Background: an optimization exercise with open tools, aiming at small area and a short achievable clock period. Do not read the settings as production practice. At most, simulation tests tie the RTL to the original design; equivalence was not proved. The series may have gaps, and a smaller design here may also do less where the tests do not look. The RTL of runs 1 to 6 and 16 to 18 was laid out without a check of its function.

### flow/run.sh
#!/bin/bash
# synth_recipe.tcl (not shown) runs the flow's synth.tcl, then flattens the netlist and writes it again
# the make line also repeats each setting of config.mk as NAME=value (left out here)
make -C /OpenROAD-flow-scripts/flow DESIGN_CONFIG=/design/flow/config.mk WORK_HOME=/design/flow/orfs CLKGATE_MAP_FILE= SYNTH_SCRIPT=/design/flow/synth_recipe.tcl finish
### flow/config.mk
export PLATFORM = sky130hd
export DESIGN_NAME = MultiTop
export DESIGN_NICKNAME = MultiTop
export VERILOG_FILES = /design/flow/design.v
export SDC_FILE = /design/flow/constraint.sdc
export NUM_CORES = 4
export LEC_CHECK = 0
export CAP_MARGIN = 20
export CORE_MARGIN = 2
export CORE_UTILIZATION = 40
export SLEW_MARGIN = 75
export SYNTH_HIERARCHICAL = 1
export SYNTH_MINIMUM_KEEP_SIZE = 0
### flow/constraint.sdc
create_clock -name core_clock -period 17.0 [get_ports {clk}]
set_input_delay 3.4000 -clock core_clock [delete_from_list [all_inputs] [get_ports {clk}]]
set_output_delay 3.4000 -clock core_clock [all_outputs]
set_load 0.01 [all_outputs]
### flow/design.v
module MultiTop(
    input             clk,
    input      [31:0] a,
    input      [31:0] b,
    output reg [31:0] prod
);
    reg  [31:0] a_q;
    reg  [31:0] b_q;
    wire [31:0] p;
    Multi multi(
        .a(a_q),
        .b(b_q),
        .prod(p)
    );
    always @(posedge clk) begin
        a_q  <= a;
        b_q  <= b;
        prod <= p;
    end
endmodule

module FA(input a, input b, input c, output s, output co);
    assign s = a ^ b ^ c;
    assign co = (a & b) | (c & (a ^ b));
endmodule
module HA(input a, input b, output s, output co);
    assign s = a ^ b;
    assign co = a & b;
endmodule
module BENC(input b2, input b1, input b0, output onen, output twon, output neg);
    wire one, t;
    XOR2 xone(.a(b1), .b(b0), .y(one));
    INV ione(.a(one), .y(onen));
    XOR2 xt(.a(b2), .b(b1), .y(t));
    NAND2 ntwo(.a(t), .b(one), .y(twon));
    assign neg = b2 & ~(b1 & b0);
endmodule
module INV(input a, output y);
    assign y = ~a;
endmodule
module NAND2(input a, input b, output y);
    assign y = ~(a & b);
endmodule
module XOR2(input a, input b, output y);
    assign y = a ^ b;
endmodule
module AND2(input a, input b, output y);
    assign y = a & b;
endmodule
module AO21(input a1, input a2, input b1, output x);
    assign x = (a1 & a2) | b1;
endmodule
module XNOR(input a, input b, output y);
    assign y = ~(a ^ b);
endmodule
module PPSEL(input onen, input xn0, input twon, input xn1, output pp);
    assign pp = ~((onen | xn0) & (twon | xn1));
endmodule
module Multi(
    input  [31:0] a,
    input  [31:0] b,
    output [31:0] prod
);
    wire w1, w2, w3, w4, w5, w6, w7, w8, w9, w10, w11, w12, w13, w14, w15, w16;
    wire w17, w18, w19, w20, w21, w22, w23, w24, w25, w26, w27, w28, w29, w30, w31, w32;
    wire w33, w34, w35, w36, w37, w38, w39, w40, w41, w42, w43, w44, w45, w46, w47, w48;
    wire w49, w50, w51, w52, w53, w54, w55, w56, w57, w58, w59, w60, w61, w62, w63, w64;
    wire w65, w66, w67, w68, w69, w70, w71, w72, w73, w74, w75, w76, w77, w78, w79, w80;
    wire w81, w82, w83, w84, w85, w86, w87, w88, w89, w90, w91, w92, w93, w94, w95, w96;
    wire w97, w98, w99, w100, w101, w102, w103, w104, w105, w106, w107, w108, w109, w110, w111, w112;
    wire w113, w114, w115, w116, w117, w118, w119, w120, w121, w122, w123, w124, w125, w126, w127, w128;
    wire w129, w130, w131, w132, w133, w134, w135, w136, w137, w138, w139, w140, w141, w142, w143, w144;
    wire w145, w146, w147, w148, w149, w150, w151, w152, w153, w154, w155, w156, w157, w158, w159, w160;
    wire w161, w162, w163, w164, w165, w166, w167, w168, w169, w170, w171, w172, w173, w174, w175, w176;
    wire w177, w178, w179, w180, w181, w182, w183, w184, w185, w186, w187, w188, w189, w190, w191, w192;
    wire w193, w194, w195, w196, w197, w198, w199, w200, w201, w202, w203, w204, w205, w206, w207, w208;
    wire w209, w210, w211, w212, w213, w214, w215, w216, w217, w218, w219, w220, w221, w222, w223, w224;
    wire w225, w226, w227, w228, w229, w230, w231, w232, w233, w234, w235, w236, w237, w238, w239, w240;
    wire w241, w242, w243, w244, w245, w246, w247, w248, w249, w250, w251, w252, w253, w254, w255, w256;
    wire w257, w258, w259, w260, w261, w262, w263, w264, w265, w266, w267, w268, w269, w270, w271, w272;
    wire w273, w274, w275, w276, w277, w278, w279, w280, w281, w282, w283, w284, w285, w286, w287, w288;
    wire w289, w290, w291, w292, w293, w294, w295, w296, w297, w298, w299, w300, w301, w302, w303, w304;
    wire w305, w306, w307, w308, w309, w310, w311, w312, w313, w314, w315, w316, w317, w318, w319, w320;
    wire w321, w322, w323, w324, w325, w326, w327, w328, w329, w330, w331, w332, w333, w334, w335, w336;
    wire w337, w338, w339, w340, w341, w342, w343, w344, w345, w346, w347, w348, w349, w350, w351, w352;
    wire w353, w354, w355, w356, w357, w358, w359, w360, w361, w362, w363, w364, w365, w366, w367, w368;
    wire w369, w370, w371, w372, w373, w374, w375, w376, w377, w378, w379, w380, w381, w382, w383, w384;
    wire w385, w386, w387, w388, w389, w390, w391, w392, w393, w394, w395, w396, w397, w398, w399, w400;
    wire w401, w402, w403, w404, w405, w406, w407, w408, w409, w410, w411, w412, w413, w414, w415, w416;
    wire w417, w418, w419, w420, w421, w422, w423, w424, w425, w426, w427, w428, w429, w430, w431, w432;
    wire w433, w434, w435, w436, w437, w438, w439, w440, w441, w442, w443, w444, w445, w446, w447, w448;
    wire w449, w450, w451, w452, w453, w454, w455, w456, w457, w458, w459, w460, w461, w462, w463, w464;
    wire w465, w466, w467, w468, w469, w470, w471, w472, w473, w474, w475, w476, w477, w478, w479, w480;
    wire w481, w482, w483, w484, w485, w486, w487, w488, w489, w490, w491, w492;
    wire onen0 = ~b[0];
    wire twon0 = ~(b[1] & ~b[0]);
    wire neg0 = b[1];
    wire [31:0] xn0;
    XNOR xnor0_0(.a(a[0]), .b(b[1]), .y(xn0[0]));
    XNOR xnor0_1(.a(a[1]), .b(b[1]), .y(xn0[1]));
    XNOR xnor0_2(.a(a[2]), .b(b[1]), .y(xn0[2]));
    XNOR xnor0_3(.a(a[3]), .b(b[1]), .y(xn0[3]));
    XNOR xnor0_4(.a(a[4]), .b(b[1]), .y(xn0[4]));
    XNOR xnor0_5(.a(a[5]), .b(b[1]), .y(xn0[5]));
    XNOR xnor0_6(.a(a[6]), .b(b[1]), .y(xn0[6]));
    XNOR xnor0_7(.a(a[7]), .b(b[1]), .y(xn0[7]));
    XNOR xnor0_8(.a(a[8]), .b(b[1]), .y(xn0[8]));
    XNOR xnor0_9(.a(a[9]), .b(b[1]), .y(xn0[9]));
    XNOR xnor0_10(.a(a[10]), .b(b[1]), .y(xn0[10]));
    XNOR xnor0_11(.a(a[11]), .b(b[1]), .y(xn0[11]));
    XNOR xnor0_12(.a(a[12]), .b(b[1]), .y(xn0[12]));
    XNOR xnor0_13(.a(a[13]), .b(b[1]), .y(xn0[13]));
    XNOR xnor0_14(.a(a[14]), .b(b[1]), .y(xn0[14]));
    XNOR xnor0_15(.a(a[15]), .b(b[1]), .y(xn0[15]));
    XNOR xnor0_16(.a(a[16]), .b(b[1]), .y(xn0[16]));
    XNOR xnor0_17(.a(a[17]), .b(b[1]), .y(xn0[17]));
    XNOR xnor0_18(.a(a[18]), .b(b[1]), .y(xn0[18]));
    XNOR xnor0_19(.a(a[19]), .b(b[1]), .y(xn0[19]));
    XNOR xnor0_20(.a(a[20]), .b(b[1]), .y(xn0[20]));
    XNOR xnor0_21(.a(a[21]), .b(b[1]), .y(xn0[21]));
    XNOR xnor0_22(.a(a[22]), .b(b[1]), .y(xn0[22]));
    XNOR xnor0_23(.a(a[23]), .b(b[1]), .y(xn0[23]));
    XNOR xnor0_24(.a(a[24]), .b(b[1]), .y(xn0[24]));
    XNOR xnor0_25(.a(a[25]), .b(b[1]), .y(xn0[25]));
    XNOR xnor0_26(.a(a[26]), .b(b[1]), .y(xn0[26]));
    XNOR xnor0_27(.a(a[27]), .b(b[1]), .y(xn0[27]));
    XNOR xnor0_28(.a(a[28]), .b(b[1]), .y(xn0[28]));
    XNOR xnor0_29(.a(a[29]), .b(b[1]), .y(xn0[29]));
    XNOR xnor0_30(.a(a[30]), .b(b[1]), .y(xn0[30]));
    XNOR xnor0_31(.a(a[31]), .b(b[1]), .y(xn0[31]));
    wire xs0 = ~b[1];
    wire [31:0] pp0;
    PPSEL sel0_0(.onen(onen0), .xn0(xn0[0]), .twon(twon0), .xn1(xs0), .pp(pp0[0]));
    PPSEL sel0_1(.onen(onen0), .xn0(xn0[1]), .twon(twon0), .xn1(xn0[0]), .pp(pp0[1]));
    PPSEL sel0_2(.onen(onen0), .xn0(xn0[2]), .twon(twon0), .xn1(xn0[1]), .pp(pp0[2]));
    PPSEL sel0_3(.onen(onen0), .xn0(xn0[3]), .twon(twon0), .xn1(xn0[2]), .pp(pp0[3]));
    PPSEL sel0_4(.onen(onen0), .xn0(xn0[4]), .twon(twon0), .xn1(xn0[3]), .pp(pp0[4]));
    PPSEL sel0_5(.onen(onen0), .xn0(xn0[5]), .twon(twon0), .xn1(xn0[4]), .pp(pp0[5]));
    PPSEL sel0_6(.onen(onen0), .xn0(xn0[6]), .twon(twon0), .xn1(xn0[5]), .pp(pp0[6]));
    PPSEL sel0_7(.onen(onen0), .xn0(xn0[7]), .twon(twon0), .xn1(xn0[6]), .pp(pp0[7]));
    PPSEL sel0_8(.onen(onen0), .xn0(xn0[8]), .twon(twon0), .xn1(xn0[7]), .pp(pp0[8]));
    PPSEL sel0_9(.onen(onen0), .xn0(xn0[9]), .twon(twon0), .xn1(xn0[8]), .pp(pp0[9]));
    PPSEL sel0_10(.onen(onen0), .xn0(xn0[10]), .twon(twon0), .xn1(xn0[9]), .pp(pp0[10]));
    PPSEL sel0_11(.onen(onen0), .xn0(xn0[11]), .twon(twon0), .xn1(xn0[10]), .pp(pp0[11]));
    PPSEL sel0_12(.onen(onen0), .xn0(xn0[12]), .twon(twon0), .xn1(xn0[11]), .pp(pp0[12]));
    PPSEL sel0_13(.onen(onen0), .xn0(xn0[13]), .twon(twon0), .xn1(xn0[12]), .pp(pp0[13]));
    PPSEL sel0_14(.onen(onen0), .xn0(xn0[14]), .twon(twon0), .xn1(xn0[13]), .pp(pp0[14]));
    PPSEL sel0_15(.onen(onen0), .xn0(xn0[15]), .twon(twon0), .xn1(xn0[14]), .pp(pp0[15]));
    PPSEL sel0_16(.onen(onen0), .xn0(xn0[16]), .twon(twon0), .xn1(xn0[15]), .pp(pp0[16]));
    PPSEL sel0_17(.onen(onen0), .xn0(xn0[17]), .twon(twon0), .xn1(xn0[16]), .pp(pp0[17]));
    PPSEL sel0_18(.onen(onen0), .xn0(xn0[18]), .twon(twon0), .xn1(xn0[17]), .pp(pp0[18]));
    PPSEL sel0_19(.onen(onen0), .xn0(xn0[19]), .twon(twon0), .xn1(xn0[18]), .pp(pp0[19]));
    PPSEL sel0_20(.onen(onen0), .xn0(xn0[20]), .twon(twon0), .xn1(xn0[19]), .pp(pp0[20]));
    PPSEL sel0_21(.onen(onen0), .xn0(xn0[21]), .twon(twon0), .xn1(xn0[20]), .pp(pp0[21]));
    PPSEL sel0_22(.onen(onen0), .xn0(xn0[22]), .twon(twon0), .xn1(xn0[21]), .pp(pp0[22]));
    PPSEL sel0_23(.onen(onen0), .xn0(xn0[23]), .twon(twon0), .xn1(xn0[22]), .pp(pp0[23]));
    PPSEL sel0_24(.onen(onen0), .xn0(xn0[24]), .twon(twon0), .xn1(xn0[23]), .pp(pp0[24]));
    PPSEL sel0_25(.onen(onen0), .xn0(xn0[25]), .twon(twon0), .xn1(xn0[24]), .pp(pp0[25]));
    PPSEL sel0_26(.onen(onen0), .xn0(xn0[26]), .twon(twon0), .xn1(xn0[25]), .pp(pp0[26]));
    PPSEL sel0_27(.onen(onen0), .xn0(xn0[27]), .twon(twon0), .xn1(xn0[26]), .pp(pp0[27]));
    PPSEL sel0_28(.onen(onen0), .xn0(xn0[28]), .twon(twon0), .xn1(xn0[27]), .pp(pp0[28]));
    PPSEL sel0_29(.onen(onen0), .xn0(xn0[29]), .twon(twon0), .xn1(xn0[28]), .pp(pp0[29]));
    PPSEL sel0_30(.onen(onen0), .xn0(xn0[30]), .twon(twon0), .xn1(xn0[29]), .pp(pp0[30]));
    PPSEL sel0_31(.onen(onen0), .xn0(xn0[31]), .twon(twon0), .xn1(xn0[30]), .pp(pp0[31]));
    wire onen1, twon1, neg1;
    BENC benc1(.b2(b[3]), .b1(b[2]), .b0(b[1]), .onen(onen1), .twon(twon1), .neg(neg1));
    wire [29:0] xn1;
    XNOR xnor1_0(.a(a[0]), .b(b[3]), .y(xn1[0]));
    XNOR xnor1_1(.a(a[1]), .b(b[3]), .y(xn1[1]));
    XNOR xnor1_2(.a(a[2]), .b(b[3]), .y(xn1[2]));
    XNOR xnor1_3(.a(a[3]), .b(b[3]), .y(xn1[3]));
    XNOR xnor1_4(.a(a[4]), .b(b[3]), .y(xn1[4]));
    XNOR xnor1_5(.a(a[5]), .b(b[3]), .y(xn1[5]));
    XNOR xnor1_6(.a(a[6]), .b(b[3]), .y(xn1[6]));
    XNOR xnor1_7(.a(a[7]), .b(b[3]), .y(xn1[7]));
    XNOR xnor1_8(.a(a[8]), .b(b[3]), .y(xn1[8]));
    XNOR xnor1_9(.a(a[9]), .b(b[3]), .y(xn1[9]));
    XNOR xnor1_10(.a(a[10]), .b(b[3]), .y(xn1[10]));
    XNOR xnor1_11(.a(a[11]), .b(b[3]), .y(xn1[11]));
    XNOR xnor1_12(.a(a[12]), .b(b[3]), .y(xn1[12]));
    XNOR xnor1_13(.a(a[13]), .b(b[3]), .y(xn1[13]));
    XNOR xnor1_14(.a(a[14]), .b(b[3]), .y(xn1[14]));
    XNOR xnor1_15(.a(a[15]), .b(b[3]), .y(xn1[15]));
    XNOR xnor1_16(.a(a[16]), .b(b[3]), .y(xn1[16]));
    XNOR xnor1_17(.a(a[17]), .b(b[3]), .y(xn1[17]));
    XNOR xnor1_18(.a(a[18]), .b(b[3]), .y(xn1[18]));
    XNOR xnor1_19(.a(a[19]), .b(b[3]), .y(xn1[19]));
    XNOR xnor1_20(.a(a[20]), .b(b[3]), .y(xn1[20]));
    XNOR xnor1_21(.a(a[21]), .b(b[3]), .y(xn1[21]));
    XNOR xnor1_22(.a(a[22]), .b(b[3]), .y(xn1[22]));
    XNOR xnor1_23(.a(a[23]), .b(b[3]), .y(xn1[23]));
    XNOR xnor1_24(.a(a[24]), .b(b[3]), .y(xn1[24]));
    XNOR xnor1_25(.a(a[25]), .b(b[3]), .y(xn1[25]));
    XNOR xnor1_26(.a(a[26]), .b(b[3]), .y(xn1[26]));
    XNOR xnor1_27(.a(a[27]), .b(b[3]), .y(xn1[27]));
    XNOR xnor1_28(.a(a[28]), .b(b[3]), .y(xn1[28]));
    XNOR xnor1_29(.a(a[29]), .b(b[3]), .y(xn1[29]));
    wire xs1 = ~b[3];
    wire [29:0] pp1;
    PPSEL sel1_0(.onen(onen1), .xn0(xn1[0]), .twon(twon1), .xn1(xs1), .pp(pp1[0]));
    PPSEL sel1_1(.onen(onen1), .xn0(xn1[1]), .twon(twon1), .xn1(xn1[0]), .pp(pp1[1]));
    PPSEL sel1_2(.onen(onen1), .xn0(xn1[2]), .twon(twon1), .xn1(xn1[1]), .pp(pp1[2]));
    PPSEL sel1_3(.onen(onen1), .xn0(xn1[3]), .twon(twon1), .xn1(xn1[2]), .pp(pp1[3]));
    PPSEL sel1_4(.onen(onen1), .xn0(xn1[4]), .twon(twon1), .xn1(xn1[3]), .pp(pp1[4]));
    PPSEL sel1_5(.onen(onen1), .xn0(xn1[5]), .twon(twon1), .xn1(xn1[4]), .pp(pp1[5]));
    PPSEL sel1_6(.onen(onen1), .xn0(xn1[6]), .twon(twon1), .xn1(xn1[5]), .pp(pp1[6]));
    PPSEL sel1_7(.onen(onen1), .xn0(xn1[7]), .twon(twon1), .xn1(xn1[6]), .pp(pp1[7]));
    PPSEL sel1_8(.onen(onen1), .xn0(xn1[8]), .twon(twon1), .xn1(xn1[7]), .pp(pp1[8]));
    PPSEL sel1_9(.onen(onen1), .xn0(xn1[9]), .twon(twon1), .xn1(xn1[8]), .pp(pp1[9]));
    PPSEL sel1_10(.onen(onen1), .xn0(xn1[10]), .twon(twon1), .xn1(xn1[9]), .pp(pp1[10]));
    PPSEL sel1_11(.onen(onen1), .xn0(xn1[11]), .twon(twon1), .xn1(xn1[10]), .pp(pp1[11]));
    PPSEL sel1_12(.onen(onen1), .xn0(xn1[12]), .twon(twon1), .xn1(xn1[11]), .pp(pp1[12]));
    PPSEL sel1_13(.onen(onen1), .xn0(xn1[13]), .twon(twon1), .xn1(xn1[12]), .pp(pp1[13]));
    PPSEL sel1_14(.onen(onen1), .xn0(xn1[14]), .twon(twon1), .xn1(xn1[13]), .pp(pp1[14]));
    PPSEL sel1_15(.onen(onen1), .xn0(xn1[15]), .twon(twon1), .xn1(xn1[14]), .pp(pp1[15]));
    PPSEL sel1_16(.onen(onen1), .xn0(xn1[16]), .twon(twon1), .xn1(xn1[15]), .pp(pp1[16]));
    PPSEL sel1_17(.onen(onen1), .xn0(xn1[17]), .twon(twon1), .xn1(xn1[16]), .pp(pp1[17]));
    PPSEL sel1_18(.onen(onen1), .xn0(xn1[18]), .twon(twon1), .xn1(xn1[17]), .pp(pp1[18]));
    PPSEL sel1_19(.onen(onen1), .xn0(xn1[19]), .twon(twon1), .xn1(xn1[18]), .pp(pp1[19]));
    PPSEL sel1_20(.onen(onen1), .xn0(xn1[20]), .twon(twon1), .xn1(xn1[19]), .pp(pp1[20]));
    PPSEL sel1_21(.onen(onen1), .xn0(xn1[21]), .twon(twon1), .xn1(xn1[20]), .pp(pp1[21]));
    PPSEL sel1_22(.onen(onen1), .xn0(xn1[22]), .twon(twon1), .xn1(xn1[21]), .pp(pp1[22]));
    PPSEL sel1_23(.onen(onen1), .xn0(xn1[23]), .twon(twon1), .xn1(xn1[22]), .pp(pp1[23]));
    PPSEL sel1_24(.onen(onen1), .xn0(xn1[24]), .twon(twon1), .xn1(xn1[23]), .pp(pp1[24]));
    PPSEL sel1_25(.onen(onen1), .xn0(xn1[25]), .twon(twon1), .xn1(xn1[24]), .pp(pp1[25]));
    PPSEL sel1_26(.onen(onen1), .xn0(xn1[26]), .twon(twon1), .xn1(xn1[25]), .pp(pp1[26]));
    PPSEL sel1_27(.onen(onen1), .xn0(xn1[27]), .twon(twon1), .xn1(xn1[26]), .pp(pp1[27]));
    PPSEL sel1_28(.onen(onen1), .xn0(xn1[28]), .twon(twon1), .xn1(xn1[27]), .pp(pp1[28]));
    PPSEL sel1_29(.onen(onen1), .xn0(xn1[29]), .twon(twon1), .xn1(xn1[28]), .pp(pp1[29]));
    wire onen2, twon2, neg2;
    BENC benc2(.b2(b[5]), .b1(b[4]), .b0(b[3]), .onen(onen2), .twon(twon2), .neg(neg2));
    wire [27:0] xn2;
    XNOR xnor2_0(.a(a[0]), .b(b[5]), .y(xn2[0]));
    XNOR xnor2_1(.a(a[1]), .b(b[5]), .y(xn2[1]));
    XNOR xnor2_2(.a(a[2]), .b(b[5]), .y(xn2[2]));
    XNOR xnor2_3(.a(a[3]), .b(b[5]), .y(xn2[3]));
    XNOR xnor2_4(.a(a[4]), .b(b[5]), .y(xn2[4]));
    XNOR xnor2_5(.a(a[5]), .b(b[5]), .y(xn2[5]));
    XNOR xnor2_6(.a(a[6]), .b(b[5]), .y(xn2[6]));
    XNOR xnor2_7(.a(a[7]), .b(b[5]), .y(xn2[7]));
    XNOR xnor2_8(.a(a[8]), .b(b[5]), .y(xn2[8]));
    XNOR xnor2_9(.a(a[9]), .b(b[5]), .y(xn2[9]));
    XNOR xnor2_10(.a(a[10]), .b(b[5]), .y(xn2[10]));
    XNOR xnor2_11(.a(a[11]), .b(b[5]), .y(xn2[11]));
    XNOR xnor2_12(.a(a[12]), .b(b[5]), .y(xn2[12]));
    XNOR xnor2_13(.a(a[13]), .b(b[5]), .y(xn2[13]));
    XNOR xnor2_14(.a(a[14]), .b(b[5]), .y(xn2[14]));
    XNOR xnor2_15(.a(a[15]), .b(b[5]), .y(xn2[15]));
    XNOR xnor2_16(.a(a[16]), .b(b[5]), .y(xn2[16]));
    XNOR xnor2_17(.a(a[17]), .b(b[5]), .y(xn2[17]));
    XNOR xnor2_18(.a(a[18]), .b(b[5]), .y(xn2[18]));
    XNOR xnor2_19(.a(a[19]), .b(b[5]), .y(xn2[19]));
    XNOR xnor2_20(.a(a[20]), .b(b[5]), .y(xn2[20]));
    XNOR xnor2_21(.a(a[21]), .b(b[5]), .y(xn2[21]));
    XNOR xnor2_22(.a(a[22]), .b(b[5]), .y(xn2[22]));
    XNOR xnor2_23(.a(a[23]), .b(b[5]), .y(xn2[23]));
    XNOR xnor2_24(.a(a[24]), .b(b[5]), .y(xn2[24]));
    XNOR xnor2_25(.a(a[25]), .b(b[5]), .y(xn2[25]));
    XNOR xnor2_26(.a(a[26]), .b(b[5]), .y(xn2[26]));
    XNOR xnor2_27(.a(a[27]), .b(b[5]), .y(xn2[27]));
    wire xs2 = ~b[5];
    wire [27:0] pp2;
    PPSEL sel2_0(.onen(onen2), .xn0(xn2[0]), .twon(twon2), .xn1(xs2), .pp(pp2[0]));
    PPSEL sel2_1(.onen(onen2), .xn0(xn2[1]), .twon(twon2), .xn1(xn2[0]), .pp(pp2[1]));
    PPSEL sel2_2(.onen(onen2), .xn0(xn2[2]), .twon(twon2), .xn1(xn2[1]), .pp(pp2[2]));
    PPSEL sel2_3(.onen(onen2), .xn0(xn2[3]), .twon(twon2), .xn1(xn2[2]), .pp(pp2[3]));
    PPSEL sel2_4(.onen(onen2), .xn0(xn2[4]), .twon(twon2), .xn1(xn2[3]), .pp(pp2[4]));
    PPSEL sel2_5(.onen(onen2), .xn0(xn2[5]), .twon(twon2), .xn1(xn2[4]), .pp(pp2[5]));
    PPSEL sel2_6(.onen(onen2), .xn0(xn2[6]), .twon(twon2), .xn1(xn2[5]), .pp(pp2[6]));
    PPSEL sel2_7(.onen(onen2), .xn0(xn2[7]), .twon(twon2), .xn1(xn2[6]), .pp(pp2[7]));
    PPSEL sel2_8(.onen(onen2), .xn0(xn2[8]), .twon(twon2), .xn1(xn2[7]), .pp(pp2[8]));
    PPSEL sel2_9(.onen(onen2), .xn0(xn2[9]), .twon(twon2), .xn1(xn2[8]), .pp(pp2[9]));
    PPSEL sel2_10(.onen(onen2), .xn0(xn2[10]), .twon(twon2), .xn1(xn2[9]), .pp(pp2[10]));
    PPSEL sel2_11(.onen(onen2), .xn0(xn2[11]), .twon(twon2), .xn1(xn2[10]), .pp(pp2[11]));
    PPSEL sel2_12(.onen(onen2), .xn0(xn2[12]), .twon(twon2), .xn1(xn2[11]), .pp(pp2[12]));
    PPSEL sel2_13(.onen(onen2), .xn0(xn2[13]), .twon(twon2), .xn1(xn2[12]), .pp(pp2[13]));
    PPSEL sel2_14(.onen(onen2), .xn0(xn2[14]), .twon(twon2), .xn1(xn2[13]), .pp(pp2[14]));
    PPSEL sel2_15(.onen(onen2), .xn0(xn2[15]), .twon(twon2), .xn1(xn2[14]), .pp(pp2[15]));
    PPSEL sel2_16(.onen(onen2), .xn0(xn2[16]), .twon(twon2), .xn1(xn2[15]), .pp(pp2[16]));
    PPSEL sel2_17(.onen(onen2), .xn0(xn2[17]), .twon(twon2), .xn1(xn2[16]), .pp(pp2[17]));
    PPSEL sel2_18(.onen(onen2), .xn0(xn2[18]), .twon(twon2), .xn1(xn2[17]), .pp(pp2[18]));
    PPSEL sel2_19(.onen(onen2), .xn0(xn2[19]), .twon(twon2), .xn1(xn2[18]), .pp(pp2[19]));
    PPSEL sel2_20(.onen(onen2), .xn0(xn2[20]), .twon(twon2), .xn1(xn2[19]), .pp(pp2[20]));
    PPSEL sel2_21(.onen(onen2), .xn0(xn2[21]), .twon(twon2), .xn1(xn2[20]), .pp(pp2[21]));
    PPSEL sel2_22(.onen(onen2), .xn0(xn2[22]), .twon(twon2), .xn1(xn2[21]), .pp(pp2[22]));
    PPSEL sel2_23(.onen(onen2), .xn0(xn2[23]), .twon(twon2), .xn1(xn2[22]), .pp(pp2[23]));
    PPSEL sel2_24(.onen(onen2), .xn0(xn2[24]), .twon(twon2), .xn1(xn2[23]), .pp(pp2[24]));
    PPSEL sel2_25(.onen(onen2), .xn0(xn2[25]), .twon(twon2), .xn1(xn2[24]), .pp(pp2[25]));
    PPSEL sel2_26(.onen(onen2), .xn0(xn2[26]), .twon(twon2), .xn1(xn2[25]), .pp(pp2[26]));
    PPSEL sel2_27(.onen(onen2), .xn0(xn2[27]), .twon(twon2), .xn1(xn2[26]), .pp(pp2[27]));
    wire onen3, twon3, neg3;
    BENC benc3(.b2(b[7]), .b1(b[6]), .b0(b[5]), .onen(onen3), .twon(twon3), .neg(neg3));
    wire [25:0] xn3;
    XNOR xnor3_0(.a(a[0]), .b(b[7]), .y(xn3[0]));
    XNOR xnor3_1(.a(a[1]), .b(b[7]), .y(xn3[1]));
    XNOR xnor3_2(.a(a[2]), .b(b[7]), .y(xn3[2]));
    XNOR xnor3_3(.a(a[3]), .b(b[7]), .y(xn3[3]));
    XNOR xnor3_4(.a(a[4]), .b(b[7]), .y(xn3[4]));
    XNOR xnor3_5(.a(a[5]), .b(b[7]), .y(xn3[5]));
    XNOR xnor3_6(.a(a[6]), .b(b[7]), .y(xn3[6]));
    XNOR xnor3_7(.a(a[7]), .b(b[7]), .y(xn3[7]));
    XNOR xnor3_8(.a(a[8]), .b(b[7]), .y(xn3[8]));
    XNOR xnor3_9(.a(a[9]), .b(b[7]), .y(xn3[9]));
    XNOR xnor3_10(.a(a[10]), .b(b[7]), .y(xn3[10]));
    XNOR xnor3_11(.a(a[11]), .b(b[7]), .y(xn3[11]));
    XNOR xnor3_12(.a(a[12]), .b(b[7]), .y(xn3[12]));
    XNOR xnor3_13(.a(a[13]), .b(b[7]), .y(xn3[13]));
    XNOR xnor3_14(.a(a[14]), .b(b[7]), .y(xn3[14]));
    XNOR xnor3_15(.a(a[15]), .b(b[7]), .y(xn3[15]));
    XNOR xnor3_16(.a(a[16]), .b(b[7]), .y(xn3[16]));
    XNOR xnor3_17(.a(a[17]), .b(b[7]), .y(xn3[17]));
    XNOR xnor3_18(.a(a[18]), .b(b[7]), .y(xn3[18]));
    XNOR xnor3_19(.a(a[19]), .b(b[7]), .y(xn3[19]));
    XNOR xnor3_20(.a(a[20]), .b(b[7]), .y(xn3[20]));
    XNOR xnor3_21(.a(a[21]), .b(b[7]), .y(xn3[21]));
    XNOR xnor3_22(.a(a[22]), .b(b[7]), .y(xn3[22]));
    XNOR xnor3_23(.a(a[23]), .b(b[7]), .y(xn3[23]));
    XNOR xnor3_24(.a(a[24]), .b(b[7]), .y(xn3[24]));
    XNOR xnor3_25(.a(a[25]), .b(b[7]), .y(xn3[25]));
    wire xs3 = ~b[7];
    wire [25:0] pp3;
    PPSEL sel3_0(.onen(onen3), .xn0(xn3[0]), .twon(twon3), .xn1(xs3), .pp(pp3[0]));
    PPSEL sel3_1(.onen(onen3), .xn0(xn3[1]), .twon(twon3), .xn1(xn3[0]), .pp(pp3[1]));
    PPSEL sel3_2(.onen(onen3), .xn0(xn3[2]), .twon(twon3), .xn1(xn3[1]), .pp(pp3[2]));
    PPSEL sel3_3(.onen(onen3), .xn0(xn3[3]), .twon(twon3), .xn1(xn3[2]), .pp(pp3[3]));
    PPSEL sel3_4(.onen(onen3), .xn0(xn3[4]), .twon(twon3), .xn1(xn3[3]), .pp(pp3[4]));
    PPSEL sel3_5(.onen(onen3), .xn0(xn3[5]), .twon(twon3), .xn1(xn3[4]), .pp(pp3[5]));
    PPSEL sel3_6(.onen(onen3), .xn0(xn3[6]), .twon(twon3), .xn1(xn3[5]), .pp(pp3[6]));
    PPSEL sel3_7(.onen(onen3), .xn0(xn3[7]), .twon(twon3), .xn1(xn3[6]), .pp(pp3[7]));
    PPSEL sel3_8(.onen(onen3), .xn0(xn3[8]), .twon(twon3), .xn1(xn3[7]), .pp(pp3[8]));
    PPSEL sel3_9(.onen(onen3), .xn0(xn3[9]), .twon(twon3), .xn1(xn3[8]), .pp(pp3[9]));
    PPSEL sel3_10(.onen(onen3), .xn0(xn3[10]), .twon(twon3), .xn1(xn3[9]), .pp(pp3[10]));
    PPSEL sel3_11(.onen(onen3), .xn0(xn3[11]), .twon(twon3), .xn1(xn3[10]), .pp(pp3[11]));
    PPSEL sel3_12(.onen(onen3), .xn0(xn3[12]), .twon(twon3), .xn1(xn3[11]), .pp(pp3[12]));
    PPSEL sel3_13(.onen(onen3), .xn0(xn3[13]), .twon(twon3), .xn1(xn3[12]), .pp(pp3[13]));
    PPSEL sel3_14(.onen(onen3), .xn0(xn3[14]), .twon(twon3), .xn1(xn3[13]), .pp(pp3[14]));
    PPSEL sel3_15(.onen(onen3), .xn0(xn3[15]), .twon(twon3), .xn1(xn3[14]), .pp(pp3[15]));
    PPSEL sel3_16(.onen(onen3), .xn0(xn3[16]), .twon(twon3), .xn1(xn3[15]), .pp(pp3[16]));
    PPSEL sel3_17(.onen(onen3), .xn0(xn3[17]), .twon(twon3), .xn1(xn3[16]), .pp(pp3[17]));
    PPSEL sel3_18(.onen(onen3), .xn0(xn3[18]), .twon(twon3), .xn1(xn3[17]), .pp(pp3[18]));
    PPSEL sel3_19(.onen(onen3), .xn0(xn3[19]), .twon(twon3), .xn1(xn3[18]), .pp(pp3[19]));
    PPSEL sel3_20(.onen(onen3), .xn0(xn3[20]), .twon(twon3), .xn1(xn3[19]), .pp(pp3[20]));
    PPSEL sel3_21(.onen(onen3), .xn0(xn3[21]), .twon(twon3), .xn1(xn3[20]), .pp(pp3[21]));
    PPSEL sel3_22(.onen(onen3), .xn0(xn3[22]), .twon(twon3), .xn1(xn3[21]), .pp(pp3[22]));
    PPSEL sel3_23(.onen(onen3), .xn0(xn3[23]), .twon(twon3), .xn1(xn3[22]), .pp(pp3[23]));
    PPSEL sel3_24(.onen(onen3), .xn0(xn3[24]), .twon(twon3), .xn1(xn3[23]), .pp(pp3[24]));
    PPSEL sel3_25(.onen(onen3), .xn0(xn3[25]), .twon(twon3), .xn1(xn3[24]), .pp(pp3[25]));
    wire onen4, twon4, neg4;
    BENC benc4(.b2(b[9]), .b1(b[8]), .b0(b[7]), .onen(onen4), .twon(twon4), .neg(neg4));
    wire [23:0] xn4;
    XNOR xnor4_0(.a(a[0]), .b(b[9]), .y(xn4[0]));
    XNOR xnor4_1(.a(a[1]), .b(b[9]), .y(xn4[1]));
    XNOR xnor4_2(.a(a[2]), .b(b[9]), .y(xn4[2]));
    XNOR xnor4_3(.a(a[3]), .b(b[9]), .y(xn4[3]));
    XNOR xnor4_4(.a(a[4]), .b(b[9]), .y(xn4[4]));
    XNOR xnor4_5(.a(a[5]), .b(b[9]), .y(xn4[5]));
    XNOR xnor4_6(.a(a[6]), .b(b[9]), .y(xn4[6]));
    XNOR xnor4_7(.a(a[7]), .b(b[9]), .y(xn4[7]));
    XNOR xnor4_8(.a(a[8]), .b(b[9]), .y(xn4[8]));
    XNOR xnor4_9(.a(a[9]), .b(b[9]), .y(xn4[9]));
    XNOR xnor4_10(.a(a[10]), .b(b[9]), .y(xn4[10]));
    XNOR xnor4_11(.a(a[11]), .b(b[9]), .y(xn4[11]));
    XNOR xnor4_12(.a(a[12]), .b(b[9]), .y(xn4[12]));
    XNOR xnor4_13(.a(a[13]), .b(b[9]), .y(xn4[13]));
    XNOR xnor4_14(.a(a[14]), .b(b[9]), .y(xn4[14]));
    XNOR xnor4_15(.a(a[15]), .b(b[9]), .y(xn4[15]));
    XNOR xnor4_16(.a(a[16]), .b(b[9]), .y(xn4[16]));
    XNOR xnor4_17(.a(a[17]), .b(b[9]), .y(xn4[17]));
    XNOR xnor4_18(.a(a[18]), .b(b[9]), .y(xn4[18]));
    XNOR xnor4_19(.a(a[19]), .b(b[9]), .y(xn4[19]));
    XNOR xnor4_20(.a(a[20]), .b(b[9]), .y(xn4[20]));
    XNOR xnor4_21(.a(a[21]), .b(b[9]), .y(xn4[21]));
    XNOR xnor4_22(.a(a[22]), .b(b[9]), .y(xn4[22]));
    XNOR xnor4_23(.a(a[23]), .b(b[9]), .y(xn4[23]));
    wire xs4 = ~b[9];
    wire [23:0] pp4;
    PPSEL sel4_0(.onen(onen4), .xn0(xn4[0]), .twon(twon4), .xn1(xs4), .pp(pp4[0]));
    PPSEL sel4_1(.onen(onen4), .xn0(xn4[1]), .twon(twon4), .xn1(xn4[0]), .pp(pp4[1]));
    PPSEL sel4_2(.onen(onen4), .xn0(xn4[2]), .twon(twon4), .xn1(xn4[1]), .pp(pp4[2]));
    PPSEL sel4_3(.onen(onen4), .xn0(xn4[3]), .twon(twon4), .xn1(xn4[2]), .pp(pp4[3]));
    PPSEL sel4_4(.onen(onen4), .xn0(xn4[4]), .twon(twon4), .xn1(xn4[3]), .pp(pp4[4]));
    PPSEL sel4_5(.onen(onen4), .xn0(xn4[5]), .twon(twon4), .xn1(xn4[4]), .pp(pp4[5]));
    PPSEL sel4_6(.onen(onen4), .xn0(xn4[6]), .twon(twon4), .xn1(xn4[5]), .pp(pp4[6]));
    PPSEL sel4_7(.onen(onen4), .xn0(xn4[7]), .twon(twon4), .xn1(xn4[6]), .pp(pp4[7]));
    PPSEL sel4_8(.onen(onen4), .xn0(xn4[8]), .twon(twon4), .xn1(xn4[7]), .pp(pp4[8]));
    PPSEL sel4_9(.onen(onen4), .xn0(xn4[9]), .twon(twon4), .xn1(xn4[8]), .pp(pp4[9]));
    PPSEL sel4_10(.onen(onen4), .xn0(xn4[10]), .twon(twon4), .xn1(xn4[9]), .pp(pp4[10]));
    PPSEL sel4_11(.onen(onen4), .xn0(xn4[11]), .twon(twon4), .xn1(xn4[10]), .pp(pp4[11]));
    PPSEL sel4_12(.onen(onen4), .xn0(xn4[12]), .twon(twon4), .xn1(xn4[11]), .pp(pp4[12]));
    PPSEL sel4_13(.onen(onen4), .xn0(xn4[13]), .twon(twon4), .xn1(xn4[12]), .pp(pp4[13]));
    PPSEL sel4_14(.onen(onen4), .xn0(xn4[14]), .twon(twon4), .xn1(xn4[13]), .pp(pp4[14]));
    PPSEL sel4_15(.onen(onen4), .xn0(xn4[15]), .twon(twon4), .xn1(xn4[14]), .pp(pp4[15]));
    PPSEL sel4_16(.onen(onen4), .xn0(xn4[16]), .twon(twon4), .xn1(xn4[15]), .pp(pp4[16]));
    PPSEL sel4_17(.onen(onen4), .xn0(xn4[17]), .twon(twon4), .xn1(xn4[16]), .pp(pp4[17]));
    PPSEL sel4_18(.onen(onen4), .xn0(xn4[18]), .twon(twon4), .xn1(xn4[17]), .pp(pp4[18]));
    PPSEL sel4_19(.onen(onen4), .xn0(xn4[19]), .twon(twon4), .xn1(xn4[18]), .pp(pp4[19]));
    PPSEL sel4_20(.onen(onen4), .xn0(xn4[20]), .twon(twon4), .xn1(xn4[19]), .pp(pp4[20]));
    PPSEL sel4_21(.onen(onen4), .xn0(xn4[21]), .twon(twon4), .xn1(xn4[20]), .pp(pp4[21]));
    PPSEL sel4_22(.onen(onen4), .xn0(xn4[22]), .twon(twon4), .xn1(xn4[21]), .pp(pp4[22]));
    PPSEL sel4_23(.onen(onen4), .xn0(xn4[23]), .twon(twon4), .xn1(xn4[22]), .pp(pp4[23]));
    wire onen5, twon5, neg5;
    BENC benc5(.b2(b[11]), .b1(b[10]), .b0(b[9]), .onen(onen5), .twon(twon5), .neg(neg5));
    wire [21:0] xn5;
    XNOR xnor5_0(.a(a[0]), .b(b[11]), .y(xn5[0]));
    XNOR xnor5_1(.a(a[1]), .b(b[11]), .y(xn5[1]));
    XNOR xnor5_2(.a(a[2]), .b(b[11]), .y(xn5[2]));
    XNOR xnor5_3(.a(a[3]), .b(b[11]), .y(xn5[3]));
    XNOR xnor5_4(.a(a[4]), .b(b[11]), .y(xn5[4]));
    XNOR xnor5_5(.a(a[5]), .b(b[11]), .y(xn5[5]));
    XNOR xnor5_6(.a(a[6]), .b(b[11]), .y(xn5[6]));
    XNOR xnor5_7(.a(a[7]), .b(b[11]), .y(xn5[7]));
    XNOR xnor5_8(.a(a[8]), .b(b[11]), .y(xn5[8]));
    XNOR xnor5_9(.a(a[9]), .b(b[11]), .y(xn5[9]));
    XNOR xnor5_10(.a(a[10]), .b(b[11]), .y(xn5[10]));
    XNOR xnor5_11(.a(a[11]), .b(b[11]), .y(xn5[11]));
    XNOR xnor5_12(.a(a[12]), .b(b[11]), .y(xn5[12]));
    XNOR xnor5_13(.a(a[13]), .b(b[11]), .y(xn5[13]));
    XNOR xnor5_14(.a(a[14]), .b(b[11]), .y(xn5[14]));
    XNOR xnor5_15(.a(a[15]), .b(b[11]), .y(xn5[15]));
    XNOR xnor5_16(.a(a[16]), .b(b[11]), .y(xn5[16]));
    XNOR xnor5_17(.a(a[17]), .b(b[11]), .y(xn5[17]));
    XNOR xnor5_18(.a(a[18]), .b(b[11]), .y(xn5[18]));
    XNOR xnor5_19(.a(a[19]), .b(b[11]), .y(xn5[19]));
    XNOR xnor5_20(.a(a[20]), .b(b[11]), .y(xn5[20]));
    XNOR xnor5_21(.a(a[21]), .b(b[11]), .y(xn5[21]));
    wire xs5 = ~b[11];
    wire [21:0] pp5;
    PPSEL sel5_0(.onen(onen5), .xn0(xn5[0]), .twon(twon5), .xn1(xs5), .pp(pp5[0]));
    PPSEL sel5_1(.onen(onen5), .xn0(xn5[1]), .twon(twon5), .xn1(xn5[0]), .pp(pp5[1]));
    PPSEL sel5_2(.onen(onen5), .xn0(xn5[2]), .twon(twon5), .xn1(xn5[1]), .pp(pp5[2]));
    PPSEL sel5_3(.onen(onen5), .xn0(xn5[3]), .twon(twon5), .xn1(xn5[2]), .pp(pp5[3]));
    PPSEL sel5_4(.onen(onen5), .xn0(xn5[4]), .twon(twon5), .xn1(xn5[3]), .pp(pp5[4]));
    PPSEL sel5_5(.onen(onen5), .xn0(xn5[5]), .twon(twon5), .xn1(xn5[4]), .pp(pp5[5]));
    PPSEL sel5_6(.onen(onen5), .xn0(xn5[6]), .twon(twon5), .xn1(xn5[5]), .pp(pp5[6]));
    PPSEL sel5_7(.onen(onen5), .xn0(xn5[7]), .twon(twon5), .xn1(xn5[6]), .pp(pp5[7]));
    PPSEL sel5_8(.onen(onen5), .xn0(xn5[8]), .twon(twon5), .xn1(xn5[7]), .pp(pp5[8]));
    PPSEL sel5_9(.onen(onen5), .xn0(xn5[9]), .twon(twon5), .xn1(xn5[8]), .pp(pp5[9]));
    PPSEL sel5_10(.onen(onen5), .xn0(xn5[10]), .twon(twon5), .xn1(xn5[9]), .pp(pp5[10]));
    PPSEL sel5_11(.onen(onen5), .xn0(xn5[11]), .twon(twon5), .xn1(xn5[10]), .pp(pp5[11]));
    PPSEL sel5_12(.onen(onen5), .xn0(xn5[12]), .twon(twon5), .xn1(xn5[11]), .pp(pp5[12]));
    PPSEL sel5_13(.onen(onen5), .xn0(xn5[13]), .twon(twon5), .xn1(xn5[12]), .pp(pp5[13]));
    PPSEL sel5_14(.onen(onen5), .xn0(xn5[14]), .twon(twon5), .xn1(xn5[13]), .pp(pp5[14]));
    PPSEL sel5_15(.onen(onen5), .xn0(xn5[15]), .twon(twon5), .xn1(xn5[14]), .pp(pp5[15]));
    PPSEL sel5_16(.onen(onen5), .xn0(xn5[16]), .twon(twon5), .xn1(xn5[15]), .pp(pp5[16]));
    PPSEL sel5_17(.onen(onen5), .xn0(xn5[17]), .twon(twon5), .xn1(xn5[16]), .pp(pp5[17]));
    PPSEL sel5_18(.onen(onen5), .xn0(xn5[18]), .twon(twon5), .xn1(xn5[17]), .pp(pp5[18]));
    PPSEL sel5_19(.onen(onen5), .xn0(xn5[19]), .twon(twon5), .xn1(xn5[18]), .pp(pp5[19]));
    PPSEL sel5_20(.onen(onen5), .xn0(xn5[20]), .twon(twon5), .xn1(xn5[19]), .pp(pp5[20]));
    PPSEL sel5_21(.onen(onen5), .xn0(xn5[21]), .twon(twon5), .xn1(xn5[20]), .pp(pp5[21]));
    wire onen6, twon6, neg6;
    BENC benc6(.b2(b[13]), .b1(b[12]), .b0(b[11]), .onen(onen6), .twon(twon6), .neg(neg6));
    wire [19:0] xn6;
    XNOR xnor6_0(.a(a[0]), .b(b[13]), .y(xn6[0]));
    XNOR xnor6_1(.a(a[1]), .b(b[13]), .y(xn6[1]));
    XNOR xnor6_2(.a(a[2]), .b(b[13]), .y(xn6[2]));
    XNOR xnor6_3(.a(a[3]), .b(b[13]), .y(xn6[3]));
    XNOR xnor6_4(.a(a[4]), .b(b[13]), .y(xn6[4]));
    XNOR xnor6_5(.a(a[5]), .b(b[13]), .y(xn6[5]));
    XNOR xnor6_6(.a(a[6]), .b(b[13]), .y(xn6[6]));
    XNOR xnor6_7(.a(a[7]), .b(b[13]), .y(xn6[7]));
    XNOR xnor6_8(.a(a[8]), .b(b[13]), .y(xn6[8]));
    XNOR xnor6_9(.a(a[9]), .b(b[13]), .y(xn6[9]));
    XNOR xnor6_10(.a(a[10]), .b(b[13]), .y(xn6[10]));
    XNOR xnor6_11(.a(a[11]), .b(b[13]), .y(xn6[11]));
    XNOR xnor6_12(.a(a[12]), .b(b[13]), .y(xn6[12]));
    XNOR xnor6_13(.a(a[13]), .b(b[13]), .y(xn6[13]));
    XNOR xnor6_14(.a(a[14]), .b(b[13]), .y(xn6[14]));
    XNOR xnor6_15(.a(a[15]), .b(b[13]), .y(xn6[15]));
    XNOR xnor6_16(.a(a[16]), .b(b[13]), .y(xn6[16]));
    XNOR xnor6_17(.a(a[17]), .b(b[13]), .y(xn6[17]));
    XNOR xnor6_18(.a(a[18]), .b(b[13]), .y(xn6[18]));
    XNOR xnor6_19(.a(a[19]), .b(b[13]), .y(xn6[19]));
    wire xs6 = ~b[13];
    wire [19:0] pp6;
    PPSEL sel6_0(.onen(onen6), .xn0(xn6[0]), .twon(twon6), .xn1(xs6), .pp(pp6[0]));
    PPSEL sel6_1(.onen(onen6), .xn0(xn6[1]), .twon(twon6), .xn1(xn6[0]), .pp(pp6[1]));
    PPSEL sel6_2(.onen(onen6), .xn0(xn6[2]), .twon(twon6), .xn1(xn6[1]), .pp(pp6[2]));
    PPSEL sel6_3(.onen(onen6), .xn0(xn6[3]), .twon(twon6), .xn1(xn6[2]), .pp(pp6[3]));
    PPSEL sel6_4(.onen(onen6), .xn0(xn6[4]), .twon(twon6), .xn1(xn6[3]), .pp(pp6[4]));
    PPSEL sel6_5(.onen(onen6), .xn0(xn6[5]), .twon(twon6), .xn1(xn6[4]), .pp(pp6[5]));
    PPSEL sel6_6(.onen(onen6), .xn0(xn6[6]), .twon(twon6), .xn1(xn6[5]), .pp(pp6[6]));
    PPSEL sel6_7(.onen(onen6), .xn0(xn6[7]), .twon(twon6), .xn1(xn6[6]), .pp(pp6[7]));
    PPSEL sel6_8(.onen(onen6), .xn0(xn6[8]), .twon(twon6), .xn1(xn6[7]), .pp(pp6[8]));
    PPSEL sel6_9(.onen(onen6), .xn0(xn6[9]), .twon(twon6), .xn1(xn6[8]), .pp(pp6[9]));
    PPSEL sel6_10(.onen(onen6), .xn0(xn6[10]), .twon(twon6), .xn1(xn6[9]), .pp(pp6[10]));
    PPSEL sel6_11(.onen(onen6), .xn0(xn6[11]), .twon(twon6), .xn1(xn6[10]), .pp(pp6[11]));
    PPSEL sel6_12(.onen(onen6), .xn0(xn6[12]), .twon(twon6), .xn1(xn6[11]), .pp(pp6[12]));
    PPSEL sel6_13(.onen(onen6), .xn0(xn6[13]), .twon(twon6), .xn1(xn6[12]), .pp(pp6[13]));
    PPSEL sel6_14(.onen(onen6), .xn0(xn6[14]), .twon(twon6), .xn1(xn6[13]), .pp(pp6[14]));
    PPSEL sel6_15(.onen(onen6), .xn0(xn6[15]), .twon(twon6), .xn1(xn6[14]), .pp(pp6[15]));
    PPSEL sel6_16(.onen(onen6), .xn0(xn6[16]), .twon(twon6), .xn1(xn6[15]), .pp(pp6[16]));
    PPSEL sel6_17(.onen(onen6), .xn0(xn6[17]), .twon(twon6), .xn1(xn6[16]), .pp(pp6[17]));
    PPSEL sel6_18(.onen(onen6), .xn0(xn6[18]), .twon(twon6), .xn1(xn6[17]), .pp(pp6[18]));
    PPSEL sel6_19(.onen(onen6), .xn0(xn6[19]), .twon(twon6), .xn1(xn6[18]), .pp(pp6[19]));
    wire onen7, twon7, neg7;
    BENC benc7(.b2(b[15]), .b1(b[14]), .b0(b[13]), .onen(onen7), .twon(twon7), .neg(neg7));
    wire [17:0] xn7;
    XNOR xnor7_0(.a(a[0]), .b(b[15]), .y(xn7[0]));
    XNOR xnor7_1(.a(a[1]), .b(b[15]), .y(xn7[1]));
    XNOR xnor7_2(.a(a[2]), .b(b[15]), .y(xn7[2]));
    XNOR xnor7_3(.a(a[3]), .b(b[15]), .y(xn7[3]));
    XNOR xnor7_4(.a(a[4]), .b(b[15]), .y(xn7[4]));
    XNOR xnor7_5(.a(a[5]), .b(b[15]), .y(xn7[5]));
    XNOR xnor7_6(.a(a[6]), .b(b[15]), .y(xn7[6]));
    XNOR xnor7_7(.a(a[7]), .b(b[15]), .y(xn7[7]));
    XNOR xnor7_8(.a(a[8]), .b(b[15]), .y(xn7[8]));
    XNOR xnor7_9(.a(a[9]), .b(b[15]), .y(xn7[9]));
    XNOR xnor7_10(.a(a[10]), .b(b[15]), .y(xn7[10]));
    XNOR xnor7_11(.a(a[11]), .b(b[15]), .y(xn7[11]));
    XNOR xnor7_12(.a(a[12]), .b(b[15]), .y(xn7[12]));
    XNOR xnor7_13(.a(a[13]), .b(b[15]), .y(xn7[13]));
    XNOR xnor7_14(.a(a[14]), .b(b[15]), .y(xn7[14]));
    XNOR xnor7_15(.a(a[15]), .b(b[15]), .y(xn7[15]));
    XNOR xnor7_16(.a(a[16]), .b(b[15]), .y(xn7[16]));
    XNOR xnor7_17(.a(a[17]), .b(b[15]), .y(xn7[17]));
    wire xs7 = ~b[15];
    wire [17:0] pp7;
    PPSEL sel7_0(.onen(onen7), .xn0(xn7[0]), .twon(twon7), .xn1(xs7), .pp(pp7[0]));
    PPSEL sel7_1(.onen(onen7), .xn0(xn7[1]), .twon(twon7), .xn1(xn7[0]), .pp(pp7[1]));
    PPSEL sel7_2(.onen(onen7), .xn0(xn7[2]), .twon(twon7), .xn1(xn7[1]), .pp(pp7[2]));
    PPSEL sel7_3(.onen(onen7), .xn0(xn7[3]), .twon(twon7), .xn1(xn7[2]), .pp(pp7[3]));
    PPSEL sel7_4(.onen(onen7), .xn0(xn7[4]), .twon(twon7), .xn1(xn7[3]), .pp(pp7[4]));
    PPSEL sel7_5(.onen(onen7), .xn0(xn7[5]), .twon(twon7), .xn1(xn7[4]), .pp(pp7[5]));
    PPSEL sel7_6(.onen(onen7), .xn0(xn7[6]), .twon(twon7), .xn1(xn7[5]), .pp(pp7[6]));
    PPSEL sel7_7(.onen(onen7), .xn0(xn7[7]), .twon(twon7), .xn1(xn7[6]), .pp(pp7[7]));
    PPSEL sel7_8(.onen(onen7), .xn0(xn7[8]), .twon(twon7), .xn1(xn7[7]), .pp(pp7[8]));
    PPSEL sel7_9(.onen(onen7), .xn0(xn7[9]), .twon(twon7), .xn1(xn7[8]), .pp(pp7[9]));
    PPSEL sel7_10(.onen(onen7), .xn0(xn7[10]), .twon(twon7), .xn1(xn7[9]), .pp(pp7[10]));
    PPSEL sel7_11(.onen(onen7), .xn0(xn7[11]), .twon(twon7), .xn1(xn7[10]), .pp(pp7[11]));
    PPSEL sel7_12(.onen(onen7), .xn0(xn7[12]), .twon(twon7), .xn1(xn7[11]), .pp(pp7[12]));
    PPSEL sel7_13(.onen(onen7), .xn0(xn7[13]), .twon(twon7), .xn1(xn7[12]), .pp(pp7[13]));
    PPSEL sel7_14(.onen(onen7), .xn0(xn7[14]), .twon(twon7), .xn1(xn7[13]), .pp(pp7[14]));
    PPSEL sel7_15(.onen(onen7), .xn0(xn7[15]), .twon(twon7), .xn1(xn7[14]), .pp(pp7[15]));
    PPSEL sel7_16(.onen(onen7), .xn0(xn7[16]), .twon(twon7), .xn1(xn7[15]), .pp(pp7[16]));
    PPSEL sel7_17(.onen(onen7), .xn0(xn7[17]), .twon(twon7), .xn1(xn7[16]), .pp(pp7[17]));
    wire onen8, twon8, neg8;
    BENC benc8(.b2(b[17]), .b1(b[16]), .b0(b[15]), .onen(onen8), .twon(twon8), .neg(neg8));
    wire [15:0] xn8;
    XNOR xnor8_0(.a(a[0]), .b(b[17]), .y(xn8[0]));
    XNOR xnor8_1(.a(a[1]), .b(b[17]), .y(xn8[1]));
    XNOR xnor8_2(.a(a[2]), .b(b[17]), .y(xn8[2]));
    XNOR xnor8_3(.a(a[3]), .b(b[17]), .y(xn8[3]));
    XNOR xnor8_4(.a(a[4]), .b(b[17]), .y(xn8[4]));
    XNOR xnor8_5(.a(a[5]), .b(b[17]), .y(xn8[5]));
    XNOR xnor8_6(.a(a[6]), .b(b[17]), .y(xn8[6]));
    XNOR xnor8_7(.a(a[7]), .b(b[17]), .y(xn8[7]));
    XNOR xnor8_8(.a(a[8]), .b(b[17]), .y(xn8[8]));
    XNOR xnor8_9(.a(a[9]), .b(b[17]), .y(xn8[9]));
    XNOR xnor8_10(.a(a[10]), .b(b[17]), .y(xn8[10]));
    XNOR xnor8_11(.a(a[11]), .b(b[17]), .y(xn8[11]));
    XNOR xnor8_12(.a(a[12]), .b(b[17]), .y(xn8[12]));
    XNOR xnor8_13(.a(a[13]), .b(b[17]), .y(xn8[13]));
    XNOR xnor8_14(.a(a[14]), .b(b[17]), .y(xn8[14]));
    XNOR xnor8_15(.a(a[15]), .b(b[17]), .y(xn8[15]));
    wire xs8 = ~b[17];
    wire [15:0] pp8;
    PPSEL sel8_0(.onen(onen8), .xn0(xn8[0]), .twon(twon8), .xn1(xs8), .pp(pp8[0]));
    PPSEL sel8_1(.onen(onen8), .xn0(xn8[1]), .twon(twon8), .xn1(xn8[0]), .pp(pp8[1]));
    PPSEL sel8_2(.onen(onen8), .xn0(xn8[2]), .twon(twon8), .xn1(xn8[1]), .pp(pp8[2]));
    PPSEL sel8_3(.onen(onen8), .xn0(xn8[3]), .twon(twon8), .xn1(xn8[2]), .pp(pp8[3]));
    PPSEL sel8_4(.onen(onen8), .xn0(xn8[4]), .twon(twon8), .xn1(xn8[3]), .pp(pp8[4]));
    PPSEL sel8_5(.onen(onen8), .xn0(xn8[5]), .twon(twon8), .xn1(xn8[4]), .pp(pp8[5]));
    PPSEL sel8_6(.onen(onen8), .xn0(xn8[6]), .twon(twon8), .xn1(xn8[5]), .pp(pp8[6]));
    PPSEL sel8_7(.onen(onen8), .xn0(xn8[7]), .twon(twon8), .xn1(xn8[6]), .pp(pp8[7]));
    PPSEL sel8_8(.onen(onen8), .xn0(xn8[8]), .twon(twon8), .xn1(xn8[7]), .pp(pp8[8]));
    PPSEL sel8_9(.onen(onen8), .xn0(xn8[9]), .twon(twon8), .xn1(xn8[8]), .pp(pp8[9]));
    PPSEL sel8_10(.onen(onen8), .xn0(xn8[10]), .twon(twon8), .xn1(xn8[9]), .pp(pp8[10]));
    PPSEL sel8_11(.onen(onen8), .xn0(xn8[11]), .twon(twon8), .xn1(xn8[10]), .pp(pp8[11]));
    PPSEL sel8_12(.onen(onen8), .xn0(xn8[12]), .twon(twon8), .xn1(xn8[11]), .pp(pp8[12]));
    PPSEL sel8_13(.onen(onen8), .xn0(xn8[13]), .twon(twon8), .xn1(xn8[12]), .pp(pp8[13]));
    PPSEL sel8_14(.onen(onen8), .xn0(xn8[14]), .twon(twon8), .xn1(xn8[13]), .pp(pp8[14]));
    PPSEL sel8_15(.onen(onen8), .xn0(xn8[15]), .twon(twon8), .xn1(xn8[14]), .pp(pp8[15]));
    wire onen9, twon9, neg9;
    BENC benc9(.b2(b[19]), .b1(b[18]), .b0(b[17]), .onen(onen9), .twon(twon9), .neg(neg9));
    wire [13:0] xn9;
    XNOR xnor9_0(.a(a[0]), .b(b[19]), .y(xn9[0]));
    XNOR xnor9_1(.a(a[1]), .b(b[19]), .y(xn9[1]));
    XNOR xnor9_2(.a(a[2]), .b(b[19]), .y(xn9[2]));
    XNOR xnor9_3(.a(a[3]), .b(b[19]), .y(xn9[3]));
    XNOR xnor9_4(.a(a[4]), .b(b[19]), .y(xn9[4]));
    XNOR xnor9_5(.a(a[5]), .b(b[19]), .y(xn9[5]));
    XNOR xnor9_6(.a(a[6]), .b(b[19]), .y(xn9[6]));
    XNOR xnor9_7(.a(a[7]), .b(b[19]), .y(xn9[7]));
    XNOR xnor9_8(.a(a[8]), .b(b[19]), .y(xn9[8]));
    XNOR xnor9_9(.a(a[9]), .b(b[19]), .y(xn9[9]));
    XNOR xnor9_10(.a(a[10]), .b(b[19]), .y(xn9[10]));
    XNOR xnor9_11(.a(a[11]), .b(b[19]), .y(xn9[11]));
    XNOR xnor9_12(.a(a[12]), .b(b[19]), .y(xn9[12]));
    XNOR xnor9_13(.a(a[13]), .b(b[19]), .y(xn9[13]));
    wire xs9 = ~b[19];
    wire [13:0] pp9;
    PPSEL sel9_0(.onen(onen9), .xn0(xn9[0]), .twon(twon9), .xn1(xs9), .pp(pp9[0]));
    PPSEL sel9_1(.onen(onen9), .xn0(xn9[1]), .twon(twon9), .xn1(xn9[0]), .pp(pp9[1]));
    PPSEL sel9_2(.onen(onen9), .xn0(xn9[2]), .twon(twon9), .xn1(xn9[1]), .pp(pp9[2]));
    PPSEL sel9_3(.onen(onen9), .xn0(xn9[3]), .twon(twon9), .xn1(xn9[2]), .pp(pp9[3]));
    PPSEL sel9_4(.onen(onen9), .xn0(xn9[4]), .twon(twon9), .xn1(xn9[3]), .pp(pp9[4]));
    PPSEL sel9_5(.onen(onen9), .xn0(xn9[5]), .twon(twon9), .xn1(xn9[4]), .pp(pp9[5]));
    PPSEL sel9_6(.onen(onen9), .xn0(xn9[6]), .twon(twon9), .xn1(xn9[5]), .pp(pp9[6]));
    PPSEL sel9_7(.onen(onen9), .xn0(xn9[7]), .twon(twon9), .xn1(xn9[6]), .pp(pp9[7]));
    PPSEL sel9_8(.onen(onen9), .xn0(xn9[8]), .twon(twon9), .xn1(xn9[7]), .pp(pp9[8]));
    PPSEL sel9_9(.onen(onen9), .xn0(xn9[9]), .twon(twon9), .xn1(xn9[8]), .pp(pp9[9]));
    PPSEL sel9_10(.onen(onen9), .xn0(xn9[10]), .twon(twon9), .xn1(xn9[9]), .pp(pp9[10]));
    PPSEL sel9_11(.onen(onen9), .xn0(xn9[11]), .twon(twon9), .xn1(xn9[10]), .pp(pp9[11]));
    PPSEL sel9_12(.onen(onen9), .xn0(xn9[12]), .twon(twon9), .xn1(xn9[11]), .pp(pp9[12]));
    PPSEL sel9_13(.onen(onen9), .xn0(xn9[13]), .twon(twon9), .xn1(xn9[12]), .pp(pp9[13]));
    wire onen10, twon10, neg10;
    BENC benc10(.b2(b[21]), .b1(b[20]), .b0(b[19]), .onen(onen10), .twon(twon10), .neg(neg10));
    wire [11:0] xn10;
    XNOR xnor10_0(.a(a[0]), .b(b[21]), .y(xn10[0]));
    XNOR xnor10_1(.a(a[1]), .b(b[21]), .y(xn10[1]));
    XNOR xnor10_2(.a(a[2]), .b(b[21]), .y(xn10[2]));
    XNOR xnor10_3(.a(a[3]), .b(b[21]), .y(xn10[3]));
    XNOR xnor10_4(.a(a[4]), .b(b[21]), .y(xn10[4]));
    XNOR xnor10_5(.a(a[5]), .b(b[21]), .y(xn10[5]));
    XNOR xnor10_6(.a(a[6]), .b(b[21]), .y(xn10[6]));
    XNOR xnor10_7(.a(a[7]), .b(b[21]), .y(xn10[7]));
    XNOR xnor10_8(.a(a[8]), .b(b[21]), .y(xn10[8]));
    XNOR xnor10_9(.a(a[9]), .b(b[21]), .y(xn10[9]));
    XNOR xnor10_10(.a(a[10]), .b(b[21]), .y(xn10[10]));
    XNOR xnor10_11(.a(a[11]), .b(b[21]), .y(xn10[11]));
    wire xs10 = ~b[21];
    wire [11:0] pp10;
    PPSEL sel10_0(.onen(onen10), .xn0(xn10[0]), .twon(twon10), .xn1(xs10), .pp(pp10[0]));
    PPSEL sel10_1(.onen(onen10), .xn0(xn10[1]), .twon(twon10), .xn1(xn10[0]), .pp(pp10[1]));
    PPSEL sel10_2(.onen(onen10), .xn0(xn10[2]), .twon(twon10), .xn1(xn10[1]), .pp(pp10[2]));
    PPSEL sel10_3(.onen(onen10), .xn0(xn10[3]), .twon(twon10), .xn1(xn10[2]), .pp(pp10[3]));
    PPSEL sel10_4(.onen(onen10), .xn0(xn10[4]), .twon(twon10), .xn1(xn10[3]), .pp(pp10[4]));
    PPSEL sel10_5(.onen(onen10), .xn0(xn10[5]), .twon(twon10), .xn1(xn10[4]), .pp(pp10[5]));
    PPSEL sel10_6(.onen(onen10), .xn0(xn10[6]), .twon(twon10), .xn1(xn10[5]), .pp(pp10[6]));
    PPSEL sel10_7(.onen(onen10), .xn0(xn10[7]), .twon(twon10), .xn1(xn10[6]), .pp(pp10[7]));
    PPSEL sel10_8(.onen(onen10), .xn0(xn10[8]), .twon(twon10), .xn1(xn10[7]), .pp(pp10[8]));
    PPSEL sel10_9(.onen(onen10), .xn0(xn10[9]), .twon(twon10), .xn1(xn10[8]), .pp(pp10[9]));
    PPSEL sel10_10(.onen(onen10), .xn0(xn10[10]), .twon(twon10), .xn1(xn10[9]), .pp(pp10[10]));
    PPSEL sel10_11(.onen(onen10), .xn0(xn10[11]), .twon(twon10), .xn1(xn10[10]), .pp(pp10[11]));
    wire onen11, twon11, neg11;
    BENC benc11(.b2(b[23]), .b1(b[22]), .b0(b[21]), .onen(onen11), .twon(twon11), .neg(neg11));
    wire [9:0] xn11;
    XNOR xnor11_0(.a(a[0]), .b(b[23]), .y(xn11[0]));
    XNOR xnor11_1(.a(a[1]), .b(b[23]), .y(xn11[1]));
    XNOR xnor11_2(.a(a[2]), .b(b[23]), .y(xn11[2]));
    XNOR xnor11_3(.a(a[3]), .b(b[23]), .y(xn11[3]));
    XNOR xnor11_4(.a(a[4]), .b(b[23]), .y(xn11[4]));
    XNOR xnor11_5(.a(a[5]), .b(b[23]), .y(xn11[5]));
    XNOR xnor11_6(.a(a[6]), .b(b[23]), .y(xn11[6]));
    XNOR xnor11_7(.a(a[7]), .b(b[23]), .y(xn11[7]));
    XNOR xnor11_8(.a(a[8]), .b(b[23]), .y(xn11[8]));
    XNOR xnor11_9(.a(a[9]), .b(b[23]), .y(xn11[9]));
    wire xs11 = ~b[23];
    wire [9:0] pp11;
    PPSEL sel11_0(.onen(onen11), .xn0(xn11[0]), .twon(twon11), .xn1(xs11), .pp(pp11[0]));
    PPSEL sel11_1(.onen(onen11), .xn0(xn11[1]), .twon(twon11), .xn1(xn11[0]), .pp(pp11[1]));
    PPSEL sel11_2(.onen(onen11), .xn0(xn11[2]), .twon(twon11), .xn1(xn11[1]), .pp(pp11[2]));
    PPSEL sel11_3(.onen(onen11), .xn0(xn11[3]), .twon(twon11), .xn1(xn11[2]), .pp(pp11[3]));
    PPSEL sel11_4(.onen(onen11), .xn0(xn11[4]), .twon(twon11), .xn1(xn11[3]), .pp(pp11[4]));
    PPSEL sel11_5(.onen(onen11), .xn0(xn11[5]), .twon(twon11), .xn1(xn11[4]), .pp(pp11[5]));
    PPSEL sel11_6(.onen(onen11), .xn0(xn11[6]), .twon(twon11), .xn1(xn11[5]), .pp(pp11[6]));
    PPSEL sel11_7(.onen(onen11), .xn0(xn11[7]), .twon(twon11), .xn1(xn11[6]), .pp(pp11[7]));
    PPSEL sel11_8(.onen(onen11), .xn0(xn11[8]), .twon(twon11), .xn1(xn11[7]), .pp(pp11[8]));
    PPSEL sel11_9(.onen(onen11), .xn0(xn11[9]), .twon(twon11), .xn1(xn11[8]), .pp(pp11[9]));
    wire onen12, twon12, neg12;
    BENC benc12(.b2(b[25]), .b1(b[24]), .b0(b[23]), .onen(onen12), .twon(twon12), .neg(neg12));
    wire [7:0] xn12;
    XNOR xnor12_0(.a(a[0]), .b(b[25]), .y(xn12[0]));
    XNOR xnor12_1(.a(a[1]), .b(b[25]), .y(xn12[1]));
    XNOR xnor12_2(.a(a[2]), .b(b[25]), .y(xn12[2]));
    XNOR xnor12_3(.a(a[3]), .b(b[25]), .y(xn12[3]));
    XNOR xnor12_4(.a(a[4]), .b(b[25]), .y(xn12[4]));
    XNOR xnor12_5(.a(a[5]), .b(b[25]), .y(xn12[5]));
    XNOR xnor12_6(.a(a[6]), .b(b[25]), .y(xn12[6]));
    XNOR xnor12_7(.a(a[7]), .b(b[25]), .y(xn12[7]));
    wire xs12 = ~b[25];
    wire [7:0] pp12;
    PPSEL sel12_0(.onen(onen12), .xn0(xn12[0]), .twon(twon12), .xn1(xs12), .pp(pp12[0]));
    PPSEL sel12_1(.onen(onen12), .xn0(xn12[1]), .twon(twon12), .xn1(xn12[0]), .pp(pp12[1]));
    PPSEL sel12_2(.onen(onen12), .xn0(xn12[2]), .twon(twon12), .xn1(xn12[1]), .pp(pp12[2]));
    PPSEL sel12_3(.onen(onen12), .xn0(xn12[3]), .twon(twon12), .xn1(xn12[2]), .pp(pp12[3]));
    PPSEL sel12_4(.onen(onen12), .xn0(xn12[4]), .twon(twon12), .xn1(xn12[3]), .pp(pp12[4]));
    PPSEL sel12_5(.onen(onen12), .xn0(xn12[5]), .twon(twon12), .xn1(xn12[4]), .pp(pp12[5]));
    PPSEL sel12_6(.onen(onen12), .xn0(xn12[6]), .twon(twon12), .xn1(xn12[5]), .pp(pp12[6]));
    PPSEL sel12_7(.onen(onen12), .xn0(xn12[7]), .twon(twon12), .xn1(xn12[6]), .pp(pp12[7]));
    wire onen13, twon13, neg13;
    BENC benc13(.b2(b[27]), .b1(b[26]), .b0(b[25]), .onen(onen13), .twon(twon13), .neg(neg13));
    wire [5:0] xn13;
    XNOR xnor13_0(.a(a[0]), .b(b[27]), .y(xn13[0]));
    XNOR xnor13_1(.a(a[1]), .b(b[27]), .y(xn13[1]));
    XNOR xnor13_2(.a(a[2]), .b(b[27]), .y(xn13[2]));
    XNOR xnor13_3(.a(a[3]), .b(b[27]), .y(xn13[3]));
    XNOR xnor13_4(.a(a[4]), .b(b[27]), .y(xn13[4]));
    XNOR xnor13_5(.a(a[5]), .b(b[27]), .y(xn13[5]));
    wire xs13 = ~b[27];
    wire [5:0] pp13;
    PPSEL sel13_0(.onen(onen13), .xn0(xn13[0]), .twon(twon13), .xn1(xs13), .pp(pp13[0]));
    PPSEL sel13_1(.onen(onen13), .xn0(xn13[1]), .twon(twon13), .xn1(xn13[0]), .pp(pp13[1]));
    PPSEL sel13_2(.onen(onen13), .xn0(xn13[2]), .twon(twon13), .xn1(xn13[1]), .pp(pp13[2]));
    PPSEL sel13_3(.onen(onen13), .xn0(xn13[3]), .twon(twon13), .xn1(xn13[2]), .pp(pp13[3]));
    PPSEL sel13_4(.onen(onen13), .xn0(xn13[4]), .twon(twon13), .xn1(xn13[3]), .pp(pp13[4]));
    PPSEL sel13_5(.onen(onen13), .xn0(xn13[5]), .twon(twon13), .xn1(xn13[4]), .pp(pp13[5]));
    wire onen14, twon14, neg14;
    BENC benc14(.b2(b[29]), .b1(b[28]), .b0(b[27]), .onen(onen14), .twon(twon14), .neg(neg14));
    wire [3:0] xn14;
    XNOR xnor14_0(.a(a[0]), .b(b[29]), .y(xn14[0]));
    XNOR xnor14_1(.a(a[1]), .b(b[29]), .y(xn14[1]));
    XNOR xnor14_2(.a(a[2]), .b(b[29]), .y(xn14[2]));
    XNOR xnor14_3(.a(a[3]), .b(b[29]), .y(xn14[3]));
    wire xs14 = ~b[29];
    wire [3:0] pp14;
    PPSEL sel14_0(.onen(onen14), .xn0(xn14[0]), .twon(twon14), .xn1(xs14), .pp(pp14[0]));
    PPSEL sel14_1(.onen(onen14), .xn0(xn14[1]), .twon(twon14), .xn1(xn14[0]), .pp(pp14[1]));
    PPSEL sel14_2(.onen(onen14), .xn0(xn14[2]), .twon(twon14), .xn1(xn14[1]), .pp(pp14[2]));
    PPSEL sel14_3(.onen(onen14), .xn0(xn14[3]), .twon(twon14), .xn1(xn14[2]), .pp(pp14[3]));
    wire onen15, twon15, neg15;
    BENC benc15(.b2(b[31]), .b1(b[30]), .b0(b[29]), .onen(onen15), .twon(twon15), .neg(neg15));
    wire [1:0] xn15;
    XNOR xnor15_0(.a(a[0]), .b(b[31]), .y(xn15[0]));
    XNOR xnor15_1(.a(a[1]), .b(b[31]), .y(xn15[1]));
    wire xs15 = ~b[31];
    wire [1:0] pp15;
    PPSEL sel15_0(.onen(onen15), .xn0(xn15[0]), .twon(twon15), .xn1(xs15), .pp(pp15[0]));
    PPSEL sel15_1(.onen(onen15), .xn0(xn15[1]), .twon(twon15), .xn1(xn15[0]), .pp(pp15[1]));
    HA ha1(.a(neg0), .b(pp0[0]), .s(w1), .co(w2));
    HA ha2(.a(pp0[1]), .b(w2), .s(w3), .co(w4));
    FA fa1(.a(neg1), .b(pp0[2]), .c(pp1[0]), .s(w5), .co(w6));
    HA ha3(.a(w5), .b(w4), .s(w7), .co(w8));
    FA fa2(.a(pp0[3]), .b(pp1[1]), .c(w6), .s(w9), .co(w10));
    HA ha4(.a(w8), .b(w9), .s(w11), .co(w12));
    FA fa3(.a(neg2), .b(pp0[4]), .c(pp1[2]), .s(w13), .co(w14));
    FA fa4(.a(pp2[0]), .b(w13), .c(w10), .s(w15), .co(w16));
    HA ha5(.a(w12), .b(w15), .s(w17), .co(w18));
    FA fa5(.a(pp0[5]), .b(pp1[3]), .c(pp2[1]), .s(w19), .co(w20));
    FA fa6(.a(w14), .b(w19), .c(w16), .s(w21), .co(w22));
    HA ha6(.a(w18), .b(w21), .s(w23), .co(w24));
    FA fa7(.a(neg3), .b(pp0[6]), .c(pp1[4]), .s(w25), .co(w26));
    FA fa8(.a(pp2[2]), .b(pp3[0]), .c(w20), .s(w27), .co(w28));
    FA fa9(.a(w25), .b(w27), .c(w22), .s(w29), .co(w30));
    FA fa10(.a(pp0[7]), .b(pp1[5]), .c(pp2[3]), .s(w31), .co(w32));
    FA fa11(.a(pp3[1]), .b(w26), .c(w31), .s(w33), .co(w34));
    HA ha7(.a(w28), .b(w33), .s(w35), .co(w36));
    FA fa12(.a(neg4), .b(pp0[8]), .c(pp1[6]), .s(w37), .co(w38));
    FA fa13(.a(pp2[4]), .b(pp3[2]), .c(pp4[0]), .s(w39), .co(w40));
    FA fa14(.a(w32), .b(w37), .c(w39), .s(w41), .co(w42));
    HA ha8(.a(w34), .b(w41), .s(w43), .co(w44));
    FA fa15(.a(pp0[9]), .b(pp1[7]), .c(pp2[5]), .s(w45), .co(w46));
    FA fa16(.a(pp3[3]), .b(pp4[1]), .c(w38), .s(w47), .co(w48));
    FA fa17(.a(w40), .b(w45), .c(w47), .s(w49), .co(w50));
    HA ha9(.a(w42), .b(w44), .s(w51), .co(w52));
    FA fa18(.a(neg5), .b(pp0[10]), .c(pp1[8]), .s(w53), .co(w54));
    FA fa19(.a(pp2[6]), .b(pp3[4]), .c(pp4[2]), .s(w55), .co(w56));
    FA fa20(.a(pp5[0]), .b(w46), .c(w53), .s(w57), .co(w58));
    FA fa21(.a(w55), .b(w48), .c(w57), .s(w59), .co(w60));
    HA ha10(.a(w50), .b(w59), .s(w61), .co(w62));
    FA fa22(.a(pp0[11]), .b(pp1[9]), .c(pp2[7]), .s(w63), .co(w64));
    FA fa23(.a(pp3[5]), .b(pp4[3]), .c(pp5[1]), .s(w65), .co(w66));
    FA fa24(.a(w54), .b(w56), .c(w63), .s(w67), .co(w68));
    FA fa25(.a(w65), .b(w58), .c(w67), .s(w69), .co(w70));
    HA ha11(.a(w60), .b(w69), .s(w71), .co(w72));
    FA fa26(.a(neg6), .b(pp0[12]), .c(pp1[10]), .s(w73), .co(w74));
    FA fa27(.a(pp2[8]), .b(pp3[6]), .c(pp4[4]), .s(w75), .co(w76));
    FA fa28(.a(pp5[2]), .b(pp6[0]), .c(w64), .s(w77), .co(w78));
    FA fa29(.a(w66), .b(w73), .c(w75), .s(w79), .co(w80));
    FA fa30(.a(w68), .b(w77), .c(w79), .s(w81), .co(w82));
    HA ha12(.a(w70), .b(w81), .s(w83), .co(w84));
    FA fa31(.a(pp0[13]), .b(pp1[11]), .c(pp2[9]), .s(w85), .co(w86));
    FA fa32(.a(pp3[7]), .b(pp4[5]), .c(pp5[3]), .s(w87), .co(w88));
    FA fa33(.a(pp6[1]), .b(w74), .c(w76), .s(w89), .co(w90));
    FA fa34(.a(w85), .b(w87), .c(w78), .s(w91), .co(w92));
    FA fa35(.a(w80), .b(w89), .c(w91), .s(w93), .co(w94));
    HA ha13(.a(w82), .b(w84), .s(w95), .co(w96));
    FA fa36(.a(neg7), .b(pp0[14]), .c(pp1[12]), .s(w97), .co(w98));
    FA fa37(.a(pp2[10]), .b(pp3[8]), .c(pp4[6]), .s(w99), .co(w100));
    FA fa38(.a(pp5[4]), .b(pp6[2]), .c(pp7[0]), .s(w101), .co(w102));
    FA fa39(.a(w86), .b(w88), .c(w97), .s(w103), .co(w104));
    FA fa40(.a(w99), .b(w101), .c(w90), .s(w105), .co(w106));
    FA fa41(.a(w103), .b(w92), .c(w105), .s(w107), .co(w108));
    HA ha14(.a(w94), .b(w107), .s(w109), .co(w110));
    FA fa42(.a(pp0[15]), .b(pp1[13]), .c(pp2[11]), .s(w111), .co(w112));
    FA fa43(.a(pp3[9]), .b(pp4[7]), .c(pp5[5]), .s(w113), .co(w114));
    FA fa44(.a(pp6[3]), .b(pp7[1]), .c(w98), .s(w115), .co(w116));
    FA fa45(.a(w100), .b(w102), .c(w111), .s(w117), .co(w118));
    FA fa46(.a(w113), .b(w104), .c(w115), .s(w119), .co(w120));
    FA fa47(.a(w117), .b(w106), .c(w119), .s(w121), .co(w122));
    HA ha15(.a(w108), .b(w121), .s(w123), .co(w124));
    FA fa48(.a(neg8), .b(pp0[16]), .c(pp1[14]), .s(w125), .co(w126));
    FA fa49(.a(pp2[12]), .b(pp3[10]), .c(pp4[8]), .s(w127), .co(w128));
    FA fa50(.a(pp5[6]), .b(pp6[4]), .c(pp7[2]), .s(w129), .co(w130));
    FA fa51(.a(pp8[0]), .b(w112), .c(w114), .s(w131), .co(w132));
    FA fa52(.a(w125), .b(w127), .c(w129), .s(w133), .co(w134));
    FA fa53(.a(w116), .b(w118), .c(w131), .s(w135), .co(w136));
    FA fa54(.a(w133), .b(w120), .c(w135), .s(w137), .co(w138));
    HA ha16(.a(w122), .b(w137), .s(w139), .co(w140));
    FA fa55(.a(pp0[17]), .b(pp1[15]), .c(pp2[13]), .s(w141), .co(w142));
    FA fa56(.a(pp3[11]), .b(pp4[9]), .c(pp5[7]), .s(w143), .co(w144));
    FA fa57(.a(pp6[5]), .b(pp7[3]), .c(pp8[1]), .s(w145), .co(w146));
    FA fa58(.a(w126), .b(w128), .c(w130), .s(w147), .co(w148));
    FA fa59(.a(w141), .b(w143), .c(w145), .s(w149), .co(w150));
    FA fa60(.a(w132), .b(w134), .c(w147), .s(w151), .co(w152));
    FA fa61(.a(w149), .b(w136), .c(w151), .s(w153), .co(w154));
    HA ha17(.a(w138), .b(w153), .s(w155), .co(w156));
    FA fa62(.a(neg9), .b(pp0[18]), .c(pp1[16]), .s(w157), .co(w158));
    FA fa63(.a(pp2[14]), .b(pp3[12]), .c(pp4[10]), .s(w159), .co(w160));
    FA fa64(.a(pp5[8]), .b(pp6[6]), .c(pp7[4]), .s(w161), .co(w162));
    FA fa65(.a(pp8[2]), .b(pp9[0]), .c(w142), .s(w163), .co(w164));
    FA fa66(.a(w144), .b(w146), .c(w157), .s(w165), .co(w166));
    FA fa67(.a(w159), .b(w161), .c(w148), .s(w167), .co(w168));
    FA fa68(.a(w163), .b(w150), .c(w165), .s(w169), .co(w170));
    FA fa69(.a(w167), .b(w152), .c(w169), .s(w171), .co(w172));
    HA ha18(.a(w154), .b(w171), .s(w173), .co(w174));
    FA fa70(.a(pp0[19]), .b(pp1[17]), .c(pp2[15]), .s(w175), .co(w176));
    FA fa71(.a(pp3[13]), .b(pp4[11]), .c(pp5[9]), .s(w177), .co(w178));
    FA fa72(.a(pp6[7]), .b(pp7[5]), .c(pp8[3]), .s(w179), .co(w180));
    FA fa73(.a(pp9[1]), .b(w158), .c(w160), .s(w181), .co(w182));
    FA fa74(.a(w162), .b(w175), .c(w177), .s(w183), .co(w184));
    FA fa75(.a(w179), .b(w164), .c(w166), .s(w185), .co(w186));
    FA fa76(.a(w181), .b(w183), .c(w168), .s(w187), .co(w188));
    FA fa77(.a(w170), .b(w185), .c(w187), .s(w189), .co(w190));
    HA ha19(.a(w172), .b(w174), .s(w191), .co(w192));
    FA fa78(.a(neg10), .b(pp0[20]), .c(pp1[18]), .s(w193), .co(w194));
    FA fa79(.a(pp2[16]), .b(pp3[14]), .c(pp4[12]), .s(w195), .co(w196));
    FA fa80(.a(pp5[10]), .b(pp6[8]), .c(pp7[6]), .s(w197), .co(w198));
    FA fa81(.a(pp8[4]), .b(pp9[2]), .c(pp10[0]), .s(w199), .co(w200));
    FA fa82(.a(w176), .b(w178), .c(w180), .s(w201), .co(w202));
    FA fa83(.a(w193), .b(w195), .c(w197), .s(w203), .co(w204));
    FA fa84(.a(w199), .b(w182), .c(w184), .s(w205), .co(w206));
    FA fa85(.a(w201), .b(w203), .c(w186), .s(w207), .co(w208));
    FA fa86(.a(w205), .b(w188), .c(w207), .s(w209), .co(w210));
    HA ha20(.a(w190), .b(w209), .s(w211), .co(w212));
    FA fa87(.a(pp0[21]), .b(pp1[19]), .c(pp2[17]), .s(w213), .co(w214));
    FA fa88(.a(pp3[15]), .b(pp4[13]), .c(pp5[11]), .s(w215), .co(w216));
    FA fa89(.a(pp6[9]), .b(pp7[7]), .c(pp8[5]), .s(w217), .co(w218));
    FA fa90(.a(pp9[3]), .b(pp10[1]), .c(w194), .s(w219), .co(w220));
    FA fa91(.a(w196), .b(w198), .c(w200), .s(w221), .co(w222));
    FA fa92(.a(w213), .b(w215), .c(w217), .s(w223), .co(w224));
    FA fa93(.a(w202), .b(w219), .c(w204), .s(w225), .co(w226));
    FA fa94(.a(w221), .b(w223), .c(w206), .s(w227), .co(w228));
    FA fa95(.a(w225), .b(w208), .c(w227), .s(w229), .co(w230));
    HA ha21(.a(w210), .b(w229), .s(w231), .co(w232));
    FA fa96(.a(neg11), .b(pp0[22]), .c(pp1[20]), .s(w233), .co(w234));
    FA fa97(.a(pp2[18]), .b(pp3[16]), .c(pp4[14]), .s(w235), .co(w236));
    FA fa98(.a(pp5[12]), .b(pp6[10]), .c(pp7[8]), .s(w237), .co(w238));
    FA fa99(.a(pp8[6]), .b(pp9[4]), .c(pp10[2]), .s(w239), .co(w240));
    FA fa100(.a(pp11[0]), .b(w214), .c(w216), .s(w241), .co(w242));
    FA fa101(.a(w218), .b(w233), .c(w235), .s(w243), .co(w244));
    FA fa102(.a(w237), .b(w239), .c(w220), .s(w245), .co(w246));
    FA fa103(.a(w222), .b(w224), .c(w241), .s(w247), .co(w248));
    FA fa104(.a(w243), .b(w245), .c(w226), .s(w249), .co(w250));
    FA fa105(.a(w247), .b(w228), .c(w249), .s(w251), .co(w252));
    HA ha22(.a(w230), .b(w251), .s(w253), .co(w254));
    FA fa106(.a(pp0[23]), .b(pp1[21]), .c(pp2[19]), .s(w255), .co(w256));
    FA fa107(.a(pp3[17]), .b(pp4[15]), .c(pp5[13]), .s(w257), .co(w258));
    FA fa108(.a(pp6[11]), .b(pp7[9]), .c(pp8[7]), .s(w259), .co(w260));
    FA fa109(.a(pp9[5]), .b(pp10[3]), .c(pp11[1]), .s(w261), .co(w262));
    FA fa110(.a(w234), .b(w236), .c(w238), .s(w263), .co(w264));
    FA fa111(.a(w240), .b(w255), .c(w257), .s(w265), .co(w266));
    FA fa112(.a(w259), .b(w261), .c(w242), .s(w267), .co(w268));
    FA fa113(.a(w244), .b(w263), .c(w265), .s(w269), .co(w270));
    FA fa114(.a(w246), .b(w267), .c(w248), .s(w271), .co(w272));
    FA fa115(.a(w269), .b(w250), .c(w271), .s(w273), .co(w274));
    HA ha23(.a(w252), .b(w273), .s(w275), .co(w276));
    FA fa116(.a(neg12), .b(pp0[24]), .c(pp1[22]), .s(w277), .co(w278));
    FA fa117(.a(pp2[20]), .b(pp3[18]), .c(pp4[16]), .s(w279), .co(w280));
    FA fa118(.a(pp5[14]), .b(pp6[12]), .c(pp7[10]), .s(w281), .co(w282));
    FA fa119(.a(pp8[8]), .b(pp9[6]), .c(pp10[4]), .s(w283), .co(w284));
    FA fa120(.a(pp11[2]), .b(pp12[0]), .c(w256), .s(w285), .co(w286));
    FA fa121(.a(w258), .b(w260), .c(w262), .s(w287), .co(w288));
    FA fa122(.a(w277), .b(w279), .c(w281), .s(w289), .co(w290));
    FA fa123(.a(w283), .b(w264), .c(w285), .s(w291), .co(w292));
    FA fa124(.a(w266), .b(w287), .c(w289), .s(w293), .co(w294));
    FA fa125(.a(w268), .b(w291), .c(w270), .s(w295), .co(w296));
    FA fa126(.a(w293), .b(w272), .c(w295), .s(w297), .co(w298));
    HA ha24(.a(w274), .b(w297), .s(w299), .co(w300));
    FA fa127(.a(pp0[25]), .b(pp1[23]), .c(pp2[21]), .s(w301), .co(w302));
    FA fa128(.a(pp3[19]), .b(pp4[17]), .c(pp5[15]), .s(w303), .co(w304));
    FA fa129(.a(pp6[13]), .b(pp7[11]), .c(pp8[9]), .s(w305), .co(w306));
    FA fa130(.a(pp9[7]), .b(pp10[5]), .c(pp11[3]), .s(w307), .co(w308));
    FA fa131(.a(pp12[1]), .b(w278), .c(w280), .s(w309), .co(w310));
    FA fa132(.a(w282), .b(w284), .c(w301), .s(w311), .co(w312));
    FA fa133(.a(w303), .b(w305), .c(w307), .s(w313), .co(w314));
    FA fa134(.a(w286), .b(w288), .c(w290), .s(w315), .co(w316));
    FA fa135(.a(w309), .b(w311), .c(w313), .s(w317), .co(w318));
    FA fa136(.a(w292), .b(w294), .c(w315), .s(w319), .co(w320));
    FA fa137(.a(w317), .b(w296), .c(w319), .s(w321), .co(w322));
    HA ha25(.a(w298), .b(w321), .s(w323), .co(w324));
    FA fa138(.a(neg13), .b(pp0[26]), .c(pp1[24]), .s(w325), .co(w326));
    FA fa139(.a(pp2[22]), .b(pp3[20]), .c(pp4[18]), .s(w327), .co(w328));
    FA fa140(.a(pp5[16]), .b(pp6[14]), .c(pp7[12]), .s(w329), .co(w330));
    FA fa141(.a(pp8[10]), .b(pp9[8]), .c(pp10[6]), .s(w331), .co(w332));
    FA fa142(.a(pp11[4]), .b(pp12[2]), .c(pp13[0]), .s(w333), .co(w334));
    FA fa143(.a(w302), .b(w304), .c(w306), .s(w335), .co(w336));
    FA fa144(.a(w308), .b(w325), .c(w327), .s(w337), .co(w338));
    FA fa145(.a(w329), .b(w331), .c(w333), .s(w339), .co(w340));
    FA fa146(.a(w310), .b(w312), .c(w314), .s(w341), .co(w342));
    FA fa147(.a(w335), .b(w337), .c(w339), .s(w343), .co(w344));
    FA fa148(.a(w316), .b(w318), .c(w341), .s(w345), .co(w346));
    FA fa149(.a(w343), .b(w320), .c(w345), .s(w347), .co(w348));
    HA ha26(.a(w322), .b(w347), .s(w349), .co(w350));
    FA fa150(.a(pp0[27]), .b(pp1[25]), .c(pp2[23]), .s(w351), .co(w352));
    FA fa151(.a(pp3[21]), .b(pp4[19]), .c(pp5[17]), .s(w353), .co(w354));
    FA fa152(.a(pp6[15]), .b(pp7[13]), .c(pp8[11]), .s(w355), .co(w356));
    FA fa153(.a(pp9[9]), .b(pp10[7]), .c(pp11[5]), .s(w357), .co(w358));
    FA fa154(.a(pp12[3]), .b(pp13[1]), .c(w326), .s(w359), .co(w360));
    FA fa155(.a(w328), .b(w330), .c(w332), .s(w361), .co(w362));
    FA fa156(.a(w334), .b(w351), .c(w353), .s(w363), .co(w364));
    FA fa157(.a(w355), .b(w357), .c(w336), .s(w365), .co(w366));
    FA fa158(.a(w359), .b(w338), .c(w340), .s(w367), .co(w368));
    FA fa159(.a(w361), .b(w363), .c(w342), .s(w369), .co(w370));
    FA fa160(.a(w365), .b(w344), .c(w367), .s(w371), .co(w372));
    FA fa161(.a(w369), .b(w346), .c(w371), .s(w373), .co(w374));
    HA ha27(.a(w348), .b(w373), .s(w375), .co(w376));
    FA fa162(.a(neg14), .b(pp0[28]), .c(pp1[26]), .s(w377), .co(w378));
    FA fa163(.a(pp2[24]), .b(pp3[22]), .c(pp4[20]), .s(w379), .co(w380));
    FA fa164(.a(pp5[18]), .b(pp6[16]), .c(pp7[14]), .s(w381), .co(w382));
    FA fa165(.a(pp8[12]), .b(pp9[10]), .c(pp10[8]), .s(w383), .co(w384));
    FA fa166(.a(pp11[6]), .b(pp12[4]), .c(pp13[2]), .s(w385), .co(w386));
    FA fa167(.a(pp14[0]), .b(w352), .c(w354), .s(w387), .co(w388));
    FA fa168(.a(w356), .b(w358), .c(w377), .s(w389), .co(w390));
    FA fa169(.a(w379), .b(w381), .c(w383), .s(w391), .co(w392));
    FA fa170(.a(w385), .b(w360), .c(w362), .s(w393), .co(w394));
    FA fa171(.a(w364), .b(w387), .c(w389), .s(w395), .co(w396));
    FA fa172(.a(w391), .b(w366), .c(w393), .s(w397), .co(w398));
    FA fa173(.a(w368), .b(w395), .c(w370), .s(w399), .co(w400));
    FA fa174(.a(w397), .b(w372), .c(w399), .s(w401), .co(w402));
    HA ha28(.a(w374), .b(w376), .s(w403), .co(w404));
    FA fa175(.a(pp0[29]), .b(pp1[27]), .c(pp2[25]), .s(w405), .co(w406));
    FA fa176(.a(pp3[23]), .b(pp4[21]), .c(pp5[19]), .s(w407), .co(w408));
    FA fa177(.a(pp6[17]), .b(pp7[15]), .c(pp8[13]), .s(w409), .co(w410));
    FA fa178(.a(pp9[11]), .b(pp10[9]), .c(pp11[7]), .s(w411), .co(w412));
    FA fa179(.a(pp12[5]), .b(pp13[3]), .c(pp14[1]), .s(w413), .co(w414));
    FA fa180(.a(w378), .b(w380), .c(w382), .s(w415), .co(w416));
    FA fa181(.a(w384), .b(w386), .c(w405), .s(w417), .co(w418));
    FA fa182(.a(w407), .b(w409), .c(w411), .s(w419), .co(w420));
    FA fa183(.a(w413), .b(w388), .c(w390), .s(w421), .co(w422));
    FA fa184(.a(w392), .b(w415), .c(w417), .s(w423), .co(w424));
    FA fa185(.a(w419), .b(w394), .c(w396), .s(w425), .co(w426));
    FA fa186(.a(w421), .b(w423), .c(w398), .s(w427), .co(w428));
    FA fa187(.a(w425), .b(w400), .c(w427), .s(w429), .co(w430));
    HA ha29(.a(w402), .b(w429), .s(w431), .co(w432));
    FA fa188(.a(neg15), .b(pp0[30]), .c(pp1[28]), .s(w433), .co(w434));
    FA fa189(.a(pp2[26]), .b(pp3[24]), .c(pp4[22]), .s(w435), .co(w436));
    FA fa190(.a(pp5[20]), .b(pp6[18]), .c(pp7[16]), .s(w437), .co(w438));
    FA fa191(.a(pp8[14]), .b(pp9[12]), .c(pp10[10]), .s(w439), .co(w440));
    FA fa192(.a(pp11[8]), .b(pp12[6]), .c(pp13[4]), .s(w441), .co(w442));
    FA fa193(.a(pp14[2]), .b(pp15[0]), .c(w406), .s(w443), .co(w444));
    FA fa194(.a(w408), .b(w410), .c(w412), .s(w445), .co(w446));
    FA fa195(.a(w414), .b(w433), .c(w435), .s(w447), .co(w448));
    FA fa196(.a(w437), .b(w439), .c(w441), .s(w449), .co(w450));
    FA fa197(.a(w416), .b(w418), .c(w443), .s(w451), .co(w452));
    FA fa198(.a(w420), .b(w445), .c(w447), .s(w453), .co(w454));
    FA fa199(.a(w449), .b(w422), .c(w424), .s(w455), .co(w456));
    FA fa200(.a(w451), .b(w453), .c(w426), .s(w457), .co(w458));
    FA fa201(.a(w455), .b(w428), .c(w457), .s(w459), .co(w460));
    HA ha30(.a(w430), .b(w459), .s(w461), .co(w462));
    assign prod[0] = w1;
    assign prod[1] = w3;
    assign prod[2] = w7;
    assign prod[3] = w11;
    assign prod[4] = w17;
    assign prod[5] = w23;
    wire g6, p6;
    HA hgp6(.a(w24), .b(w29), .s(p6), .co(g6));
    wire g7, p7;
    HA hgp7(.a(w30), .b(w35), .s(p7), .co(g7));
    wire g8, p8;
    HA hgp8(.a(w36), .b(w43), .s(p8), .co(g8));
    wire g9, p9;
    HA hgp9(.a(w49), .b(w51), .s(p9), .co(g9));
    wire g10, p10;
    HA hgp10(.a(w52), .b(w61), .s(p10), .co(g10));
    wire g11, p11;
    HA hgp11(.a(w62), .b(w71), .s(p11), .co(g11));
    wire g12, p12;
    HA hgp12(.a(w72), .b(w83), .s(p12), .co(g12));
    wire g13, p13;
    HA hgp13(.a(w93), .b(w95), .s(p13), .co(g13));
    wire g14, p14;
    HA hgp14(.a(w96), .b(w109), .s(p14), .co(g14));
    wire g15, p15;
    HA hgp15(.a(w110), .b(w123), .s(p15), .co(g15));
    wire g16, p16;
    HA hgp16(.a(w124), .b(w139), .s(p16), .co(g16));
    wire g17, p17;
    HA hgp17(.a(w140), .b(w155), .s(p17), .co(g17));
    wire g18, p18;
    HA hgp18(.a(w156), .b(w173), .s(p18), .co(g18));
    wire g19, p19;
    HA hgp19(.a(w189), .b(w191), .s(p19), .co(g19));
    wire g20, p20;
    HA hgp20(.a(w192), .b(w211), .s(p20), .co(g20));
    wire g21, p21;
    HA hgp21(.a(w212), .b(w231), .s(p21), .co(g21));
    wire g22, p22;
    HA hgp22(.a(w232), .b(w253), .s(p22), .co(g22));
    wire g23, p23;
    HA hgp23(.a(w254), .b(w275), .s(p23), .co(g23));
    wire g24, p24;
    HA hgp24(.a(w276), .b(w299), .s(p24), .co(g24));
    wire g25, p25;
    HA hgp25(.a(w300), .b(w323), .s(p25), .co(g25));
    wire g26, p26;
    HA hgp26(.a(w324), .b(w349), .s(p26), .co(g26));
    wire g27, p27;
    HA hgp27(.a(w350), .b(w375), .s(p27), .co(g27));
    wire g28, p28;
    HA hgp28(.a(w401), .b(w403), .s(p28), .co(g28));
    wire g29, p29;
    HA hgp29(.a(w404), .b(w431), .s(p29), .co(g29));
    wire g30, p30;
    HA hgp30(.a(w432), .b(w461), .s(p30), .co(g30));
    wire G7_6;
    AO21 gao7_6(.a1(p7), .a2(g6), .b1(g7), .x(G7_6));
    wire G9_8;
    AO21 gao9_8(.a1(p9), .a2(g8), .b1(g9), .x(G9_8));
    wire P9_8;
    AND2 pand9_8(.a(p9), .b(p8), .y(P9_8));
    wire G10_8;
    AO21 gao10_8(.a1(p10), .a2(G9_8), .b1(g10), .x(G10_8));
    wire P10_8;
    AND2 pand10_8(.a(p10), .b(P9_8), .y(P10_8));
    wire G12_11;
    AO21 gao12_11(.a1(p12), .a2(g11), .b1(g12), .x(G12_11));
    wire P12_11;
    AND2 pand12_11(.a(p12), .b(p11), .y(P12_11));
    wire G11_8;
    AO21 gao11_8(.a1(p11), .a2(G10_8), .b1(g11), .x(G11_8));
    wire P11_8;
    AND2 pand11_8(.a(p11), .b(P10_8), .y(P11_8));
    wire G12_8;
    AO21 gao12_8(.a1(P12_11), .a2(G10_8), .b1(G12_11), .x(G12_8));
    wire P12_8;
    AND2 pand12_8(.a(P12_11), .b(P10_8), .y(P12_8));
    wire G8_6;
    AO21 gao8_6(.a1(p8), .a2(G7_6), .b1(g8), .x(G8_6));
    wire G9_6;
    AO21 gao9_6(.a1(P9_8), .a2(G7_6), .b1(G9_8), .x(G9_6));
    wire G10_6;
    AO21 gao10_6(.a1(P10_8), .a2(G7_6), .b1(G10_8), .x(G10_6));
    wire G11_6;
    AO21 gao11_6(.a1(P11_8), .a2(G7_6), .b1(G11_8), .x(G11_6));
    wire G12_6;
    AO21 gao12_6(.a1(P12_8), .a2(G7_6), .b1(G12_8), .x(G12_6));
    wire G14_13;
    AO21 gao14_13(.a1(p14), .a2(g13), .b1(g14), .x(G14_13));
    wire P14_13;
    AND2 pand14_13(.a(p14), .b(p13), .y(P14_13));
    wire G16_15;
    AO21 gao16_15(.a1(p16), .a2(g15), .b1(g16), .x(G16_15));
    wire P16_15;
    AND2 pand16_15(.a(p16), .b(p15), .y(P16_15));
    wire G15_13;
    AO21 gao15_13(.a1(p15), .a2(G14_13), .b1(g15), .x(G15_13));
    wire P15_13;
    AND2 pand15_13(.a(p15), .b(P14_13), .y(P15_13));
    wire G16_13;
    AO21 gao16_13(.a1(P16_15), .a2(G14_13), .b1(G16_15), .x(G16_13));
    wire P16_13;
    AND2 pand16_13(.a(P16_15), .b(P14_13), .y(P16_13));
    wire G13_6;
    AO21 gao13_6(.a1(p13), .a2(G12_6), .b1(g13), .x(G13_6));
    wire G14_6;
    AO21 gao14_6(.a1(P14_13), .a2(G12_6), .b1(G14_13), .x(G14_6));
    wire G15_6;
    AO21 gao15_6(.a1(P15_13), .a2(G12_6), .b1(G15_13), .x(G15_6));
    wire G16_6;
    AO21 gao16_6(.a1(P16_13), .a2(G12_6), .b1(G16_13), .x(G16_6));
    wire G18_17;
    AO21 gao18_17(.a1(p18), .a2(g17), .b1(g18), .x(G18_17));
    wire P18_17;
    AND2 pand18_17(.a(p18), .b(p17), .y(P18_17));
    wire G19_17;
    AO21 gao19_17(.a1(p19), .a2(G18_17), .b1(g19), .x(G19_17));
    wire P19_17;
    AND2 pand19_17(.a(p19), .b(P18_17), .y(P19_17));
    wire G20_17;
    AO21 gao20_17(.a1(p20), .a2(G19_17), .b1(g20), .x(G20_17));
    wire P20_17;
    AND2 pand20_17(.a(p20), .b(P19_17), .y(P20_17));
    wire G22_21;
    AO21 gao22_21(.a1(p22), .a2(g21), .b1(g22), .x(G22_21));
    wire P22_21;
    AND2 pand22_21(.a(p22), .b(p21), .y(P22_21));
    wire G21_17;
    AO21 gao21_17(.a1(p21), .a2(G20_17), .b1(g21), .x(G21_17));
    wire P21_17;
    AND2 pand21_17(.a(p21), .b(P20_17), .y(P21_17));
    wire G22_17;
    AO21 gao22_17(.a1(P22_21), .a2(G20_17), .b1(G22_21), .x(G22_17));
    wire P22_17;
    AND2 pand22_17(.a(P22_21), .b(P20_17), .y(P22_17));
    wire G17_6;
    AO21 gao17_6(.a1(p17), .a2(G16_6), .b1(g17), .x(G17_6));
    wire G18_6;
    AO21 gao18_6(.a1(P18_17), .a2(G16_6), .b1(G18_17), .x(G18_6));
    wire G19_6;
    AO21 gao19_6(.a1(P19_17), .a2(G16_6), .b1(G19_17), .x(G19_6));
    wire G20_6;
    AO21 gao20_6(.a1(P20_17), .a2(G16_6), .b1(G20_17), .x(G20_6));
    wire G21_6;
    AO21 gao21_6(.a1(P21_17), .a2(G16_6), .b1(G21_17), .x(G21_6));
    wire G22_6;
    AO21 gao22_6(.a1(P22_17), .a2(G16_6), .b1(G22_17), .x(G22_6));
    wire G24_23;
    AO21 gao24_23(.a1(p24), .a2(g23), .b1(g24), .x(G24_23));
    wire P24_23;
    AND2 pand24_23(.a(p24), .b(p23), .y(P24_23));
    wire G25_23;
    AO21 gao25_23(.a1(p25), .a2(G24_23), .b1(g25), .x(G25_23));
    wire P25_23;
    AND2 pand25_23(.a(p25), .b(P24_23), .y(P25_23));
    wire G27_26;
    AO21 gao27_26(.a1(p27), .a2(g26), .b1(g27), .x(G27_26));
    wire P27_26;
    AND2 pand27_26(.a(p27), .b(p26), .y(P27_26));
    wire G28_26;
    AO21 gao28_26(.a1(p28), .a2(G27_26), .b1(g28), .x(G28_26));
    wire P28_26;
    AND2 pand28_26(.a(p28), .b(P27_26), .y(P28_26));
    wire G26_23;
    AO21 gao26_23(.a1(p26), .a2(G25_23), .b1(g26), .x(G26_23));
    wire P26_23;
    AND2 pand26_23(.a(p26), .b(P25_23), .y(P26_23));
    wire G27_23;
    AO21 gao27_23(.a1(P27_26), .a2(G25_23), .b1(G27_26), .x(G27_23));
    wire P27_23;
    AND2 pand27_23(.a(P27_26), .b(P25_23), .y(P27_23));
    wire G28_23;
    AO21 gao28_23(.a1(P28_26), .a2(G25_23), .b1(G28_26), .x(G28_23));
    wire P28_23;
    AND2 pand28_23(.a(P28_26), .b(P25_23), .y(P28_23));
    wire G30_29;
    AO21 gao30_29(.a1(p30), .a2(g29), .b1(g30), .x(G30_29));
    wire P30_29;
    AND2 pand30_29(.a(p30), .b(p29), .y(P30_29));
    wire G29_23;
    AO21 gao29_23(.a1(p29), .a2(G28_23), .b1(g29), .x(G29_23));
    wire P29_23;
    AND2 pand29_23(.a(p29), .b(P28_23), .y(P29_23));
    wire G30_23;
    AO21 gao30_23(.a1(P30_29), .a2(G28_23), .b1(G30_29), .x(G30_23));
    wire P30_23;
    AND2 pand30_23(.a(P30_29), .b(P28_23), .y(P30_23));
    wire G23_6;
    AO21 gao23_6(.a1(p23), .a2(G22_6), .b1(g23), .x(G23_6));
    wire G24_6;
    AO21 gao24_6(.a1(P24_23), .a2(G22_6), .b1(G24_23), .x(G24_6));
    wire G25_6;
    AO21 gao25_6(.a1(P25_23), .a2(G22_6), .b1(G25_23), .x(G25_6));
    wire G26_6;
    AO21 gao26_6(.a1(P26_23), .a2(G22_6), .b1(G26_23), .x(G26_6));
    wire G27_6;
    AO21 gao27_6(.a1(P27_23), .a2(G22_6), .b1(G27_23), .x(G27_6));
    wire G28_6;
    AO21 gao28_6(.a1(P28_23), .a2(G22_6), .b1(G28_23), .x(G28_6));
    wire G29_6;
    AO21 gao29_6(.a1(P29_23), .a2(G22_6), .b1(G29_23), .x(G29_6));
    wire G30_6;
    AO21 gao30_6(.a1(P30_23), .a2(G22_6), .b1(G30_23), .x(G30_6));
    assign prod[6] = p6;
    XOR2 sx7(.a(p7), .b(g6), .y(prod[7]));
    XOR2 sx8(.a(p8), .b(G7_6), .y(prod[8]));
    XOR2 sx9(.a(p9), .b(G8_6), .y(prod[9]));
    XOR2 sx10(.a(p10), .b(G9_6), .y(prod[10]));
    XOR2 sx11(.a(p11), .b(G10_6), .y(prod[11]));
    XOR2 sx12(.a(p12), .b(G11_6), .y(prod[12]));
    XOR2 sx13(.a(p13), .b(G12_6), .y(prod[13]));
    XOR2 sx14(.a(p14), .b(G13_6), .y(prod[14]));
    XOR2 sx15(.a(p15), .b(G14_6), .y(prod[15]));
    XOR2 sx16(.a(p16), .b(G15_6), .y(prod[16]));
    XOR2 sx17(.a(p17), .b(G16_6), .y(prod[17]));
    XOR2 sx18(.a(p18), .b(G17_6), .y(prod[18]));
    XOR2 sx19(.a(p19), .b(G18_6), .y(prod[19]));
    XOR2 sx20(.a(p20), .b(G19_6), .y(prod[20]));
    XOR2 sx21(.a(p21), .b(G20_6), .y(prod[21]));
    XOR2 sx22(.a(p22), .b(G21_6), .y(prod[22]));
    XOR2 sx23(.a(p23), .b(G22_6), .y(prod[23]));
    XOR2 sx24(.a(p24), .b(G23_6), .y(prod[24]));
    XOR2 sx25(.a(p25), .b(G24_6), .y(prod[25]));
    XOR2 sx26(.a(p26), .b(G25_6), .y(prod[26]));
    XOR2 sx27(.a(p27), .b(G26_6), .y(prod[27]));
    XOR2 sx28(.a(p28), .b(G27_6), .y(prod[28]));
    XOR2 sx29(.a(p29), .b(G28_6), .y(prod[29]));
    XOR2 sx30(.a(p30), .b(G29_6), .y(prod[30]));
    XOR2 txw463(.a(pp0[31]), .b(pp1[29]), .y(w463));
    XOR2 txw464(.a(pp2[27]), .b(pp3[25]), .y(w464));
    XOR2 txw465(.a(pp4[23]), .b(pp5[21]), .y(w465));
    XOR2 txw466(.a(pp6[19]), .b(pp7[17]), .y(w466));
    XOR2 txw467(.a(pp8[15]), .b(pp9[13]), .y(w467));
    XOR2 txw468(.a(pp10[11]), .b(pp11[9]), .y(w468));
    XOR2 txw469(.a(pp12[7]), .b(pp13[5]), .y(w469));
    XOR2 txw470(.a(pp14[3]), .b(pp15[1]), .y(w470));
    XOR2 txw471(.a(w463), .b(w464), .y(w471));
    XOR2 txw472(.a(w465), .b(w466), .y(w472));
    XOR2 txw473(.a(w467), .b(w468), .y(w473));
    XOR2 txw474(.a(w469), .b(w470), .y(w474));
    XOR2 txw475(.a(w434), .b(w436), .y(w475));
    XOR2 txw476(.a(w438), .b(w440), .y(w476));
    XOR2 txw477(.a(w442), .b(w471), .y(w477));
    XOR2 txw478(.a(w472), .b(w473), .y(w478));
    XOR2 txw479(.a(w474), .b(w475), .y(w479));
    XOR2 txw480(.a(w476), .b(w477), .y(w480));
    XOR2 txw481(.a(w478), .b(w444), .y(w481));
    XOR2 txw482(.a(w446), .b(w448), .y(w482));
    XOR2 txw483(.a(w450), .b(w479), .y(w483));
    XOR2 txw484(.a(w480), .b(w481), .y(w484));
    XOR2 txw485(.a(w482), .b(w483), .y(w485));
    XOR2 txw486(.a(w452), .b(w454), .y(w486));
    XOR2 txw487(.a(w484), .b(w485), .y(w487));
    XOR2 txw488(.a(w486), .b(w487), .y(w488));
    XOR2 txw489(.a(w456), .b(w488), .y(w489));
    XOR2 txw490(.a(w458), .b(w489), .y(w490));
    XOR2 txw491(.a(w490), .b(w460), .y(w491));
    XOR2 txw492(.a(w491), .b(w462), .y(w492));
    XOR2 sx31(.a(w492), .b(G30_6), .y(prod[31]));
endmodule
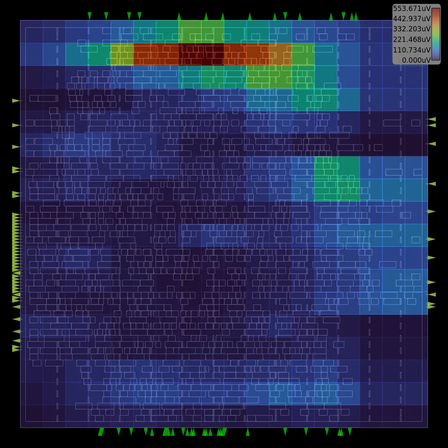
Fig. 1. IR drop over the die (run 1).

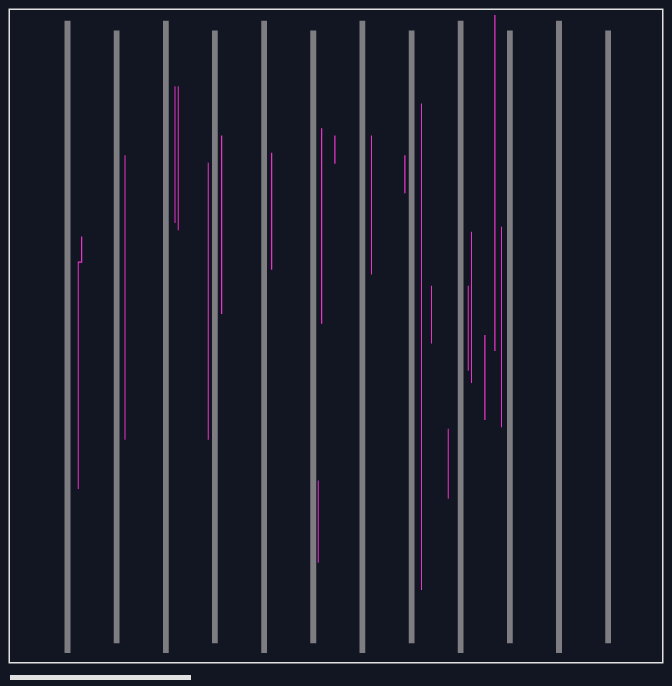
Fig. 2. Met4 routing (run 1).
The bar under the picture is 50 um long. Supply wires on this layer in grey.
19 nets have wire on it. The layer holds 2.7% of the routed length. The wires run mostly vertical.

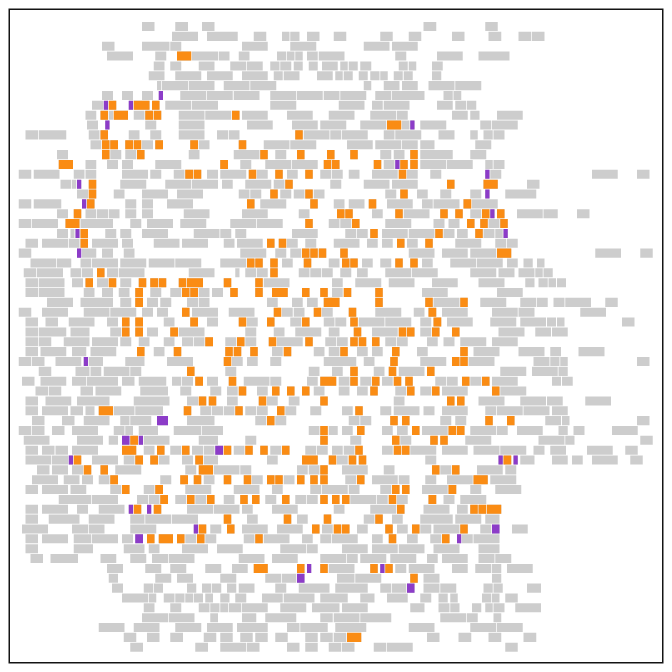
Fig. 3. Gate families picked out (run 1).
Key: inverting AOI/OAI gates = orange [cells 287, most used o22ai_1]; inverters = purple [cells 32, most used inv_1, where spread over the die]

## run 1: sequential cells by signal (all words and copies together), names as in the netlist
| signal | flops |
|---|---|
| a_q | 32 |
| b_q | 32 |
| prod | 32 |
## run 1: through the flow
step / hold slack, ns / cells
2_1_floorplan: 0.8952 / 1125
3_3_place_gp: 0.8869 / 1628
3_5_place_dp: 0.8661 / 1631
4_1_cts: 0.8846 / 1647
5_1_grt: 0.7385 / 1651
6_report: 0.7121 / 1651
## run 1: synth_stat cells
| cell | n | area share (%) |
|---|---|---|
| xnor2_1 | 272 | 19 |
| buf_4 | 7 | 0.42 |
| a21boi_2 | 15 | 1.4 |
| xor2_1 | 85 | 6.0 |
| nand2b_1 | 1 | 0.051 |
| and2_1 | 25 | 1.3 |
| a21o_1 | 49 | 3.0 |
| fa_1 | 201 | 32 |
| dfxtp_1 | 96 | 16 |
| ha_1 | 55 | 5.6 |
| nand2_1 | 15 | 0.45 |
| o22ai_1 | 272 | 14 |
| inv_1 | 32 | 0.97 |
## run 1: per-layer routing
layer	track usage (%)	wire length (um)	up-vias
met5	0	0	-
met4	7.967	918	0
met3	2.816	2034	46
met2	35.13	16080	367
met1	29.96	15170	4660
li1	-	-	4316
## run 1: worst max-delay path, cell delays in order (launching register included)
cell and delay (ns):
dfxtp_2 0.33, buf_8 0.29, xor2_1 0.20, nand2_2 0.23, buf_4 0.27, o22ai_1 0.26
fa_1 0.50, fa_1 0.46, fa_1 0.53, fa_1 0.41, ha_1 0.20, ha_1 0.28
ha_1 0.32, a21o_1 0.21, a21o_1 0.19, a21o_1 0.16, a21o_2 0.27, a21o_1 0.20
xor2_1 0.15
## run 1: modules after synthesis, one instance, submodules excluded, a selection
module / flops+latches / cells / times used / cell area [um2]
Multi: 0 / 25 / 1 / 122.6
FA: 0 / 1 / 201 / 20.02
HA: 0 / 1 / 55 / 12.51
BENC: 0 / 1 / 15 / 11.26
XOR2: 0 / 1 / 85 / 8.758
AO21: 0 / 1 / 49 / 7.507
PPSEL: 0 / 1 / 272 / 6.256
NAND2: 0 / 1 / 15 / 3.754
INV: 0 / 1 / 15 / 3.754
==> flow_summary.toml, run 1 <==
[yosys]
synth-xor-area-share_pct = 25.23
yosysSeqAreaShare_pct = 15.51
synth_compound_area_share_pct = 18.07
yosys_warnings = 7
synth.area.mux_share_pct = 0
syn_nets = 1446
synthAdderAreaFrac_pct = 38.03
synth_top_family_by_area = "adder cells"

[grt]
grt_pass1_vias = 9735
grt_start_max_net_pins = 38
grt-ovfl-total = 0

[cts]
htree_num_levels = 3
cts_sinks = 96
clkTransAtPathRegs_ns = 0.07
ctsRootBufferMaster = "clkbuf_16"

[timing]
worst_pin_slew_ns = 0.3912
slew_headroom_pct = 73.92
rsz0062_at_grt = "false"
finalSetupViolations = 0
layout_setup_ws_ns = 11.40
hold_viol = 0
tns_ns = 0

[final_layout]
clk_share_pct = 2.025
diodes = 0
area_growth_pct = 18.16
nFlopsAndLatches = 96
seq_area_share_pct = 13.52
nets = 1571
nClkBuffers = 10
multi_input_area_share_pct = 71.58
num-fill-cells = 2791
final_common_cell = "xnor2_1"
largestClassByArea = "multi-input gates"
multi_input_area_mm2 = 0.01048

[status]
status = "timing/DRC/antenna clean"

[worst_setup_path]
cp.required_ns = 17.27
critical_path.startpoint = "b_q[5]$_DFF_P_"
cp-end-kind = "register"
reg2reg_from = "b_q[5]$_DFF_P_"
path_max_fanout = 33

[drt]
ant_nets = 0
vias_per_cell = 5.687
drt-total-wl_mm = 34.20
vias = 9389

[placed_design]
dp_slack_ns = 11.39
port-buffer-count = 96
hpwl_mm = 26.23

[floorplan]
design.die.area_mm2 = 0.03240
taps = 396
die-width_um = 180

[hold_path]
hold_start = "b_q[1]$_DFF_P_"
holdPathEnd = "prod[0]$_DFF_P_"
--- run 2 (diff from run 1) ---
--- a/flow/config.mk
+++ b/flow/config.mk
@@ -8,5 +8,5 @@
 export CAP_MARGIN = 20
 export CORE_MARGIN = 2
-export CORE_UTILIZATION = 40
+export CORE_UTILIZATION = 60
 export SLEW_MARGIN = 75
 export SYNTH_HIERARCHICAL = 1
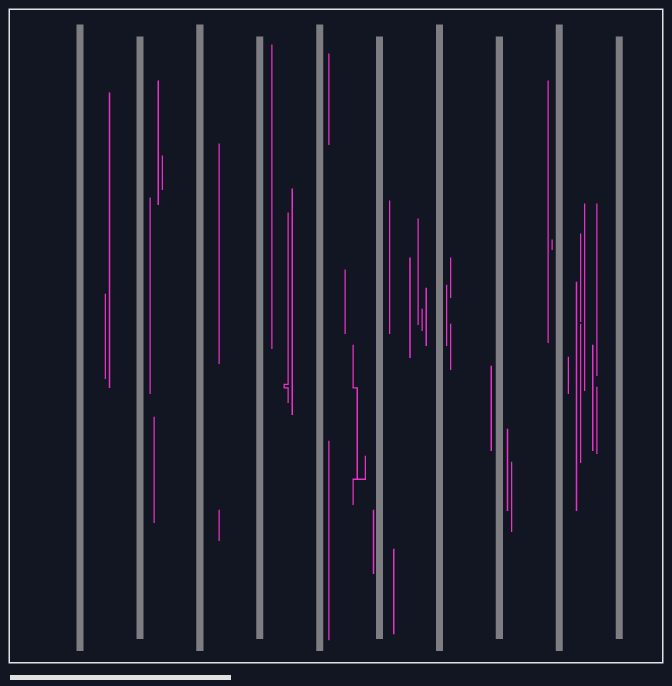
Fig. 4. Met4 routing (run 2).
The bar under the picture is 50 um long. Supply wires on this layer in grey.
The layer holds 3.1% of the routed length. 30 nets have wire on it. The longest straight run is 68.7 um. The layer carries 1,040 um of wire.

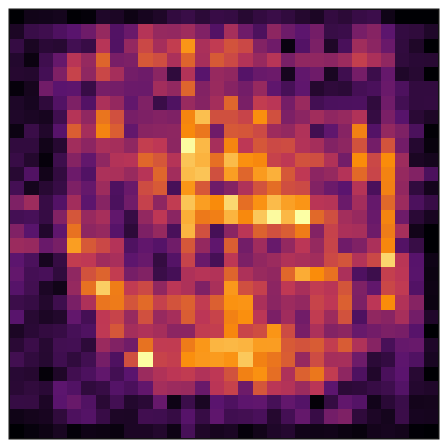
Fig. 5. Wire density map (run 2).
30 x 30 tiles, from black (low) to pale yellow (high), scaled to the fullest tile. Values are wire area over tile area, all layers added.
25% of the tiles are over half the peak. The mean over all tiles is 0.26. The fullest tile reaches 0.74.

==> flow_summary.toml, run 2 <==
[status]
status = "timing/DRC/antenna clean"

[final_layout]
postLayoutCoreUtil_pct = 71.31
largestRegisters = "a_q x32, b_q x32, prod x32"
num-fill-cells = 1523
area_growth_pct = 16.46
nets = 1570
diodes = 0
final_common_cell = "xnor2_1"

[grt]
grt_start_max_net_pins = 38
grt_pass1_wl_mm = 53.88
grt_pass1_vias = 9913
grt-ovfl-total = 0
grtUsageTotal_pct = 32.16

[yosys]
synth_top_area_share_pct = 32.48
synthTopCellsByArea = "fa_1 (32%), xnor2_1 (19%), dfxtp_1 (16%), o22ai_1 (14%), xor2_1 (6.0%)"
yosysSeqAreaShare_pct = 15.51
synth_ff_type = "dfxtp_1"
yosys_warnings = 7
synth_edf_count = 0
yosys.area.top_type = "fa_1"
syn_nets = 1446
synth_commonest_cells = "o22ai_1 (272), xnor2_1 (272), fa_1 (201)"
synthArstFlopShare_pct = 0

[worst_setup_path]
cp-end-kind = "register"
crit_slowest_cell = "fa_1"
max_stage_delay_ns = 0.51
crit_chain = "buf_8, xor2_1, nand2_2, buf_4, o22ai_1, fa_1, fa_1, fa_1, fa_1, fa_1, ha_1, ha_1, a21o_1, a21o_1, a21o_1, a21o_1, a21o_1, xor2_1"
path_delay_family = "adder cells"
timing.critical_path.buf_inv = 2
cp.arrival_ns = 6.00
cp.required_ns = 17.26
path_max_fanout = 35

[cts]
htree_num_levels = 3
cts.hold.buffers_added = 0
insertion_delay_ns = 0.37
cts_setup_buffers = 0
ctsRootBufferMaster = "clkbuf_16"
cts_sinks = 96
clkTransAtPathRegs_ns = 0.09
cts_buffers = 9

[timing]
timing.fmax_ghz = 0.1742
worst_pin_slew_ns = 0.3890
finalSetupViolations = 0
hold_viol = 0
tns_ns = 0
slew_headroom_pct = 74.07
fin_crit_sh_pct = 33.77
rsz0062_at_grt = "false"

[floorplan]
die-width_um = 147.7
design.die.area_mm2 = 0.02182

[placed_design]
port-buffer-count = 96
hpwl_mm = 25.70

[drt]
vias_per_cell = 6.359
topRoutingLayerUsed = "met4"
vias = 9691
route.met2.wl_mm = 15.57
drt-total-wl_mm = 33.99
dr_wl_met3_mm = 3.010
wire_per_inst_um = 22.30
m1WireLength_mm = 14.37
ant_nets = 0

[hold_path]
hold_path_class = "register to register"
[run 2: cell count changes in the layout (fill, tap and decap cells not counted), moves of 2 or more]
cell	change
buf_4	+3
inv_6	-3
clkinvlp_4	+2
dfxtp_2	+2
dlymetal6s2s_1	-2
[run 2: path summary, 6_finish.rpt]
check,start,to,slack [ns],cells after the start
max reg2reg,b_q[3]$_DFF_P_,prod[31]$_DFF_P_,11.26,18
min reg2reg,b_q[1]$_DFF_P_,prod[0]$_DFF_P_,0.87,2
min,b_q[1]$_DFF_P_,prod[0]$_DFF_P_,0.87,2
max,b_q[3]$_DFF_P_,prod[31]$_DFF_P_,11.26,18
[run 2: routing by layer]
metal	vias up	global-route usage [%]
met5	-	0
met4	0	10.96
met3	83	5.926
met2	538	50.98
met1	4760	44.88
li1	4310	-
[run 2: logic make-up after synthesis]
group                    Yosys count  synth area share [%]
AO/OA/AOI/OAI                    336                 18.07
AND/OR/NAND/NOR                   41                 1.767
XOR/XNOR                         357                 25.23
buffers and inverters             39                 1.394
adder cells (fa/ha/maj)          256                 38.03
flip-flops                        96                 15.51
[run 2: through the flow]
| step | instances | instance area (um2) | setup slack (ns) | hold WS, ns |
|---|---|---|---|---|
| finish | 1524 | 14430 | 11.26 | 0.8747 |
| CTS | 1523 | 14350 | 11.20 | 0.8868 |
| detailed placement | 1507 | 14040 | 11.19 | 0.8600 |
| floorplan | 1125 | 12390 | 10.47 | 0.8952 |
| global placement | 1504 | 13790 | 10.82 | 0.8484 |
| global route | 1524 | 14430 | 11.02 | 0.9237 |
[run 2: final cells by class]
type                       count  area [um2]  area share (%)
inverter                      32       133.9          0.9278
clock inverter                 7       80.08          0.5549
multi-input combinational    990       10460           72.49
clock buffer                   9       225.2           1.561
timing repair buffer         120        1215           8.419
sequential                    96        1978           13.71
tap                          270       337.8           2.341
[run 2: worst min-delay path, delay by kind of cell (launching register included)]
| kind | cells | cell delay (ns) |
|---|---|---|
| buf+inv | 1 | 0.31 |
| fa+ha+maj | 1 | 0.20 |
| flops | 1 | 0.33 |
--- run 3 (diff from run 2) ---
--- a/flow/config.mk
+++ b/flow/config.mk
@@ -8,6 +8,6 @@
 export CAP_MARGIN = 20
 export CORE_MARGIN = 2
-export CORE_UTILIZATION = 60
-export SLEW_MARGIN = 75
+export CORE_UTILIZATION = 40
+export SLEW_MARGIN = 85
 export SYNTH_HIERARCHICAL = 1
 export SYNTH_MINIMUM_KEEP_SIZE = 0
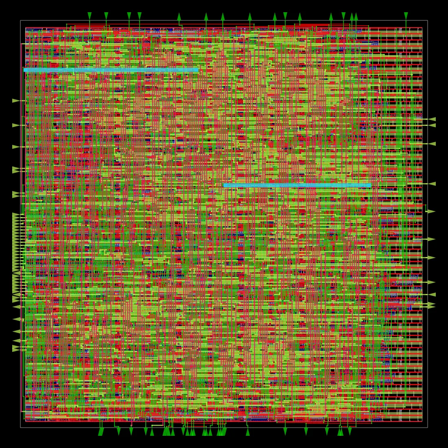
Fig. 6. Routing view (run 3).
all-layer global routing usage: 39.71%
WL met2: 37.06 mm
final WL: 89.60 mm

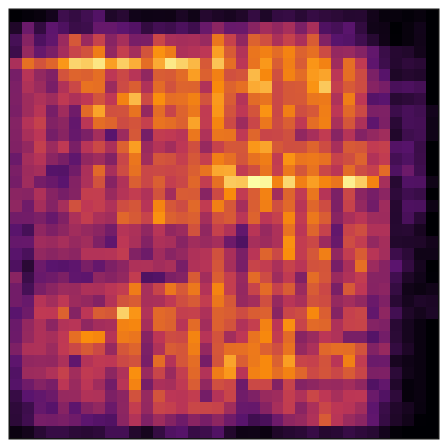
Fig. 7. Wire density map (run 3).
36 x 36 tiles, from black (low) to pale yellow (high), scaled to the fullest tile. Values are wire area over tile area, all layers added.
The mean over all tiles is 0.54. 2.9% of the tiles are nearly empty. 39% of the tiles are over half the peak.

==> flow_summary.toml, run 3 <==
[status]
status = "timing/DRC/antenna clean"

[yosys]
avgSynthCellArea_um2 = 11.01
synthTopCellsByArea = "fa_1 (32%), xnor2_1 (19%), dfxtp_1 (16%), o22ai_1 (14%), xor2_1 (6.0%)"
yosysUniqueCellTypes = 13
yosys_warnings = 7
synthArstFlopShare_pct = 0
yosysSeqAreaShare_pct = 15.51
syn-cell-area_mm2 = 0.01239
synth_commonest_cells = "o22ai_1 (272), xnor2_1 (272), fa_1 (201)"
synth_top_area_share_pct = 32.48
yosys.area.top_type = "fa_1"
synth_ff_type = "dfxtp_1"
synth_edf_count = 0
syn_nets = 1446

[worst_setup_path]
crit_chain = "buf_8, buf_8, buf_16, xor2_4, clkbuf_2, nand2_4, buf_4, buf_4, o22ai_4, fa_4, fa_1, fa_1, fa_1, fa_1, ha_1, ha_1, and2_1, and2_1, and2_1, and2_1, a21o_1, xor2_1"
crit_type = "register to register"
path_max_fanout = 10
path_delay_family = "adder cells"
crit_slowest_cell = "fa_4"
cp-start-kind = "register"
cp.required_ns = 17.31
cp.arrival_ns = 7.34
cp-end-kind = "register"
reg2reg_from = "b_q[7]$_DFF_P_"
max_stage_delay_ns = 0.91
critical_path.startpoint = "b_q[7]$_DFF_P_"
timing.critical_path.buf_inv = 6

[floorplan]
start_util_pct = 40.61
core_area_mm2 = 0.03051
design.die.area_mm2 = 0.03240
die-width_um = 180
die_y_um = 180
io_pins = 97

[timing]
slew_violations = 0
finalSetupViolations = 0
hold_viol = 0
skew_ns = 0.01871
rsz0062_at_grt = "false"
timing.fmax_ghz = 0.1423
post-route-min-period_ns = 7.027
fin_crit_sh_pct = 41.34
tns_ns = 0
slew_headroom_pct = 51.48
worst_pin_slew_ns = 0.7278
whs_ns = 1.015

[final_layout]
drive_gt1_share_pct = 57.40
area_growth_pct = 112.3
largestRegisters = "a_q x32, b_q x32, prod x32"
num-fill-cells = 921
mostFrequentLayoutCells = "o22ai_4 (207), buf_1 (191), fa_1 (190)"
nets = 2025
final_common_cell = "o22ai_4"

[cts]
htree_num_levels = 3
cts_buffers = 9
cts_setup_buffers = 0
cts.hold.buffers_added = 0
ctsRootBufferMaster = "clkbuf_16"
insertion_delay_ns = 0.41
clkTransAtPathRegs_ns = 0.09
cts_sinks = 96

[grt]
grt_start_max_net_pins = 21
grt-ovfl-total = 0
grt_pass1_vias = 14850
antenna_found_initial = 1
grt_pass1_wl_mm = 94.61

[drt]
vias_per_cell = 7.336
vias = 15460
dr_wl_met3_mm = 13.76
ant_nets = 0
drt-pass1-iter-count = 7
topRoutingLayerUsed = "met5"
m1WireLength_mm = 27.14
drt_iter0_drc = 2176
wire_per_inst_um = 42.53

[hold_path]
hold_start = "b_q[1]$_DFF_P_"
hold_path_class = "register to register"

[placed_design]
place_congestion = 0.8856
port-buffer-count = 96
hpwl_mm = 47.38

[run]
drv_cap = 0
[run 3: worst paths after layout]
| path | endpoint | slack [ns] | cells after the start |
|---|---|---|---|
| max | prod[31]$_DFF_P_ | 9.97 | 22 |
| min | prod[0]$_DFF_P_ | 1.02 | 3 |
| max reg2reg | prod[31]$_DFF_P_ | 9.97 | 22 |
| min reg2reg | prod[0]$_DFF_P_ | 1.02 | 3 |
[run 3: logic make-up (layout without fill, tap and decap cells)]
group	Yosys count	in the layout	synth area share [%]
buffers and inverters	39	623	1.394
other	0	2	0
flip-flops	96	96	15.51
AND/OR/NAND/NOR	41	41	1.767
XOR/XNOR	357	357	25.23
adder cells (fa/ha/maj)	256	256	38.03
AO/OA/AOI/OAI	336	336	18.07
[run 3: per-module statistics from Yosys, one instance, submodules excluded, excerpt]
| module | flip-flops and latches | times used | cells | cell area (um2) |
|---|---|---|---|---|
| INV | 0 | 15 | 1 | 3.754 |
| AO21 | 0 | 49 | 1 | 7.507 |
| MultiTop | 96 | 1 | 96 | 1922 |
| XOR2 | 0 | 85 | 1 | 8.758 |
| PPSEL | 0 | 272 | 1 | 6.256 |
| FA | 0 | 201 | 1 | 20.02 |
| HA | 0 | 55 | 1 | 12.51 |
| Multi | 0 | 1 | 25 | 122.6 |
[run 3: per-stage QoR]
step | cells | setup slack [ns] | util, % | instance area (um2)
after floorplan | 1125 | 10.47 | - | 12390
after global placement | 1628 | 10.56 | 45.67 | 13930
after detailed placement | 2008 | 10.85 | 73.19 | 22330
after CTS | 2024 | 10.70 | 74.18 | 22630
after global routing | 2106 | 10.06 | 86.21 | 26300
final | 2107 | 9.973 | 86.22 | 26310
[run 3: metal layers]
metal / track usage, % / vias up
met5: 0 / -
met4: 32.68 / 4
met3: 10.86 / 894
met2: 64.09 / 1831
met1: 43.92 / 7479
li1: - / 5248
[run 3: final cells by class]
class	count	area, um2	area share (%)
Multi-Input combinational cell	990	18380	69.87
Tap cell	396	495.5	1.884
Timing Repair Buffer	575	4847	18.43
Clock buffer	9	225.2	0.8562
Clock inverter	7	77.57	0.2949
Inverter	32	205.2	0.7801
Antenna cell	2	5.005	0.01903
Sequential cell	96	2069	7.867
--- run 4 (diff from run 3) ---
--- a/flow/config.mk
+++ b/flow/config.mk
@@ -9,5 +9,5 @@
 export CORE_MARGIN = 2
 export CORE_UTILIZATION = 40
-export SLEW_MARGIN = 85
+export SLEW_MARGIN = 80
 export SYNTH_HIERARCHICAL = 1
 export SYNTH_MINIMUM_KEEP_SIZE = 0
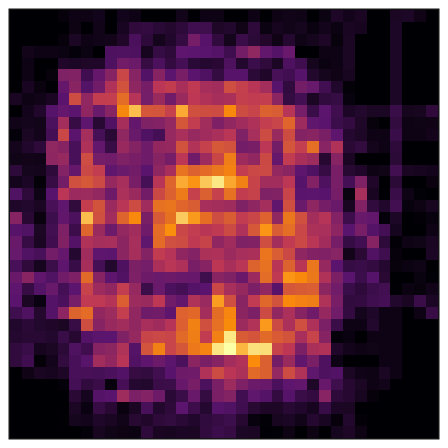
Fig. 8. Wire density map (run 4).
36 x 36 tiles, from black (low) to pale yellow (high), scaled to the fullest tile. Values are wire area over tile area, all layers added.
16% of the tiles are nearly empty. The mean over all tiles is 0.18. The densest ninth of the die: middle. The emptiest ninth of the die: top right. 16% of the tiles are over half the peak. The fullest tile reaches 0.74.
WL per Instance: 21.66 um
vias post-DR: 9,817

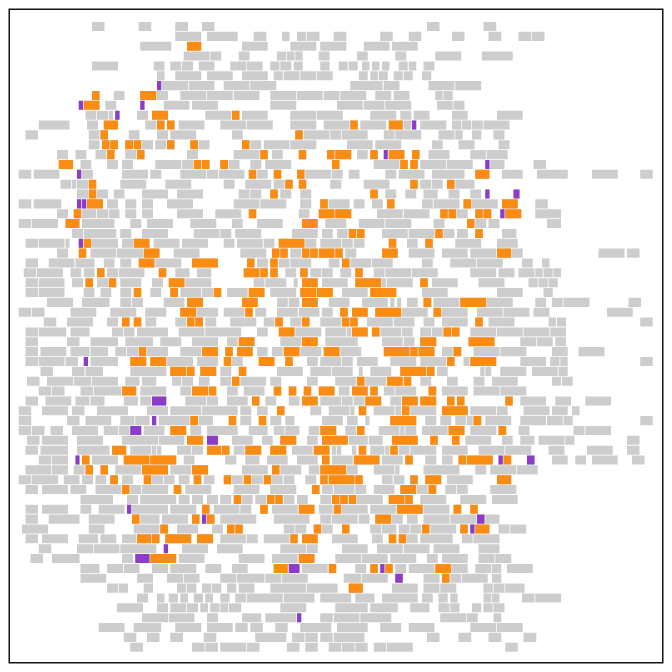
Fig. 9. Gate families picked out (run 4).
Key: inverters = purple [cells 32, most used inv_1, where spread over the die]; inverting AOI/OAI gates = orange [cells 287, most used o22ai_1]

==> flow_summary.toml, run 4 <==
[worst_setup_path]
cp.arrival_ns = 5.97
crit_slowest_cell = "fa_1"
path_delay_family = "adder cells"
max_stage_delay_ns = 0.53
cpMostUsedCell = "fa_1"
path_max_fanout = 16
worstRegToRegCells = 19
crit_type = "register to register"
cp-end-kind = "register"
cp-start-kind = "register"
cp.depth = 19
crit_chain = "buf_8, buf_16, xor2_1, nand2_4, buf_8, o22ai_1, fa_1, fa_1, fa_1, fa_1, fa_1, ha_1, ha_1, ha_1, and2_1, a21o_1, a21o_1, a21o_1, xor2_1"
cp.required_ns = 17.26
timing.critical_path.buf_inv = 3

[yosys]
avgSynthCellArea_um2 = 11.01
synth_edf_count = 0
synthArstFlopShare_pct = 0
syn_nets = 1446
yosysUniqueCellTypes = 13
synth_top_area_share_pct = 32.48
yosys.area.top_type = "fa_1"
yosys_warnings = 7
yosysSeqAreaShare_pct = 15.51
syn-cell-area_mm2 = 0.01239
synthTopCellsByArea = "fa_1 (32%), xnor2_1 (19%), dfxtp_1 (16%), o22ai_1 (14%), xor2_1 (6.0%)"
synth_ff_type = "dfxtp_1"
synth_commonest_cells = "o22ai_1 (272), xnor2_1 (272), fa_1 (201)"

[grt]
grt_pass1_wl_mm = 57.73
grt_start_max_net_pins = 33
antenna_found_initial = 0
grt-ovfl-total = 0
grtUsageTotal_pct = 22.81
grt_pass1_vias = 10320

[status]
status = "timing/DRC/antenna clean"

[placed_design]
dp_slack_ns = 11.34
place_congestion = 0.8856
hpwl_mm = 28.20
port-buffer-count = 96
dp.cells = 1668
dpl_cell_area_mm2 = 0.01567

[timing]
worst_pin_slew_ns = 0.3074
layout_setup_ws_ns = 11.29
fin_crit_sh_pct = 33.60
slew_violations = 0
tns_ns = 0
skew_ns = 0.01254
post-route-min-period_ns = 5.712
slew_headroom_pct = 79.36
timing.fmax_ghz = 0.1751
finalSetupViolations = 0
hold_viol = 0
rsz0062_at_grt = "false"
whs_ns = 0.9554

[final_layout]
mostFrequentLayoutCells = "xnor2_1 (209), fa_1 (201), o22ai_1 (180)"
final_common_cell = "xnor2_1"
area_growth_pct = 33.03
seqCellArea_mm2 = 0.002012
largestRegisters = "a_q x32, b_q x32, prod x32"
num-fill-cells = 2555
multi_input_area_mm2 = 0.01183
diodes = 0
drive_gt1_share_pct = 23.49
nets = 1610
fin_cells = 1690
postLayoutCoreUtil_pct = 54.03
design_area_mm2 = 0.01648

[floorplan]
die-width_um = 180
design.die.area_mm2 = 0.03240
start_util_pct = 40.61
core_area_mm2 = 0.03051
die_y_um = 180

[cts]
cts_buffers = 9
cts_sinks = 96
ctsRootBufferMaster = "clkbuf_16"
cts_setup_buffers = 0
clkTransAtPathRegs_ns = 0.07
htree_num_levels = 3
insertion_delay_ns = 0.38
cts.hold.buffers_added = 0

[run]
drv_cap = 0

[hold_path]
hold_path_class = "register to register"
whs_path_depth = 3

[drt]
drt_iter0_drc = 640
drt-pass1-iter-count = 5
drt-total-wl_mm = 36.61
drc = 0
ant_nets = 0
vias_per_cell = 5.809
==> run 4: cell count changes in the layout (fill, tap and decap cells not counted), sizes merged <==
| cell | before | now |
|---|---|---|
| dlymetal6s2s | 8 | 0 |
| clkbuf | 60 | 12 |
| buf | 418 | 62 |
| inv | 34 | 33 |
| diode | 2 | 0 |
| clkdlybuf4s50 | 98 | 96 |
==> run 4: logic make-up after synthesis <==
kind of cell | after synthesis | synth area share (%)
AO/OA/AOI/OAI | 336 | 18.07
XOR/XNOR | 357 | 25.23
adder cells (fa/ha/maj) | 256 | 38.03
buffers and inverters | 39 | 1.394
flip-flops | 96 | 15.51
AND/OR/NAND/NOR | 41 | 1.767
==> run 4: final timing paths <==
| path | start | slack [ns] | to |
|---|---|---|---|
| hold / removal | b_q[2]$_DFF_P_ | 0.96 | prod[2]$_DFF_P_ |
| hold reg to reg | b_q[2]$_DFF_P_ | 0.96 | prod[2]$_DFF_P_ |
| setup reg to reg | b_q[9]$_DFF_P_ | 11.29 | prod[30]$_DFF_P_ |
| setup / recovery | b_q[9]$_DFF_P_ | 11.29 | prod[30]$_DFF_P_ |
==> run 4: final cells by class <==
type	instances	share of cell area (%)
Multi-Input combinational cell	990	71.78
Clock inverter	6	0.3795
Tap cell	396	3.006
Timing Repair Buffer	160	10.22
Clock buffer	10	1.450
Inverter	32	0.9640
Sequential cell	96	12.21
==> run 4: per-module statistics from Yosys, one instance, submodules excluded, excerpt <==
module	cells	area, um2
Multi	25	122.6
FA	1	20.02
HA	1	12.51
BENC	1	11.26
XOR2	1	8.758
PPSEL	1	6.256
INV	1	3.754
NAND2	1	3.754
==> run 4: metal layers <==
layer,wire length [um],GRT usage [%],vias up,part of all wire [%]
li1,-,-,4418,-
met1,15340,30.37,4886,42
met2,17500,36.64,430,48
met3,2316,3.464,83,6.3
met4,1448,10.57,0,4.0
met5,0,0,-,0
==> run 4: worst min-delay path: stages (launching register included) <==
cell and delay (ns):
dfxtp_1 0.38, a21boi_2 0.21, fa_1 0.21, ha_1 0.13
--- run 5 (diff from run 4) ---
--- a/flow/config.mk
+++ b/flow/config.mk
@@ -9,5 +9,5 @@
 export CORE_MARGIN = 2
 export CORE_UTILIZATION = 40
-export SLEW_MARGIN = 80
+export SLEW_MARGIN = 70
 export SYNTH_HIERARCHICAL = 1
 export SYNTH_MINIMUM_KEEP_SIZE = 0
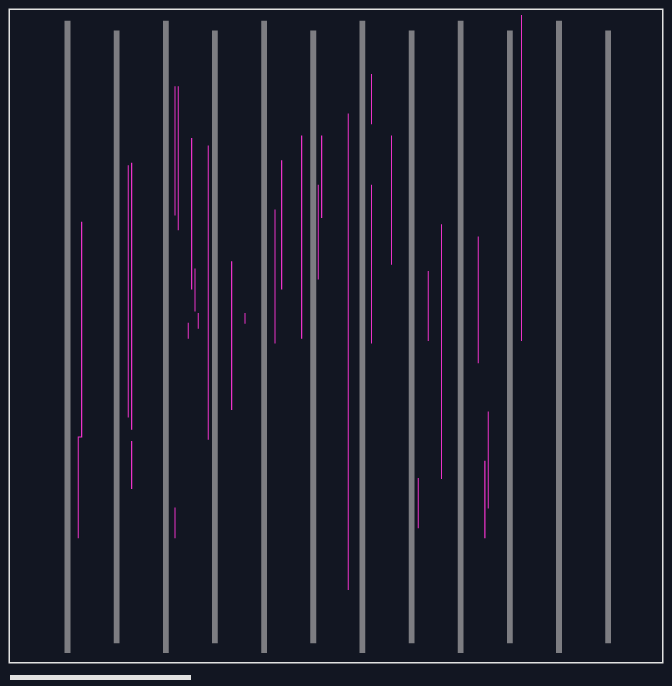
Fig. 10. Met4 routing (run 5).
The bar under the picture is 50 um long. Supply wires on this layer in grey.
The layer holds 3.5% of the routed length. The layer carries 1,190 um of wire. 24 nets have wire on it. The wires run mostly vertical.
vias post-DR: 9,370
final WL: 33.96 mm

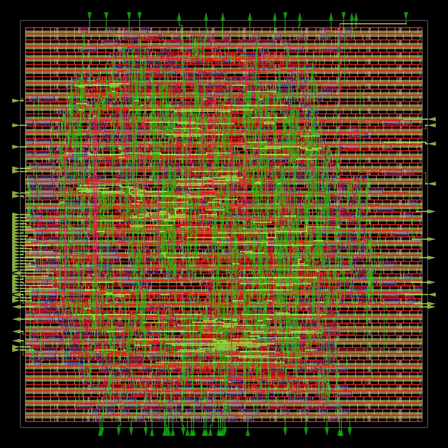
Fig. 11. Routing view (run 5).
WL met2: 15.75 mm
all-layer global routing usage: 21.61%
M1 WL: 14.80 mm
WL per Instance: 20.64 um
metal3 WL: 2.221 mm

==> flow_summary.toml, run 5 <==
[yosys]
synth_top_family_by_area = "adder cells"
synth-simple-area-share_pct = 1.767
synth_ff_type = "dfxtp_1"
yosys_warnings = 7
synth-xor-area-share_pct = 25.23
synthAdderAreaFrac_pct = 38.03
avgSynthCellArea_um2 = 11.01
yosysSeqAreaShare_pct = 15.51
synthArstFlopShare_pct = 0
syn_nets = 1446
synthTopCellsByArea = "fa_1 (32%), xnor2_1 (19%), dfxtp_1 (16%), o22ai_1 (14%), xor2_1 (6.0%)"
synth.area.mux_share_pct = 0

[timing]
whs_ns = 0.8968
timing.fmax_ghz = 0.1675
slew_headroom_pct = 70.66
slew_violations = 0
layout_setup_ws_ns = 11.03
skew_ns = 0.01067
worst_pin_slew_ns = 0.4401

[worst_setup_path]
critical_path.startpoint = "b_q[3]$_DFF_P_"
max_stage_delay_ns = 0.53
cp-start-kind = "register"
reg2reg_from = "b_q[3]$_DFF_P_"
worstRegToRegCells = 18
crit_chain = "buf_16, xor2_1, nand2_2, buf_4, o22ai_1, fa_1, fa_1, fa_1, fa_1, ha_1, ha_1, ha_1, a21o_1, a21o_1, a21o_1, a21o_1, a21o_1, xor2_1"
cp.required_ns = 17.26
cpMostUsedCell = "a21o_1"
cp.arrival_ns = 6.23
timing.critical_path.buf_inv = 2
endpoint = "prod[30]$_DFF_P_"
crit_type = "register to register"
rrSetupSlack_ns = 11.03
cp.depth = 18
cp-end-kind = "register"

[grt]
grt_start_max_net_pins = 38
grt-ovfl-total = 0
antenna_found_initial = 0
grt_pass1_wl_mm = 54.86

[floorplan]
die-width_um = 180
start_util_pct = 40.61
design.die.area_mm2 = 0.03240

[cts]
cts_buffers = 9
cts_setup_buffers = 0
insertion_delay_ns = 0.38
ctsRootBufferMaster = "clkbuf_16"
clkTransAtPathRegs_ns = 0.07
cts.hold.buffers_added = 0

[drt]
vias_per_cell = 5.696
drc = 0
drt_iter0_drc = 739

[placed_design]
dpl_cell_area_mm2 = 0.01407
dp_slack_ns = 11.06

[final_layout]
drive_gt1_share_pct = 7.286
diodes = 0
mostFrequentLayoutCells = "o22ai_1 (272), xnor2_1 (272), fa_1 (201)"
fin_cells = 1645
design_area_mm2 = 0.01439
largestRegisters = "a_q x32, b_q x32, prod x32"
area_growth_pct = 16.15

[hold_path]
hold_path_class = "register to register"

[status]
status = "timing/DRC/antenna clean"
-- run 5: kinds of logic (layout without fill, tap and decap cells) --
group	after synthesis	after routing
buf+inv	39	163
fa+ha+maj	256	256
flops	96	96
xor+xnor	357	357
simple gates	41	41
compound gates	336	336
-- run 5: worst min-delay path by stage --
stage / slack [ns] / to / cells past startpoint / startpoint
after floorplan: 0.90 / prod[2]$_DFF_P_ / 4 / b_q[2]$_DFF_P_
after global placement: 0.89 / prod[2]$_DFF_P_ / 3 / b_q[2]$_DFF_P_
after detailed placement: 0.88 / prod[2]$_DFF_P_ / 3 / b_q[2]$_DFF_P_
after CTS: 0.91 / prod[0]$_DFF_P_ / 2 / b_q[1]$_DFF_P_
after global routing: 0.95 / prod[0]$_DFF_P_ / 2 / b_q[1]$_DFF_P_
final: 0.90 / prod[0]$_DFF_P_ / 2 / b_q[1]$_DFF_P_
-- run 5: final cells by class --
| cell class | count | area share (%) |
|---|---|---|
| Sequential cell | 96 | 13.66 |
| Inverter | 32 | 0.9042 |
| Clock inverter | 6 | 0.4347 |
| Tap cell | 396 | 3.443 |
| Multi-Input combinational cell | 990 | 71.94 |
| Timing Repair Buffer | 115 | 7.955 |
| Clock buffer | 10 | 1.661 |
-- run 5: worst register-to-register path, delay by kind of cell, from the launching register on --
family	cells	cell delay, ns
AO/OA/AOI/OAI	6	1.34
XOR/XNOR	2	0.49
adder cells (fa/ha/maj)	7	2.69
buffers and inverters	2	0.51
flip-flops	1	0.53
AND/OR/NAND/NOR	1	0.29
-- run 5: per-module statistics from Yosys (local to each module, per instance), excerpt --
module  flops+latches  copies in the design  cell area [um2]
INV                 0                    15            3.754
AND2                0                    25            6.256
PPSEL               0                   272            6.256
BENC                0                    15            11.26
FA                  0                   201            20.02
Multi               0                     1            122.6
NAND2               0                    15            3.754
-- run 5: per-layer routing --
layer | up-vias | GRT usage [%] | wire length (um)
met3 | 69 | 2.776 | 2221
met1 | 4585 | 29.44 | 14800
li1 | 4301 | - | -
met4 | 0 | 8.878 | 1186
met5 | - | 0 | 0
met2 | 415 | 34.82 | 15750
--- run 6 (diff from run 5) ---
--- a/flow/design.v
+++ b/flow/design.v
@@ -29,14 +29,10 @@
 endmodule
 module BENC(input b2, input b1, input b0, output onen, output twon, output neg);
-    wire one, t;
-    XOR2 xone(.a(b1), .b(b0), .y(one));
-    INV ione(.a(one), .y(onen));
+    wire t;
+    XNOR xone(.a(b1), .b(b0), .y(onen));
     XOR2 xt(.a(b2), .b(b1), .y(t));
-    NAND2 ntwo(.a(t), .b(one), .y(twon));
+    NAND2 ntwo(.a(t), .b(onen), .y(twon));
     assign neg = b2 & ~(b1 & b0);
 endmodule
-module INV(input a, output y);
-    assign y = ~a;
-endmodule
 module NAND2(input a, input b, output y);
     assign y = ~(a & b);
--- a/flow/config.mk
+++ b/flow/config.mk
@@ -9,5 +9,5 @@
 export CORE_MARGIN = 2
 export CORE_UTILIZATION = 40
-export SLEW_MARGIN = 70
+export SLEW_MARGIN = 75
 export SYNTH_HIERARCHICAL = 1
 export SYNTH_MINIMUM_KEEP_SIZE = 0
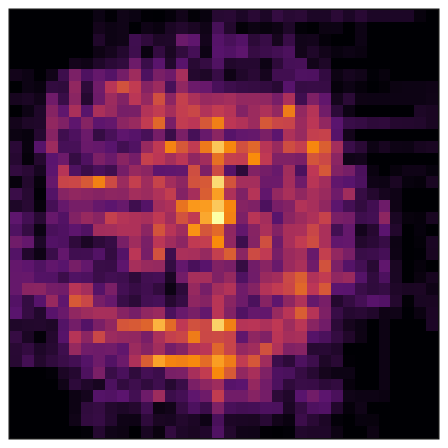
Fig. 12. Wire density map (run 6).
36 x 36 tiles, from black (low) to pale yellow (high), scaled to the fullest tile. Values are wire area over tile area, all layers added.
The fullest tile reaches 0.76. 10% of the tiles are over half the peak. The mean over all tiles is 0.17. The densest ninth of the die: middle.

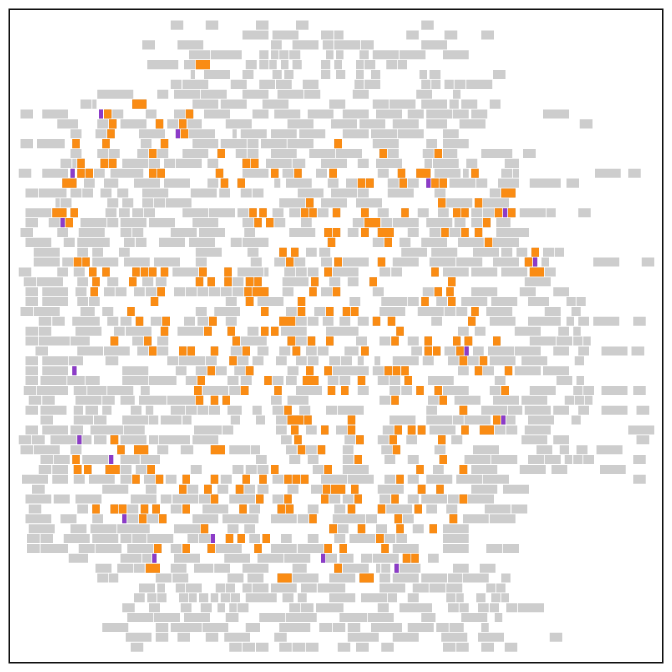
Fig. 13. Gate families picked out (run 6).
Key: inverters = purple [cells 17, most used inv_1, where spread over the die]; inverting AOI/OAI gates = orange [cells 287, most used o22ai_1]

==> flow_summary.toml, run 6 <==
[worst_setup_path]
cp.arrival_ns = 6.12
worstRegToRegCells = 19
crit_type = "register to register"
cp-start-kind = "register"
cp-end-kind = "register"
cp.required_ns = 17.26
cpMostUsedCell = "fa_1"
crit_chain = "buf_8, buf_16, xnor2_2, buf_4, nand2_4, o22ai_1, fa_1, fa_1, fa_1, fa_1, fa_1, ha_1, ha_1, ha_1, and2_1, a21o_1, a21o_1, a21o_1, xor2_1"
max_stage_delay_ns = 0.53
cp.depth = 19
timing.critical_path.buf_inv = 3

[drt]
drt_iter0_drc = 759
vias_per_cell = 5.654
vias = 9357
drt-total-wl_mm = 34.28
wire_per_inst_um = 20.71
drc = 0

[cts]
insertion_delay_ns = 0.38
cts_tree = "built"
ctsRootBufferMaster = "clkbuf_16"
clkTransAtPathRegs_ns = 0.08
cts_buffers = 9
cts.hold.buffers_added = 0
cts_setup_buffers = 0

[placed_design]
dp_slack_ns = 11.14

[yosys]
synthTopCellsByArea = "fa_1 (33%), xnor2_1 (20%), dfxtp_1 (16%), o22ai_1 (14%), ha_1 (5.6%)"
synth.area.mux_share_pct = 0
synth_top_family_by_area = "adder cells"
synth-simple-area-share_pct = 1.775
synthAdderAreaFrac_pct = 38.20
yosys_warnings = 7
synth-xor-area-share_pct = 25.35
syn_nets = 1431
yosysUniqueCellTypes = 13
synth_compound_area_share_pct = 18.15
synthArstFlopShare_pct = 0
yosysSeqAreaShare_pct = 15.58
synth_ff_type = "dfxtp_1"
avgSynthCellArea_um2 = 11.11

[hold_path]
whs_path_depth = 3
hold_path_class = "register to register"

[final_layout]
area_growth_pct = 19.54
drive_gt1_share_pct = 10.09
mostFrequentLayoutCells = "xnor2_1 (276), o22ai_1 (266), fa_1 (201)"
largestRegisters = "a_q x32, b_q x32, prod x32"
diodes = 0

[floorplan]
start_util_pct = 40.43
design.die.area_mm2 = 0.03226
die-width_um = 179.6
die_y_um = 179.6

[grt]
grt_pass1_wl_mm = 54.74
antenna_found_initial = 0
grt_start_max_net_pins = 34
grt-ovfl-total = 0
grtUsageTotal_pct = 21.80

[timing]
whs_ns = 0.8930
skew_ns = 0.01434
slew_violations = 0
tns_ns = 0
worst_pin_slew_ns = 0.3691
layout_setup_ws_ns = 11.14
slew_headroom_pct = 75.39
timing.fmax_ghz = 0.1706

[status]
status = "timing/DRC/antenna clean"
[run 6: cell count changes in the layout (fill, tap and decap cells not counted), moves of 4 or more]
cell | previous run | this run
buf_2 | 0 | 5
buf_4 | 13 | 18
buf_6 | 4 | 8
buf_8 | 0 | 7
dfxtp_4 | 7 | 13
inv_1 | 22 | 16
o22ai_1 | 272 | 266
o22ai_2 | 0 | 6
xnor2_1 | 272 | 276
xnor2_2 | 0 | 9
xor2_1 | 85 | 70
[run 6: final cells by class]
type | instances | area [um2] | share of cell area [%]
multi-input combinational | 990 | 10510 | 71.27
sequential | 96 | 1984 | 13.46
timing repair buffer | 140 | 1384 | 9.386
tap | 396 | 495.5 | 3.360
clock buffer | 9 | 225.2 | 1.527
clock inverter | 7 | 83.83 | 0.5686
inverter | 17 | 63.81 | 0.4328
[run 6: logic make-up (layout without fill, tap and decap cells)]
logic type,count (synthesis),after routing
xor gates and xnor gates,357,357
AOI/OAI and AO/OA,336,336
adders and majority gates,256,256
DFF,96,96
and+or+nand+nor,41,41
buffers and inverters,24,173
[run 6: per-layer routing]
layer	vias up	track usage [%]	part of all wire [%]
met5	-	0	0
met3	45	4.781	7.5
li1	4327	-	-
met2	365	34.73	46
met1	4620	29.50	44
met4	0	7.252	2.3
[run 6: metrics by stage]
step	cells	instance area, um2
after floorplan	1110	12330
after global placement	1622	13980
after detailed placement	1637	14350
after CTS	1653	14660
after global routing	1655	14740
final	1655	14740
[run 6: final timing paths]
path | slack (ns) | from | endpoint
setup reg to reg | 11.14 | b_q[7]$_DFF_P_ | prod[31]$_DFF_P_
setup / recovery | 11.14 | b_q[7]$_DFF_P_ | prod[31]$_DFF_P_
hold / removal | 0.89 | b_q[2]$_DFF_P_ | prod[2]$_DFF_P_
hold reg to reg | 0.89 | b_q[2]$_DFF_P_ | prod[2]$_DFF_P_
--- run 7 (diff from run 6) ---
--- a/flow/design.v
+++ b/flow/design.v
@@ -29,8 +29,9 @@
 endmodule
 module BENC(input b2, input b1, input b0, output onen, output twon, output neg);
-    wire t;
+    wire t, onen2;
     XNOR xone(.a(b1), .b(b0), .y(onen));
+    XNOR xone2(.a(b1), .b(b0), .y(onen2));
     XOR2 xt(.a(b2), .b(b1), .y(t));
-    NAND2 ntwo(.a(t), .b(onen), .y(twon));
+    NAND2 ntwo(.a(t), .b(onen2), .y(twon));
     assign neg = b2 & ~(b1 & b0);
 endmodule
@@ -808,5 +809,5 @@
     FA fa75(.a(w179), .b(w164), .c(w166), .s(w185), .co(w186));
     FA fa76(.a(w181), .b(w183), .c(w168), .s(w187), .co(w188));
-    FA fa77(.a(w170), .b(w185), .c(w187), .s(w189), .co(w190));
+    FA fa77(.a(w185), .b(w170), .c(w187), .s(w189), .co(w190));
     HA ha19(.a(w172), .b(w174), .s(w191), .co(w192));
     FA fa78(.a(neg10), .b(pp0[20]), .c(pp1[18]), .s(w193), .co(w194));
@@ -1105,8 +1106,4 @@
     wire P27_26;
     AND2 pand27_26(.a(p27), .b(p26), .y(P27_26));
-    wire G28_26;
-    AO21 gao28_26(.a1(p28), .a2(G27_26), .b1(g28), .x(G28_26));
-    wire P28_26;
-    AND2 pand28_26(.a(p28), .b(P27_26), .y(P28_26));
     wire G26_23;
     AO21 gao26_23(.a1(p26), .a2(G25_23), .b1(g26), .x(G26_23));
@@ -1117,20 +1114,24 @@
     wire P27_23;
     AND2 pand27_23(.a(P27_26), .b(P25_23), .y(P27_23));
+    wire G29_28;
+    AO21 gao29_28(.a1(p29), .a2(g28), .b1(g29), .x(G29_28));
+    wire P29_28;
+    AND2 pand29_28(.a(p29), .b(p28), .y(P29_28));
+    wire G30_28;
+    AO21 gao30_28(.a1(p30), .a2(G29_28), .b1(g30), .x(G30_28));
+    wire P30_28;
+    AND2 pand30_28(.a(p30), .b(P29_28), .y(P30_28));
     wire G28_23;
-    AO21 gao28_23(.a1(P28_26), .a2(G25_23), .b1(G28_26), .x(G28_23));
+    AO21 gao28_23(.a1(p28), .a2(G27_23), .b1(g28), .x(G28_23));
     wire P28_23;
-    AND2 pand28_23(.a(P28_26), .b(P25_23), .y(P28_23));
-    wire G30_29;
-    AO21 gao30_29(.a1(p30), .a2(g29), .b1(g30), .x(G30_29));
-    wire P30_29;
-    AND2 pand30_29(.a(p30), .b(p29), .y(P30_29));
+    AND2 pand28_23(.a(p28), .b(P27_23), .y(P28_23));
     wire G29_23;
-    AO21 gao29_23(.a1(p29), .a2(G28_23), .b1(g29), .x(G29_23));
+    AO21 gao29_23(.a1(P29_28), .a2(G27_23), .b1(G29_28), .x(G29_23));
     wire P29_23;
-    AND2 pand29_23(.a(p29), .b(P28_23), .y(P29_23));
+    AND2 pand29_23(.a(P29_28), .b(P27_23), .y(P29_23));
     wire G30_23;
-    AO21 gao30_23(.a1(P30_29), .a2(G28_23), .b1(G30_29), .x(G30_23));
+    AO21 gao30_23(.a1(P30_28), .a2(G27_23), .b1(G30_28), .x(G30_23));
     wire P30_23;
-    AND2 pand30_23(.a(P30_29), .b(P28_23), .y(P30_23));
+    AND2 pand30_23(.a(P30_28), .b(P27_23), .y(P30_23));
     wire G23_6;
     AO21 gao23_6(.a1(p23), .a2(G22_6), .b1(g23), .x(G23_6));
@@ -1197,6 +1198,6 @@
     XOR2 txw484(.a(w480), .b(w481), .y(w484));
     XOR2 txw485(.a(w482), .b(w483), .y(w485));
-    XOR2 txw486(.a(w452), .b(w454), .y(w486));
-    XOR2 txw487(.a(w484), .b(w485), .y(w487));
+    XOR2 txw486(.a(w452), .b(w484), .y(w486));
+    XOR2 txw487(.a(w454), .b(w485), .y(w487));
     XOR2 txw488(.a(w486), .b(w487), .y(w488));
     XOR2 txw489(.a(w456), .b(w488), .y(w489));
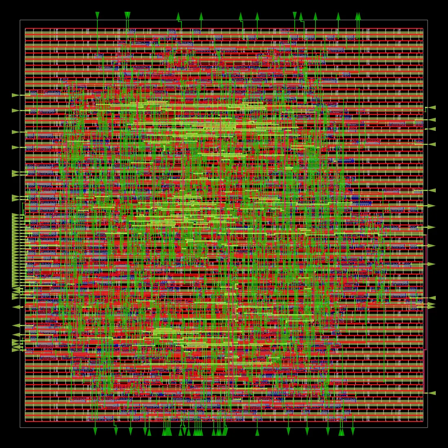
Fig. 14. Routing view (run 7).
metal3 WL: 2.270 mm
WL per Instance: 20.78 um
Max Used Layer: met4
all-layer global routing usage: 21.88%

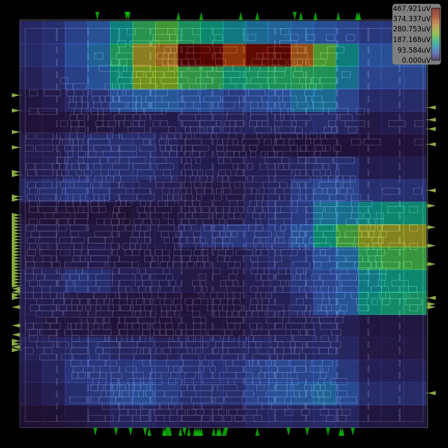
Fig. 15. IR drop over the die (run 7).

==> flow_summary.toml, run 7 <==
[drt]
vias = 9468
vias_per_cell = 5.656
drt-total-wl_mm = 34.78
ant_nets = 0
drc = 0
drt_iter0_drc = 749
drt-pass1-iter-count = 5

[timing]
hold_viol = 0
finalSetupViolations = 0
slew_headroom_pct = 72.98
rsz0062_at_grt = "false"
skew_ns = 0.01548
fin_crit_sh_pct = 32.84
whs_ns = 0.7533
timing.fmax_ghz = 0.1791
worst_pin_slew_ns = 0.4023
tns_ns = 0
slew_violations = 0

[worst_setup_path]
cp-end-kind = "register"
max_stage_delay_ns = 0.48
rrSetupSlack_ns = 11.42
worstRegToRegCells = 18
reg2reg_from = "b_q[9]$_DFF_P_"
cp.arrival_ns = 5.85
cp-start-kind = "register"
crit_chain = "buf_6, buf_12, xor2_1, nand2_4, o22ai_2, fa_1, fa_1, fa_1, fa_1, fa_1, fa_1, ha_1, ha_1, and2_1, and2_1, a21o_1, a21o_1, xor2_1"
crit_type = "register to register"
critical_path.startpoint = "b_q[9]$_DFF_P_"
crit_slowest_cell = "fa_1"
cp.required_ns = 17.27
cpMostUsedCell = "fa_1"
reg2reg_to = "prod[31]$_DFF_P_"

[floorplan]
start_util_pct = 40.65
rows = 64
die-width_um = 180.5
core_area_mm2 = 0.03067
design.die.area_mm2 = 0.03259
die_y_um = 180.5

[grt]
grt-ovfl-total = 0
grt_pass1_vias = 9794
grt_start_max_net_pins = 37
antenna_found_initial = 0
grt_pass1_wl_mm = 55.65

[yosys]
yosysUniqueCellTypes = 13
syn-cell-area_mm2 = 0.01247
synth-xor-area-share_pct = 26.14
yosysSeqAreaShare_pct = 15.42
yosys.area.top_type = "fa_1"
synth_edf_count = 0
avgSynthCellArea_um2 = 11.08
synthAdderAreaFrac_pct = 37.80
synthArstFlopShare_pct = 0
synth-simple-area-share_pct = 1.756
synth.area.mux_share_pct = 0
synth_compound_area_share_pct = 17.96
yosys_warnings = 7
synth_top_family_by_area = "adder cells"
synthTopCellsByArea = "fa_1 (32%), xnor2_1 (21%), dfxtp_1 (15%), o22ai_1 (14%), ha_1 (5.5%)"
synth_ff_type = "dfxtp_1"
syn_inst = 1125
syn_nets = 1446

[cts]
htree_num_levels = 3
cts_buffers = 9
cts.hold.buffers_added = 0
clock_path_buffers = 2
ctsRootBufferMaster = "clkbuf_16"
clkTransAtPathRegs_ns = 0.07
cts_tree = "built"
insertion_delay_ns = 0.38
cts_sinks = 96
cts_setup_buffers = 0
cts_resized = 0

[status]
status = "timing/DRC/antenna clean"

[hold_path]
whs_path_depth = 2
hold_path_class = "register to register"
hold_start = "b_q[1]$_DFF_P_"
holdPathEnd = "prod[0]$_DFF_P_"

[final_layout]
mostFrequentLayoutCells = "xnor2_1 (293), o22ai_1 (267), fa_1 (201)"
largestRegisters = "a_q x32, b_q x32, prod x32"
nets = 1594
final_common_cell = "xnor2_1"
drive_gt1_share_pct = 10.17
num-fill-cells = 2842
area_growth_pct = 19.93
diodes = 0

[placed_design]
port-buffer-count = 96

[run]
drv_cap = 0
[run 7: cell types whose count changed in the layout (fill, tap and decap cells not counted), sizes merged]
| cell | change |
|---|---|
| dlymetal6s2s | +1 |
| clkinv | -1 |
| buf | +5 |
| xnor2 | +15 |
| clkdlybuf4s15 | -1 |
| clkbuf | +1 |
| clkdlybuf4s18 | -1 |
[run 7: per-layer routing]
| metal | GRT usage, % | part of all wire (%) | vias to the layer above |
|---|---|---|---|
| met5 | 0 | 0 | - |
| met4 | 6.194 | 1.7 | 0 |
| met3 | 4.184 | 6.5 | 39 |
| met2 | 36.17 | 48 | 361 |
| met1 | 29.29 | 44 | 4694 |
| li1 | - | - | 4374 |
[run 7: worst max path at each step]
stage / end / cells past startpoint
3_5_place_dp: prod[25]$_DFF_P_ / 18
4_1_cts: prod[25]$_DFF_P_ / 18
5_1_grt: prod[28]$_DFF_P_ / 19
6_report: prod[31]$_DFF_P_ / 18
2_1_floorplan: prod[31]$_DFF_P_ / 15
3_3_place_gp: prod[31]$_DFF_P_ / 16
[run 7: critical path: cells and delay by family, from the launching register on]
kind                     cells  cell delay (ns)
adder cells (fa/ha/maj)      8             3.20
AO/OA/AOI/OAI                3             0.58
AND/OR/NAND/NOR              3             0.57
XOR/XNOR                     2             0.40
buffers and inverters        2             0.36
flip-flops                   1             0.33
[run 7: layout make-up]
cell class	count	area [um2]	share of cell area (%)
Multi-Input combinational cell	1005	10620	71.04
Sequential cell	96	1992	13.32
Timing Repair Buffer	144	1489	9.959
Tap cell	396	495.5	3.314
Clock buffer	10	229.0	1.532
Inverter	17	66.31	0.4436
Clock inverter	6	57.56	0.3850
[run 7: through the flow]
| step | area [um2] | utilization (%) | std cells | worst slack [ns] |
|---|---|---|---|---|
| 2_1_floorplan | 12470 | - | 1125 | 10.39 |
| 3_3_place_gp | 14080 | 45.92 | 1634 | 10.71 |
| 3_5_place_dp | 14480 | 47.21 | 1650 | 11.41 |
| 4_1_cts | 14770 | 48.15 | 1666 | 11.40 |
| 5_1_grt | 14950 | 48.75 | 1674 | 11.16 |
| 6_report | 14950 | 48.75 | 1674 | 11.42 |
--- run 8 (diff from run 7) ---
==> flow/flow/run.sh (new file) <==
#!/bin/bash
# The standard layout (standard.sh, standard synthesis included), except that the
# buffers buffer_ports puts on every input and output port are buf_1 cells rather than the
# clkdlybuf4s50_1 delay cells it picks by default. The make output goes to standard.log;
# ORFS keeps each step's own log under orfs/logs/.
set -euo pipefail
bash standard.sh BUFFER_PORTS_ARGS="-buffer_cell sky130_fd_sc_hd__buf_1" finish > standard.log 2>&1
==> flow/standard.sh (new file) <==
#!/bin/bash
# synth_recipe.tcl (not shown) runs the flow's synth.tcl, then flattens the netlist and writes it again
# the make line also repeats each setting of config.mk as NAME=value (left out here)
make -C /OpenROAD-flow-scripts/flow DESIGN_CONFIG=/design/flow/config.mk WORK_HOME=/design/flow/orfs CLKGATE_MAP_FILE= SYNTH_SCRIPT=/design/flow/synth_recipe.tcl "${@:-finish}"
--- a/flow/config.mk
+++ b/flow/config.mk
@@ -9,4 +9,5 @@
 export CORE_MARGIN = 2
 export CORE_UTILIZATION = 40
+export CTS_BUF_LIST = sky130_fd_sc_hd__clkbuf_8
 export SLEW_MARGIN = 75
 export SYNTH_HIERARCHICAL = 1
removed: flow/run.sh
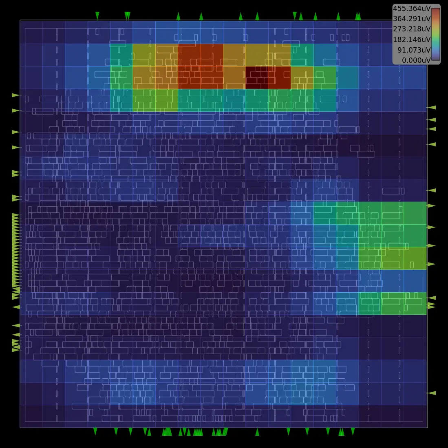
Fig. 16. IR drop over the die (run 8).

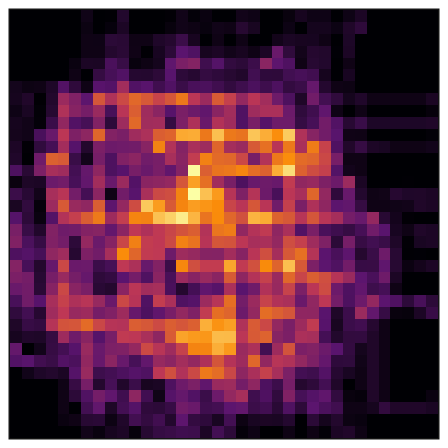
Fig. 17. Wire density map (run 8).
36 x 36 tiles, from black (low) to pale yellow (high), scaled to the fullest tile. Values are wire area over tile area, all layers added.
The mean over all tiles is 0.17. The fullest tile reaches 0.68. The emptiest ninth of the die: top right. 15% of the tiles are over half the peak. 18% of the tiles are nearly empty.

==> flow_summary.toml, run 8 <==
[floorplan]
core_area_mm2 = 0.03067
rows = 64
start_util_pct = 40.65
design.die.area_mm2 = 0.03259

[drt]
ant_nets = 0
vias_per_cell = 5.745
wire_per_inst_um = 20.82
drt-pass1-iter-count = 5
vias = 9571
drc = 0
drt-total-wl_mm = 34.69
drt_iter0_drc = 730

[cts]
cts_sinks = 96
cts.hold.buffers_added = 0
cts_resized = 0
clock_path_buffers = 2
cts_setup_buffers = 0
cts_buffers = 9
insertion_delay_ns = 0.43
clkTransAtPathRegs_ns = 0.11

[yosys]
synthTopCellsByArea = "fa_1 (32%), xnor2_1 (21%), dfxtp_1 (15%), o22ai_1 (14%), ha_1 (5.5%)"
yosys.area.top_type = "fa_1"
syn_inst = 1125
yosysSeqAreaShare_pct = 15.42
synthArstFlopShare_pct = 0
yosys_warnings = 7

[worst_setup_path]
crit_type = "register to register"
rrSetupSlack_ns = 11.41
timing.critical_path.buf_inv = 4
worstRegToRegCells = 19
cp-end-kind = "register"
cp.required_ns = 17.32

[timing]
timing.fmax_ghz = 0.1788
layout_setup_ws_ns = 11.41
rsz0062_at_grt = "false"
worst_pin_slew_ns = 0.3748
finalSetupViolations = 0
skew_ns = 0.01722
tns_ns = 0

[final_layout]
fin_cells = 1666
drive_gt1_share_pct = 9.370
design_area_mm2 = 0.01411
final_common_cell = "xnor2_1"
nets = 1586
area_growth_pct = 13.16

[grt]
grt_pass1_vias = 10030
grtUsageTotal_pct = 21.84
antenna_found_initial = 0

[placed_design]
port-buffer-count = 96
dpl_cell_area_mm2 = 0.01382
dp_slack_ns = 11.35
dp.cells = 1647

[status]
status = "timing/DRC/antenna clean"

[run]
drv_cap = 0
-- run 8: cell count changes in the layout (fill, tap and decap cells not counted), moves of 2 or more --
cell             before  now
buf_1                 1   96
dfxtp_2              11   13
clkbuf_16             9    0
buf_8                11    4
clkbuf_8              0   10
clkdlybuf4s50_1      96    0
buf_4                16   18
dfxtp_4              15   11
dfxtp_1              70   72
-- run 8: final cells by class --
type                       count  area [um2]
clock buffer                   9       123.9
fill                        2879       16560
sequential                    96        1979
clock inverter                 7       80.08
tap                          396       495.5
timing repair buffer         136       764.5
multi-input combinational   1005       10590
inverter                      17       68.82
-- run 8: modules after synthesis, one instance, submodules excluded, a selection --
module,flops+latches,copies in the design,cell area (um2)
MultiTop,96,1,1922
Multi,0,1,122.6
FA,0,201,20.02
HA,0,55,12.51
XNOR,0,302,8.758
XOR2,0,70,8.758
AO21,0,49,7.507
PPSEL,0,272,6.256
-- run 8: worst min-delay path, cell delays in order, from the launching register on --
cell	delay (ns)
dfxtp_2	0.34
buf_8	0.18
ha_1	0.15
-- run 8: logic make-up after synthesis --
| group | share of synthesized area, % |
|---|---|
| and+or+nand+nor | 1.756 |
| DFF | 15.42 |
| xor gates and xnor gates | 26.14 |
| AOI/OAI and AO/OA | 17.96 |
| buffers and inverters | 0.9334 |
| adders and majority gates | 37.80 |
-- run 8: metal layers --
layer / global-route usage [%] / routed length (um)
met1: 29.93 / 15090
met2: 35.69 / 16410
met3: 3.698 / 2552
met4: 6.129 / 634
met5: 0 / 0
-- run 8: worst min path at each step --
stage,from,end,slack (ns),cells after the start
6_report,b_q[1]$_DFF_P_,prod[0]$_DFF_P_,0.69,2
5_1_grt,b_q[1]$_DFF_P_,prod[0]$_DFF_P_,0.73,2
4_1_cts,b_q[0]$_DFF_P_,prod[0]$_DFF_P_,0.87,3
3_5_place_dp,b_q[0]$_DFF_P_,prod[0]$_DFF_P_,0.86,3
3_3_place_gp,b_q[2]$_DFF_P_,prod[2]$_DFF_P_,0.92,3
2_1_floorplan,b_q[2]$_DFF_P_,prod[2]$_DFF_P_,0.92,4
--- run 9 (diff from run 8) ---
--- a/flow/config.mk
+++ b/flow/config.mk
@@ -9,6 +9,5 @@
 export CORE_MARGIN = 2
 export CORE_UTILIZATION = 40
-export CTS_BUF_LIST = sky130_fd_sc_hd__clkbuf_8
-export SLEW_MARGIN = 75
+export SLEW_MARGIN = 78
 export SYNTH_HIERARCHICAL = 1
 export SYNTH_MINIMUM_KEEP_SIZE = 0
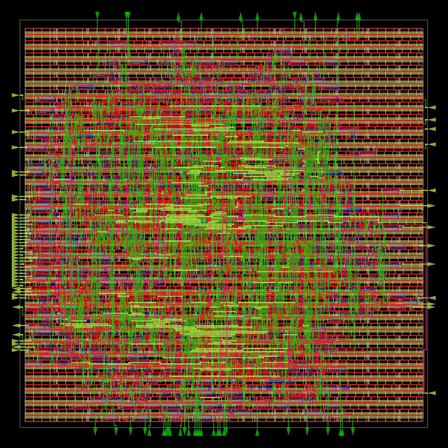
Fig. 18. Routing view (run 9).
metal3 WL: 2.408 mm
vias post-DR: 9,633

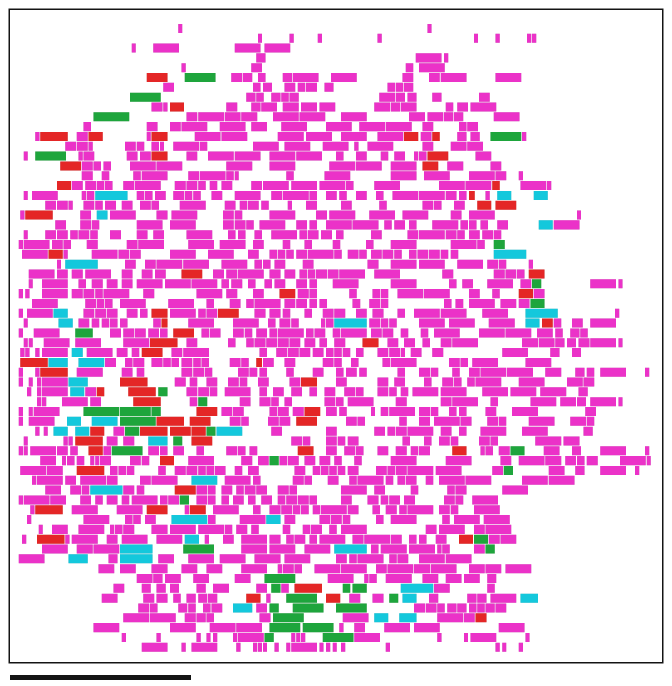
Fig. 19. Sizing map (run 9).
The bar under the picture is 50 um long.
Key: drive 6 and up = cyan [cells 38, most used buf_6]; drive 1 or less = magenta [cells 1,134, most used xnor2_1]; drive 3 to 4 = green [cells 40, most used dfxtp_4]; drive 2 = red [cells 64]
Plain + repair buffers: 142
P&R area growth vs syn: 15.73%

==> flow_summary.toml, run 9 <==
[status]
status = "timing/DRC/antenna clean"

[final_layout]
drive_gt1_share_pct = 11.13
fin_cells = 1672
final_common_cell = "xnor2_1"

[worst_setup_path]
cp-end-kind = "register"
cp.required_ns = 17.27
worstRegToRegCells = 19
crit_type = "register to register"

[grt]
grtUsageTotal_pct = 21.90
grt_pass1_vias = 9997
antenna_found_initial = 0

[yosys]
yosys.area.top_type = "fa_1"
synthTopCellsByArea = "fa_1 (32%), xnor2_1 (21%), dfxtp_1 (15%), o22ai_1 (14%), ha_1 (5.5%)"
yosysSeqAreaShare_pct = 15.42
synthArstFlopShare_pct = 0
synth_top_family_by_area = "adder cells"
syn_inst = 1125
synthAdderAreaFrac_pct = 37.80
synth-xor-area-share_pct = 26.14
synth-simple-area-share_pct = 1.756

[cts]
cts_sinks = 96
cts_buffers = 9
clock_path_buffers = 2
insertion_delay_ns = 0.38
cts_setup_buffers = 0
cts.hold.buffers_added = 0
cts_resized = 0

[timing]
layout_setup_ws_ns = 11.39
finalSetupViolations = 0
worst_pin_slew_ns = 0.3325
tns_ns = 0
rsz0062_at_grt = "false"

[drt]
vias_per_cell = 5.761
drt_iter0_drc = 685
wire_per_inst_um = 20.90
ant_nets = 0
drt-pass1-iter-count = 5
drc = 0
drt-total-wl_mm = 34.94

[placed_design]
port-buffer-count = 96
dp_slack_ns = 11.40
dpl_cell_area_mm2 = 0.01393

[floorplan]
rows = 64
start_util_pct = 40.65
design.die.area_mm2 = 0.03259
core_area_mm2 = 0.03067

[hold_path]
whs_path_depth = 2
==> run 9: changes by cell type in the layout (fill, tap and decap cells not counted), sizes merged <==
| cell | before | now |
|---|---|---|
| buf | 135 | 139 |
| bufinv | 1 | 0 |
| clkbuf | 10 | 14 |
| inv | 22 | 21 |
==> run 9: final timing paths <==
check | from | endpoint | slack, ns
worst max register to register | b_q[3]$_DFF_P_ | prod[30]$_DFF_P_ | 11.39
worst min register to register | b_q[1]$_DFF_P_ | prod[0]$_DFF_P_ | 0.74
worst min-delay path | b_q[1]$_DFF_P_ | prod[0]$_DFF_P_ | 0.74
worst max-delay path | b_q[3]$_DFF_P_ | prod[30]$_DFF_P_ | 11.39
==> run 9: layout make-up <==
type	instances	area, um2
Fill cell	2875	16240
Multi-Input combinational cell	1005	10750
Sequential cell	96	1997
Timing Repair Buffer	142	812.0
Tap cell	396	495.5
Clock buffer	11	254.0
Inverter	17	68.82
Clock inverter	5	46.29
==> run 9: per-module statistics from Yosys (local to each module, per instance), excerpt <==
module,cells inside,times used,flops+latches
NAND2,1,15,0
XNOR,1,302,0
Multi,25,1,0
FA,1,201,0
PPSEL,1,272,0
XOR2,1,70,0
MultiTop,96,1,96
HA,1,55,0
==> run 9: logic make-up after synthesis <==
group,after synthesis
buffers and inverters,24
DFF,96
AOI/OAI and AO/OA,336
adders and majority gates,256
xor gates and xnor gates,372
and+or+nand+nor,41
==> run 9: layer usage <==
metal	vias up	wire length, um	track usage, %
met5	-	0	0
met4	0	704	6.516
met2	419	16560	36.02
met1	4788	15270	30.00
li1	4381	-	-
met3	45	2408	3.173
==> run 9: critical path: stages (launching register included) <==
cell and delay [ns]:
dfxtp_2 0.32, buf_8 0.16, buf_12 0.18, xnor2_4 0.30, buf_2 0.28, o22ai_1 0.11, buf_1 0.13, fa_1 0.45
fa_1 0.45, fa_1 0.49, fa_1 0.54, fa_1 0.41, ha_1 0.29, ha_1 0.31, a21o_1 0.20, a21o_1 0.18
a21o_1 0.22, a21o_1 0.18, a21o_1 0.16, xor2_1 0.15
--- run 10 (diff from run 9) ---
--- a/flow/config.mk
+++ b/flow/config.mk
@@ -9,5 +9,5 @@
 export CORE_MARGIN = 2
 export CORE_UTILIZATION = 40
-export SLEW_MARGIN = 78
+export SLEW_MARGIN = 72
 export SYNTH_HIERARCHICAL = 1
 export SYNTH_MINIMUM_KEEP_SIZE = 0
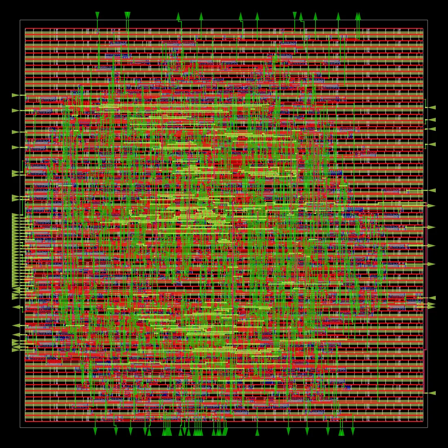
Fig. 20. Routing view (run 10).
vias post-DR: 9,531
metal3 WL: 2.319 mm
WL met2: 16.42 mm
all-layer global routing usage: 21.70%
WL per Instance: 20.81 um

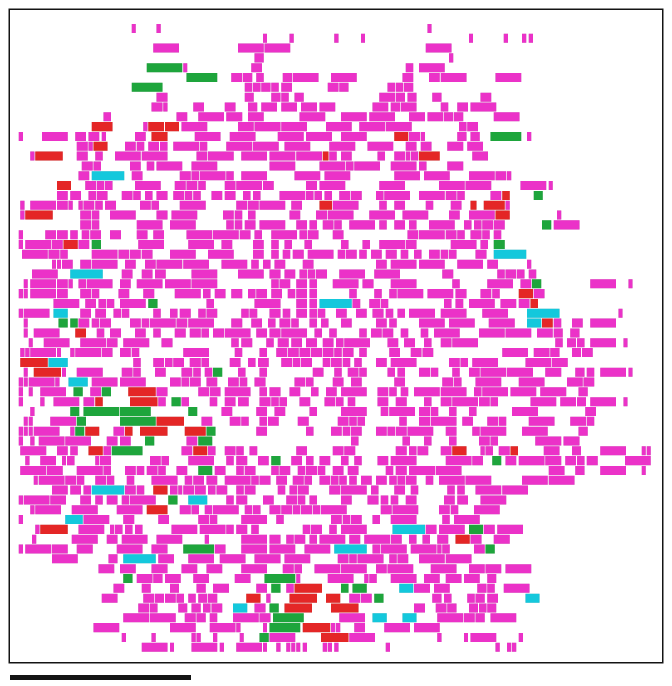
Fig. 21. Sizing map (run 10).
The bar under the picture is 50 um long.
Key: drive 2 = red [cells 47]; drive 3 to 4 = green [cells 44, most used buf_4]; drive 1 or less = magenta [cells 1,154, most used xnor2_1]; drive 6 and up = cyan [cells 20, most used clkbuf_16]

==> flow_summary.toml, run 10 <==
[worst_setup_path]
cp-end-kind = "register"
cp.arrival_ns = 5.89
cp-start-kind = "register"
cpMostUsedCell = "a21o_1"
crit_type = "register to register"
path_max_fanout = 36
crit_chain = "buf_8, xor2_1, nand2_2, buf_4, o22ai_1, fa_1, fa_1, fa_1, fa_1, ha_1, ha_1, a21o_1, a21o_1, a21o_1, a21o_1, a21o_2, a21o_1, xor2_1"
max_stage_delay_ns = 0.54
worstRegToRegCells = 18
crit_slowest_cell = "fa_1"
cp.required_ns = 17.26

[drt]
drt_iter0_drc = 715
drt-pass1-iter-count = 5
vias_per_cell = 5.738
ant_nets = 0
drt-total-wl_mm = 34.57
drc = 0

[final_layout]
final_common_cell = "xnor2_1"
drive_gt1_share_pct = 8.775
largestRegisters = "a_q x32, b_q x32, prod x32"
design_area_mm2 = 0.01407
diodes = 0
mostFrequentLayoutCells = "xnor2_1 (294), o22ai_1 (270), fa_1 (201)"
nets = 1581
num-fill-cells = 2901
area_growth_pct = 12.84

[timing]
slew_violations = 0
worst_pin_slew_ns = 0.4263
post-route-min-period_ns = 5.631
skew_ns = 0.01672
slew_headroom_pct = 71.58
rsz0062_at_grt = "false"
fin_crit_sh_pct = 33.12
timing.fmax_ghz = 0.1776
finalSetupViolations = 0
tns_ns = 0
hold_viol = 0

[floorplan]
die_y_um = 180.5
design.die.area_mm2 = 0.03259
rows = 64
start_util_pct = 40.65
core_area_mm2 = 0.03067
die-width_um = 180.5
io_pins = 97

[status]
status = "timing/DRC/antenna clean"

[cts]
clock_path_buffers = 2
cts_setup_buffers = 0
cts_buffers = 9
insertion_delay_ns = 0.38
cts_resized = 0
cts_tree = "built"
clkTransAtPathRegs_ns = 0.07
cts.hold.buffers_added = 0
cts_sinks = 96
ctsRootBufferMaster = "clkbuf_16"
htree_num_levels = 3

[grt]
grt_pass1_vias = 9907
grt-ovfl-total = 0
grt_start_max_net_pins = 39
antenna_found_initial = 0
grt_pass1_wl_mm = 55.52

[yosys]
synth_most_common_cell = "xnor2_1"
syn-cell-area_mm2 = 0.01247
synth_top_area_share_pct = 32.28
yosysUniqueCellTypes = 13
yosysSeqAreaShare_pct = 15.42
synth-seq-cells = 96
syn_inst = 1125
synthArstFlopShare_pct = 0
syn_nets = 1446
yosys_warnings = 7
yosys.area.top_type = "fa_1"
synth_edf_count = 0
synthTopCellsByArea = "fa_1 (32%), xnor2_1 (21%), dfxtp_1 (15%), o22ai_1 (14%), ha_1 (5.5%)"
synth_commonest_cells = "xnor2_1 (302), o22ai_1 (272), fa_1 (201)"
avgSynthCellArea_um2 = 11.08
synth_ff_type = "dfxtp_1"

[placed_design]
port-buffer-count = 96
hpwl_mm = 26.55
place_congestion = 0.9018
dpl_cell_area_mm2 = 0.01373

[hold_path]
whs_path_depth = 2
hold_path_class = "register to register"

[run]
drv_cap = 0
[run 10: cell counts after synthesis]
No cell type changed its count.
[run 10: layer usage]
metal  part of all wire [%]  GRT usage (%)  vias up
li1                       -              -     4360
met5                      0              0        -
met4                    1.8          6.323        0
met1                     44          29.50     4744
met3                    6.7          3.779       42
met2                     47          35.54      385
[run 10: logic make-up (layout without fill, tap and decap cells)]
family / count (synthesis) / after routing / synth area share [%]
AO/OA/AOI/OAI: 336 / 336 / 17.96
flip-flops: 96 / 96 / 15.42
AND/OR/NAND/NOR: 41 / 41 / 1.756
XOR/XNOR: 372 / 372 / 26.14
buffers and inverters: 24 / 164 / 0.9334
adder cells (fa/ha/maj): 256 / 256 / 37.80
[run 10: worst paths after layout]
check	from	to	slack (ns)
worst max-delay path	b_q[3]$_DFF_P_	prod[24]$_DFF_P_	11.37
worst min-delay path	b_q[1]$_DFF_P_	prod[0]$_DFF_P_	0.89
worst max register to register	b_q[3]$_DFF_P_	prod[24]$_DFF_P_	11.37
worst min register to register	b_q[1]$_DFF_P_	prod[0]$_DFF_P_	0.89
[run 10: final cells by class]
class	count	area (um2)	share of cell area, %
multi-input combinational	1005	10580	75.22
sequential	96	1974	14.04
timing repair buffer	131	668.1	4.750
tap	396	495.5	3.523
clock buffer	10	229.0	1.628
inverter	17	66.31	0.4714
clock inverter	6	52.55	0.3736
[run 10: per-module statistics from Yosys, one instance, submodules excluded]
module,times used,cells inside
XNOR,302,1
BENC,15,1
HA,55,1
MultiTop,1,96
FA,201,1
AND2,25,1
AO21,49,1
XOR2,70,1
NAND2,15,1
PPSEL,272,1
Multi,1,25
[run 10: worst max-delay path: cells and delay by family, from the launching register on]
kind,cells,cell delay [ns]
buf+inv,2,0.60
compound gates,7,1.38
xor+xnor,2,0.36
simple gates,1,0.22
fa+ha+maj,6,2.61
flops,1,0.33
[run 10: through the flow]
stage	worst slack [ns]	util, %	instances	hold WS [ns]
5_1_grt	11.18	45.86	1661	0.9328
3_3_place_gp	10.76	44.09	1639	0.9156
4_1_cts	11.36	45.70	1660	0.8858
6_report	11.37	45.86	1661	0.8892
3_5_place_dp	11.35	44.78	1644	0.8657
2_1_floorplan	10.39	-	1125	0.9199
--- run 11 (diff from run 10) ---
--- a/flow/config.mk
+++ b/flow/config.mk
@@ -8,6 +8,6 @@
 export CAP_MARGIN = 20
 export CORE_MARGIN = 2
-export CORE_UTILIZATION = 40
-export SLEW_MARGIN = 72
+export CORE_UTILIZATION = 55
+export SLEW_MARGIN = 75
 export SYNTH_HIERARCHICAL = 1
 export SYNTH_MINIMUM_KEEP_SIZE = 0
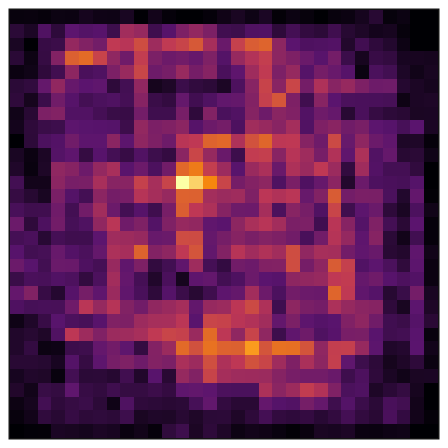
Fig. 22. Wire density map (run 11).
31 x 31 tiles, from black (low) to pale yellow (high), scaled to the fullest tile. Values are wire area over tile area, all layers added.
8.7% of the tiles are over half the peak. The densest ninth of the die: middle. The fullest tile reaches 0.91.
WL per Instance: 22.11 um
final WL: 34.32 mm
vias post-DR: 9,513
all-layer global routing usage: 30.01%

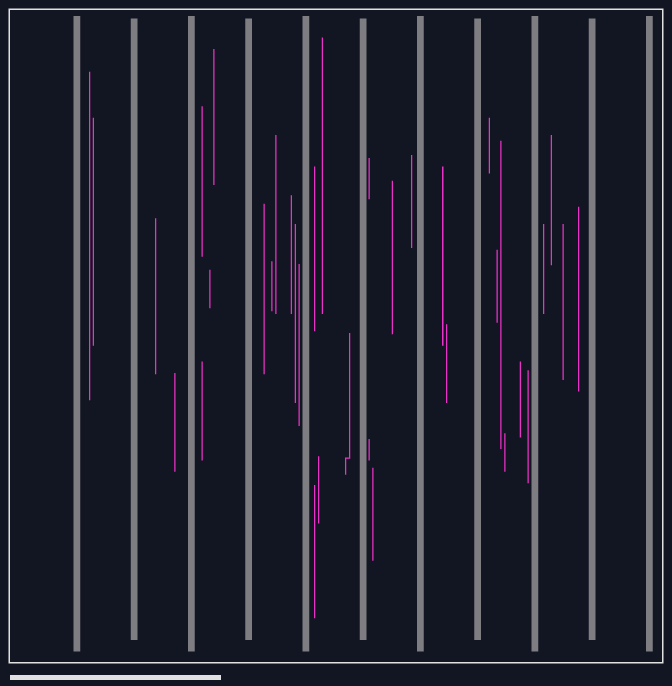
Fig. 23. Met4 routing (run 11).
The bar under the picture is 50 um long. Supply wires on this layer in grey.
29 nets have wire on it. The longest straight run is 77.5 um.

==> flow_summary.toml, run 11 <==
[status]
status = "timing/DRC/antenna clean"

[worst_setup_path]
rrSetupSlack_ns = 11.35
path_delay_family = "adder cells"
reg2reg_to = "prod[31]$_DFF_P_"
worstRegToRegCells = 18
crit_type = "register to register"
cp-start-kind = "register"
crit_chain = "buf_8, buf_8, xnor2_1, nand2_4, o22ai_1, fa_1, fa_1, fa_1, fa_1, fa_1, fa_1, ha_1, ha_1, and2_1, and2_1, and2_1, a21o_1, xor2_1"
path_max_fanout = 24
cp.required_ns = 17.25
max_stage_delay_ns = 0.52
crit_slowest_cell = "fa_1"

[yosys]
yosys_warnings = 7
synth_edf_count = 0
synth-seq-cells = 96
yosysSeqAreaShare_pct = 15.42
syn_inst = 1125
yosys.area.top_type = "fa_1"
syn-cell-area_mm2 = 0.01247
syn_nets = 1446
synth_top_area_share_pct = 32.28
avgSynthCellArea_um2 = 11.08
synth_most_common_cell = "xnor2_1"

[cts]
cts_buffers = 9
htree_num_levels = 3
cts_resized = 0
clkTransAtPathRegs_ns = 0.08
cts_setup_buffers = 0
cts_sinks = 96
cts.hold.buffers_added = 0

[grt]
antenna_found_initial = 0
grt-busiest-layer = "met2"
met2_usage_pct = 47.49
grt_start_max_net_pins = 39

[drt]
vias_per_cell = 6.130
drc = 0
drt-pass1-iter-count = 7
drt_iter0_drc = 818

[timing]
rsz0062_at_grt = "false"
hold_viol = 0
post-route-min-period_ns = 5.648
timing.fmax_ghz = 0.1771
whs_ns = 0.9037
tns_ns = 0
slew_violations = 0
layout_setup_ws_ns = 11.35

[placed_design]
dpl_cell_area_mm2 = 0.01372
dp.cells = 1535
port-buffer-count = 96
dp_slack_ns = 11.36

[final_layout]
num-fill-cells = 1880
largestRegisters = "a_q x32, b_q x32, prod x32"
nets = 1583
drive_gt1_share_pct = 10.02
postLayoutCoreUtil_pct = 62.86
fin_cells = 1552
diodes = 0
area_growth_pct = 13.13

[floorplan]
start_util_pct = 55.57
design.die.area_mm2 = 0.02389
rows = 55
core_area_mm2 = 0.02243
die-width_um = 154.6

[hold_path]
hold_start = "b_q[2]$_DFF_P_"
holdPathEnd = "prod[2]$_DFF_P_"
whs_path_depth = 3
hold_path_class = "register to register"
-- run 11: cell counts after synthesis --
Identical to the previous run, type by type.
-- run 11: layer usage --
| layer | vias to the layer above | wire (um) |
|---|---|---|
| met5 | - | 0 |
| met3 | 79 | 2717 |
| met4 | 0 | 1119 |
| li1 | 4346 | - |
| met2 | 443 | 15530 |
| met1 | 4645 | 14950 |
-- run 11: layout make-up --
class,count,area [um2],area share [%]
multi-input combinational,1005,10660,75.62
sequential,96,1983,14.06
timing repair buffer,133,734.5,5.208
tap,285,356.6,2.529
clock buffer,9,225.2,1.597
clock inverter,7,70.07,0.4968
inverter,17,68.82,0.4880
-- run 11: worst max path at each step --
stage	from	to	depth (start not counted)
after CTS	b_q[7]$_DFF_P_	prod[31]$_DFF_P_	18
final	b_q[7]$_DFF_P_	prod[31]$_DFF_P_	18
after global routing	b_q[7]$_DFF_P_	prod[31]$_DFF_P_	18
after floorplan	b_q[1]$_DFF_P_	prod[31]$_DFF_P_	15
after detailed placement	b_q[3]$_DFF_P_	prod[31]$_DFF_P_	17
after global placement	b_q[3]$_DFF_P_	prod[31]$_DFF_P_	16
-- run 11: modules after synthesis, one instance, submodules excluded, a selection --
module    times used  cells  flip-flops and latches
XNOR             302      1                       0
Multi              1     25                       0
PPSEL            272      1                       0
MultiTop           1     96                      96
AO21              49      1                       0
FA               201      1                       0
AND2              25      1                       0
XOR2              70      1                       0
NAND2             15      1                       0
-- run 11: cell families (layout without fill, tap and decap cells) --
family          after synthesis  after routing  share of synthesized area (%)
flops                        96             96                          15.42
simple gates                 41             41                          1.756
xor+xnor                    372            372                          26.14
fa+ha+maj                   256            256                          37.80
compound gates              336            336                          17.96
buf+inv                      24            166                         0.9334
-- run 11: worst register-to-register path: stages (launching register included) --
cell and delay (ns):
dfxtp_4 0.40, buf_8 0.19, buf_8 0.21, xnor2_1 0.19, nand2_4 0.23, o22ai_1 0.25
fa_1 0.52, fa_1 0.46, fa_1 0.38, fa_1 0.39, fa_1 0.39, fa_1 0.48
ha_1 0.30, ha_1 0.32, and2_1 0.19, and2_1 0.15, and2_1 0.16, a21o_1 0.19
xor2_1 0.15
--- run 12 (diff from run 11) ---
--- a/flow/config.mk
+++ b/flow/config.mk
@@ -8,5 +8,5 @@
 export CAP_MARGIN = 20
 export CORE_MARGIN = 2
-export CORE_UTILIZATION = 55
+export CORE_UTILIZATION = 40
 export SLEW_MARGIN = 75
 export SYNTH_HIERARCHICAL = 1
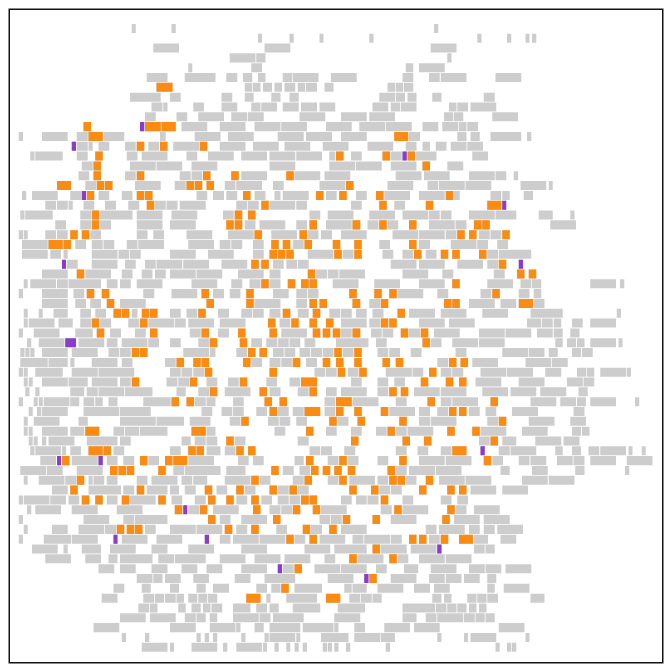
Fig. 24. Gate families picked out (run 12).
Key: inverting AOI/OAI gates = orange [cells 287, most used o22ai_1]; inverters = purple [cells 17, most used inv_1, where spread over the die]
most common cell after layout, fill and taps aside: xnor2_1
Layout Cells excl Fill: 1,666
fraction of area in multi-input gates: 74.59%

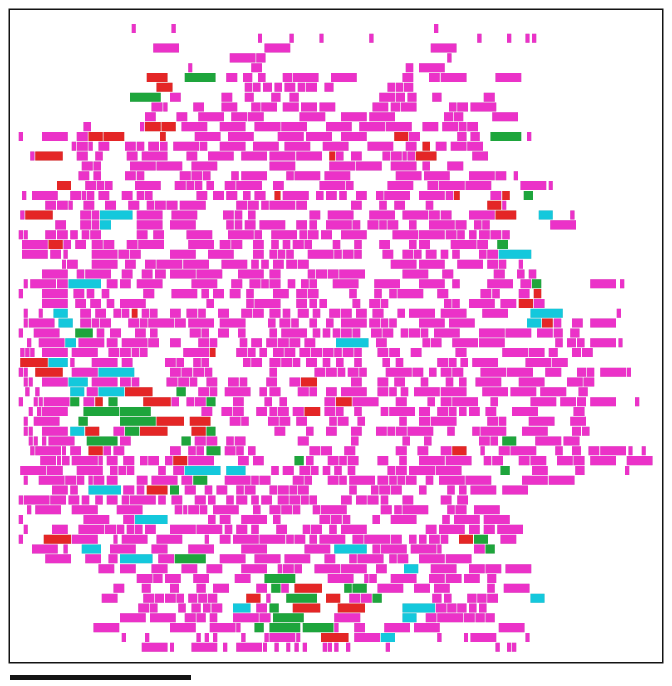
Fig. 25. Sizing map (run 12).
The bar under the picture is 50 um long.
Key: drive 1 or less = magenta [cells 1,151, most used xnor2_1]; drive 3 to 4 = green [cells 39, most used buf_4]; drive 6 and up = cyan [cells 30, most used clkbuf_16]; drive 2 = red [cells 50, most used a21boi_2]
P&R area growth vs syn: 14.06%
setup ws final: 11.46 ns
Final Instance Area: 0.01422 mm2

==> flow_summary.toml, run 12 <==
[cts]
htree_num_levels = 3
cts.hold.buffers_added = 0
cts_buffers = 9
clkTransAtPathRegs_ns = 0.07

[drt]
drt_iter0_drc = 719
vias_per_cell = 5.791
drt-total-wl_mm = 34.71
wire_per_inst_um = 20.83

[final_layout]
diodes = 0
postLayoutCoreUtil_pct = 46.36
num-fill-cells = 2857
largestRegisters = "a_q x32, b_q x32, prod x32"

[hold_path]
hold_path_class = "register to register"

[yosys]
avgSynthCellArea_um2 = 11.08
synth_most_common_cell = "xnor2_1"
synth.area.mux_share_pct = 0
synth_top_area_share_pct = 32.28
synth-seq-cells = 96
synth-xor-area-share_pct = 26.14
synth_edf_count = 0
synthAdderAreaFrac_pct = 37.80
syn-cell-area_mm2 = 0.01247
syn_inst = 1125

[status]
status = "timing/DRC/antenna clean"

[worst_setup_path]
worstRegToRegCells = 17
cp.required_ns = 17.27
endpoint = "prod[31]$_DFF_P_"
reg2reg_to = "prod[31]$_DFF_P_"
path_max_fanout = 30
crit_type = "register to register"
cp-start-kind = "register"

[placed_design]
dpl_cell_area_mm2 = 0.01382
port-buffer-count = 96

[grt]
grt_start_max_net_pins = 39
grtUsageTotal_pct = 21.79
antenna_found_initial = 0

[timing]
rsz0062_at_grt = "false"
post-route-min-period_ns = 5.538
slew_violations = 0
tns_ns = 0
hold_viol = 0

[floorplan]
rows = 64
core_area_mm2 = 0.03067
design.die.area_mm2 = 0.03259
==> run 12: cell types whose count changed in the layout (fill, tap and decap cells not counted), moves of 2 or more <==
cell     delta
dfxtp_1     +3
xnor2_2     -2
dfxtp_2     -3
xnor2_1     +3
buf_4       +4
buf_8       -2
==> run 12: worst max-delay path, stage by stage, from the launching register on <==
cell,delay (ns)
dfxtp_1,0.32
clkbuf_8,0.31
xor2_1,0.27
nand2_4,0.22
o22ai_1,0.26
fa_1,0.50
fa_1,0.45
fa_1,0.38
fa_1,0.39
fa_1,0.40
fa_1,0.47
ha_1,0.29
ha_1,0.31
and2_1,0.19
and2_1,0.15
and2_1,0.15
a21o_1,0.18
xor2_1,0.15
==> run 12: Yosys stat by module (local to each module, per instance), a selection <==
module    cell area (um2)  cells inside  copies in the design  flops+latches
MultiTop             1922            96                     1             96
Multi               122.6            25                     1              0
FA                  20.02             1                   201              0
HA                  12.51             1                    55              0
BENC                11.26             1                    15              0
XOR2                8.758             1                    70              0
AND2                6.256             1                    25              0
==> run 12: layer usage <==
layer  global-route usage, %  wire length [um]
met2                   35.50             16390
met1                   29.46             14960
met4                   6.355               704
met3                   4.285              2656
met5                       0                 0
==> run 12: worst min path at each step <==
stage,from,endpoint,cells after the start
final,b_q[0]$_DFF_P_,prod[0]$_DFF_P_,3
after global routing,b_q[0]$_DFF_P_,prod[0]$_DFF_P_,3
after global placement,b_q[2]$_DFF_P_,prod[2]$_DFF_P_,3
after detailed placement,b_q[0]$_DFF_P_,prod[0]$_DFF_P_,3
after CTS,b_q[0]$_DFF_P_,prod[0]$_DFF_P_,3
after floorplan,b_q[2]$_DFF_P_,prod[2]$_DFF_P_,4
==> run 12: layout make-up <==
| type | count | area [um2] | share of cell area [%] |
|---|---|---|---|
| multi-input cells | 1005 | 10610 | 74.59 |
| well taps | 396 | 495.5 | 3.485 |
| flip-flops and latches | 96 | 1979 | 13.92 |
| repair buffers | 136 | 769.5 | 5.412 |
| clock buffers | 11 | 254.0 | 1.786 |
| inverters | 17 | 68.82 | 0.4840 |
| clock inverters | 5 | 46.29 | 0.3256 |
--- run 13 (diff from run 12) ---
--- a/flow/config.mk
+++ b/flow/config.mk
@@ -6,5 +6,5 @@
 export NUM_CORES = 4
 export LEC_CHECK = 0
-export CAP_MARGIN = 20
+export CAP_MARGIN = 50
 export CORE_MARGIN = 2
 export CORE_UTILIZATION = 40
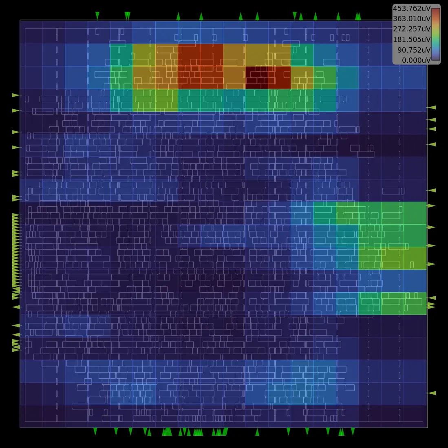
Fig. 26. IR drop over the die (run 13).

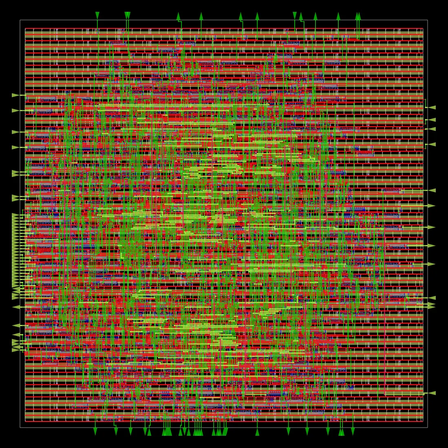
Fig. 27. Routing view (run 13).
WL per Instance: 20.83 um
M1 WL: 14.96 mm
WL met2: 16.39 mm
all-layer global routing usage: 21.79%
metal3 WL: 2.656 mm

==> flow_summary.toml, run 13 <==
[status]
status = "timing/DRC/antenna clean"

[worst_setup_path]
cp.required_ns = 17.27
path_max_fanout = 30
timing.critical_path.buf_inv = 1
reg2reg_to = "prod[31]$_DFF_P_"
cpMostUsedCell = "fa_1"
path_delay_family = "adder cells"
crit_type = "register to register"
crit_chain = "clkbuf_8, xor2_1, nand2_4, o22ai_1, fa_1, fa_1, fa_1, fa_1, fa_1, fa_1, ha_1, ha_1, and2_1, and2_1, and2_1, a21o_1, xor2_1"
cp.depth = 17
endpoint = "prod[31]$_DFF_P_"
cp-start-kind = "register"
worstRegToRegCells = 17
max_stage_delay_ns = 0.50

[yosys]
syn-cell-area_mm2 = 0.01247
syn_inst = 1125
synth_most_common_cell = "xnor2_1"
synthAdderAreaFrac_pct = 37.80
synth.area.mux_share_pct = 0
synth-seq-cells = 96
synth_edf_count = 0
avgSynthCellArea_um2 = 11.08
synth-xor-area-share_pct = 26.14
synth_top_area_share_pct = 32.28

[cts]
htree_num_levels = 3
cts.hold.buffers_added = 0
clkTransAtPathRegs_ns = 0.07
cts_buffers = 9

[final_layout]
fin_cells = 1666
largestRegisters = "a_q x32, b_q x32, prod x32"
design_area_mm2 = 0.01422
postLayoutCoreUtil_pct = 46.36
area_growth_pct = 14.06
final_common_cell = "xnor2_1"
diodes = 0

[hold_path]
hold_path_class = "register to register"

[drt]
drt-total-wl_mm = 34.71
vias_per_cell = 5.791
drt_iter0_drc = 719

[timing]
slew_violations = 0
layout_setup_ws_ns = 11.46
post-route-min-period_ns = 5.538
rsz0062_at_grt = "false"
timing.fmax_ghz = 0.1806
hold_viol = 0
tns_ns = 0

[floorplan]
design.die.area_mm2 = 0.03259
rows = 64
die-width_um = 180.5

[grt]
grt_start_max_net_pins = 39

[placed_design]
port-buffer-count = 96
==> run 13: cell counts after synthesis <==
Identical to the previous run, type by type.
==> run 13: worst min path at each step <==
stage,depth (start not counted),end,from,slack (ns)
final,3,prod[0]$_DFF_P_,b_q[0]$_DFF_P_,0.87
after global routing,3,prod[0]$_DFF_P_,b_q[0]$_DFF_P_,0.96
after CTS,3,prod[0]$_DFF_P_,b_q[0]$_DFF_P_,0.87
after detailed placement,3,prod[0]$_DFF_P_,b_q[0]$_DFF_P_,0.86
after global placement,3,prod[2]$_DFF_P_,b_q[2]$_DFF_P_,0.92
after floorplan,4,prod[2]$_DFF_P_,b_q[2]$_DFF_P_,0.92
==> run 13: layer usage <==
layer  part of all wire (%)  wire [um]  vias to the layer above  track usage, %
met2                     47      16390                      430           35.50
met5                      0          0                        -               0
met3                    7.7       2656                       46           4.285
met1                     43      14960                     4803           29.46
met4                    2.0        704                        0           6.355
li1                       -          -                     4368               -
==> run 13: cells by family (layout without fill, tap and decap cells) <==
logic type	count (synthesis)	in the layout
AO/OA/AOI/OAI	336	336
XOR/XNOR	372	372
adder cells (fa/ha/maj)	256	256
buffers and inverters	24	169
flip-flops	96	96
AND/OR/NAND/NOR	41	41
==> run 13: cell type report <==
class,count,area (um2)
well taps,396,495.5
multi-input cells,1005,10610
clock inverters,5,46.29
inverters,17,68.82
flip-flops and latches,96,1979
fillers,2857,16450
clock buffers,11,254.0
repair buffers,136,769.5
==> run 13: Yosys stat by module, one instance, submodules excluded <==
module,flip-flops and latches,times used,area [um2]
NAND2,0,15,3.754
FA,0,201,20.02
XOR2,0,70,8.758
AND2,0,25,6.256
PPSEL,0,272,6.256
Multi,0,1,122.6
AO21,0,49,7.507
MultiTop,96,1,1922
HA,0,55,12.51
XNOR,0,302,8.758
BENC,0,15,11.26
--- run 14 (diff from run 13) ---
==> flow/flow/run.sh (replaced) <==
#!/bin/bash
# The standard layout (standard.sh, standard synthesis included), with two changes:
# - buffer_ports puts buf_1 cells on the ports rather than clkdlybuf4s50_1 delay cells;
# - before the placement-stage repair_design, flow/fanout.tcl sets a max fanout, so that
#   repair_design buffers the high-fanout select nets.
# The make output goes to standard.log; ORFS keeps each step's own log under orfs/logs/.
set -euo pipefail
bash standard.sh BUFFER_PORTS_ARGS="-buffer_cell sky130_fd_sc_hd__buf_1" PRE_RESIZE_TCL="$(pwd)/flow/fanout.tcl" finish > standard.log 2>&1
==> flow/flow/fanout.tcl (new file) <==
# Buffer high-fanout nets (the Booth select lines): repair_design splits any net above this fanout.
set_max_fanout 8 [current_design]
--- a/flow/config.mk
+++ b/flow/config.mk
@@ -6,8 +6,8 @@
 export NUM_CORES = 4
 export LEC_CHECK = 0
-export CAP_MARGIN = 50
+export CAP_MARGIN = 20
 export CORE_MARGIN = 2
 export CORE_UTILIZATION = 40
-export SLEW_MARGIN = 75
+export SLEW_MARGIN = 20
 export SYNTH_HIERARCHICAL = 1
 export SYNTH_MINIMUM_KEEP_SIZE = 0
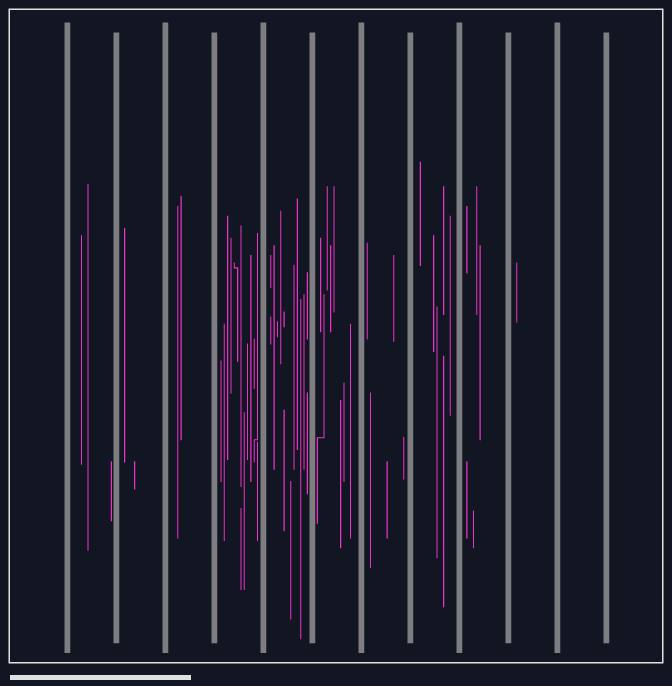
Fig. 28. Met4 routing (run 14).
The bar under the picture is 50 um long. Supply wires on this layer in grey.
The wires run mostly vertical. The layer holds 5.9% of the routed length.
vias post-DR: 10,430
final WL: 40.27 mm

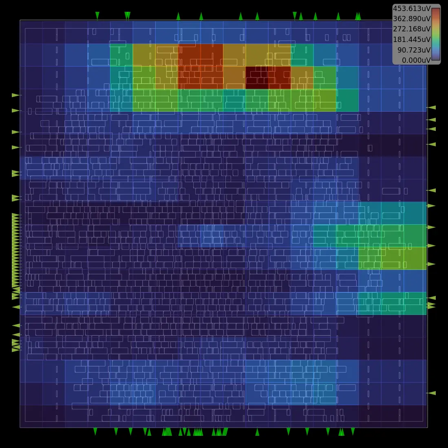
Fig. 29. IR drop over the die (run 14).

==> flow_summary.toml, run 14 <==
[yosys]
syn_nets = 1446
synthTopCellsByArea = "fa_1 (32%), xnor2_1 (21%), dfxtp_1 (15%), o22ai_1 (14%), ha_1 (5.5%)"
synth_ff_type = "dfxtp_1"
synth_top_area_share_pct = 32.28
synth_edf_count = 0
avgSynthCellArea_um2 = 11.08
yosys_warnings = 7
synth-seq-cells = 96
yosysUniqueCellTypes = 13
synth_most_common_cell = "xnor2_1"
syn-cell-area_mm2 = 0.01247
syn_inst = 1125
synthArstFlopShare_pct = 0

[timing]
slew_headroom_pct = 41.01
slew_violations = 0
timing.fmax_ghz = 0.09667
hold_viol = 0
layout_setup_ws_ns = 6.656
post-route-min-period_ns = 10.34
rsz0062_at_grt = "false"
skew_ns = 0.01625
tns_ns = 0

[floorplan]
die-width_um = 180.5
core_area_mm2 = 0.03067
rows = 64
design.die.area_mm2 = 0.03259
start_util_pct = 40.65

[worst_setup_path]
cp-start-kind = "register"
cp.required_ns = 17.27
worstRegToRegCells = 25
endpoint = "prod[28]$_DFF_P_"
reg2reg_to = "prod[28]$_DFF_P_"
cpMostUsedCell = "clkdlybuf4s50_1"
max_stage_delay_ns = 0.82
crit_type = "register to register"
crit_slowest_cell = "clkdlybuf4s50_1"
path_max_fanout = 8
reg2reg_from = "b_q[3]$_DFF_P_"
critical_path.startpoint = "b_q[3]$_DFF_P_"
cp.arrival_ns = 10.61

[hold_path]
hold_path_class = "register to register"

[drt]
drt-pass1-iter-count = 5
wire_per_inst_um = 22.21
dr_wl_met3_mm = 3.664
ant_nets = 0
vias_per_cell = 5.753
drt_iter0_drc = 961
m1WireLength_mm = 16.49
topRoutingLayerUsed = "met4"
route.met2.wl_mm = 17.73

[final_layout]
postLayoutCoreUtil_pct = 50.18
largestRegisters = "a_q x32, b_q x32, prod x32"
final_common_cell = "xnor2_1"
drive_gt1_share_pct = 4.799
design_area_mm2 = 0.01539
diodes = 0
area_growth_pct = 23.46

[status]
status = "timing/DRC/antenna clean"

[cts]
cts_tree = "built"
clkTransAtPathRegs_ns = 0.07
cts.hold.buffers_added = 0
cts_buffers = 9
cts_setup_buffers = 0
htree_num_levels = 3

[grt]
grt_pass1_wl_mm = 63.19
grt_start_max_net_pins = 19
antenna_found_initial = 0
grtUsageTotal_pct = 25.37

[placed_design]
dpl_cell_area_mm2 = 0.01510
port-buffer-count = 96
-- run 14: cell counts after synthesis --
No cell type changed its count.
-- run 14: area by class of cell --
| cell class | count | area (um2) |
|---|---|---|
| clock inverters | 7 | 61.31 |
| flip-flops and latches | 96 | 1927 |
| inverters | 17 | 63.81 |
| fillers | 2780 | 15280 |
| repair buffers | 283 | 2160 |
| well taps | 396 | 495.5 |
| clock buffers | 9 | 225.2 |
| multi-input cells | 1005 | 10460 |
-- run 14: layer usage --
metal,track usage [%],vias to the layer above
met4,13.97,0
met3,5.053,125
met2,38.96,567
met5,0,-
li1,-,4660
met1,33.64,5078
-- run 14: kinds of logic (layout without fill, tap and decap cells) --
logic type                 Yosys count  after routing  synth area share, %
AOI/OAI and AO/OA                  336            336                17.96
xor gates and xnor gates           372            372                26.14
buffers and inverters               24            316               0.9334
and+or+nand+nor                     41             41                1.756
adders and majority gates          256            256                37.80
DFF                                 96             96                15.42
-- run 14: worst min path at each step --
stage,from,end,slack (ns),cells after the start
finish,b_q[2]$_DFF_P_,prod[2]$_DFF_P_,0.95,3
floorplan,b_q[2]$_DFF_P_,prod[2]$_DFF_P_,0.92,4
global placement,b_q[2]$_DFF_P_,prod[2]$_DFF_P_,0.92,3
detailed placement,b_q[2]$_DFF_P_,prod[2]$_DFF_P_,0.93,3
CTS,b_q[2]$_DFF_P_,prod[2]$_DFF_P_,0.96,3
global route,b_q[2]$_DFF_P_,prod[2]$_DFF_P_,1.03,3
-- run 14: per-stage QoR --
| stage | std cells |
|---|---|
| floorplan | 1125 |
| global placement | 1639 |
| detailed placement | 1797 |
| CTS | 1813 |
| global route | 1813 |
| finish | 1813 |
-- run 14: Yosys stat by module, one instance, submodules excluded, a selection --
module / flip-flops and latches / cells inside
Multi: 0 / 25
XNOR: 0 / 1
XOR2: 0 / 1
FA: 0 / 1
HA: 0 / 1
AO21: 0 / 1
PPSEL: 0 / 1
BENC: 0 / 1
-- run 14: worst max-delay path: cells and delay by family (launching register included) --
kind	cells	cell delay, ns
flip-flops	1	0.32
XOR/XNOR	2	0.28
AND/OR/NAND/NOR	1	0.18
AO/OA/AOI/OAI	6	1.15
adder cells (fa/ha/maj)	7	2.72
buffers and inverters	9	5.57
--- run 15 (diff from run 14) ---
==> flow/flow/fanout.tcl (replaced) <==
# Buffer high-fanout nets (the Booth select lines): repair_design splits any net above this fanout.
set_max_fanout 14 [current_design]
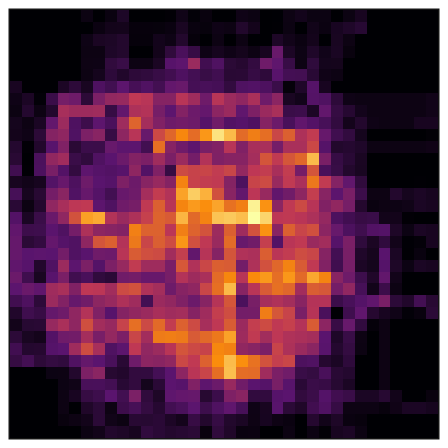
Fig. 30. Wire density map (run 15).
36 x 36 tiles, from black (low) to pale yellow (high), scaled to the fullest tile. Values are wire area over tile area, all layers added.
The fullest tile reaches 0.80. 19% of the tiles are nearly empty. The mean over all tiles is 0.19. The emptiest ninth of the die: top right. 15% of the tiles are over half the peak.

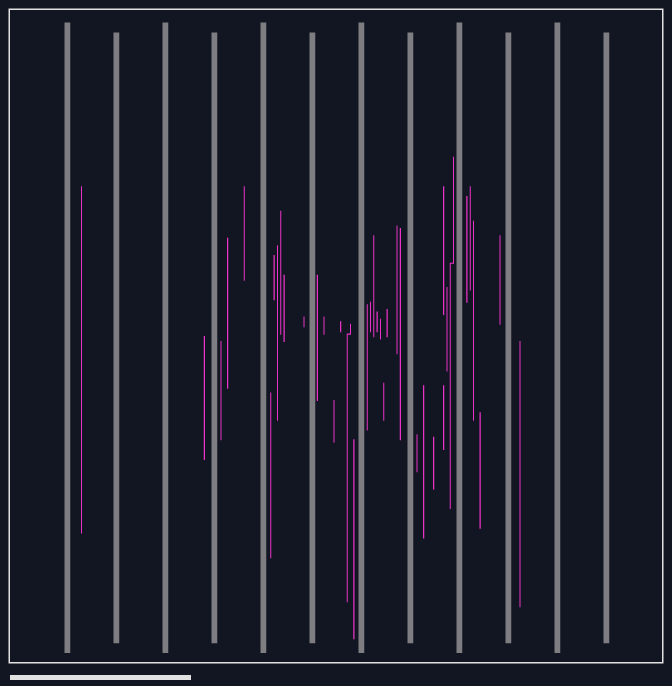
Fig. 31. Met4 routing (run 15).
The bar under the picture is 50 um long. Supply wires on this layer in grey.
The longest straight run is 95.9 um. 36 nets have wire on it. The layer holds 3.3% of the routed length. The wires run mostly vertical. The layer carries 1,250 um of wire.

==> flow_summary.toml, run 15 <==
[cts]
cts.hold.buffers_added = 0
clkTransAtPathRegs_ns = 0.07
cts_buffers = 9
cts_tree = "built"
htree_num_levels = 3
insertion_delay_ns = 0.38
cts_setup_buffers = 0

[worst_setup_path]
worstRegToRegCells = 21
cpMostUsedCell = "a21o_1"
crit_type = "register to register"
cp.required_ns = 17.27
cp.arrival_ns = 8.80
max_stage_delay_ns = 1.15
cp-end-kind = "register"
cp-start-kind = "register"
crit_slowest_cell = "clkdlybuf4s50_1"
crit_chain = "buf_4, clkdlybuf4s50_1, clkdlybuf4s50_1, xor2_1, nand2_1, buf_4, clkdlybuf4s50_1, o22ai_1, fa_1, fa_1, fa_1, fa_1, ha_1, ha_1, ha_1, a21o_1, a21o_1, a21o_1, a21o_1, a21o_1, xor2_1"
path_max_fanout = 14

[final_layout]
diodes = 0
design_area_mm2 = 0.01432
num-fill-cells = 2867
largestRegisters = "a_q x32, b_q x32, prod x32"
seqCellArea_mm2 = 0.001927
postLayoutCoreUtil_pct = 46.69
mostFrequentLayoutCells = "xnor2_1 (298), o22ai_1 (272), fa_1 (201)"
multi_input_area_mm2 = 0.01046
drive_gt1_share_pct = 5.488
final_common_cell = "xnor2_1"
area_growth_pct = 14.86
fin_cells = 1708

[run]
drv_cap = 0

[floorplan]
die-width_um = 180.5
die_y_um = 180.5
start_util_pct = 40.65
rows = 64
core_area_mm2 = 0.03067
io_pins = 97
design.die.area_mm2 = 0.03259

[hold_path]
whs_path_depth = 3
hold_path_class = "register to register"

[timing]
timing.fmax_ghz = 0.1173
slew_violations = 0
post-route-min-period_ns = 8.527
worst_pin_slew_ns = 1.157
hold_viol = 0
whs_ns = 0.9408
skew_ns = 0.01228
slew_headroom_pct = 22.78
rsz0062_at_grt = "false"
finalSetupViolations = 0
tns_ns = 0

[drt]
drt-pass1-iter-count = 5
ant_nets = 0
drt_iter0_drc = 851
vias = 9935
wire_per_inst_um = 21.99
drc = 0
vias_per_cell = 5.817
drt-total-wl_mm = 37.55

[yosys]
syn_nets = 1446
yosys.area.top_type = "fa_1"
yosys_warnings = 7
syn-cell-area_mm2 = 0.01247
yosysUniqueCellTypes = 13
avgSynthCellArea_um2 = 11.08
synthArstFlopShare_pct = 0
synth-seq-cells = 96
syn_inst = 1125
synthTopCellsByArea = "fa_1 (32%), xnor2_1 (21%), dfxtp_1 (15%), o22ai_1 (14%), ha_1 (5.5%)"
synth_most_common_cell = "xnor2_1"
synth_top_area_share_pct = 32.28
synth_ff_type = "dfxtp_1"
synth_edf_count = 0

[grt]
grt-ovfl-total = 0
antenna_found_initial = 0
grtUsageTotal_pct = 23.38
grt_pass1_wl_mm = 58.53
grt_start_max_net_pins = 19

[placed_design]
dpl_cell_area_mm2 = 0.01403
port-buffer-count = 96
dp.cells = 1692

[status]
status = "timing/DRC/antenna clean"
run 15: cell counts after synthesis:
No cell type changed its count.
run 15: final cells by class:
type                            instances  share of cell area, %
Inverter                               17                 0.4456
Clock inverter                          7                 0.4282
Timing Repair Buffer                  178                  7.602
Sequential cell                        96                  13.46
Clock buffer                            9                  1.573
Tap cell                              396                  3.460
Multi-Input combinational cell       1005                  73.03
run 15: modules after synthesis, one instance, submodules excluded:
| module | cells inside | times used | cell area (um2) |
|---|---|---|---|
| HA | 1 | 55 | 12.51 |
| Multi | 25 | 1 | 122.6 |
| AND2 | 1 | 25 | 6.256 |
| NAND2 | 1 | 15 | 3.754 |
| XNOR | 1 | 302 | 8.758 |
| MultiTop | 96 | 1 | 1922 |
| XOR2 | 1 | 70 | 8.758 |
| FA | 1 | 201 | 20.02 |
| PPSEL | 1 | 272 | 6.256 |
| BENC | 1 | 15 | 11.26 |
| AO21 | 1 | 49 | 7.507 |
run 15: per-layer routing:
metal	routed length [um]	vias up	global-route usage [%]
li1	-	4459	-
met1	16010	4907	30.81
met2	17090	485	37.37
met3	3203	84	5.376
met4	1248	0	9.097
met5	0	-	0
run 15: final timing paths:
kind                  start          endpoint  slack [ns]
max          b_q[3]$_DFF_P_  prod[28]$_DFF_P_        8.47
min          b_q[2]$_DFF_P_   prod[2]$_DFF_P_        0.94
max reg2reg  b_q[3]$_DFF_P_  prod[28]$_DFF_P_        8.47
min reg2reg  b_q[2]$_DFF_P_   prod[2]$_DFF_P_        0.94
run 15: logic make-up (layout without fill, tap and decap cells):
group                    count (synthesis)  count (layout)  share of synthesized area [%]
AO/OA/AOI/OAI                          336             336                          17.96
XOR/XNOR                               372             372                          26.14
flip-flops                              96              96                          15.42
AND/OR/NAND/NOR                         41              41                          1.756
buffers and inverters                   24             211                         0.9334
adder cells (fa/ha/maj)                256             256                          37.80
run 15: through the flow:
| stage | worst slack, ns |
|---|---|
| detailed placement | 8.532 |
| CTS | 8.542 |
| floorplan | 10.39 |
| global placement | 10.76 |
| finish | 8.473 |
| global route | 8.163 |
run 15: critical path, delay by kind of cell, from the launching register on:
family	cells	cell delay, ns
AOI/OAI and AO/OA	6	1.27
xor gates and xnor gates	2	0.28
adders and majority gates	7	2.84
buffers and inverters	5	3.24
DFF	1	0.32
and+or+nand+nor	1	0.46
--- run 16 (diff from run 15) ---
--- a/flow/design.v
+++ b/flow/design.v
@@ -1002,60 +1002,68 @@
     wire g30, p30;
     HA hgp30(.a(w432), .b(w461), .s(p30), .co(g30));
+    wire G8_7;
+    AO21 gao8_7(.a1(p8), .a2(g7), .b1(g8), .x(G8_7));
+    wire P8_7;
+    AND2 pand8_7(.a(p8), .b(p7), .y(P8_7));
     wire G7_6;
     AO21 gao7_6(.a1(p7), .a2(g6), .b1(g7), .x(G7_6));
-    wire G9_8;
-    AO21 gao9_8(.a1(p9), .a2(g8), .b1(g9), .x(G9_8));
-    wire P9_8;
-    AND2 pand9_8(.a(p9), .b(p8), .y(P9_8));
-    wire G10_8;
-    AO21 gao10_8(.a1(p10), .a2(G9_8), .b1(g10), .x(G10_8));
-    wire P10_8;
-    AND2 pand10_8(.a(p10), .b(P9_8), .y(P10_8));
-    wire G12_11;
-    AO21 gao12_11(.a1(p12), .a2(g11), .b1(g12), .x(G12_11));
-    wire P12_11;
-    AND2 pand12_11(.a(p12), .b(p11), .y(P12_11));
-    wire G11_8;
-    AO21 gao11_8(.a1(p11), .a2(G10_8), .b1(g11), .x(G11_8));
-    wire P11_8;
-    AND2 pand11_8(.a(p11), .b(P10_8), .y(P11_8));
-    wire G12_8;
-    AO21 gao12_8(.a1(P12_11), .a2(G10_8), .b1(G12_11), .x(G12_8));
-    wire P12_8;
-    AND2 pand12_8(.a(P12_11), .b(P10_8), .y(P12_8));
     wire G8_6;
-    AO21 gao8_6(.a1(p8), .a2(G7_6), .b1(g8), .x(G8_6));
+    AO21 gao8_6(.a1(P8_7), .a2(g6), .b1(G8_7), .x(G8_6));
+    wire G10_9;
+    AO21 gao10_9(.a1(p10), .a2(g9), .b1(g10), .x(G10_9));
+    wire P10_9;
+    AND2 pand10_9(.a(p10), .b(p9), .y(P10_9));
+    wire G11_9;
+    AO21 gao11_9(.a1(p11), .a2(G10_9), .b1(g11), .x(G11_9));
+    wire P11_9;
+    AND2 pand11_9(.a(p11), .b(P10_9), .y(P11_9));
+    wire G13_12;
+    AO21 gao13_12(.a1(p13), .a2(g12), .b1(g13), .x(G13_12));
+    wire P13_12;
+    AND2 pand13_12(.a(p13), .b(p12), .y(P13_12));
+    wire G12_9;
+    AO21 gao12_9(.a1(p12), .a2(G11_9), .b1(g12), .x(G12_9));
+    wire P12_9;
+    AND2 pand12_9(.a(p12), .b(P11_9), .y(P12_9));
+    wire G13_9;
+    AO21 gao13_9(.a1(P13_12), .a2(G11_9), .b1(G13_12), .x(G13_9));
+    wire P13_9;
+    AND2 pand13_9(.a(P13_12), .b(P11_9), .y(P13_9));
+    wire G15_14;
+    AO21 gao15_14(.a1(p15), .a2(g14), .b1(g15), .x(G15_14));
+    wire P15_14;
+    AND2 pand15_14(.a(p15), .b(p14), .y(P15_14));
+    wire G16_14;
+    AO21 gao16_14(.a1(p16), .a2(G15_14), .b1(g16), .x(G16_14));
+    wire P16_14;
+    AND2 pand16_14(.a(p16), .b(P15_14), .y(P16_14));
+    wire G14_9;
+    AO21 gao14_9(.a1(p14), .a2(G13_9), .b1(g14), .x(G14_9));
+    wire P14_9;
+    AND2 pand14_9(.a(p14), .b(P13_9), .y(P14_9));
+    wire G15_9;
+    AO21 gao15_9(.a1(P15_14), .a2(G13_9), .b1(G15_14), .x(G15_9));
+    wire P15_9;
+    AND2 pand15_9(.a(P15_14), .b(P13_9), .y(P15_9));
+    wire G16_9;
+    AO21 gao16_9(.a1(P16_14), .a2(G13_9), .b1(G16_14), .x(G16_9));
+    wire P16_9;
+    AND2 pand16_9(.a(P16_14), .b(P13_9), .y(P16_9));
     wire G9_6;
-    AO21 gao9_6(.a1(P9_8), .a2(G7_6), .b1(G9_8), .x(G9_6));
+    AO21 gao9_6(.a1(p9), .a2(G8_6), .b1(g9), .x(G9_6));
     wire G10_6;
-    AO21 gao10_6(.a1(P10_8), .a2(G7_6), .b1(G10_8), .x(G10_6));
+    AO21 gao10_6(.a1(P10_9), .a2(G8_6), .b1(G10_9), .x(G10_6));
     wire G11_6;
-    AO21 gao11_6(.a1(P11_8), .a2(G7_6), .b1(G11_8), .x(G11_6));
+    AO21 gao11_6(.a1(P11_9), .a2(G8_6), .b1(G11_9), .x(G11_6));
     wire G12_6;
-    AO21 gao12_6(.a1(P12_8), .a2(G7_6), .b1(G12_8), .x(G12_6));
-    wire G14_13;
-    AO21 gao14_13(.a1(p14), .a2(g13), .b1(g14), .x(G14_13));
-    wire P14_13;
-    AND2 pand14_13(.a(p14), .b(p13), .y(P14_13));
-    wire G16_15;
-    AO21 gao16_15(.a1(p16), .a2(g15), .b1(g16), .x(G16_15));
-    wire P16_15;
-    AND2 pand16_15(.a(p16), .b(p15), .y(P16_15));
-    wire G15_13;
-    AO21 gao15_13(.a1(p15), .a2(G14_13), .b1(g15), .x(G15_13));
-    wire P15_13;
-    AND2 pand15_13(.a(p15), .b(P14_13), .y(P15_13));
-    wire G16_13;
-    AO21 gao16_13(.a1(P16_15), .a2(G14_13), .b1(G16_15), .x(G16_13));
-    wire P16_13;
-    AND2 pand16_13(.a(P16_15), .b(P14_13), .y(P16_13));
+    AO21 gao12_6(.a1(P12_9), .a2(G8_6), .b1(G12_9), .x(G12_6));
     wire G13_6;
-    AO21 gao13_6(.a1(p13), .a2(G12_6), .b1(g13), .x(G13_6));
+    AO21 gao13_6(.a1(P13_9), .a2(G8_6), .b1(G13_9), .x(G13_6));
     wire G14_6;
-    AO21 gao14_6(.a1(P14_13), .a2(G12_6), .b1(G14_13), .x(G14_6));
+    AO21 gao14_6(.a1(P14_9), .a2(G8_6), .b1(G14_9), .x(G14_6));
     wire G15_6;
-    AO21 gao15_6(.a1(P15_13), .a2(G12_6), .b1(G15_13), .x(G15_6));
+    AO21 gao15_6(.a1(P15_9), .a2(G8_6), .b1(G15_9), .x(G15_6));
     wire G16_6;
-    AO21 gao16_6(.a1(P16_13), .a2(G12_6), .b1(G16_13), .x(G16_6));
+    AO21 gao16_6(.a1(P16_9), .a2(G8_6), .b1(G16_9), .x(G16_6));
     wire G18_17;
     AO21 gao18_17(.a1(p18), .a2(g17), .b1(g18), .x(G18_17));
@@ -1074,4 +1082,16 @@
     wire P22_21;
     AND2 pand22_21(.a(p22), .b(p21), .y(P22_21));
+    wire G24_23;
+    AO21 gao24_23(.a1(p24), .a2(g23), .b1(g24), .x(G24_23));
+    wire P24_23;
+    AND2 pand24_23(.a(p24), .b(p23), .y(P24_23));
+    wire G23_21;
+    AO21 gao23_21(.a1(p23), .a2(G22_21), .b1(g23), .x(G23_21));
+    wire P23_21;
+    AND2 pand23_21(.a(p23), .b(P22_21), .y(P23_21));
+    wire G24_21;
+    AO21 gao24_21(.a1(P24_23), .a2(G22_21), .b1(G24_23), .x(G24_21));
+    wire P24_21;
+    AND2 pand24_21(.a(P24_23), .b(P22_21), .y(P24_21));
     wire G21_17;
     AO21 gao21_17(.a1(p21), .a2(G20_17), .b1(g21), .x(G21_17));
@@ -1082,4 +1102,60 @@
     wire P22_17;
     AND2 pand22_17(.a(P22_21), .b(P20_17), .y(P22_17));
+    wire G23_17;
+    AO21 gao23_17(.a1(P23_21), .a2(G20_17), .b1(G23_21), .x(G23_17));
+    wire P23_17;
+    AND2 pand23_17(.a(P23_21), .b(P20_17), .y(P23_17));
+    wire G24_17;
+    AO21 gao24_17(.a1(P24_21), .a2(G20_17), .b1(G24_21), .x(G24_17));
+    wire P24_17;
+    AND2 pand24_17(.a(P24_21), .b(P20_17), .y(P24_17));
+    wire G26_25;
+    AO21 gao26_25(.a1(p26), .a2(g25), .b1(g26), .x(G26_25));
+    wire P26_25;
+    AND2 pand26_25(.a(p26), .b(p25), .y(P26_25));
+    wire G27_25;
+    AO21 gao27_25(.a1(p27), .a2(G26_25), .b1(g27), .x(G27_25));
+    wire P27_25;
+    AND2 pand27_25(.a(p27), .b(P26_25), .y(P27_25));
+    wire G28_25;
+    AO21 gao28_25(.a1(p28), .a2(G27_25), .b1(g28), .x(G28_25));
+    wire P28_25;
+    AND2 pand28_25(.a(p28), .b(P27_25), .y(P28_25));
+    wire G30_29;
+    AO21 gao30_29(.a1(p30), .a2(g29), .b1(g30), .x(G30_29));
+    wire P30_29;
+    AND2 pand30_29(.a(p30), .b(p29), .y(P30_29));
+    wire G29_25;
+    AO21 gao29_25(.a1(p29), .a2(G28_25), .b1(g29), .x(G29_25));
+    wire P29_25;
+    AND2 pand29_25(.a(p29), .b(P28_25), .y(P29_25));
+    wire G30_25;
+    AO21 gao30_25(.a1(P30_29), .a2(G28_25), .b1(G30_29), .x(G30_25));
+    wire P30_25;
+    AND2 pand30_25(.a(P30_29), .b(P28_25), .y(P30_25));
+    wire G25_17;
+    AO21 gao25_17(.a1(p25), .a2(G24_17), .b1(g25), .x(G25_17));
+    wire P25_17;
+    AND2 pand25_17(.a(p25), .b(P24_17), .y(P25_17));
+    wire G26_17;
+    AO21 gao26_17(.a1(P26_25), .a2(G24_17), .b1(G26_25), .x(G26_17));
+    wire P26_17;
+    AND2 pand26_17(.a(P26_25), .b(P24_17), .y(P26_17));
+    wire G27_17;
+    AO21 gao27_17(.a1(P27_25), .a2(G24_17), .b1(G27_25), .x(G27_17));
+    wire P27_17;
+    AND2 pand27_17(.a(P27_25), .b(P24_17), .y(P27_17));
+    wire G28_17;
+    AO21 gao28_17(.a1(P28_25), .a2(G24_17), .b1(G28_25), .x(G28_17));
+    wire P28_17;
+    AND2 pand28_17(.a(P28_25), .b(P24_17), .y(P28_17));
+    wire G29_17;
+    AO21 gao29_17(.a1(P29_25), .a2(G24_17), .b1(G29_25), .x(G29_17));
+    wire P29_17;
+    AND2 pand29_17(.a(P29_25), .b(P24_17), .y(P29_17));
+    wire G30_17;
+    AO21 gao30_17(.a1(P30_25), .a2(G24_17), .b1(G30_25), .x(G30_17));
+    wire P30_17;
+    AND2 pand30_17(.a(P30_25), .b(P24_17), .y(P30_17));
     wire G17_6;
     AO21 gao17_6(.a1(p17), .a2(G16_6), .b1(g17), .x(G17_6));
@@ -1094,60 +1170,20 @@
     wire G22_6;
     AO21 gao22_6(.a1(P22_17), .a2(G16_6), .b1(G22_17), .x(G22_6));
-    wire G24_23;
-    AO21 gao24_23(.a1(p24), .a2(g23), .b1(g24), .x(G24_23));
-    wire P24_23;
-    AND2 pand24_23(.a(p24), .b(p23), .y(P24_23));
-    wire G25_23;
-    AO21 gao25_23(.a1(p25), .a2(G24_23), .b1(g25), .x(G25_23));
-    wire P25_23;
-    AND2 pand25_23(.a(p25), .b(P24_23), .y(P25_23));
-    wire G27_26;
-    AO21 gao27_26(.a1(p27), .a2(g26), .b1(g27), .x(G27_26));
-    wire P27_26;
-    AND2 pand27_26(.a(p27), .b(p26), .y(P27_26));
-    wire G26_23;
-    AO21 gao26_23(.a1(p26), .a2(G25_23), .b1(g26), .x(G26_23));
-    wire P26_23;
-    AND2 pand26_23(.a(p26), .b(P25_23), .y(P26_23));
-    wire G27_23;
-    AO21 gao27_23(.a1(P27_26), .a2(G25_23), .b1(G27_26), .x(G27_23));
-    wire P27_23;
-    AND2 pand27_23(.a(P27_26), .b(P25_23), .y(P27_23));
-    wire G29_28;
-    AO21 gao29_28(.a1(p29), .a2(g28), .b1(g29), .x(G29_28));
-    wire P29_28;
-    AND2 pand29_28(.a(p29), .b(p28), .y(P29_28));
-    wire G30_28;
-    AO21 gao30_28(.a1(p30), .a2(G29_28), .b1(g30), .x(G30_28));
-    wire P30_28;
-    AND2 pand30_28(.a(p30), .b(P29_28), .y(P30_28));
-    wire G28_23;
-    AO21 gao28_23(.a1(p28), .a2(G27_23), .b1(g28), .x(G28_23));
-    wire P28_23;
-    AND2 pand28_23(.a(p28), .b(P27_23), .y(P28_23));
-    wire G29_23;
-    AO21 gao29_23(.a1(P29_28), .a2(G27_23), .b1(G29_28), .x(G29_23));
-    wire P29_23;
-    AND2 pand29_23(.a(P29_28), .b(P27_23), .y(P29_23));
-    wire G30_23;
-    AO21 gao30_23(.a1(P30_28), .a2(G27_23), .b1(G30_28), .x(G30_23));
-    wire P30_23;
-    AND2 pand30_23(.a(P30_28), .b(P27_23), .y(P30_23));
     wire G23_6;
-    AO21 gao23_6(.a1(p23), .a2(G22_6), .b1(g23), .x(G23_6));
+    AO21 gao23_6(.a1(P23_17), .a2(G16_6), .b1(G23_17), .x(G23_6));
     wire G24_6;
-    AO21 gao24_6(.a1(P24_23), .a2(G22_6), .b1(G24_23), .x(G24_6));
+    AO21 gao24_6(.a1(P24_17), .a2(G16_6), .b1(G24_17), .x(G24_6));
     wire G25_6;
-    AO21 gao25_6(.a1(P25_23), .a2(G22_6), .b1(G25_23), .x(G25_6));
+    AO21 gao25_6(.a1(P25_17), .a2(G16_6), .b1(G25_17), .x(G25_6));
     wire G26_6;
-    AO21 gao26_6(.a1(P26_23), .a2(G22_6), .b1(G26_23), .x(G26_6));
+    AO21 gao26_6(.a1(P26_17), .a2(G16_6), .b1(G26_17), .x(G26_6));
     wire G27_6;
-    AO21 gao27_6(.a1(P27_23), .a2(G22_6), .b1(G27_23), .x(G27_6));
+    AO21 gao27_6(.a1(P27_17), .a2(G16_6), .b1(G27_17), .x(G27_6));
     wire G28_6;
-    AO21 gao28_6(.a1(P28_23), .a2(G22_6), .b1(G28_23), .x(G28_6));
+    AO21 gao28_6(.a1(P28_17), .a2(G16_6), .b1(G28_17), .x(G28_6));
     wire G29_6;
-    AO21 gao29_6(.a1(P29_23), .a2(G22_6), .b1(G29_23), .x(G29_6));
+    AO21 gao29_6(.a1(P29_17), .a2(G16_6), .b1(G29_17), .x(G29_6));
     wire G30_6;
-    AO21 gao30_6(.a1(P30_23), .a2(G22_6), .b1(G30_23), .x(G30_6));
+    AO21 gao30_6(.a1(P30_17), .a2(G16_6), .b1(G30_17), .x(G30_6));
     assign prod[6] = p6;
     XOR2 sx7(.a(p7), .b(g6), .y(prod[7]));
==> flow/flow/run.sh (replaced) <==
#!/bin/bash
# The standard layout (standard.sh, standard synthesis included), except that the
# buffers buffer_ports puts on every input and output port are buf_1 cells rather than the
# clkdlybuf4s50_1 delay cells it picks by default. The make output goes to standard.log;
# ORFS keeps each step's own log under orfs/logs/.
set -euo pipefail
bash standard.sh BUFFER_PORTS_ARGS="-buffer_cell sky130_fd_sc_hd__buf_1" finish > standard.log 2>&1
--- a/flow/config.mk
+++ b/flow/config.mk
@@ -9,5 +9,5 @@
 export CORE_MARGIN = 2
 export CORE_UTILIZATION = 40
-export SLEW_MARGIN = 20
+export SLEW_MARGIN = 75
 export SYNTH_HIERARCHICAL = 1
 export SYNTH_MINIMUM_KEEP_SIZE = 0
removed: flow/flow/fanout.tcl
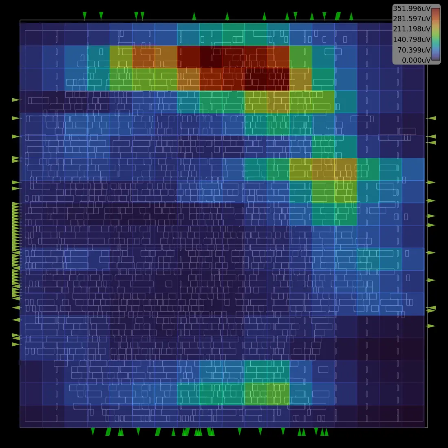
Fig. 32. IR drop over the die (run 16).

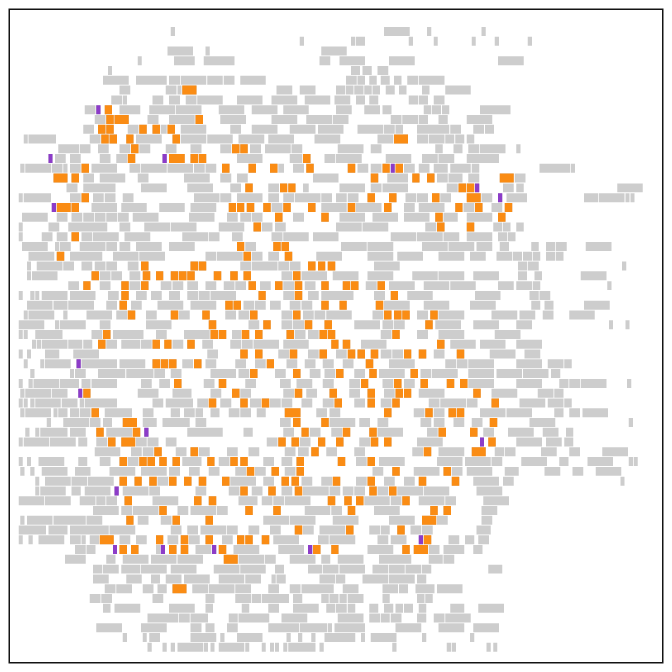
Fig. 33. Gate families picked out (run 16).
Key: inverting AOI/OAI gates = orange [cells 287, most used o22ai_1]; inverters = purple [cells 17, most used inv_1]

==> flow_summary.toml, run 16 <==
[drt]
vias_per_cell = 5.721
drc = 0
drt-total-wl_mm = 34.76
drt-pass1-iter-count = 7
wire_per_inst_um = 20.56
ant_nets = 0
drt_iter0_drc = 744

[timing]
hold_viol = 0
timing.fmax_ghz = 0.1740
slew_headroom_pct = 74.09
rsz0062_at_grt = "false"
finalSetupViolations = 0
slew_violations = 0
post-route-min-period_ns = 5.747
worst_pin_slew_ns = 0.3887
fin_crit_sh_pct = 33.80
tns_ns = 0
skew_ns = 0.01187

[floorplan]
design.die.area_mm2 = 0.03291
die_y_um = 181.4
die-width_um = 181.4
core_area_mm2 = 0.03083
io_pins = 97
rows = 64
start_util_pct = 40.84

[yosys]
synthTopCellsByArea = "fa_1 (32%), xnor2_1 (21%), dfxtp_1 (15%), o22ai_1 (14%), ha_1 (5.5%)"
syn_inst = 1143
syn_nets = 1464
synthAdderAreaFrac_pct = 37.43
avgSynthCellArea_um2 = 11.01
synth_ff_type = "dfxtp_1"
yosys_warnings = 7
synth.area.mux_share_pct = 0
synth_edf_count = 0
yosys.area.top_type = "fa_1"
yosysUniqueCellTypes = 13
syn-cell-area_mm2 = 0.01259
synth_commonest_cells = "xnor2_1 (302), o22ai_1 (272), fa_1 (201)"
synth_top_area_share_pct = 31.96
synth-seq-cells = 96
synth_most_common_cell = "xnor2_1"
synthArstFlopShare_pct = 0
synth_compound_area_share_pct = 18.32
synth-simple-area-share_pct = 2.186
synth_top_family_by_area = "adder cells"
synth-xor-area-share_pct = 25.88

[placed_design]
port-buffer-count = 96

[grt]
antenna_found_initial = 0
grt_pass1_wl_mm = 55.75
grt_start_max_net_pins = 39
grt-ovfl-total = 0
grtUsageTotal_pct = 21.84

[worst_setup_path]
crit_type = "register to register"
path_delay_family = "adder cells"
crit_chain = "buf_6, xnor2_2, clkdlybuf4s15_2, buf_2, o22ai_1, fa_1, fa_1, fa_1, fa_1, fa_1, fa_1, ha_1, ha_1, and2_1, and2_1, and2_1, a21o_1, xor2_1"
cp-end-kind = "register"
cp-start-kind = "register"
max_stage_delay_ns = 0.52
cp.arrival_ns = 6.00
cp.required_ns = 17.26
cpMostUsedCell = "fa_1"
crit_slowest_cell = "fa_1"
path_max_fanout = 22
timing.critical_path.buf_inv = 3

[final_layout]
mostFrequentLayoutCells = "xnor2_1 (292), o22ai_1 (270), fa_1 (201)"
largestRegisters = "a_q x32, b_q x32, prod x32"
area_growth_pct = 14.38
nets = 1611
postLayoutCoreUtil_pct = 46.71
final_common_cell = "xnor2_1"
diodes = 0

[cts]
cts.hold.buffers_added = 0
cts_buffers = 9
cts_setup_buffers = 0
insertion_delay_ns = 0.38
htree_num_levels = 3
clkTransAtPathRegs_ns = 0.07
cts_tree = "built"

[run]
drv_cap = 0

[status]
status = "timing/DRC/antenna clean"

[hold_path]
hold_path_class = "register to register"
==> run 16: worst paths after layout <==
kind	depth (start not counted)	from	slack (ns)	to
hold reg to reg	2	b_q[1]$_DFF_P_	0.67	prod[0]$_DFF_P_
setup reg to reg	18	b_q[17]$_DFF_P_	11.25	prod[31]$_DFF_P_
setup / recovery	18	b_q[17]$_DFF_P_	11.25	prod[31]$_DFF_P_
hold / removal	2	b_q[1]$_DFF_P_	0.67	prod[0]$_DFF_P_
==> run 16: worst min-delay path, stage by stage, from the launching register on <==
cell and delay, ns:
dfxtp_2 0.34, buf_8 0.16, ha_1 0.14
==> run 16: per-stage QoR <==
stage	setup WS, ns	cells	cell area (um2)	hold WS, ns
3_5_place_dp	11.27	1672	14000	0.8630
5_1_grt	11.01	1691	14400	0.7111
2_1_floorplan	10.26	1143	12590	0.9199
3_3_place_gp	10.49	1659	13660	0.9231
6_report	11.25	1691	14400	0.6740
4_1_cts	11.26	1688	14330	0.8821
==> run 16: area by class of cell <==
| type | instances | area [um2] |
|---|---|---|
| clock buffer | 9 | 225.2 |
| clock inverter | 7 | 100.1 |
| fill | 2876 | 16430 |
| inverter | 17 | 63.81 |
| multi-input combinational | 1023 | 10700 |
| sequential | 96 | 1976 |
| tap | 396 | 495.5 |
| timing repair buffer | 143 | 838.3 |
==> run 16: routing by layer <==
metal / wire, um / up-vias / global-route usage, %
met5: 0 / - / 0
met4: 838 / 0 / 7.285
met3: 2626 / 46 / 3.751
met2: 15910 / 404 / 34.87
met1: 15390 / 4779 / 30.15
li1: - / 4446 / -
==> run 16: modules after synthesis (local to each module, per instance) <==
module    cells inside  flip-flops and latches  cell area (um2)  times used
PPSEL                1                       0            6.256         272
NAND2                1                       0            3.754          15
XNOR                 1                       0            8.758         302
XOR2                 1                       0            8.758          70
MultiTop            96                      96             1922           1
FA                   1                       0            20.02         201
Multi               25                       0            122.6           1
AND2                 1                       0            6.256          34
HA                   1                       0            12.51          55
BENC                 1                       0            11.26          15
AO21                 1                       0            7.507          58
==> run 16: cells by family (layout without fill, tap and decap cells) <==
| kind of cell | after synthesis | count (layout) |
|---|---|---|
| AOI/OAI and AO/OA | 345 | 345 |
| xor gates and xnor gates | 372 | 372 |
| adders and majority gates | 256 | 256 |
| buffers and inverters | 24 | 176 |
| DFF | 96 | 96 |
| and+or+nand+nor | 50 | 50 |
==> run 17: too many edits to list; what changed since run 16 <==
flow/design.v: 1244 -> 1192 lines; modules unchanged: 10
  Multi: edited, 1189 -> 1137 lines
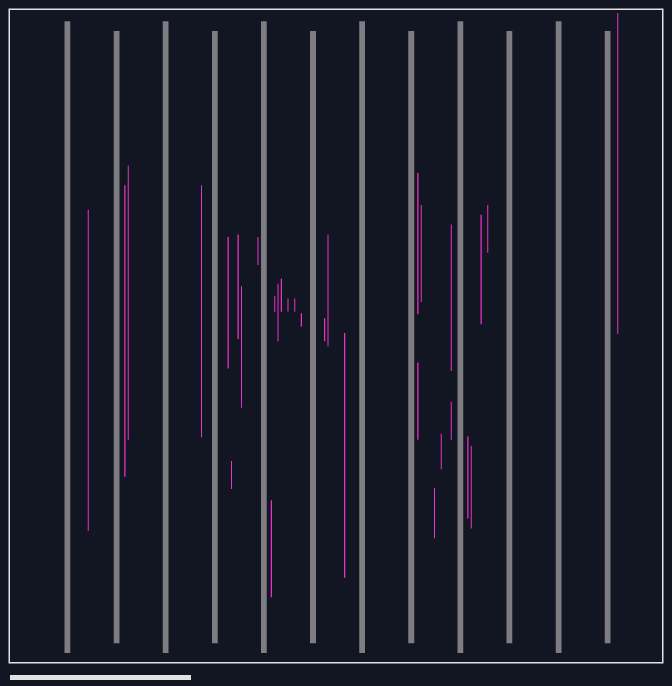
Fig. 34. Met4 routing (run 17).
The bar under the picture is 50 um long. Supply wires on this layer in grey.
The longest straight run is 88.4 um. 22 nets have wire on it. The layer carries 932 um of wire. The layer holds 2.7% of the routed length. The wires run mostly vertical.
vias post-DR: 9,570
final WL: 34.47 mm

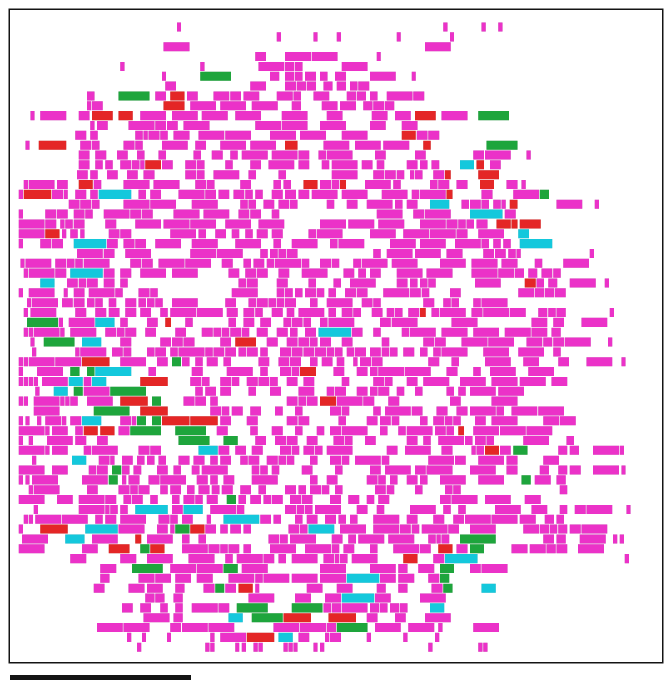
Fig. 35. Sizing map (run 17).
The bar under the picture is 50 um long.
Key: drive 6 and up = cyan [cells 32, most used clkbuf_16]; drive 1 or less = magenta [cells 1,146, most used xnor2_1]; drive 3 to 4 = green [cells 39]; drive 2 = red [cells 51, most used a21boi_2]
P&R area growth vs syn: 14.84%
setup ws final: 11.39 ns

==> flow_summary.toml, run 17 <==
[grt]
grtUsageTotal_pct = 21.54
grt_pass1_wl_mm = 54.79
grt_start_max_net_pins = 35
antenna_found_initial = 0
met1_usage_pct = 28.38
met2_usage_pct = 35.30
grt-busiest-layer = "met2"

[worst_setup_path]
cp-end-kind = "register"
cp-start-kind = "register"
cp.required_ns = 17.27
path_max_fanout = 24
cp.arrival_ns = 5.88
critical_path.startpoint = "b_q[9]$_DFF_P_"
crit_type = "register to register"

[final_layout]
multi_input_area_mm2 = 0.01055
num-fill-cells = 2918
nets = 1584
mostFrequentLayoutCells = "xnor2_1 (292), o22ai_1 (269), fa_1 (201)"
largestRegisters = "a_q x32, b_q x32, prod x32"
design_area_mm2 = 0.01425
final_common_cell = "xnor2_1"
diodes = 0
fin_cells = 1664

[yosys]
synth_top_area_share_pct = 32.42
yosysUniqueCellTypes = 13
synth.area.mux_share_pct = 0
synth-simple-area-share_pct = 1.563
syn_nets = 1438
syn_inst = 1117
synth_most_common_cell = "xnor2_1"
syn-cell-area_mm2 = 0.01241
synthAdderAreaFrac_pct = 37.97
yosys.area.top_type = "fa_1"
avgSynthCellArea_um2 = 11.11
synth-seq-cells = 96
synth_edf_count = 0
synthArstFlopShare_pct = 0
synth_top_family_by_area = "adder cells"

[timing]
post-route-min-period_ns = 5.612
worst_pin_slew_ns = 0.3636
tns_ns = 0
hold_viol = 0
skew_ns = 0.01043
rsz0062_at_grt = "false"
finalSetupViolations = 0
fin_crit_sh_pct = 33.01
slew_violations = 0

[cts]
clkTransAtPathRegs_ns = 0.07
insertion_delay_ns = 0.38
cts_buffers = 9
cts_setup_buffers = 0
cts.hold.buffers_added = 0
htree_num_levels = 3

[floorplan]
io_pins = 97
core_area_mm2 = 0.03059
die_y_um = 180.1
design.die.area_mm2 = 0.03245
die-width_um = 180.1
rows = 64
start_util_pct = 40.57

[drt]
drt_iter0_drc = 696
wire_per_inst_um = 20.72
ant_nets = 0
vias_per_cell = 5.751

[run]
drv_cap = 0

[placed_design]
dp.cells = 1645
dpl_cell_area_mm2 = 0.01386
port-buffer-count = 96

[status]
status = "timing/DRC/antenna clean"

[hold_path]
hold_start = "b_q[1]$_DFF_P_"
hold_path_class = "register to register"
==> run 17: worst max-delay path, cell delays in order (launching register included) <==
cell     delay (ns)
dfxtp_1        0.32
buf_6          0.16
buf_12         0.20
xor2_1         0.25
nand2_4        0.22
o22ai_1        0.32
fa_1           0.51
fa_1           0.52
fa_1           0.40
fa_1           0.54
fa_1           0.42
ha_1           0.28
ha_1           0.31
a21o_1         0.20
a21o_1         0.16
a21o_1         0.18
a21o_1         0.16
a21o_1         0.16
xor2_1         0.15
==> run 17: Yosys stat by module, one instance, submodules excluded, excerpt <==
| module | cell area (um2) | times used |
|---|---|---|
| XOR2 | 8.758 | 70 |
| BENC | 11.26 | 15 |
| MultiTop | 1922 | 1 |
| HA | 12.51 | 55 |
| NAND2 | 3.754 | 15 |
| Multi | 122.6 | 1 |
| PPSEL | 6.256 | 272 |
| FA | 20.02 | 201 |
| XNOR | 8.758 | 302 |
==> run 17: metrics by stage <==
stage,hold slack (ns),util (%),setup WS (ns)
final,0.6914,46.59,11.39
after CTS,0.6922,46.34,11.44
after detailed placement,0.6829,45.32,11.45
after global routing,0.7172,46.59,11.20
after global placement,0.9077,43.88,10.77
after floorplan,0.9199,-,10.42
==> run 17: cell type report <==
| cell class | instances | area share (%) |
|---|---|---|
| Tap cell | 396 | 3.476 |
| Clock inverter | 4 | 0.2283 |
| Sequential cell | 96 | 13.96 |
| Clock buffer | 12 | 1.958 |
| Inverter | 17 | 0.4653 |
| Timing Repair Buffer | 142 | 5.864 |
| Multi-Input combinational cell | 997 | 74.05 |
==> run 17: cell families after synthesis <==
| kind of cell | Yosys count |
|---|---|
| buf+inv | 24 |
| xor+xnor | 372 |
| simple gates | 37 |
| flops | 96 |
| compound gates | 332 |
| fa+ha+maj | 256 |
==> run 17: per-layer routing <==
metal  wire length (um)  part of all wire, %
met1              14920                   43
met2              16080                   47
met3               2538                  7.4
met4                931                  2.7
met5                  0                    0
==> run 17: path summary, 6_finish.rpt <==
| kind | depth (start not counted) | end | slack (ns) |
|---|---|---|---|
| hold / removal | 1 | prod[0]$_DFF_P_ | 0.69 |
| setup / recovery | 18 | prod[30]$_DFF_P_ | 11.39 |
| hold reg to reg | 1 | prod[0]$_DFF_P_ | 0.69 |
| setup reg to reg | 18 | prod[30]$_DFF_P_ | 11.39 |
--- run 18: outline of the changes from run 17 ---
flow/design.v: 1192 -> 1231 lines; modules unchanged: 10
  BENC2: new, 10 lines
  INV: new, 3 lines
  Multi: edited, 1137 -> 1163 lines
==> module BENC2 as of run 18 <==
module BENC2(input b2, input b1, input b0, output onen, output twon, output onenb, output twonb, output neg);
    wire t, onen2;
    XNOR xone(.a(b1), .b(b0), .y(onen));
    XNOR xoneb(.a(b1), .b(b0), .y(onenb));
    XNOR xone2(.a(b1), .b(b0), .y(onen2));
    XOR2 xt(.a(b2), .b(b1), .y(t));
    NAND2 ntwo(.a(t), .b(onen2), .y(twon));
    NAND2 ntwob(.a(t), .b(onen2), .y(twonb));
    assign neg = b2 & ~(b1 & b0);
endmodule
==> module INV as of run 18 <==
module INV(input a, output y);
    assign y = ~a;
endmodule
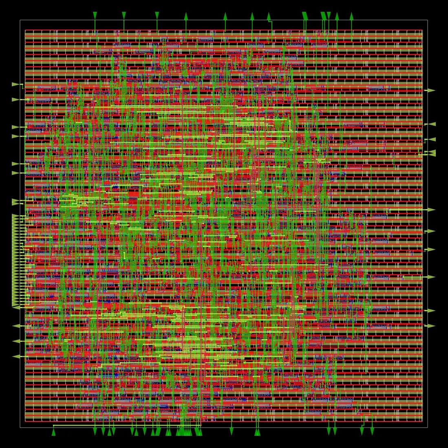
Fig. 36. Routing view (run 18).
WL met2: 16.38 mm
WL per Instance: 20.70 um

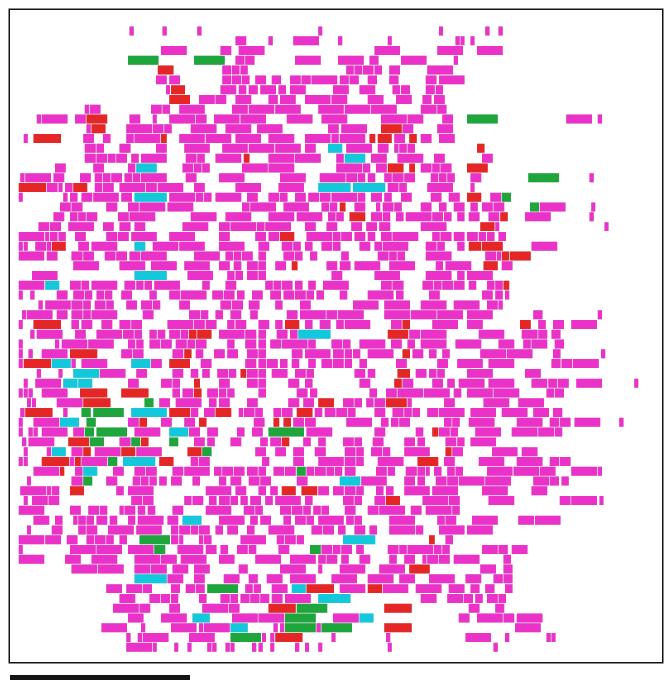
Fig. 37. Sizing map (run 18).
The bar under the picture is 50 um long.
Key: drive 3 to 4 = green [cells 29, most used dfxtp_4]; drive 6 and up = cyan [cells 30, most used clkbuf_16]; drive 1 or less = magenta [cells 1,152, most used xnor2_1]; drive 2 = red [cells 87, most used nand2_2]

==> flow_summary.toml, run 18 <==
[status]
status = "timing/DRC/antenna clean"

[grt]
grtUsageTotal_pct = 22.17
met2_usage_pct = 36.21
antenna_found_initial = 0
grt-busiest-layer = "met2"
grt_pass1_wl_mm = 56.17
met1_usage_pct = 29.91

[worst_setup_path]
max_stage_delay_ns = 0.51
reg2reg_to = "prod[28]$_DFF_P_"
rrSetupSlack_ns = 11.36
cp.arrival_ns = 5.90
cp-end-kind = "register"
path_max_fanout = 37
crit_chain = "buf_8, xor2_1, nand2_2, o22ai_1, fa_1, fa_1, fa_1, fa_1, ha_1, ha_1, ha_1, a21o_1, a21o_1, a21o_1, a21o_2, a21o_1, xor2_1"
crit_type = "register to register"
crit_slowest_cell = "fa_1"
path_delay_family = "adder cells"
cp.required_ns = 17.26
timing.critical_path.buf_inv = 1
cp-start-kind = "register"

[yosys]
synth_top_area_share_pct = 32.01
synthArstFlopShare_pct = 0
syn_nets = 1463
avgSynthCellArea_um2 = 11.01
syn_inst = 1142
synth_edf_count = 0
yosysUniqueCellTypes = 13
synth_most_common_cell = "xnor2_1"
yosys.area.top_type = "fa_1"
synth-seq-cells = 96

[final_layout]
postLayoutCoreUtil_pct = 46.95
fin_cells = 1694
largestRegisters = "a_q x32, b_q x32, prod x32"
diodes = 0
num-fill-cells = 2914
mostFrequentLayoutCells = "xnor2_1 (296), o22ai_1 (265), fa_1 (201)"
nets = 1614
final_common_cell = "xnor2_1"

[hold_path]
hold_start = "b_q[0]$_DFF_P_"
hold_path_class = "register to register"
holdPathEnd = "prod[0]$_DFF_P_"

[drt]
drt-total-wl_mm = 35.06
vias = 9635
vias_per_cell = 5.688
topRoutingLayerUsed = "met4"
dr_wl_met3_mm = 2.562
ant_nets = 0

[floorplan]
start_util_pct = 40.88
die_y_um = 181.3
io_pins = 97
design.die.area_mm2 = 0.03286
die-width_um = 181.3
core_area_mm2 = 0.03075
rows = 64

[cts]
htree_num_levels = 3
cts.hold.buffers_added = 0
insertion_delay_ns = 0.38
clkTransAtPathRegs_ns = 0.08
cts_setup_buffers = 0

[timing]
tns_ns = 0
finalSetupViolations = 0
post-route-min-period_ns = 5.637
slew_violations = 0
worst_pin_slew_ns = 0.3985
fin_crit_sh_pct = 33.16
hold_viol = 0
skew_ns = 0.01176

[placed_design]
dpl_cell_area_mm2 = 0.01399
port-buffer-count = 96

[run]
drv_cap = 0
## run 18: changes by cell type after synthesis, sizes merged
cell / change
nand2: +8
xnor2: +8
inv: +1
and2: +4
a21o: +4
## run 18: cell families after synthesis
kind of cell / share of synthesized area [%]
fa+ha+maj: 37.49
xor+xnor: 26.48
simple gates: 1.981
compound gates: 17.81
buf+inv: 0.9556
flops: 15.29
## run 18: tightest hold or removal path: cells and delay by family (launching register included)
family / cells / cell delay (ns)
flops: 1 / 0.38
compound gates: 1 / 0.20
fa+ha+maj: 1 / 0.13
buf+inv: 1 / 0.15
## run 18: cell type report
cell class / count / area (um2) / share of cell area, %
clock buffer: 9 / 225.2 / 1.560
clock inverter: 7 / 86.33 / 0.5980
inverter: 18 / 68.82 / 0.4767
multi-input combinational: 1021 / 10740 / 74.37
sequential: 96 / 1989 / 13.78
tap: 396 / 495.5 / 3.432
timing repair buffer: 147 / 834.6 / 5.781
## run 18: worst max-delay path by stage
stage / endpoint / slack (ns) / cells after the start / from
2_1_floorplan: prod[31]$_DFF_P_ / 10.41 / 15 / b_q[1]$_DFF_P_
3_3_place_gp: prod[31]$_DFF_P_ / 11.04 / 15 / b_q[7]$_DFF_P_
3_5_place_dp: prod[31]$_DFF_P_ / 11.33 / 17 / b_q[11]$_DFF_P_
4_1_cts: prod[31]$_DFF_P_ / 11.33 / 17 / b_q[11]$_DFF_P_
5_1_grt: prod[30]$_DFF_P_ / 11.10 / 17 / b_q[3]$_DFF_P_
6_report: prod[28]$_DFF_P_ / 11.36 / 17 / b_q[3]$_DFF_P_
## run 18: per-module statistics from Yosys (local to each module, per instance), excerpt
module,cell area (um2),times used,flops+latches
XNOR,8.758,310,0
AND2,6.256,25,0
NAND2,3.754,23,0
XOR2,8.758,70,0
INV,3.754,2,0
BENC,11.26,7,0
FA,20.02,201,0
PPSEL,6.256,272,0
## run 18: through the flow
stage | setup slack [ns] | hold slack (ns)
floorplan | 10.41 | 0.8986
global placement | 11.04 | 0.9144
detailed placement | 11.33 | 0.8601
CTS | 11.33 | 0.8781
global route | 11.10 | 0.9513
finish | 11.36 | 0.8902

==> gallery <==
Met4 routing.
The bar under the picture is 50 um long. Supply wires on this layer in grey.
image #1
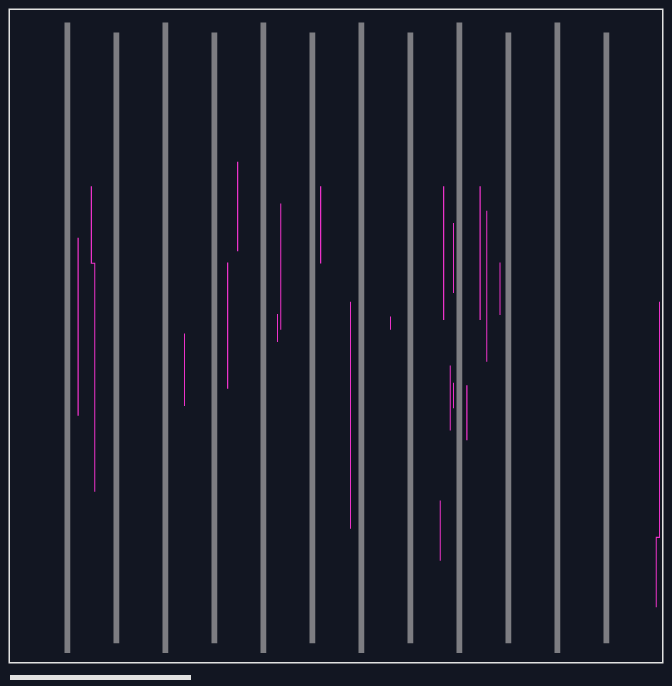
image #2
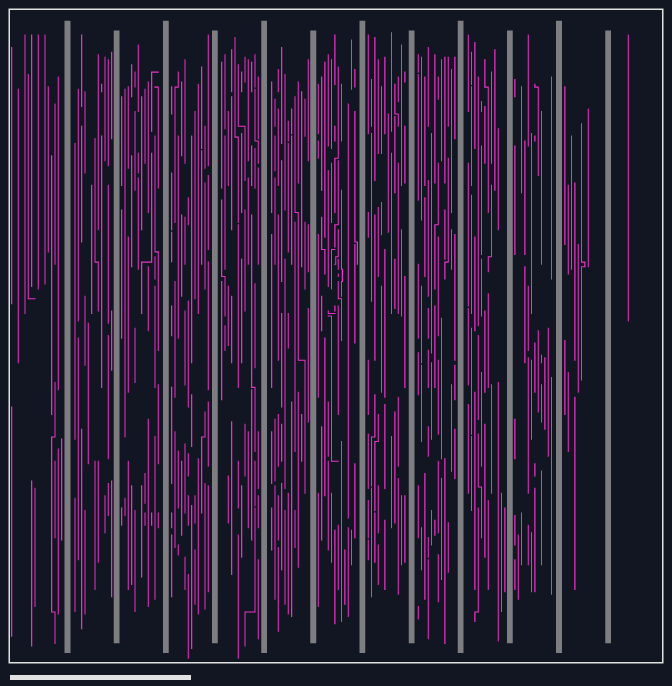
image #3
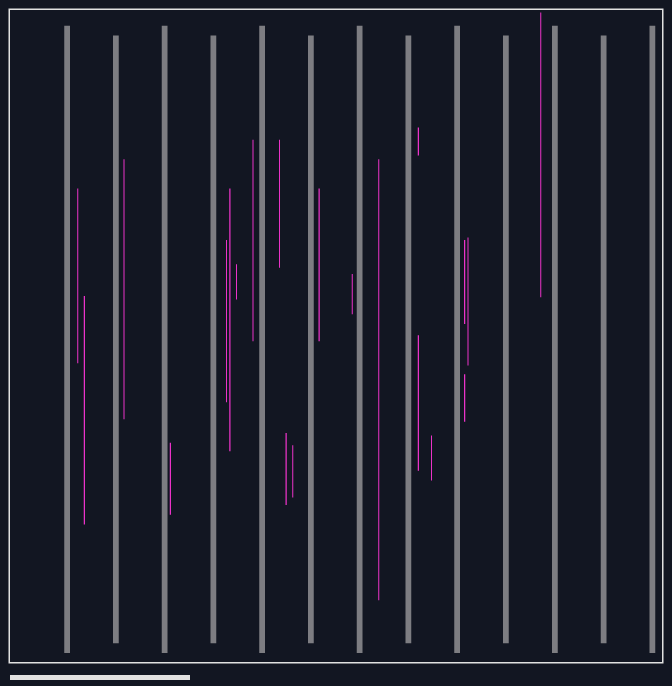
| from | picture |
|---|---|
| run 3 | image #2 |
| run 16 | image #3 |
| run 10 | image #1 |


==> gallery <==
Sizing map.
The bar under the picture is 50 um long.
shot_01.png
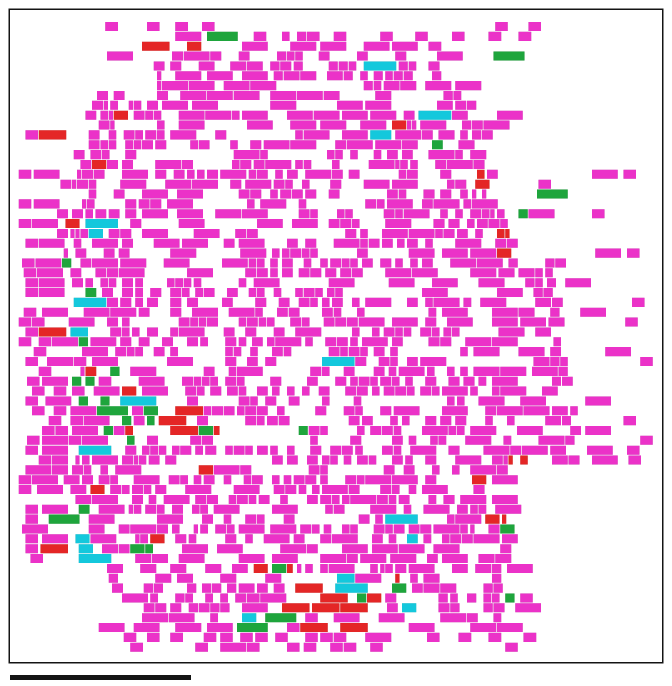
shot_02.png
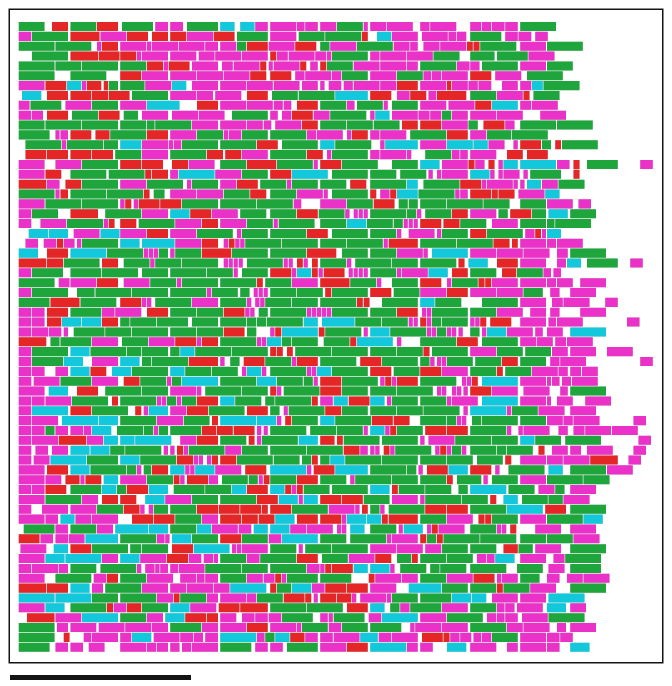
shot_03.png
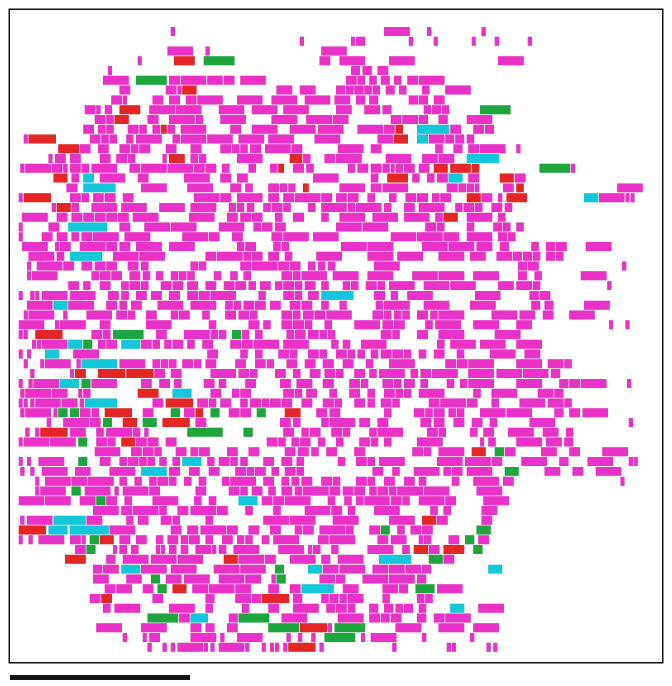
shot_04.png
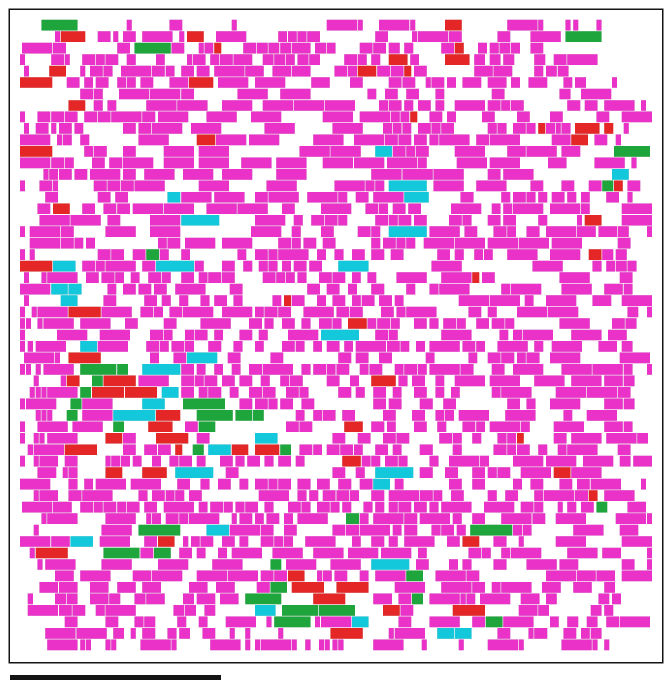
shot_05.png
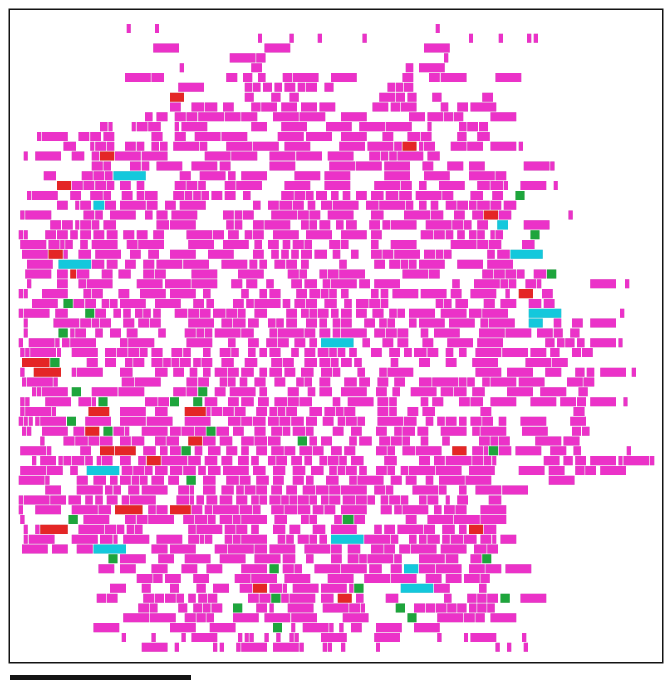
- most cells: shot_02.png
- smallest die: shot_04.png
For run 14, see shot_05.png.
For run 3, see shot_02.png.
For run 11, see shot_04.png.
For run 16, see shot_03.png.
For run 5, see shot_01.png.

Key to shot_03.png:
Key: drive 6 and up = cyan [cells 31, most used clkbuf_16]; drive 3 to 4 = green [cells 40, most used buf_4]; drive 1 or less = magenta [cells 1,173, most used xnor2_1]; drive 2 = red [cells 51, most used a21boi_2]

==> static timing again, ports no longer ideal <==
The results above use ideal ports. As a check the final layouts listed here were re-extracted and re-timed, cells and wires unchanged.
Step 1, drivers: a clkbuf_16 drives clk and a buf_2 each remaining input, both assumed.
Step 2 adds t to the input delays and takes it off the output delays; t is the mean of the earliest and latest rising clock arrival at the registers after step 1. Input paths then give back, and output paths get back, about the clock's delay inside the block.
Three values: ideal, step 1, step 2; two values: the first two.
run | shift t [ns] | setup slack, ns | worst setup path at the end
run 1 | 0.426 | 11.395 / 11.395 / 11.395 | register to register
run 2 | 0.412 | 11.259 / 11.259 / 11.259 | register to register
run 3 | 0.457 | 9.973 / 9.973 / 9.973 | register to register
run 4 | 0.422 | 11.288 / 11.288 / 11.288 | register to register
run 5 | 0.424 | 11.029 / 11.029 / 11.029 | register to register
run 6 | 0.421 | 11.139 / 11.139 / 11.139 | register to register
run 7 | 0.422 | 11.417 / 11.417 / 11.417 | register to register
run 8 | 0.467 | 11.408 / 11.408 / 11.408 | register to register
run 9 | 0.420 | 11.389 / 11.389 / 11.389 | register to register
run 10 | 0.419 | 11.369 / 11.369 / 11.369 | register to register
run 11 | 0.409 | 11.352 / 11.352 / 11.352 | register to register
run 12 | 0.416 | 11.462 / 11.462 / 11.462 | register to register
run 13 | 0.416 | 11.462 / 11.462 / 11.462 | register to register
run 14 | 0.426 | 6.656 / 6.656 / 6.656 | register to register
run 15 | 0.428 | 8.473 / 8.473 / 8.473 | register to register
run 16 | 0.426 | 11.253 / 11.253 / 11.253 | register to register
run 17 | 0.425 | 11.388 / 11.388 / 11.388 | register to register
run 18 | 0.418 | 11.363 / 11.363 / 11.363 | register to register
After both steps every run listed still meets setup and hold.
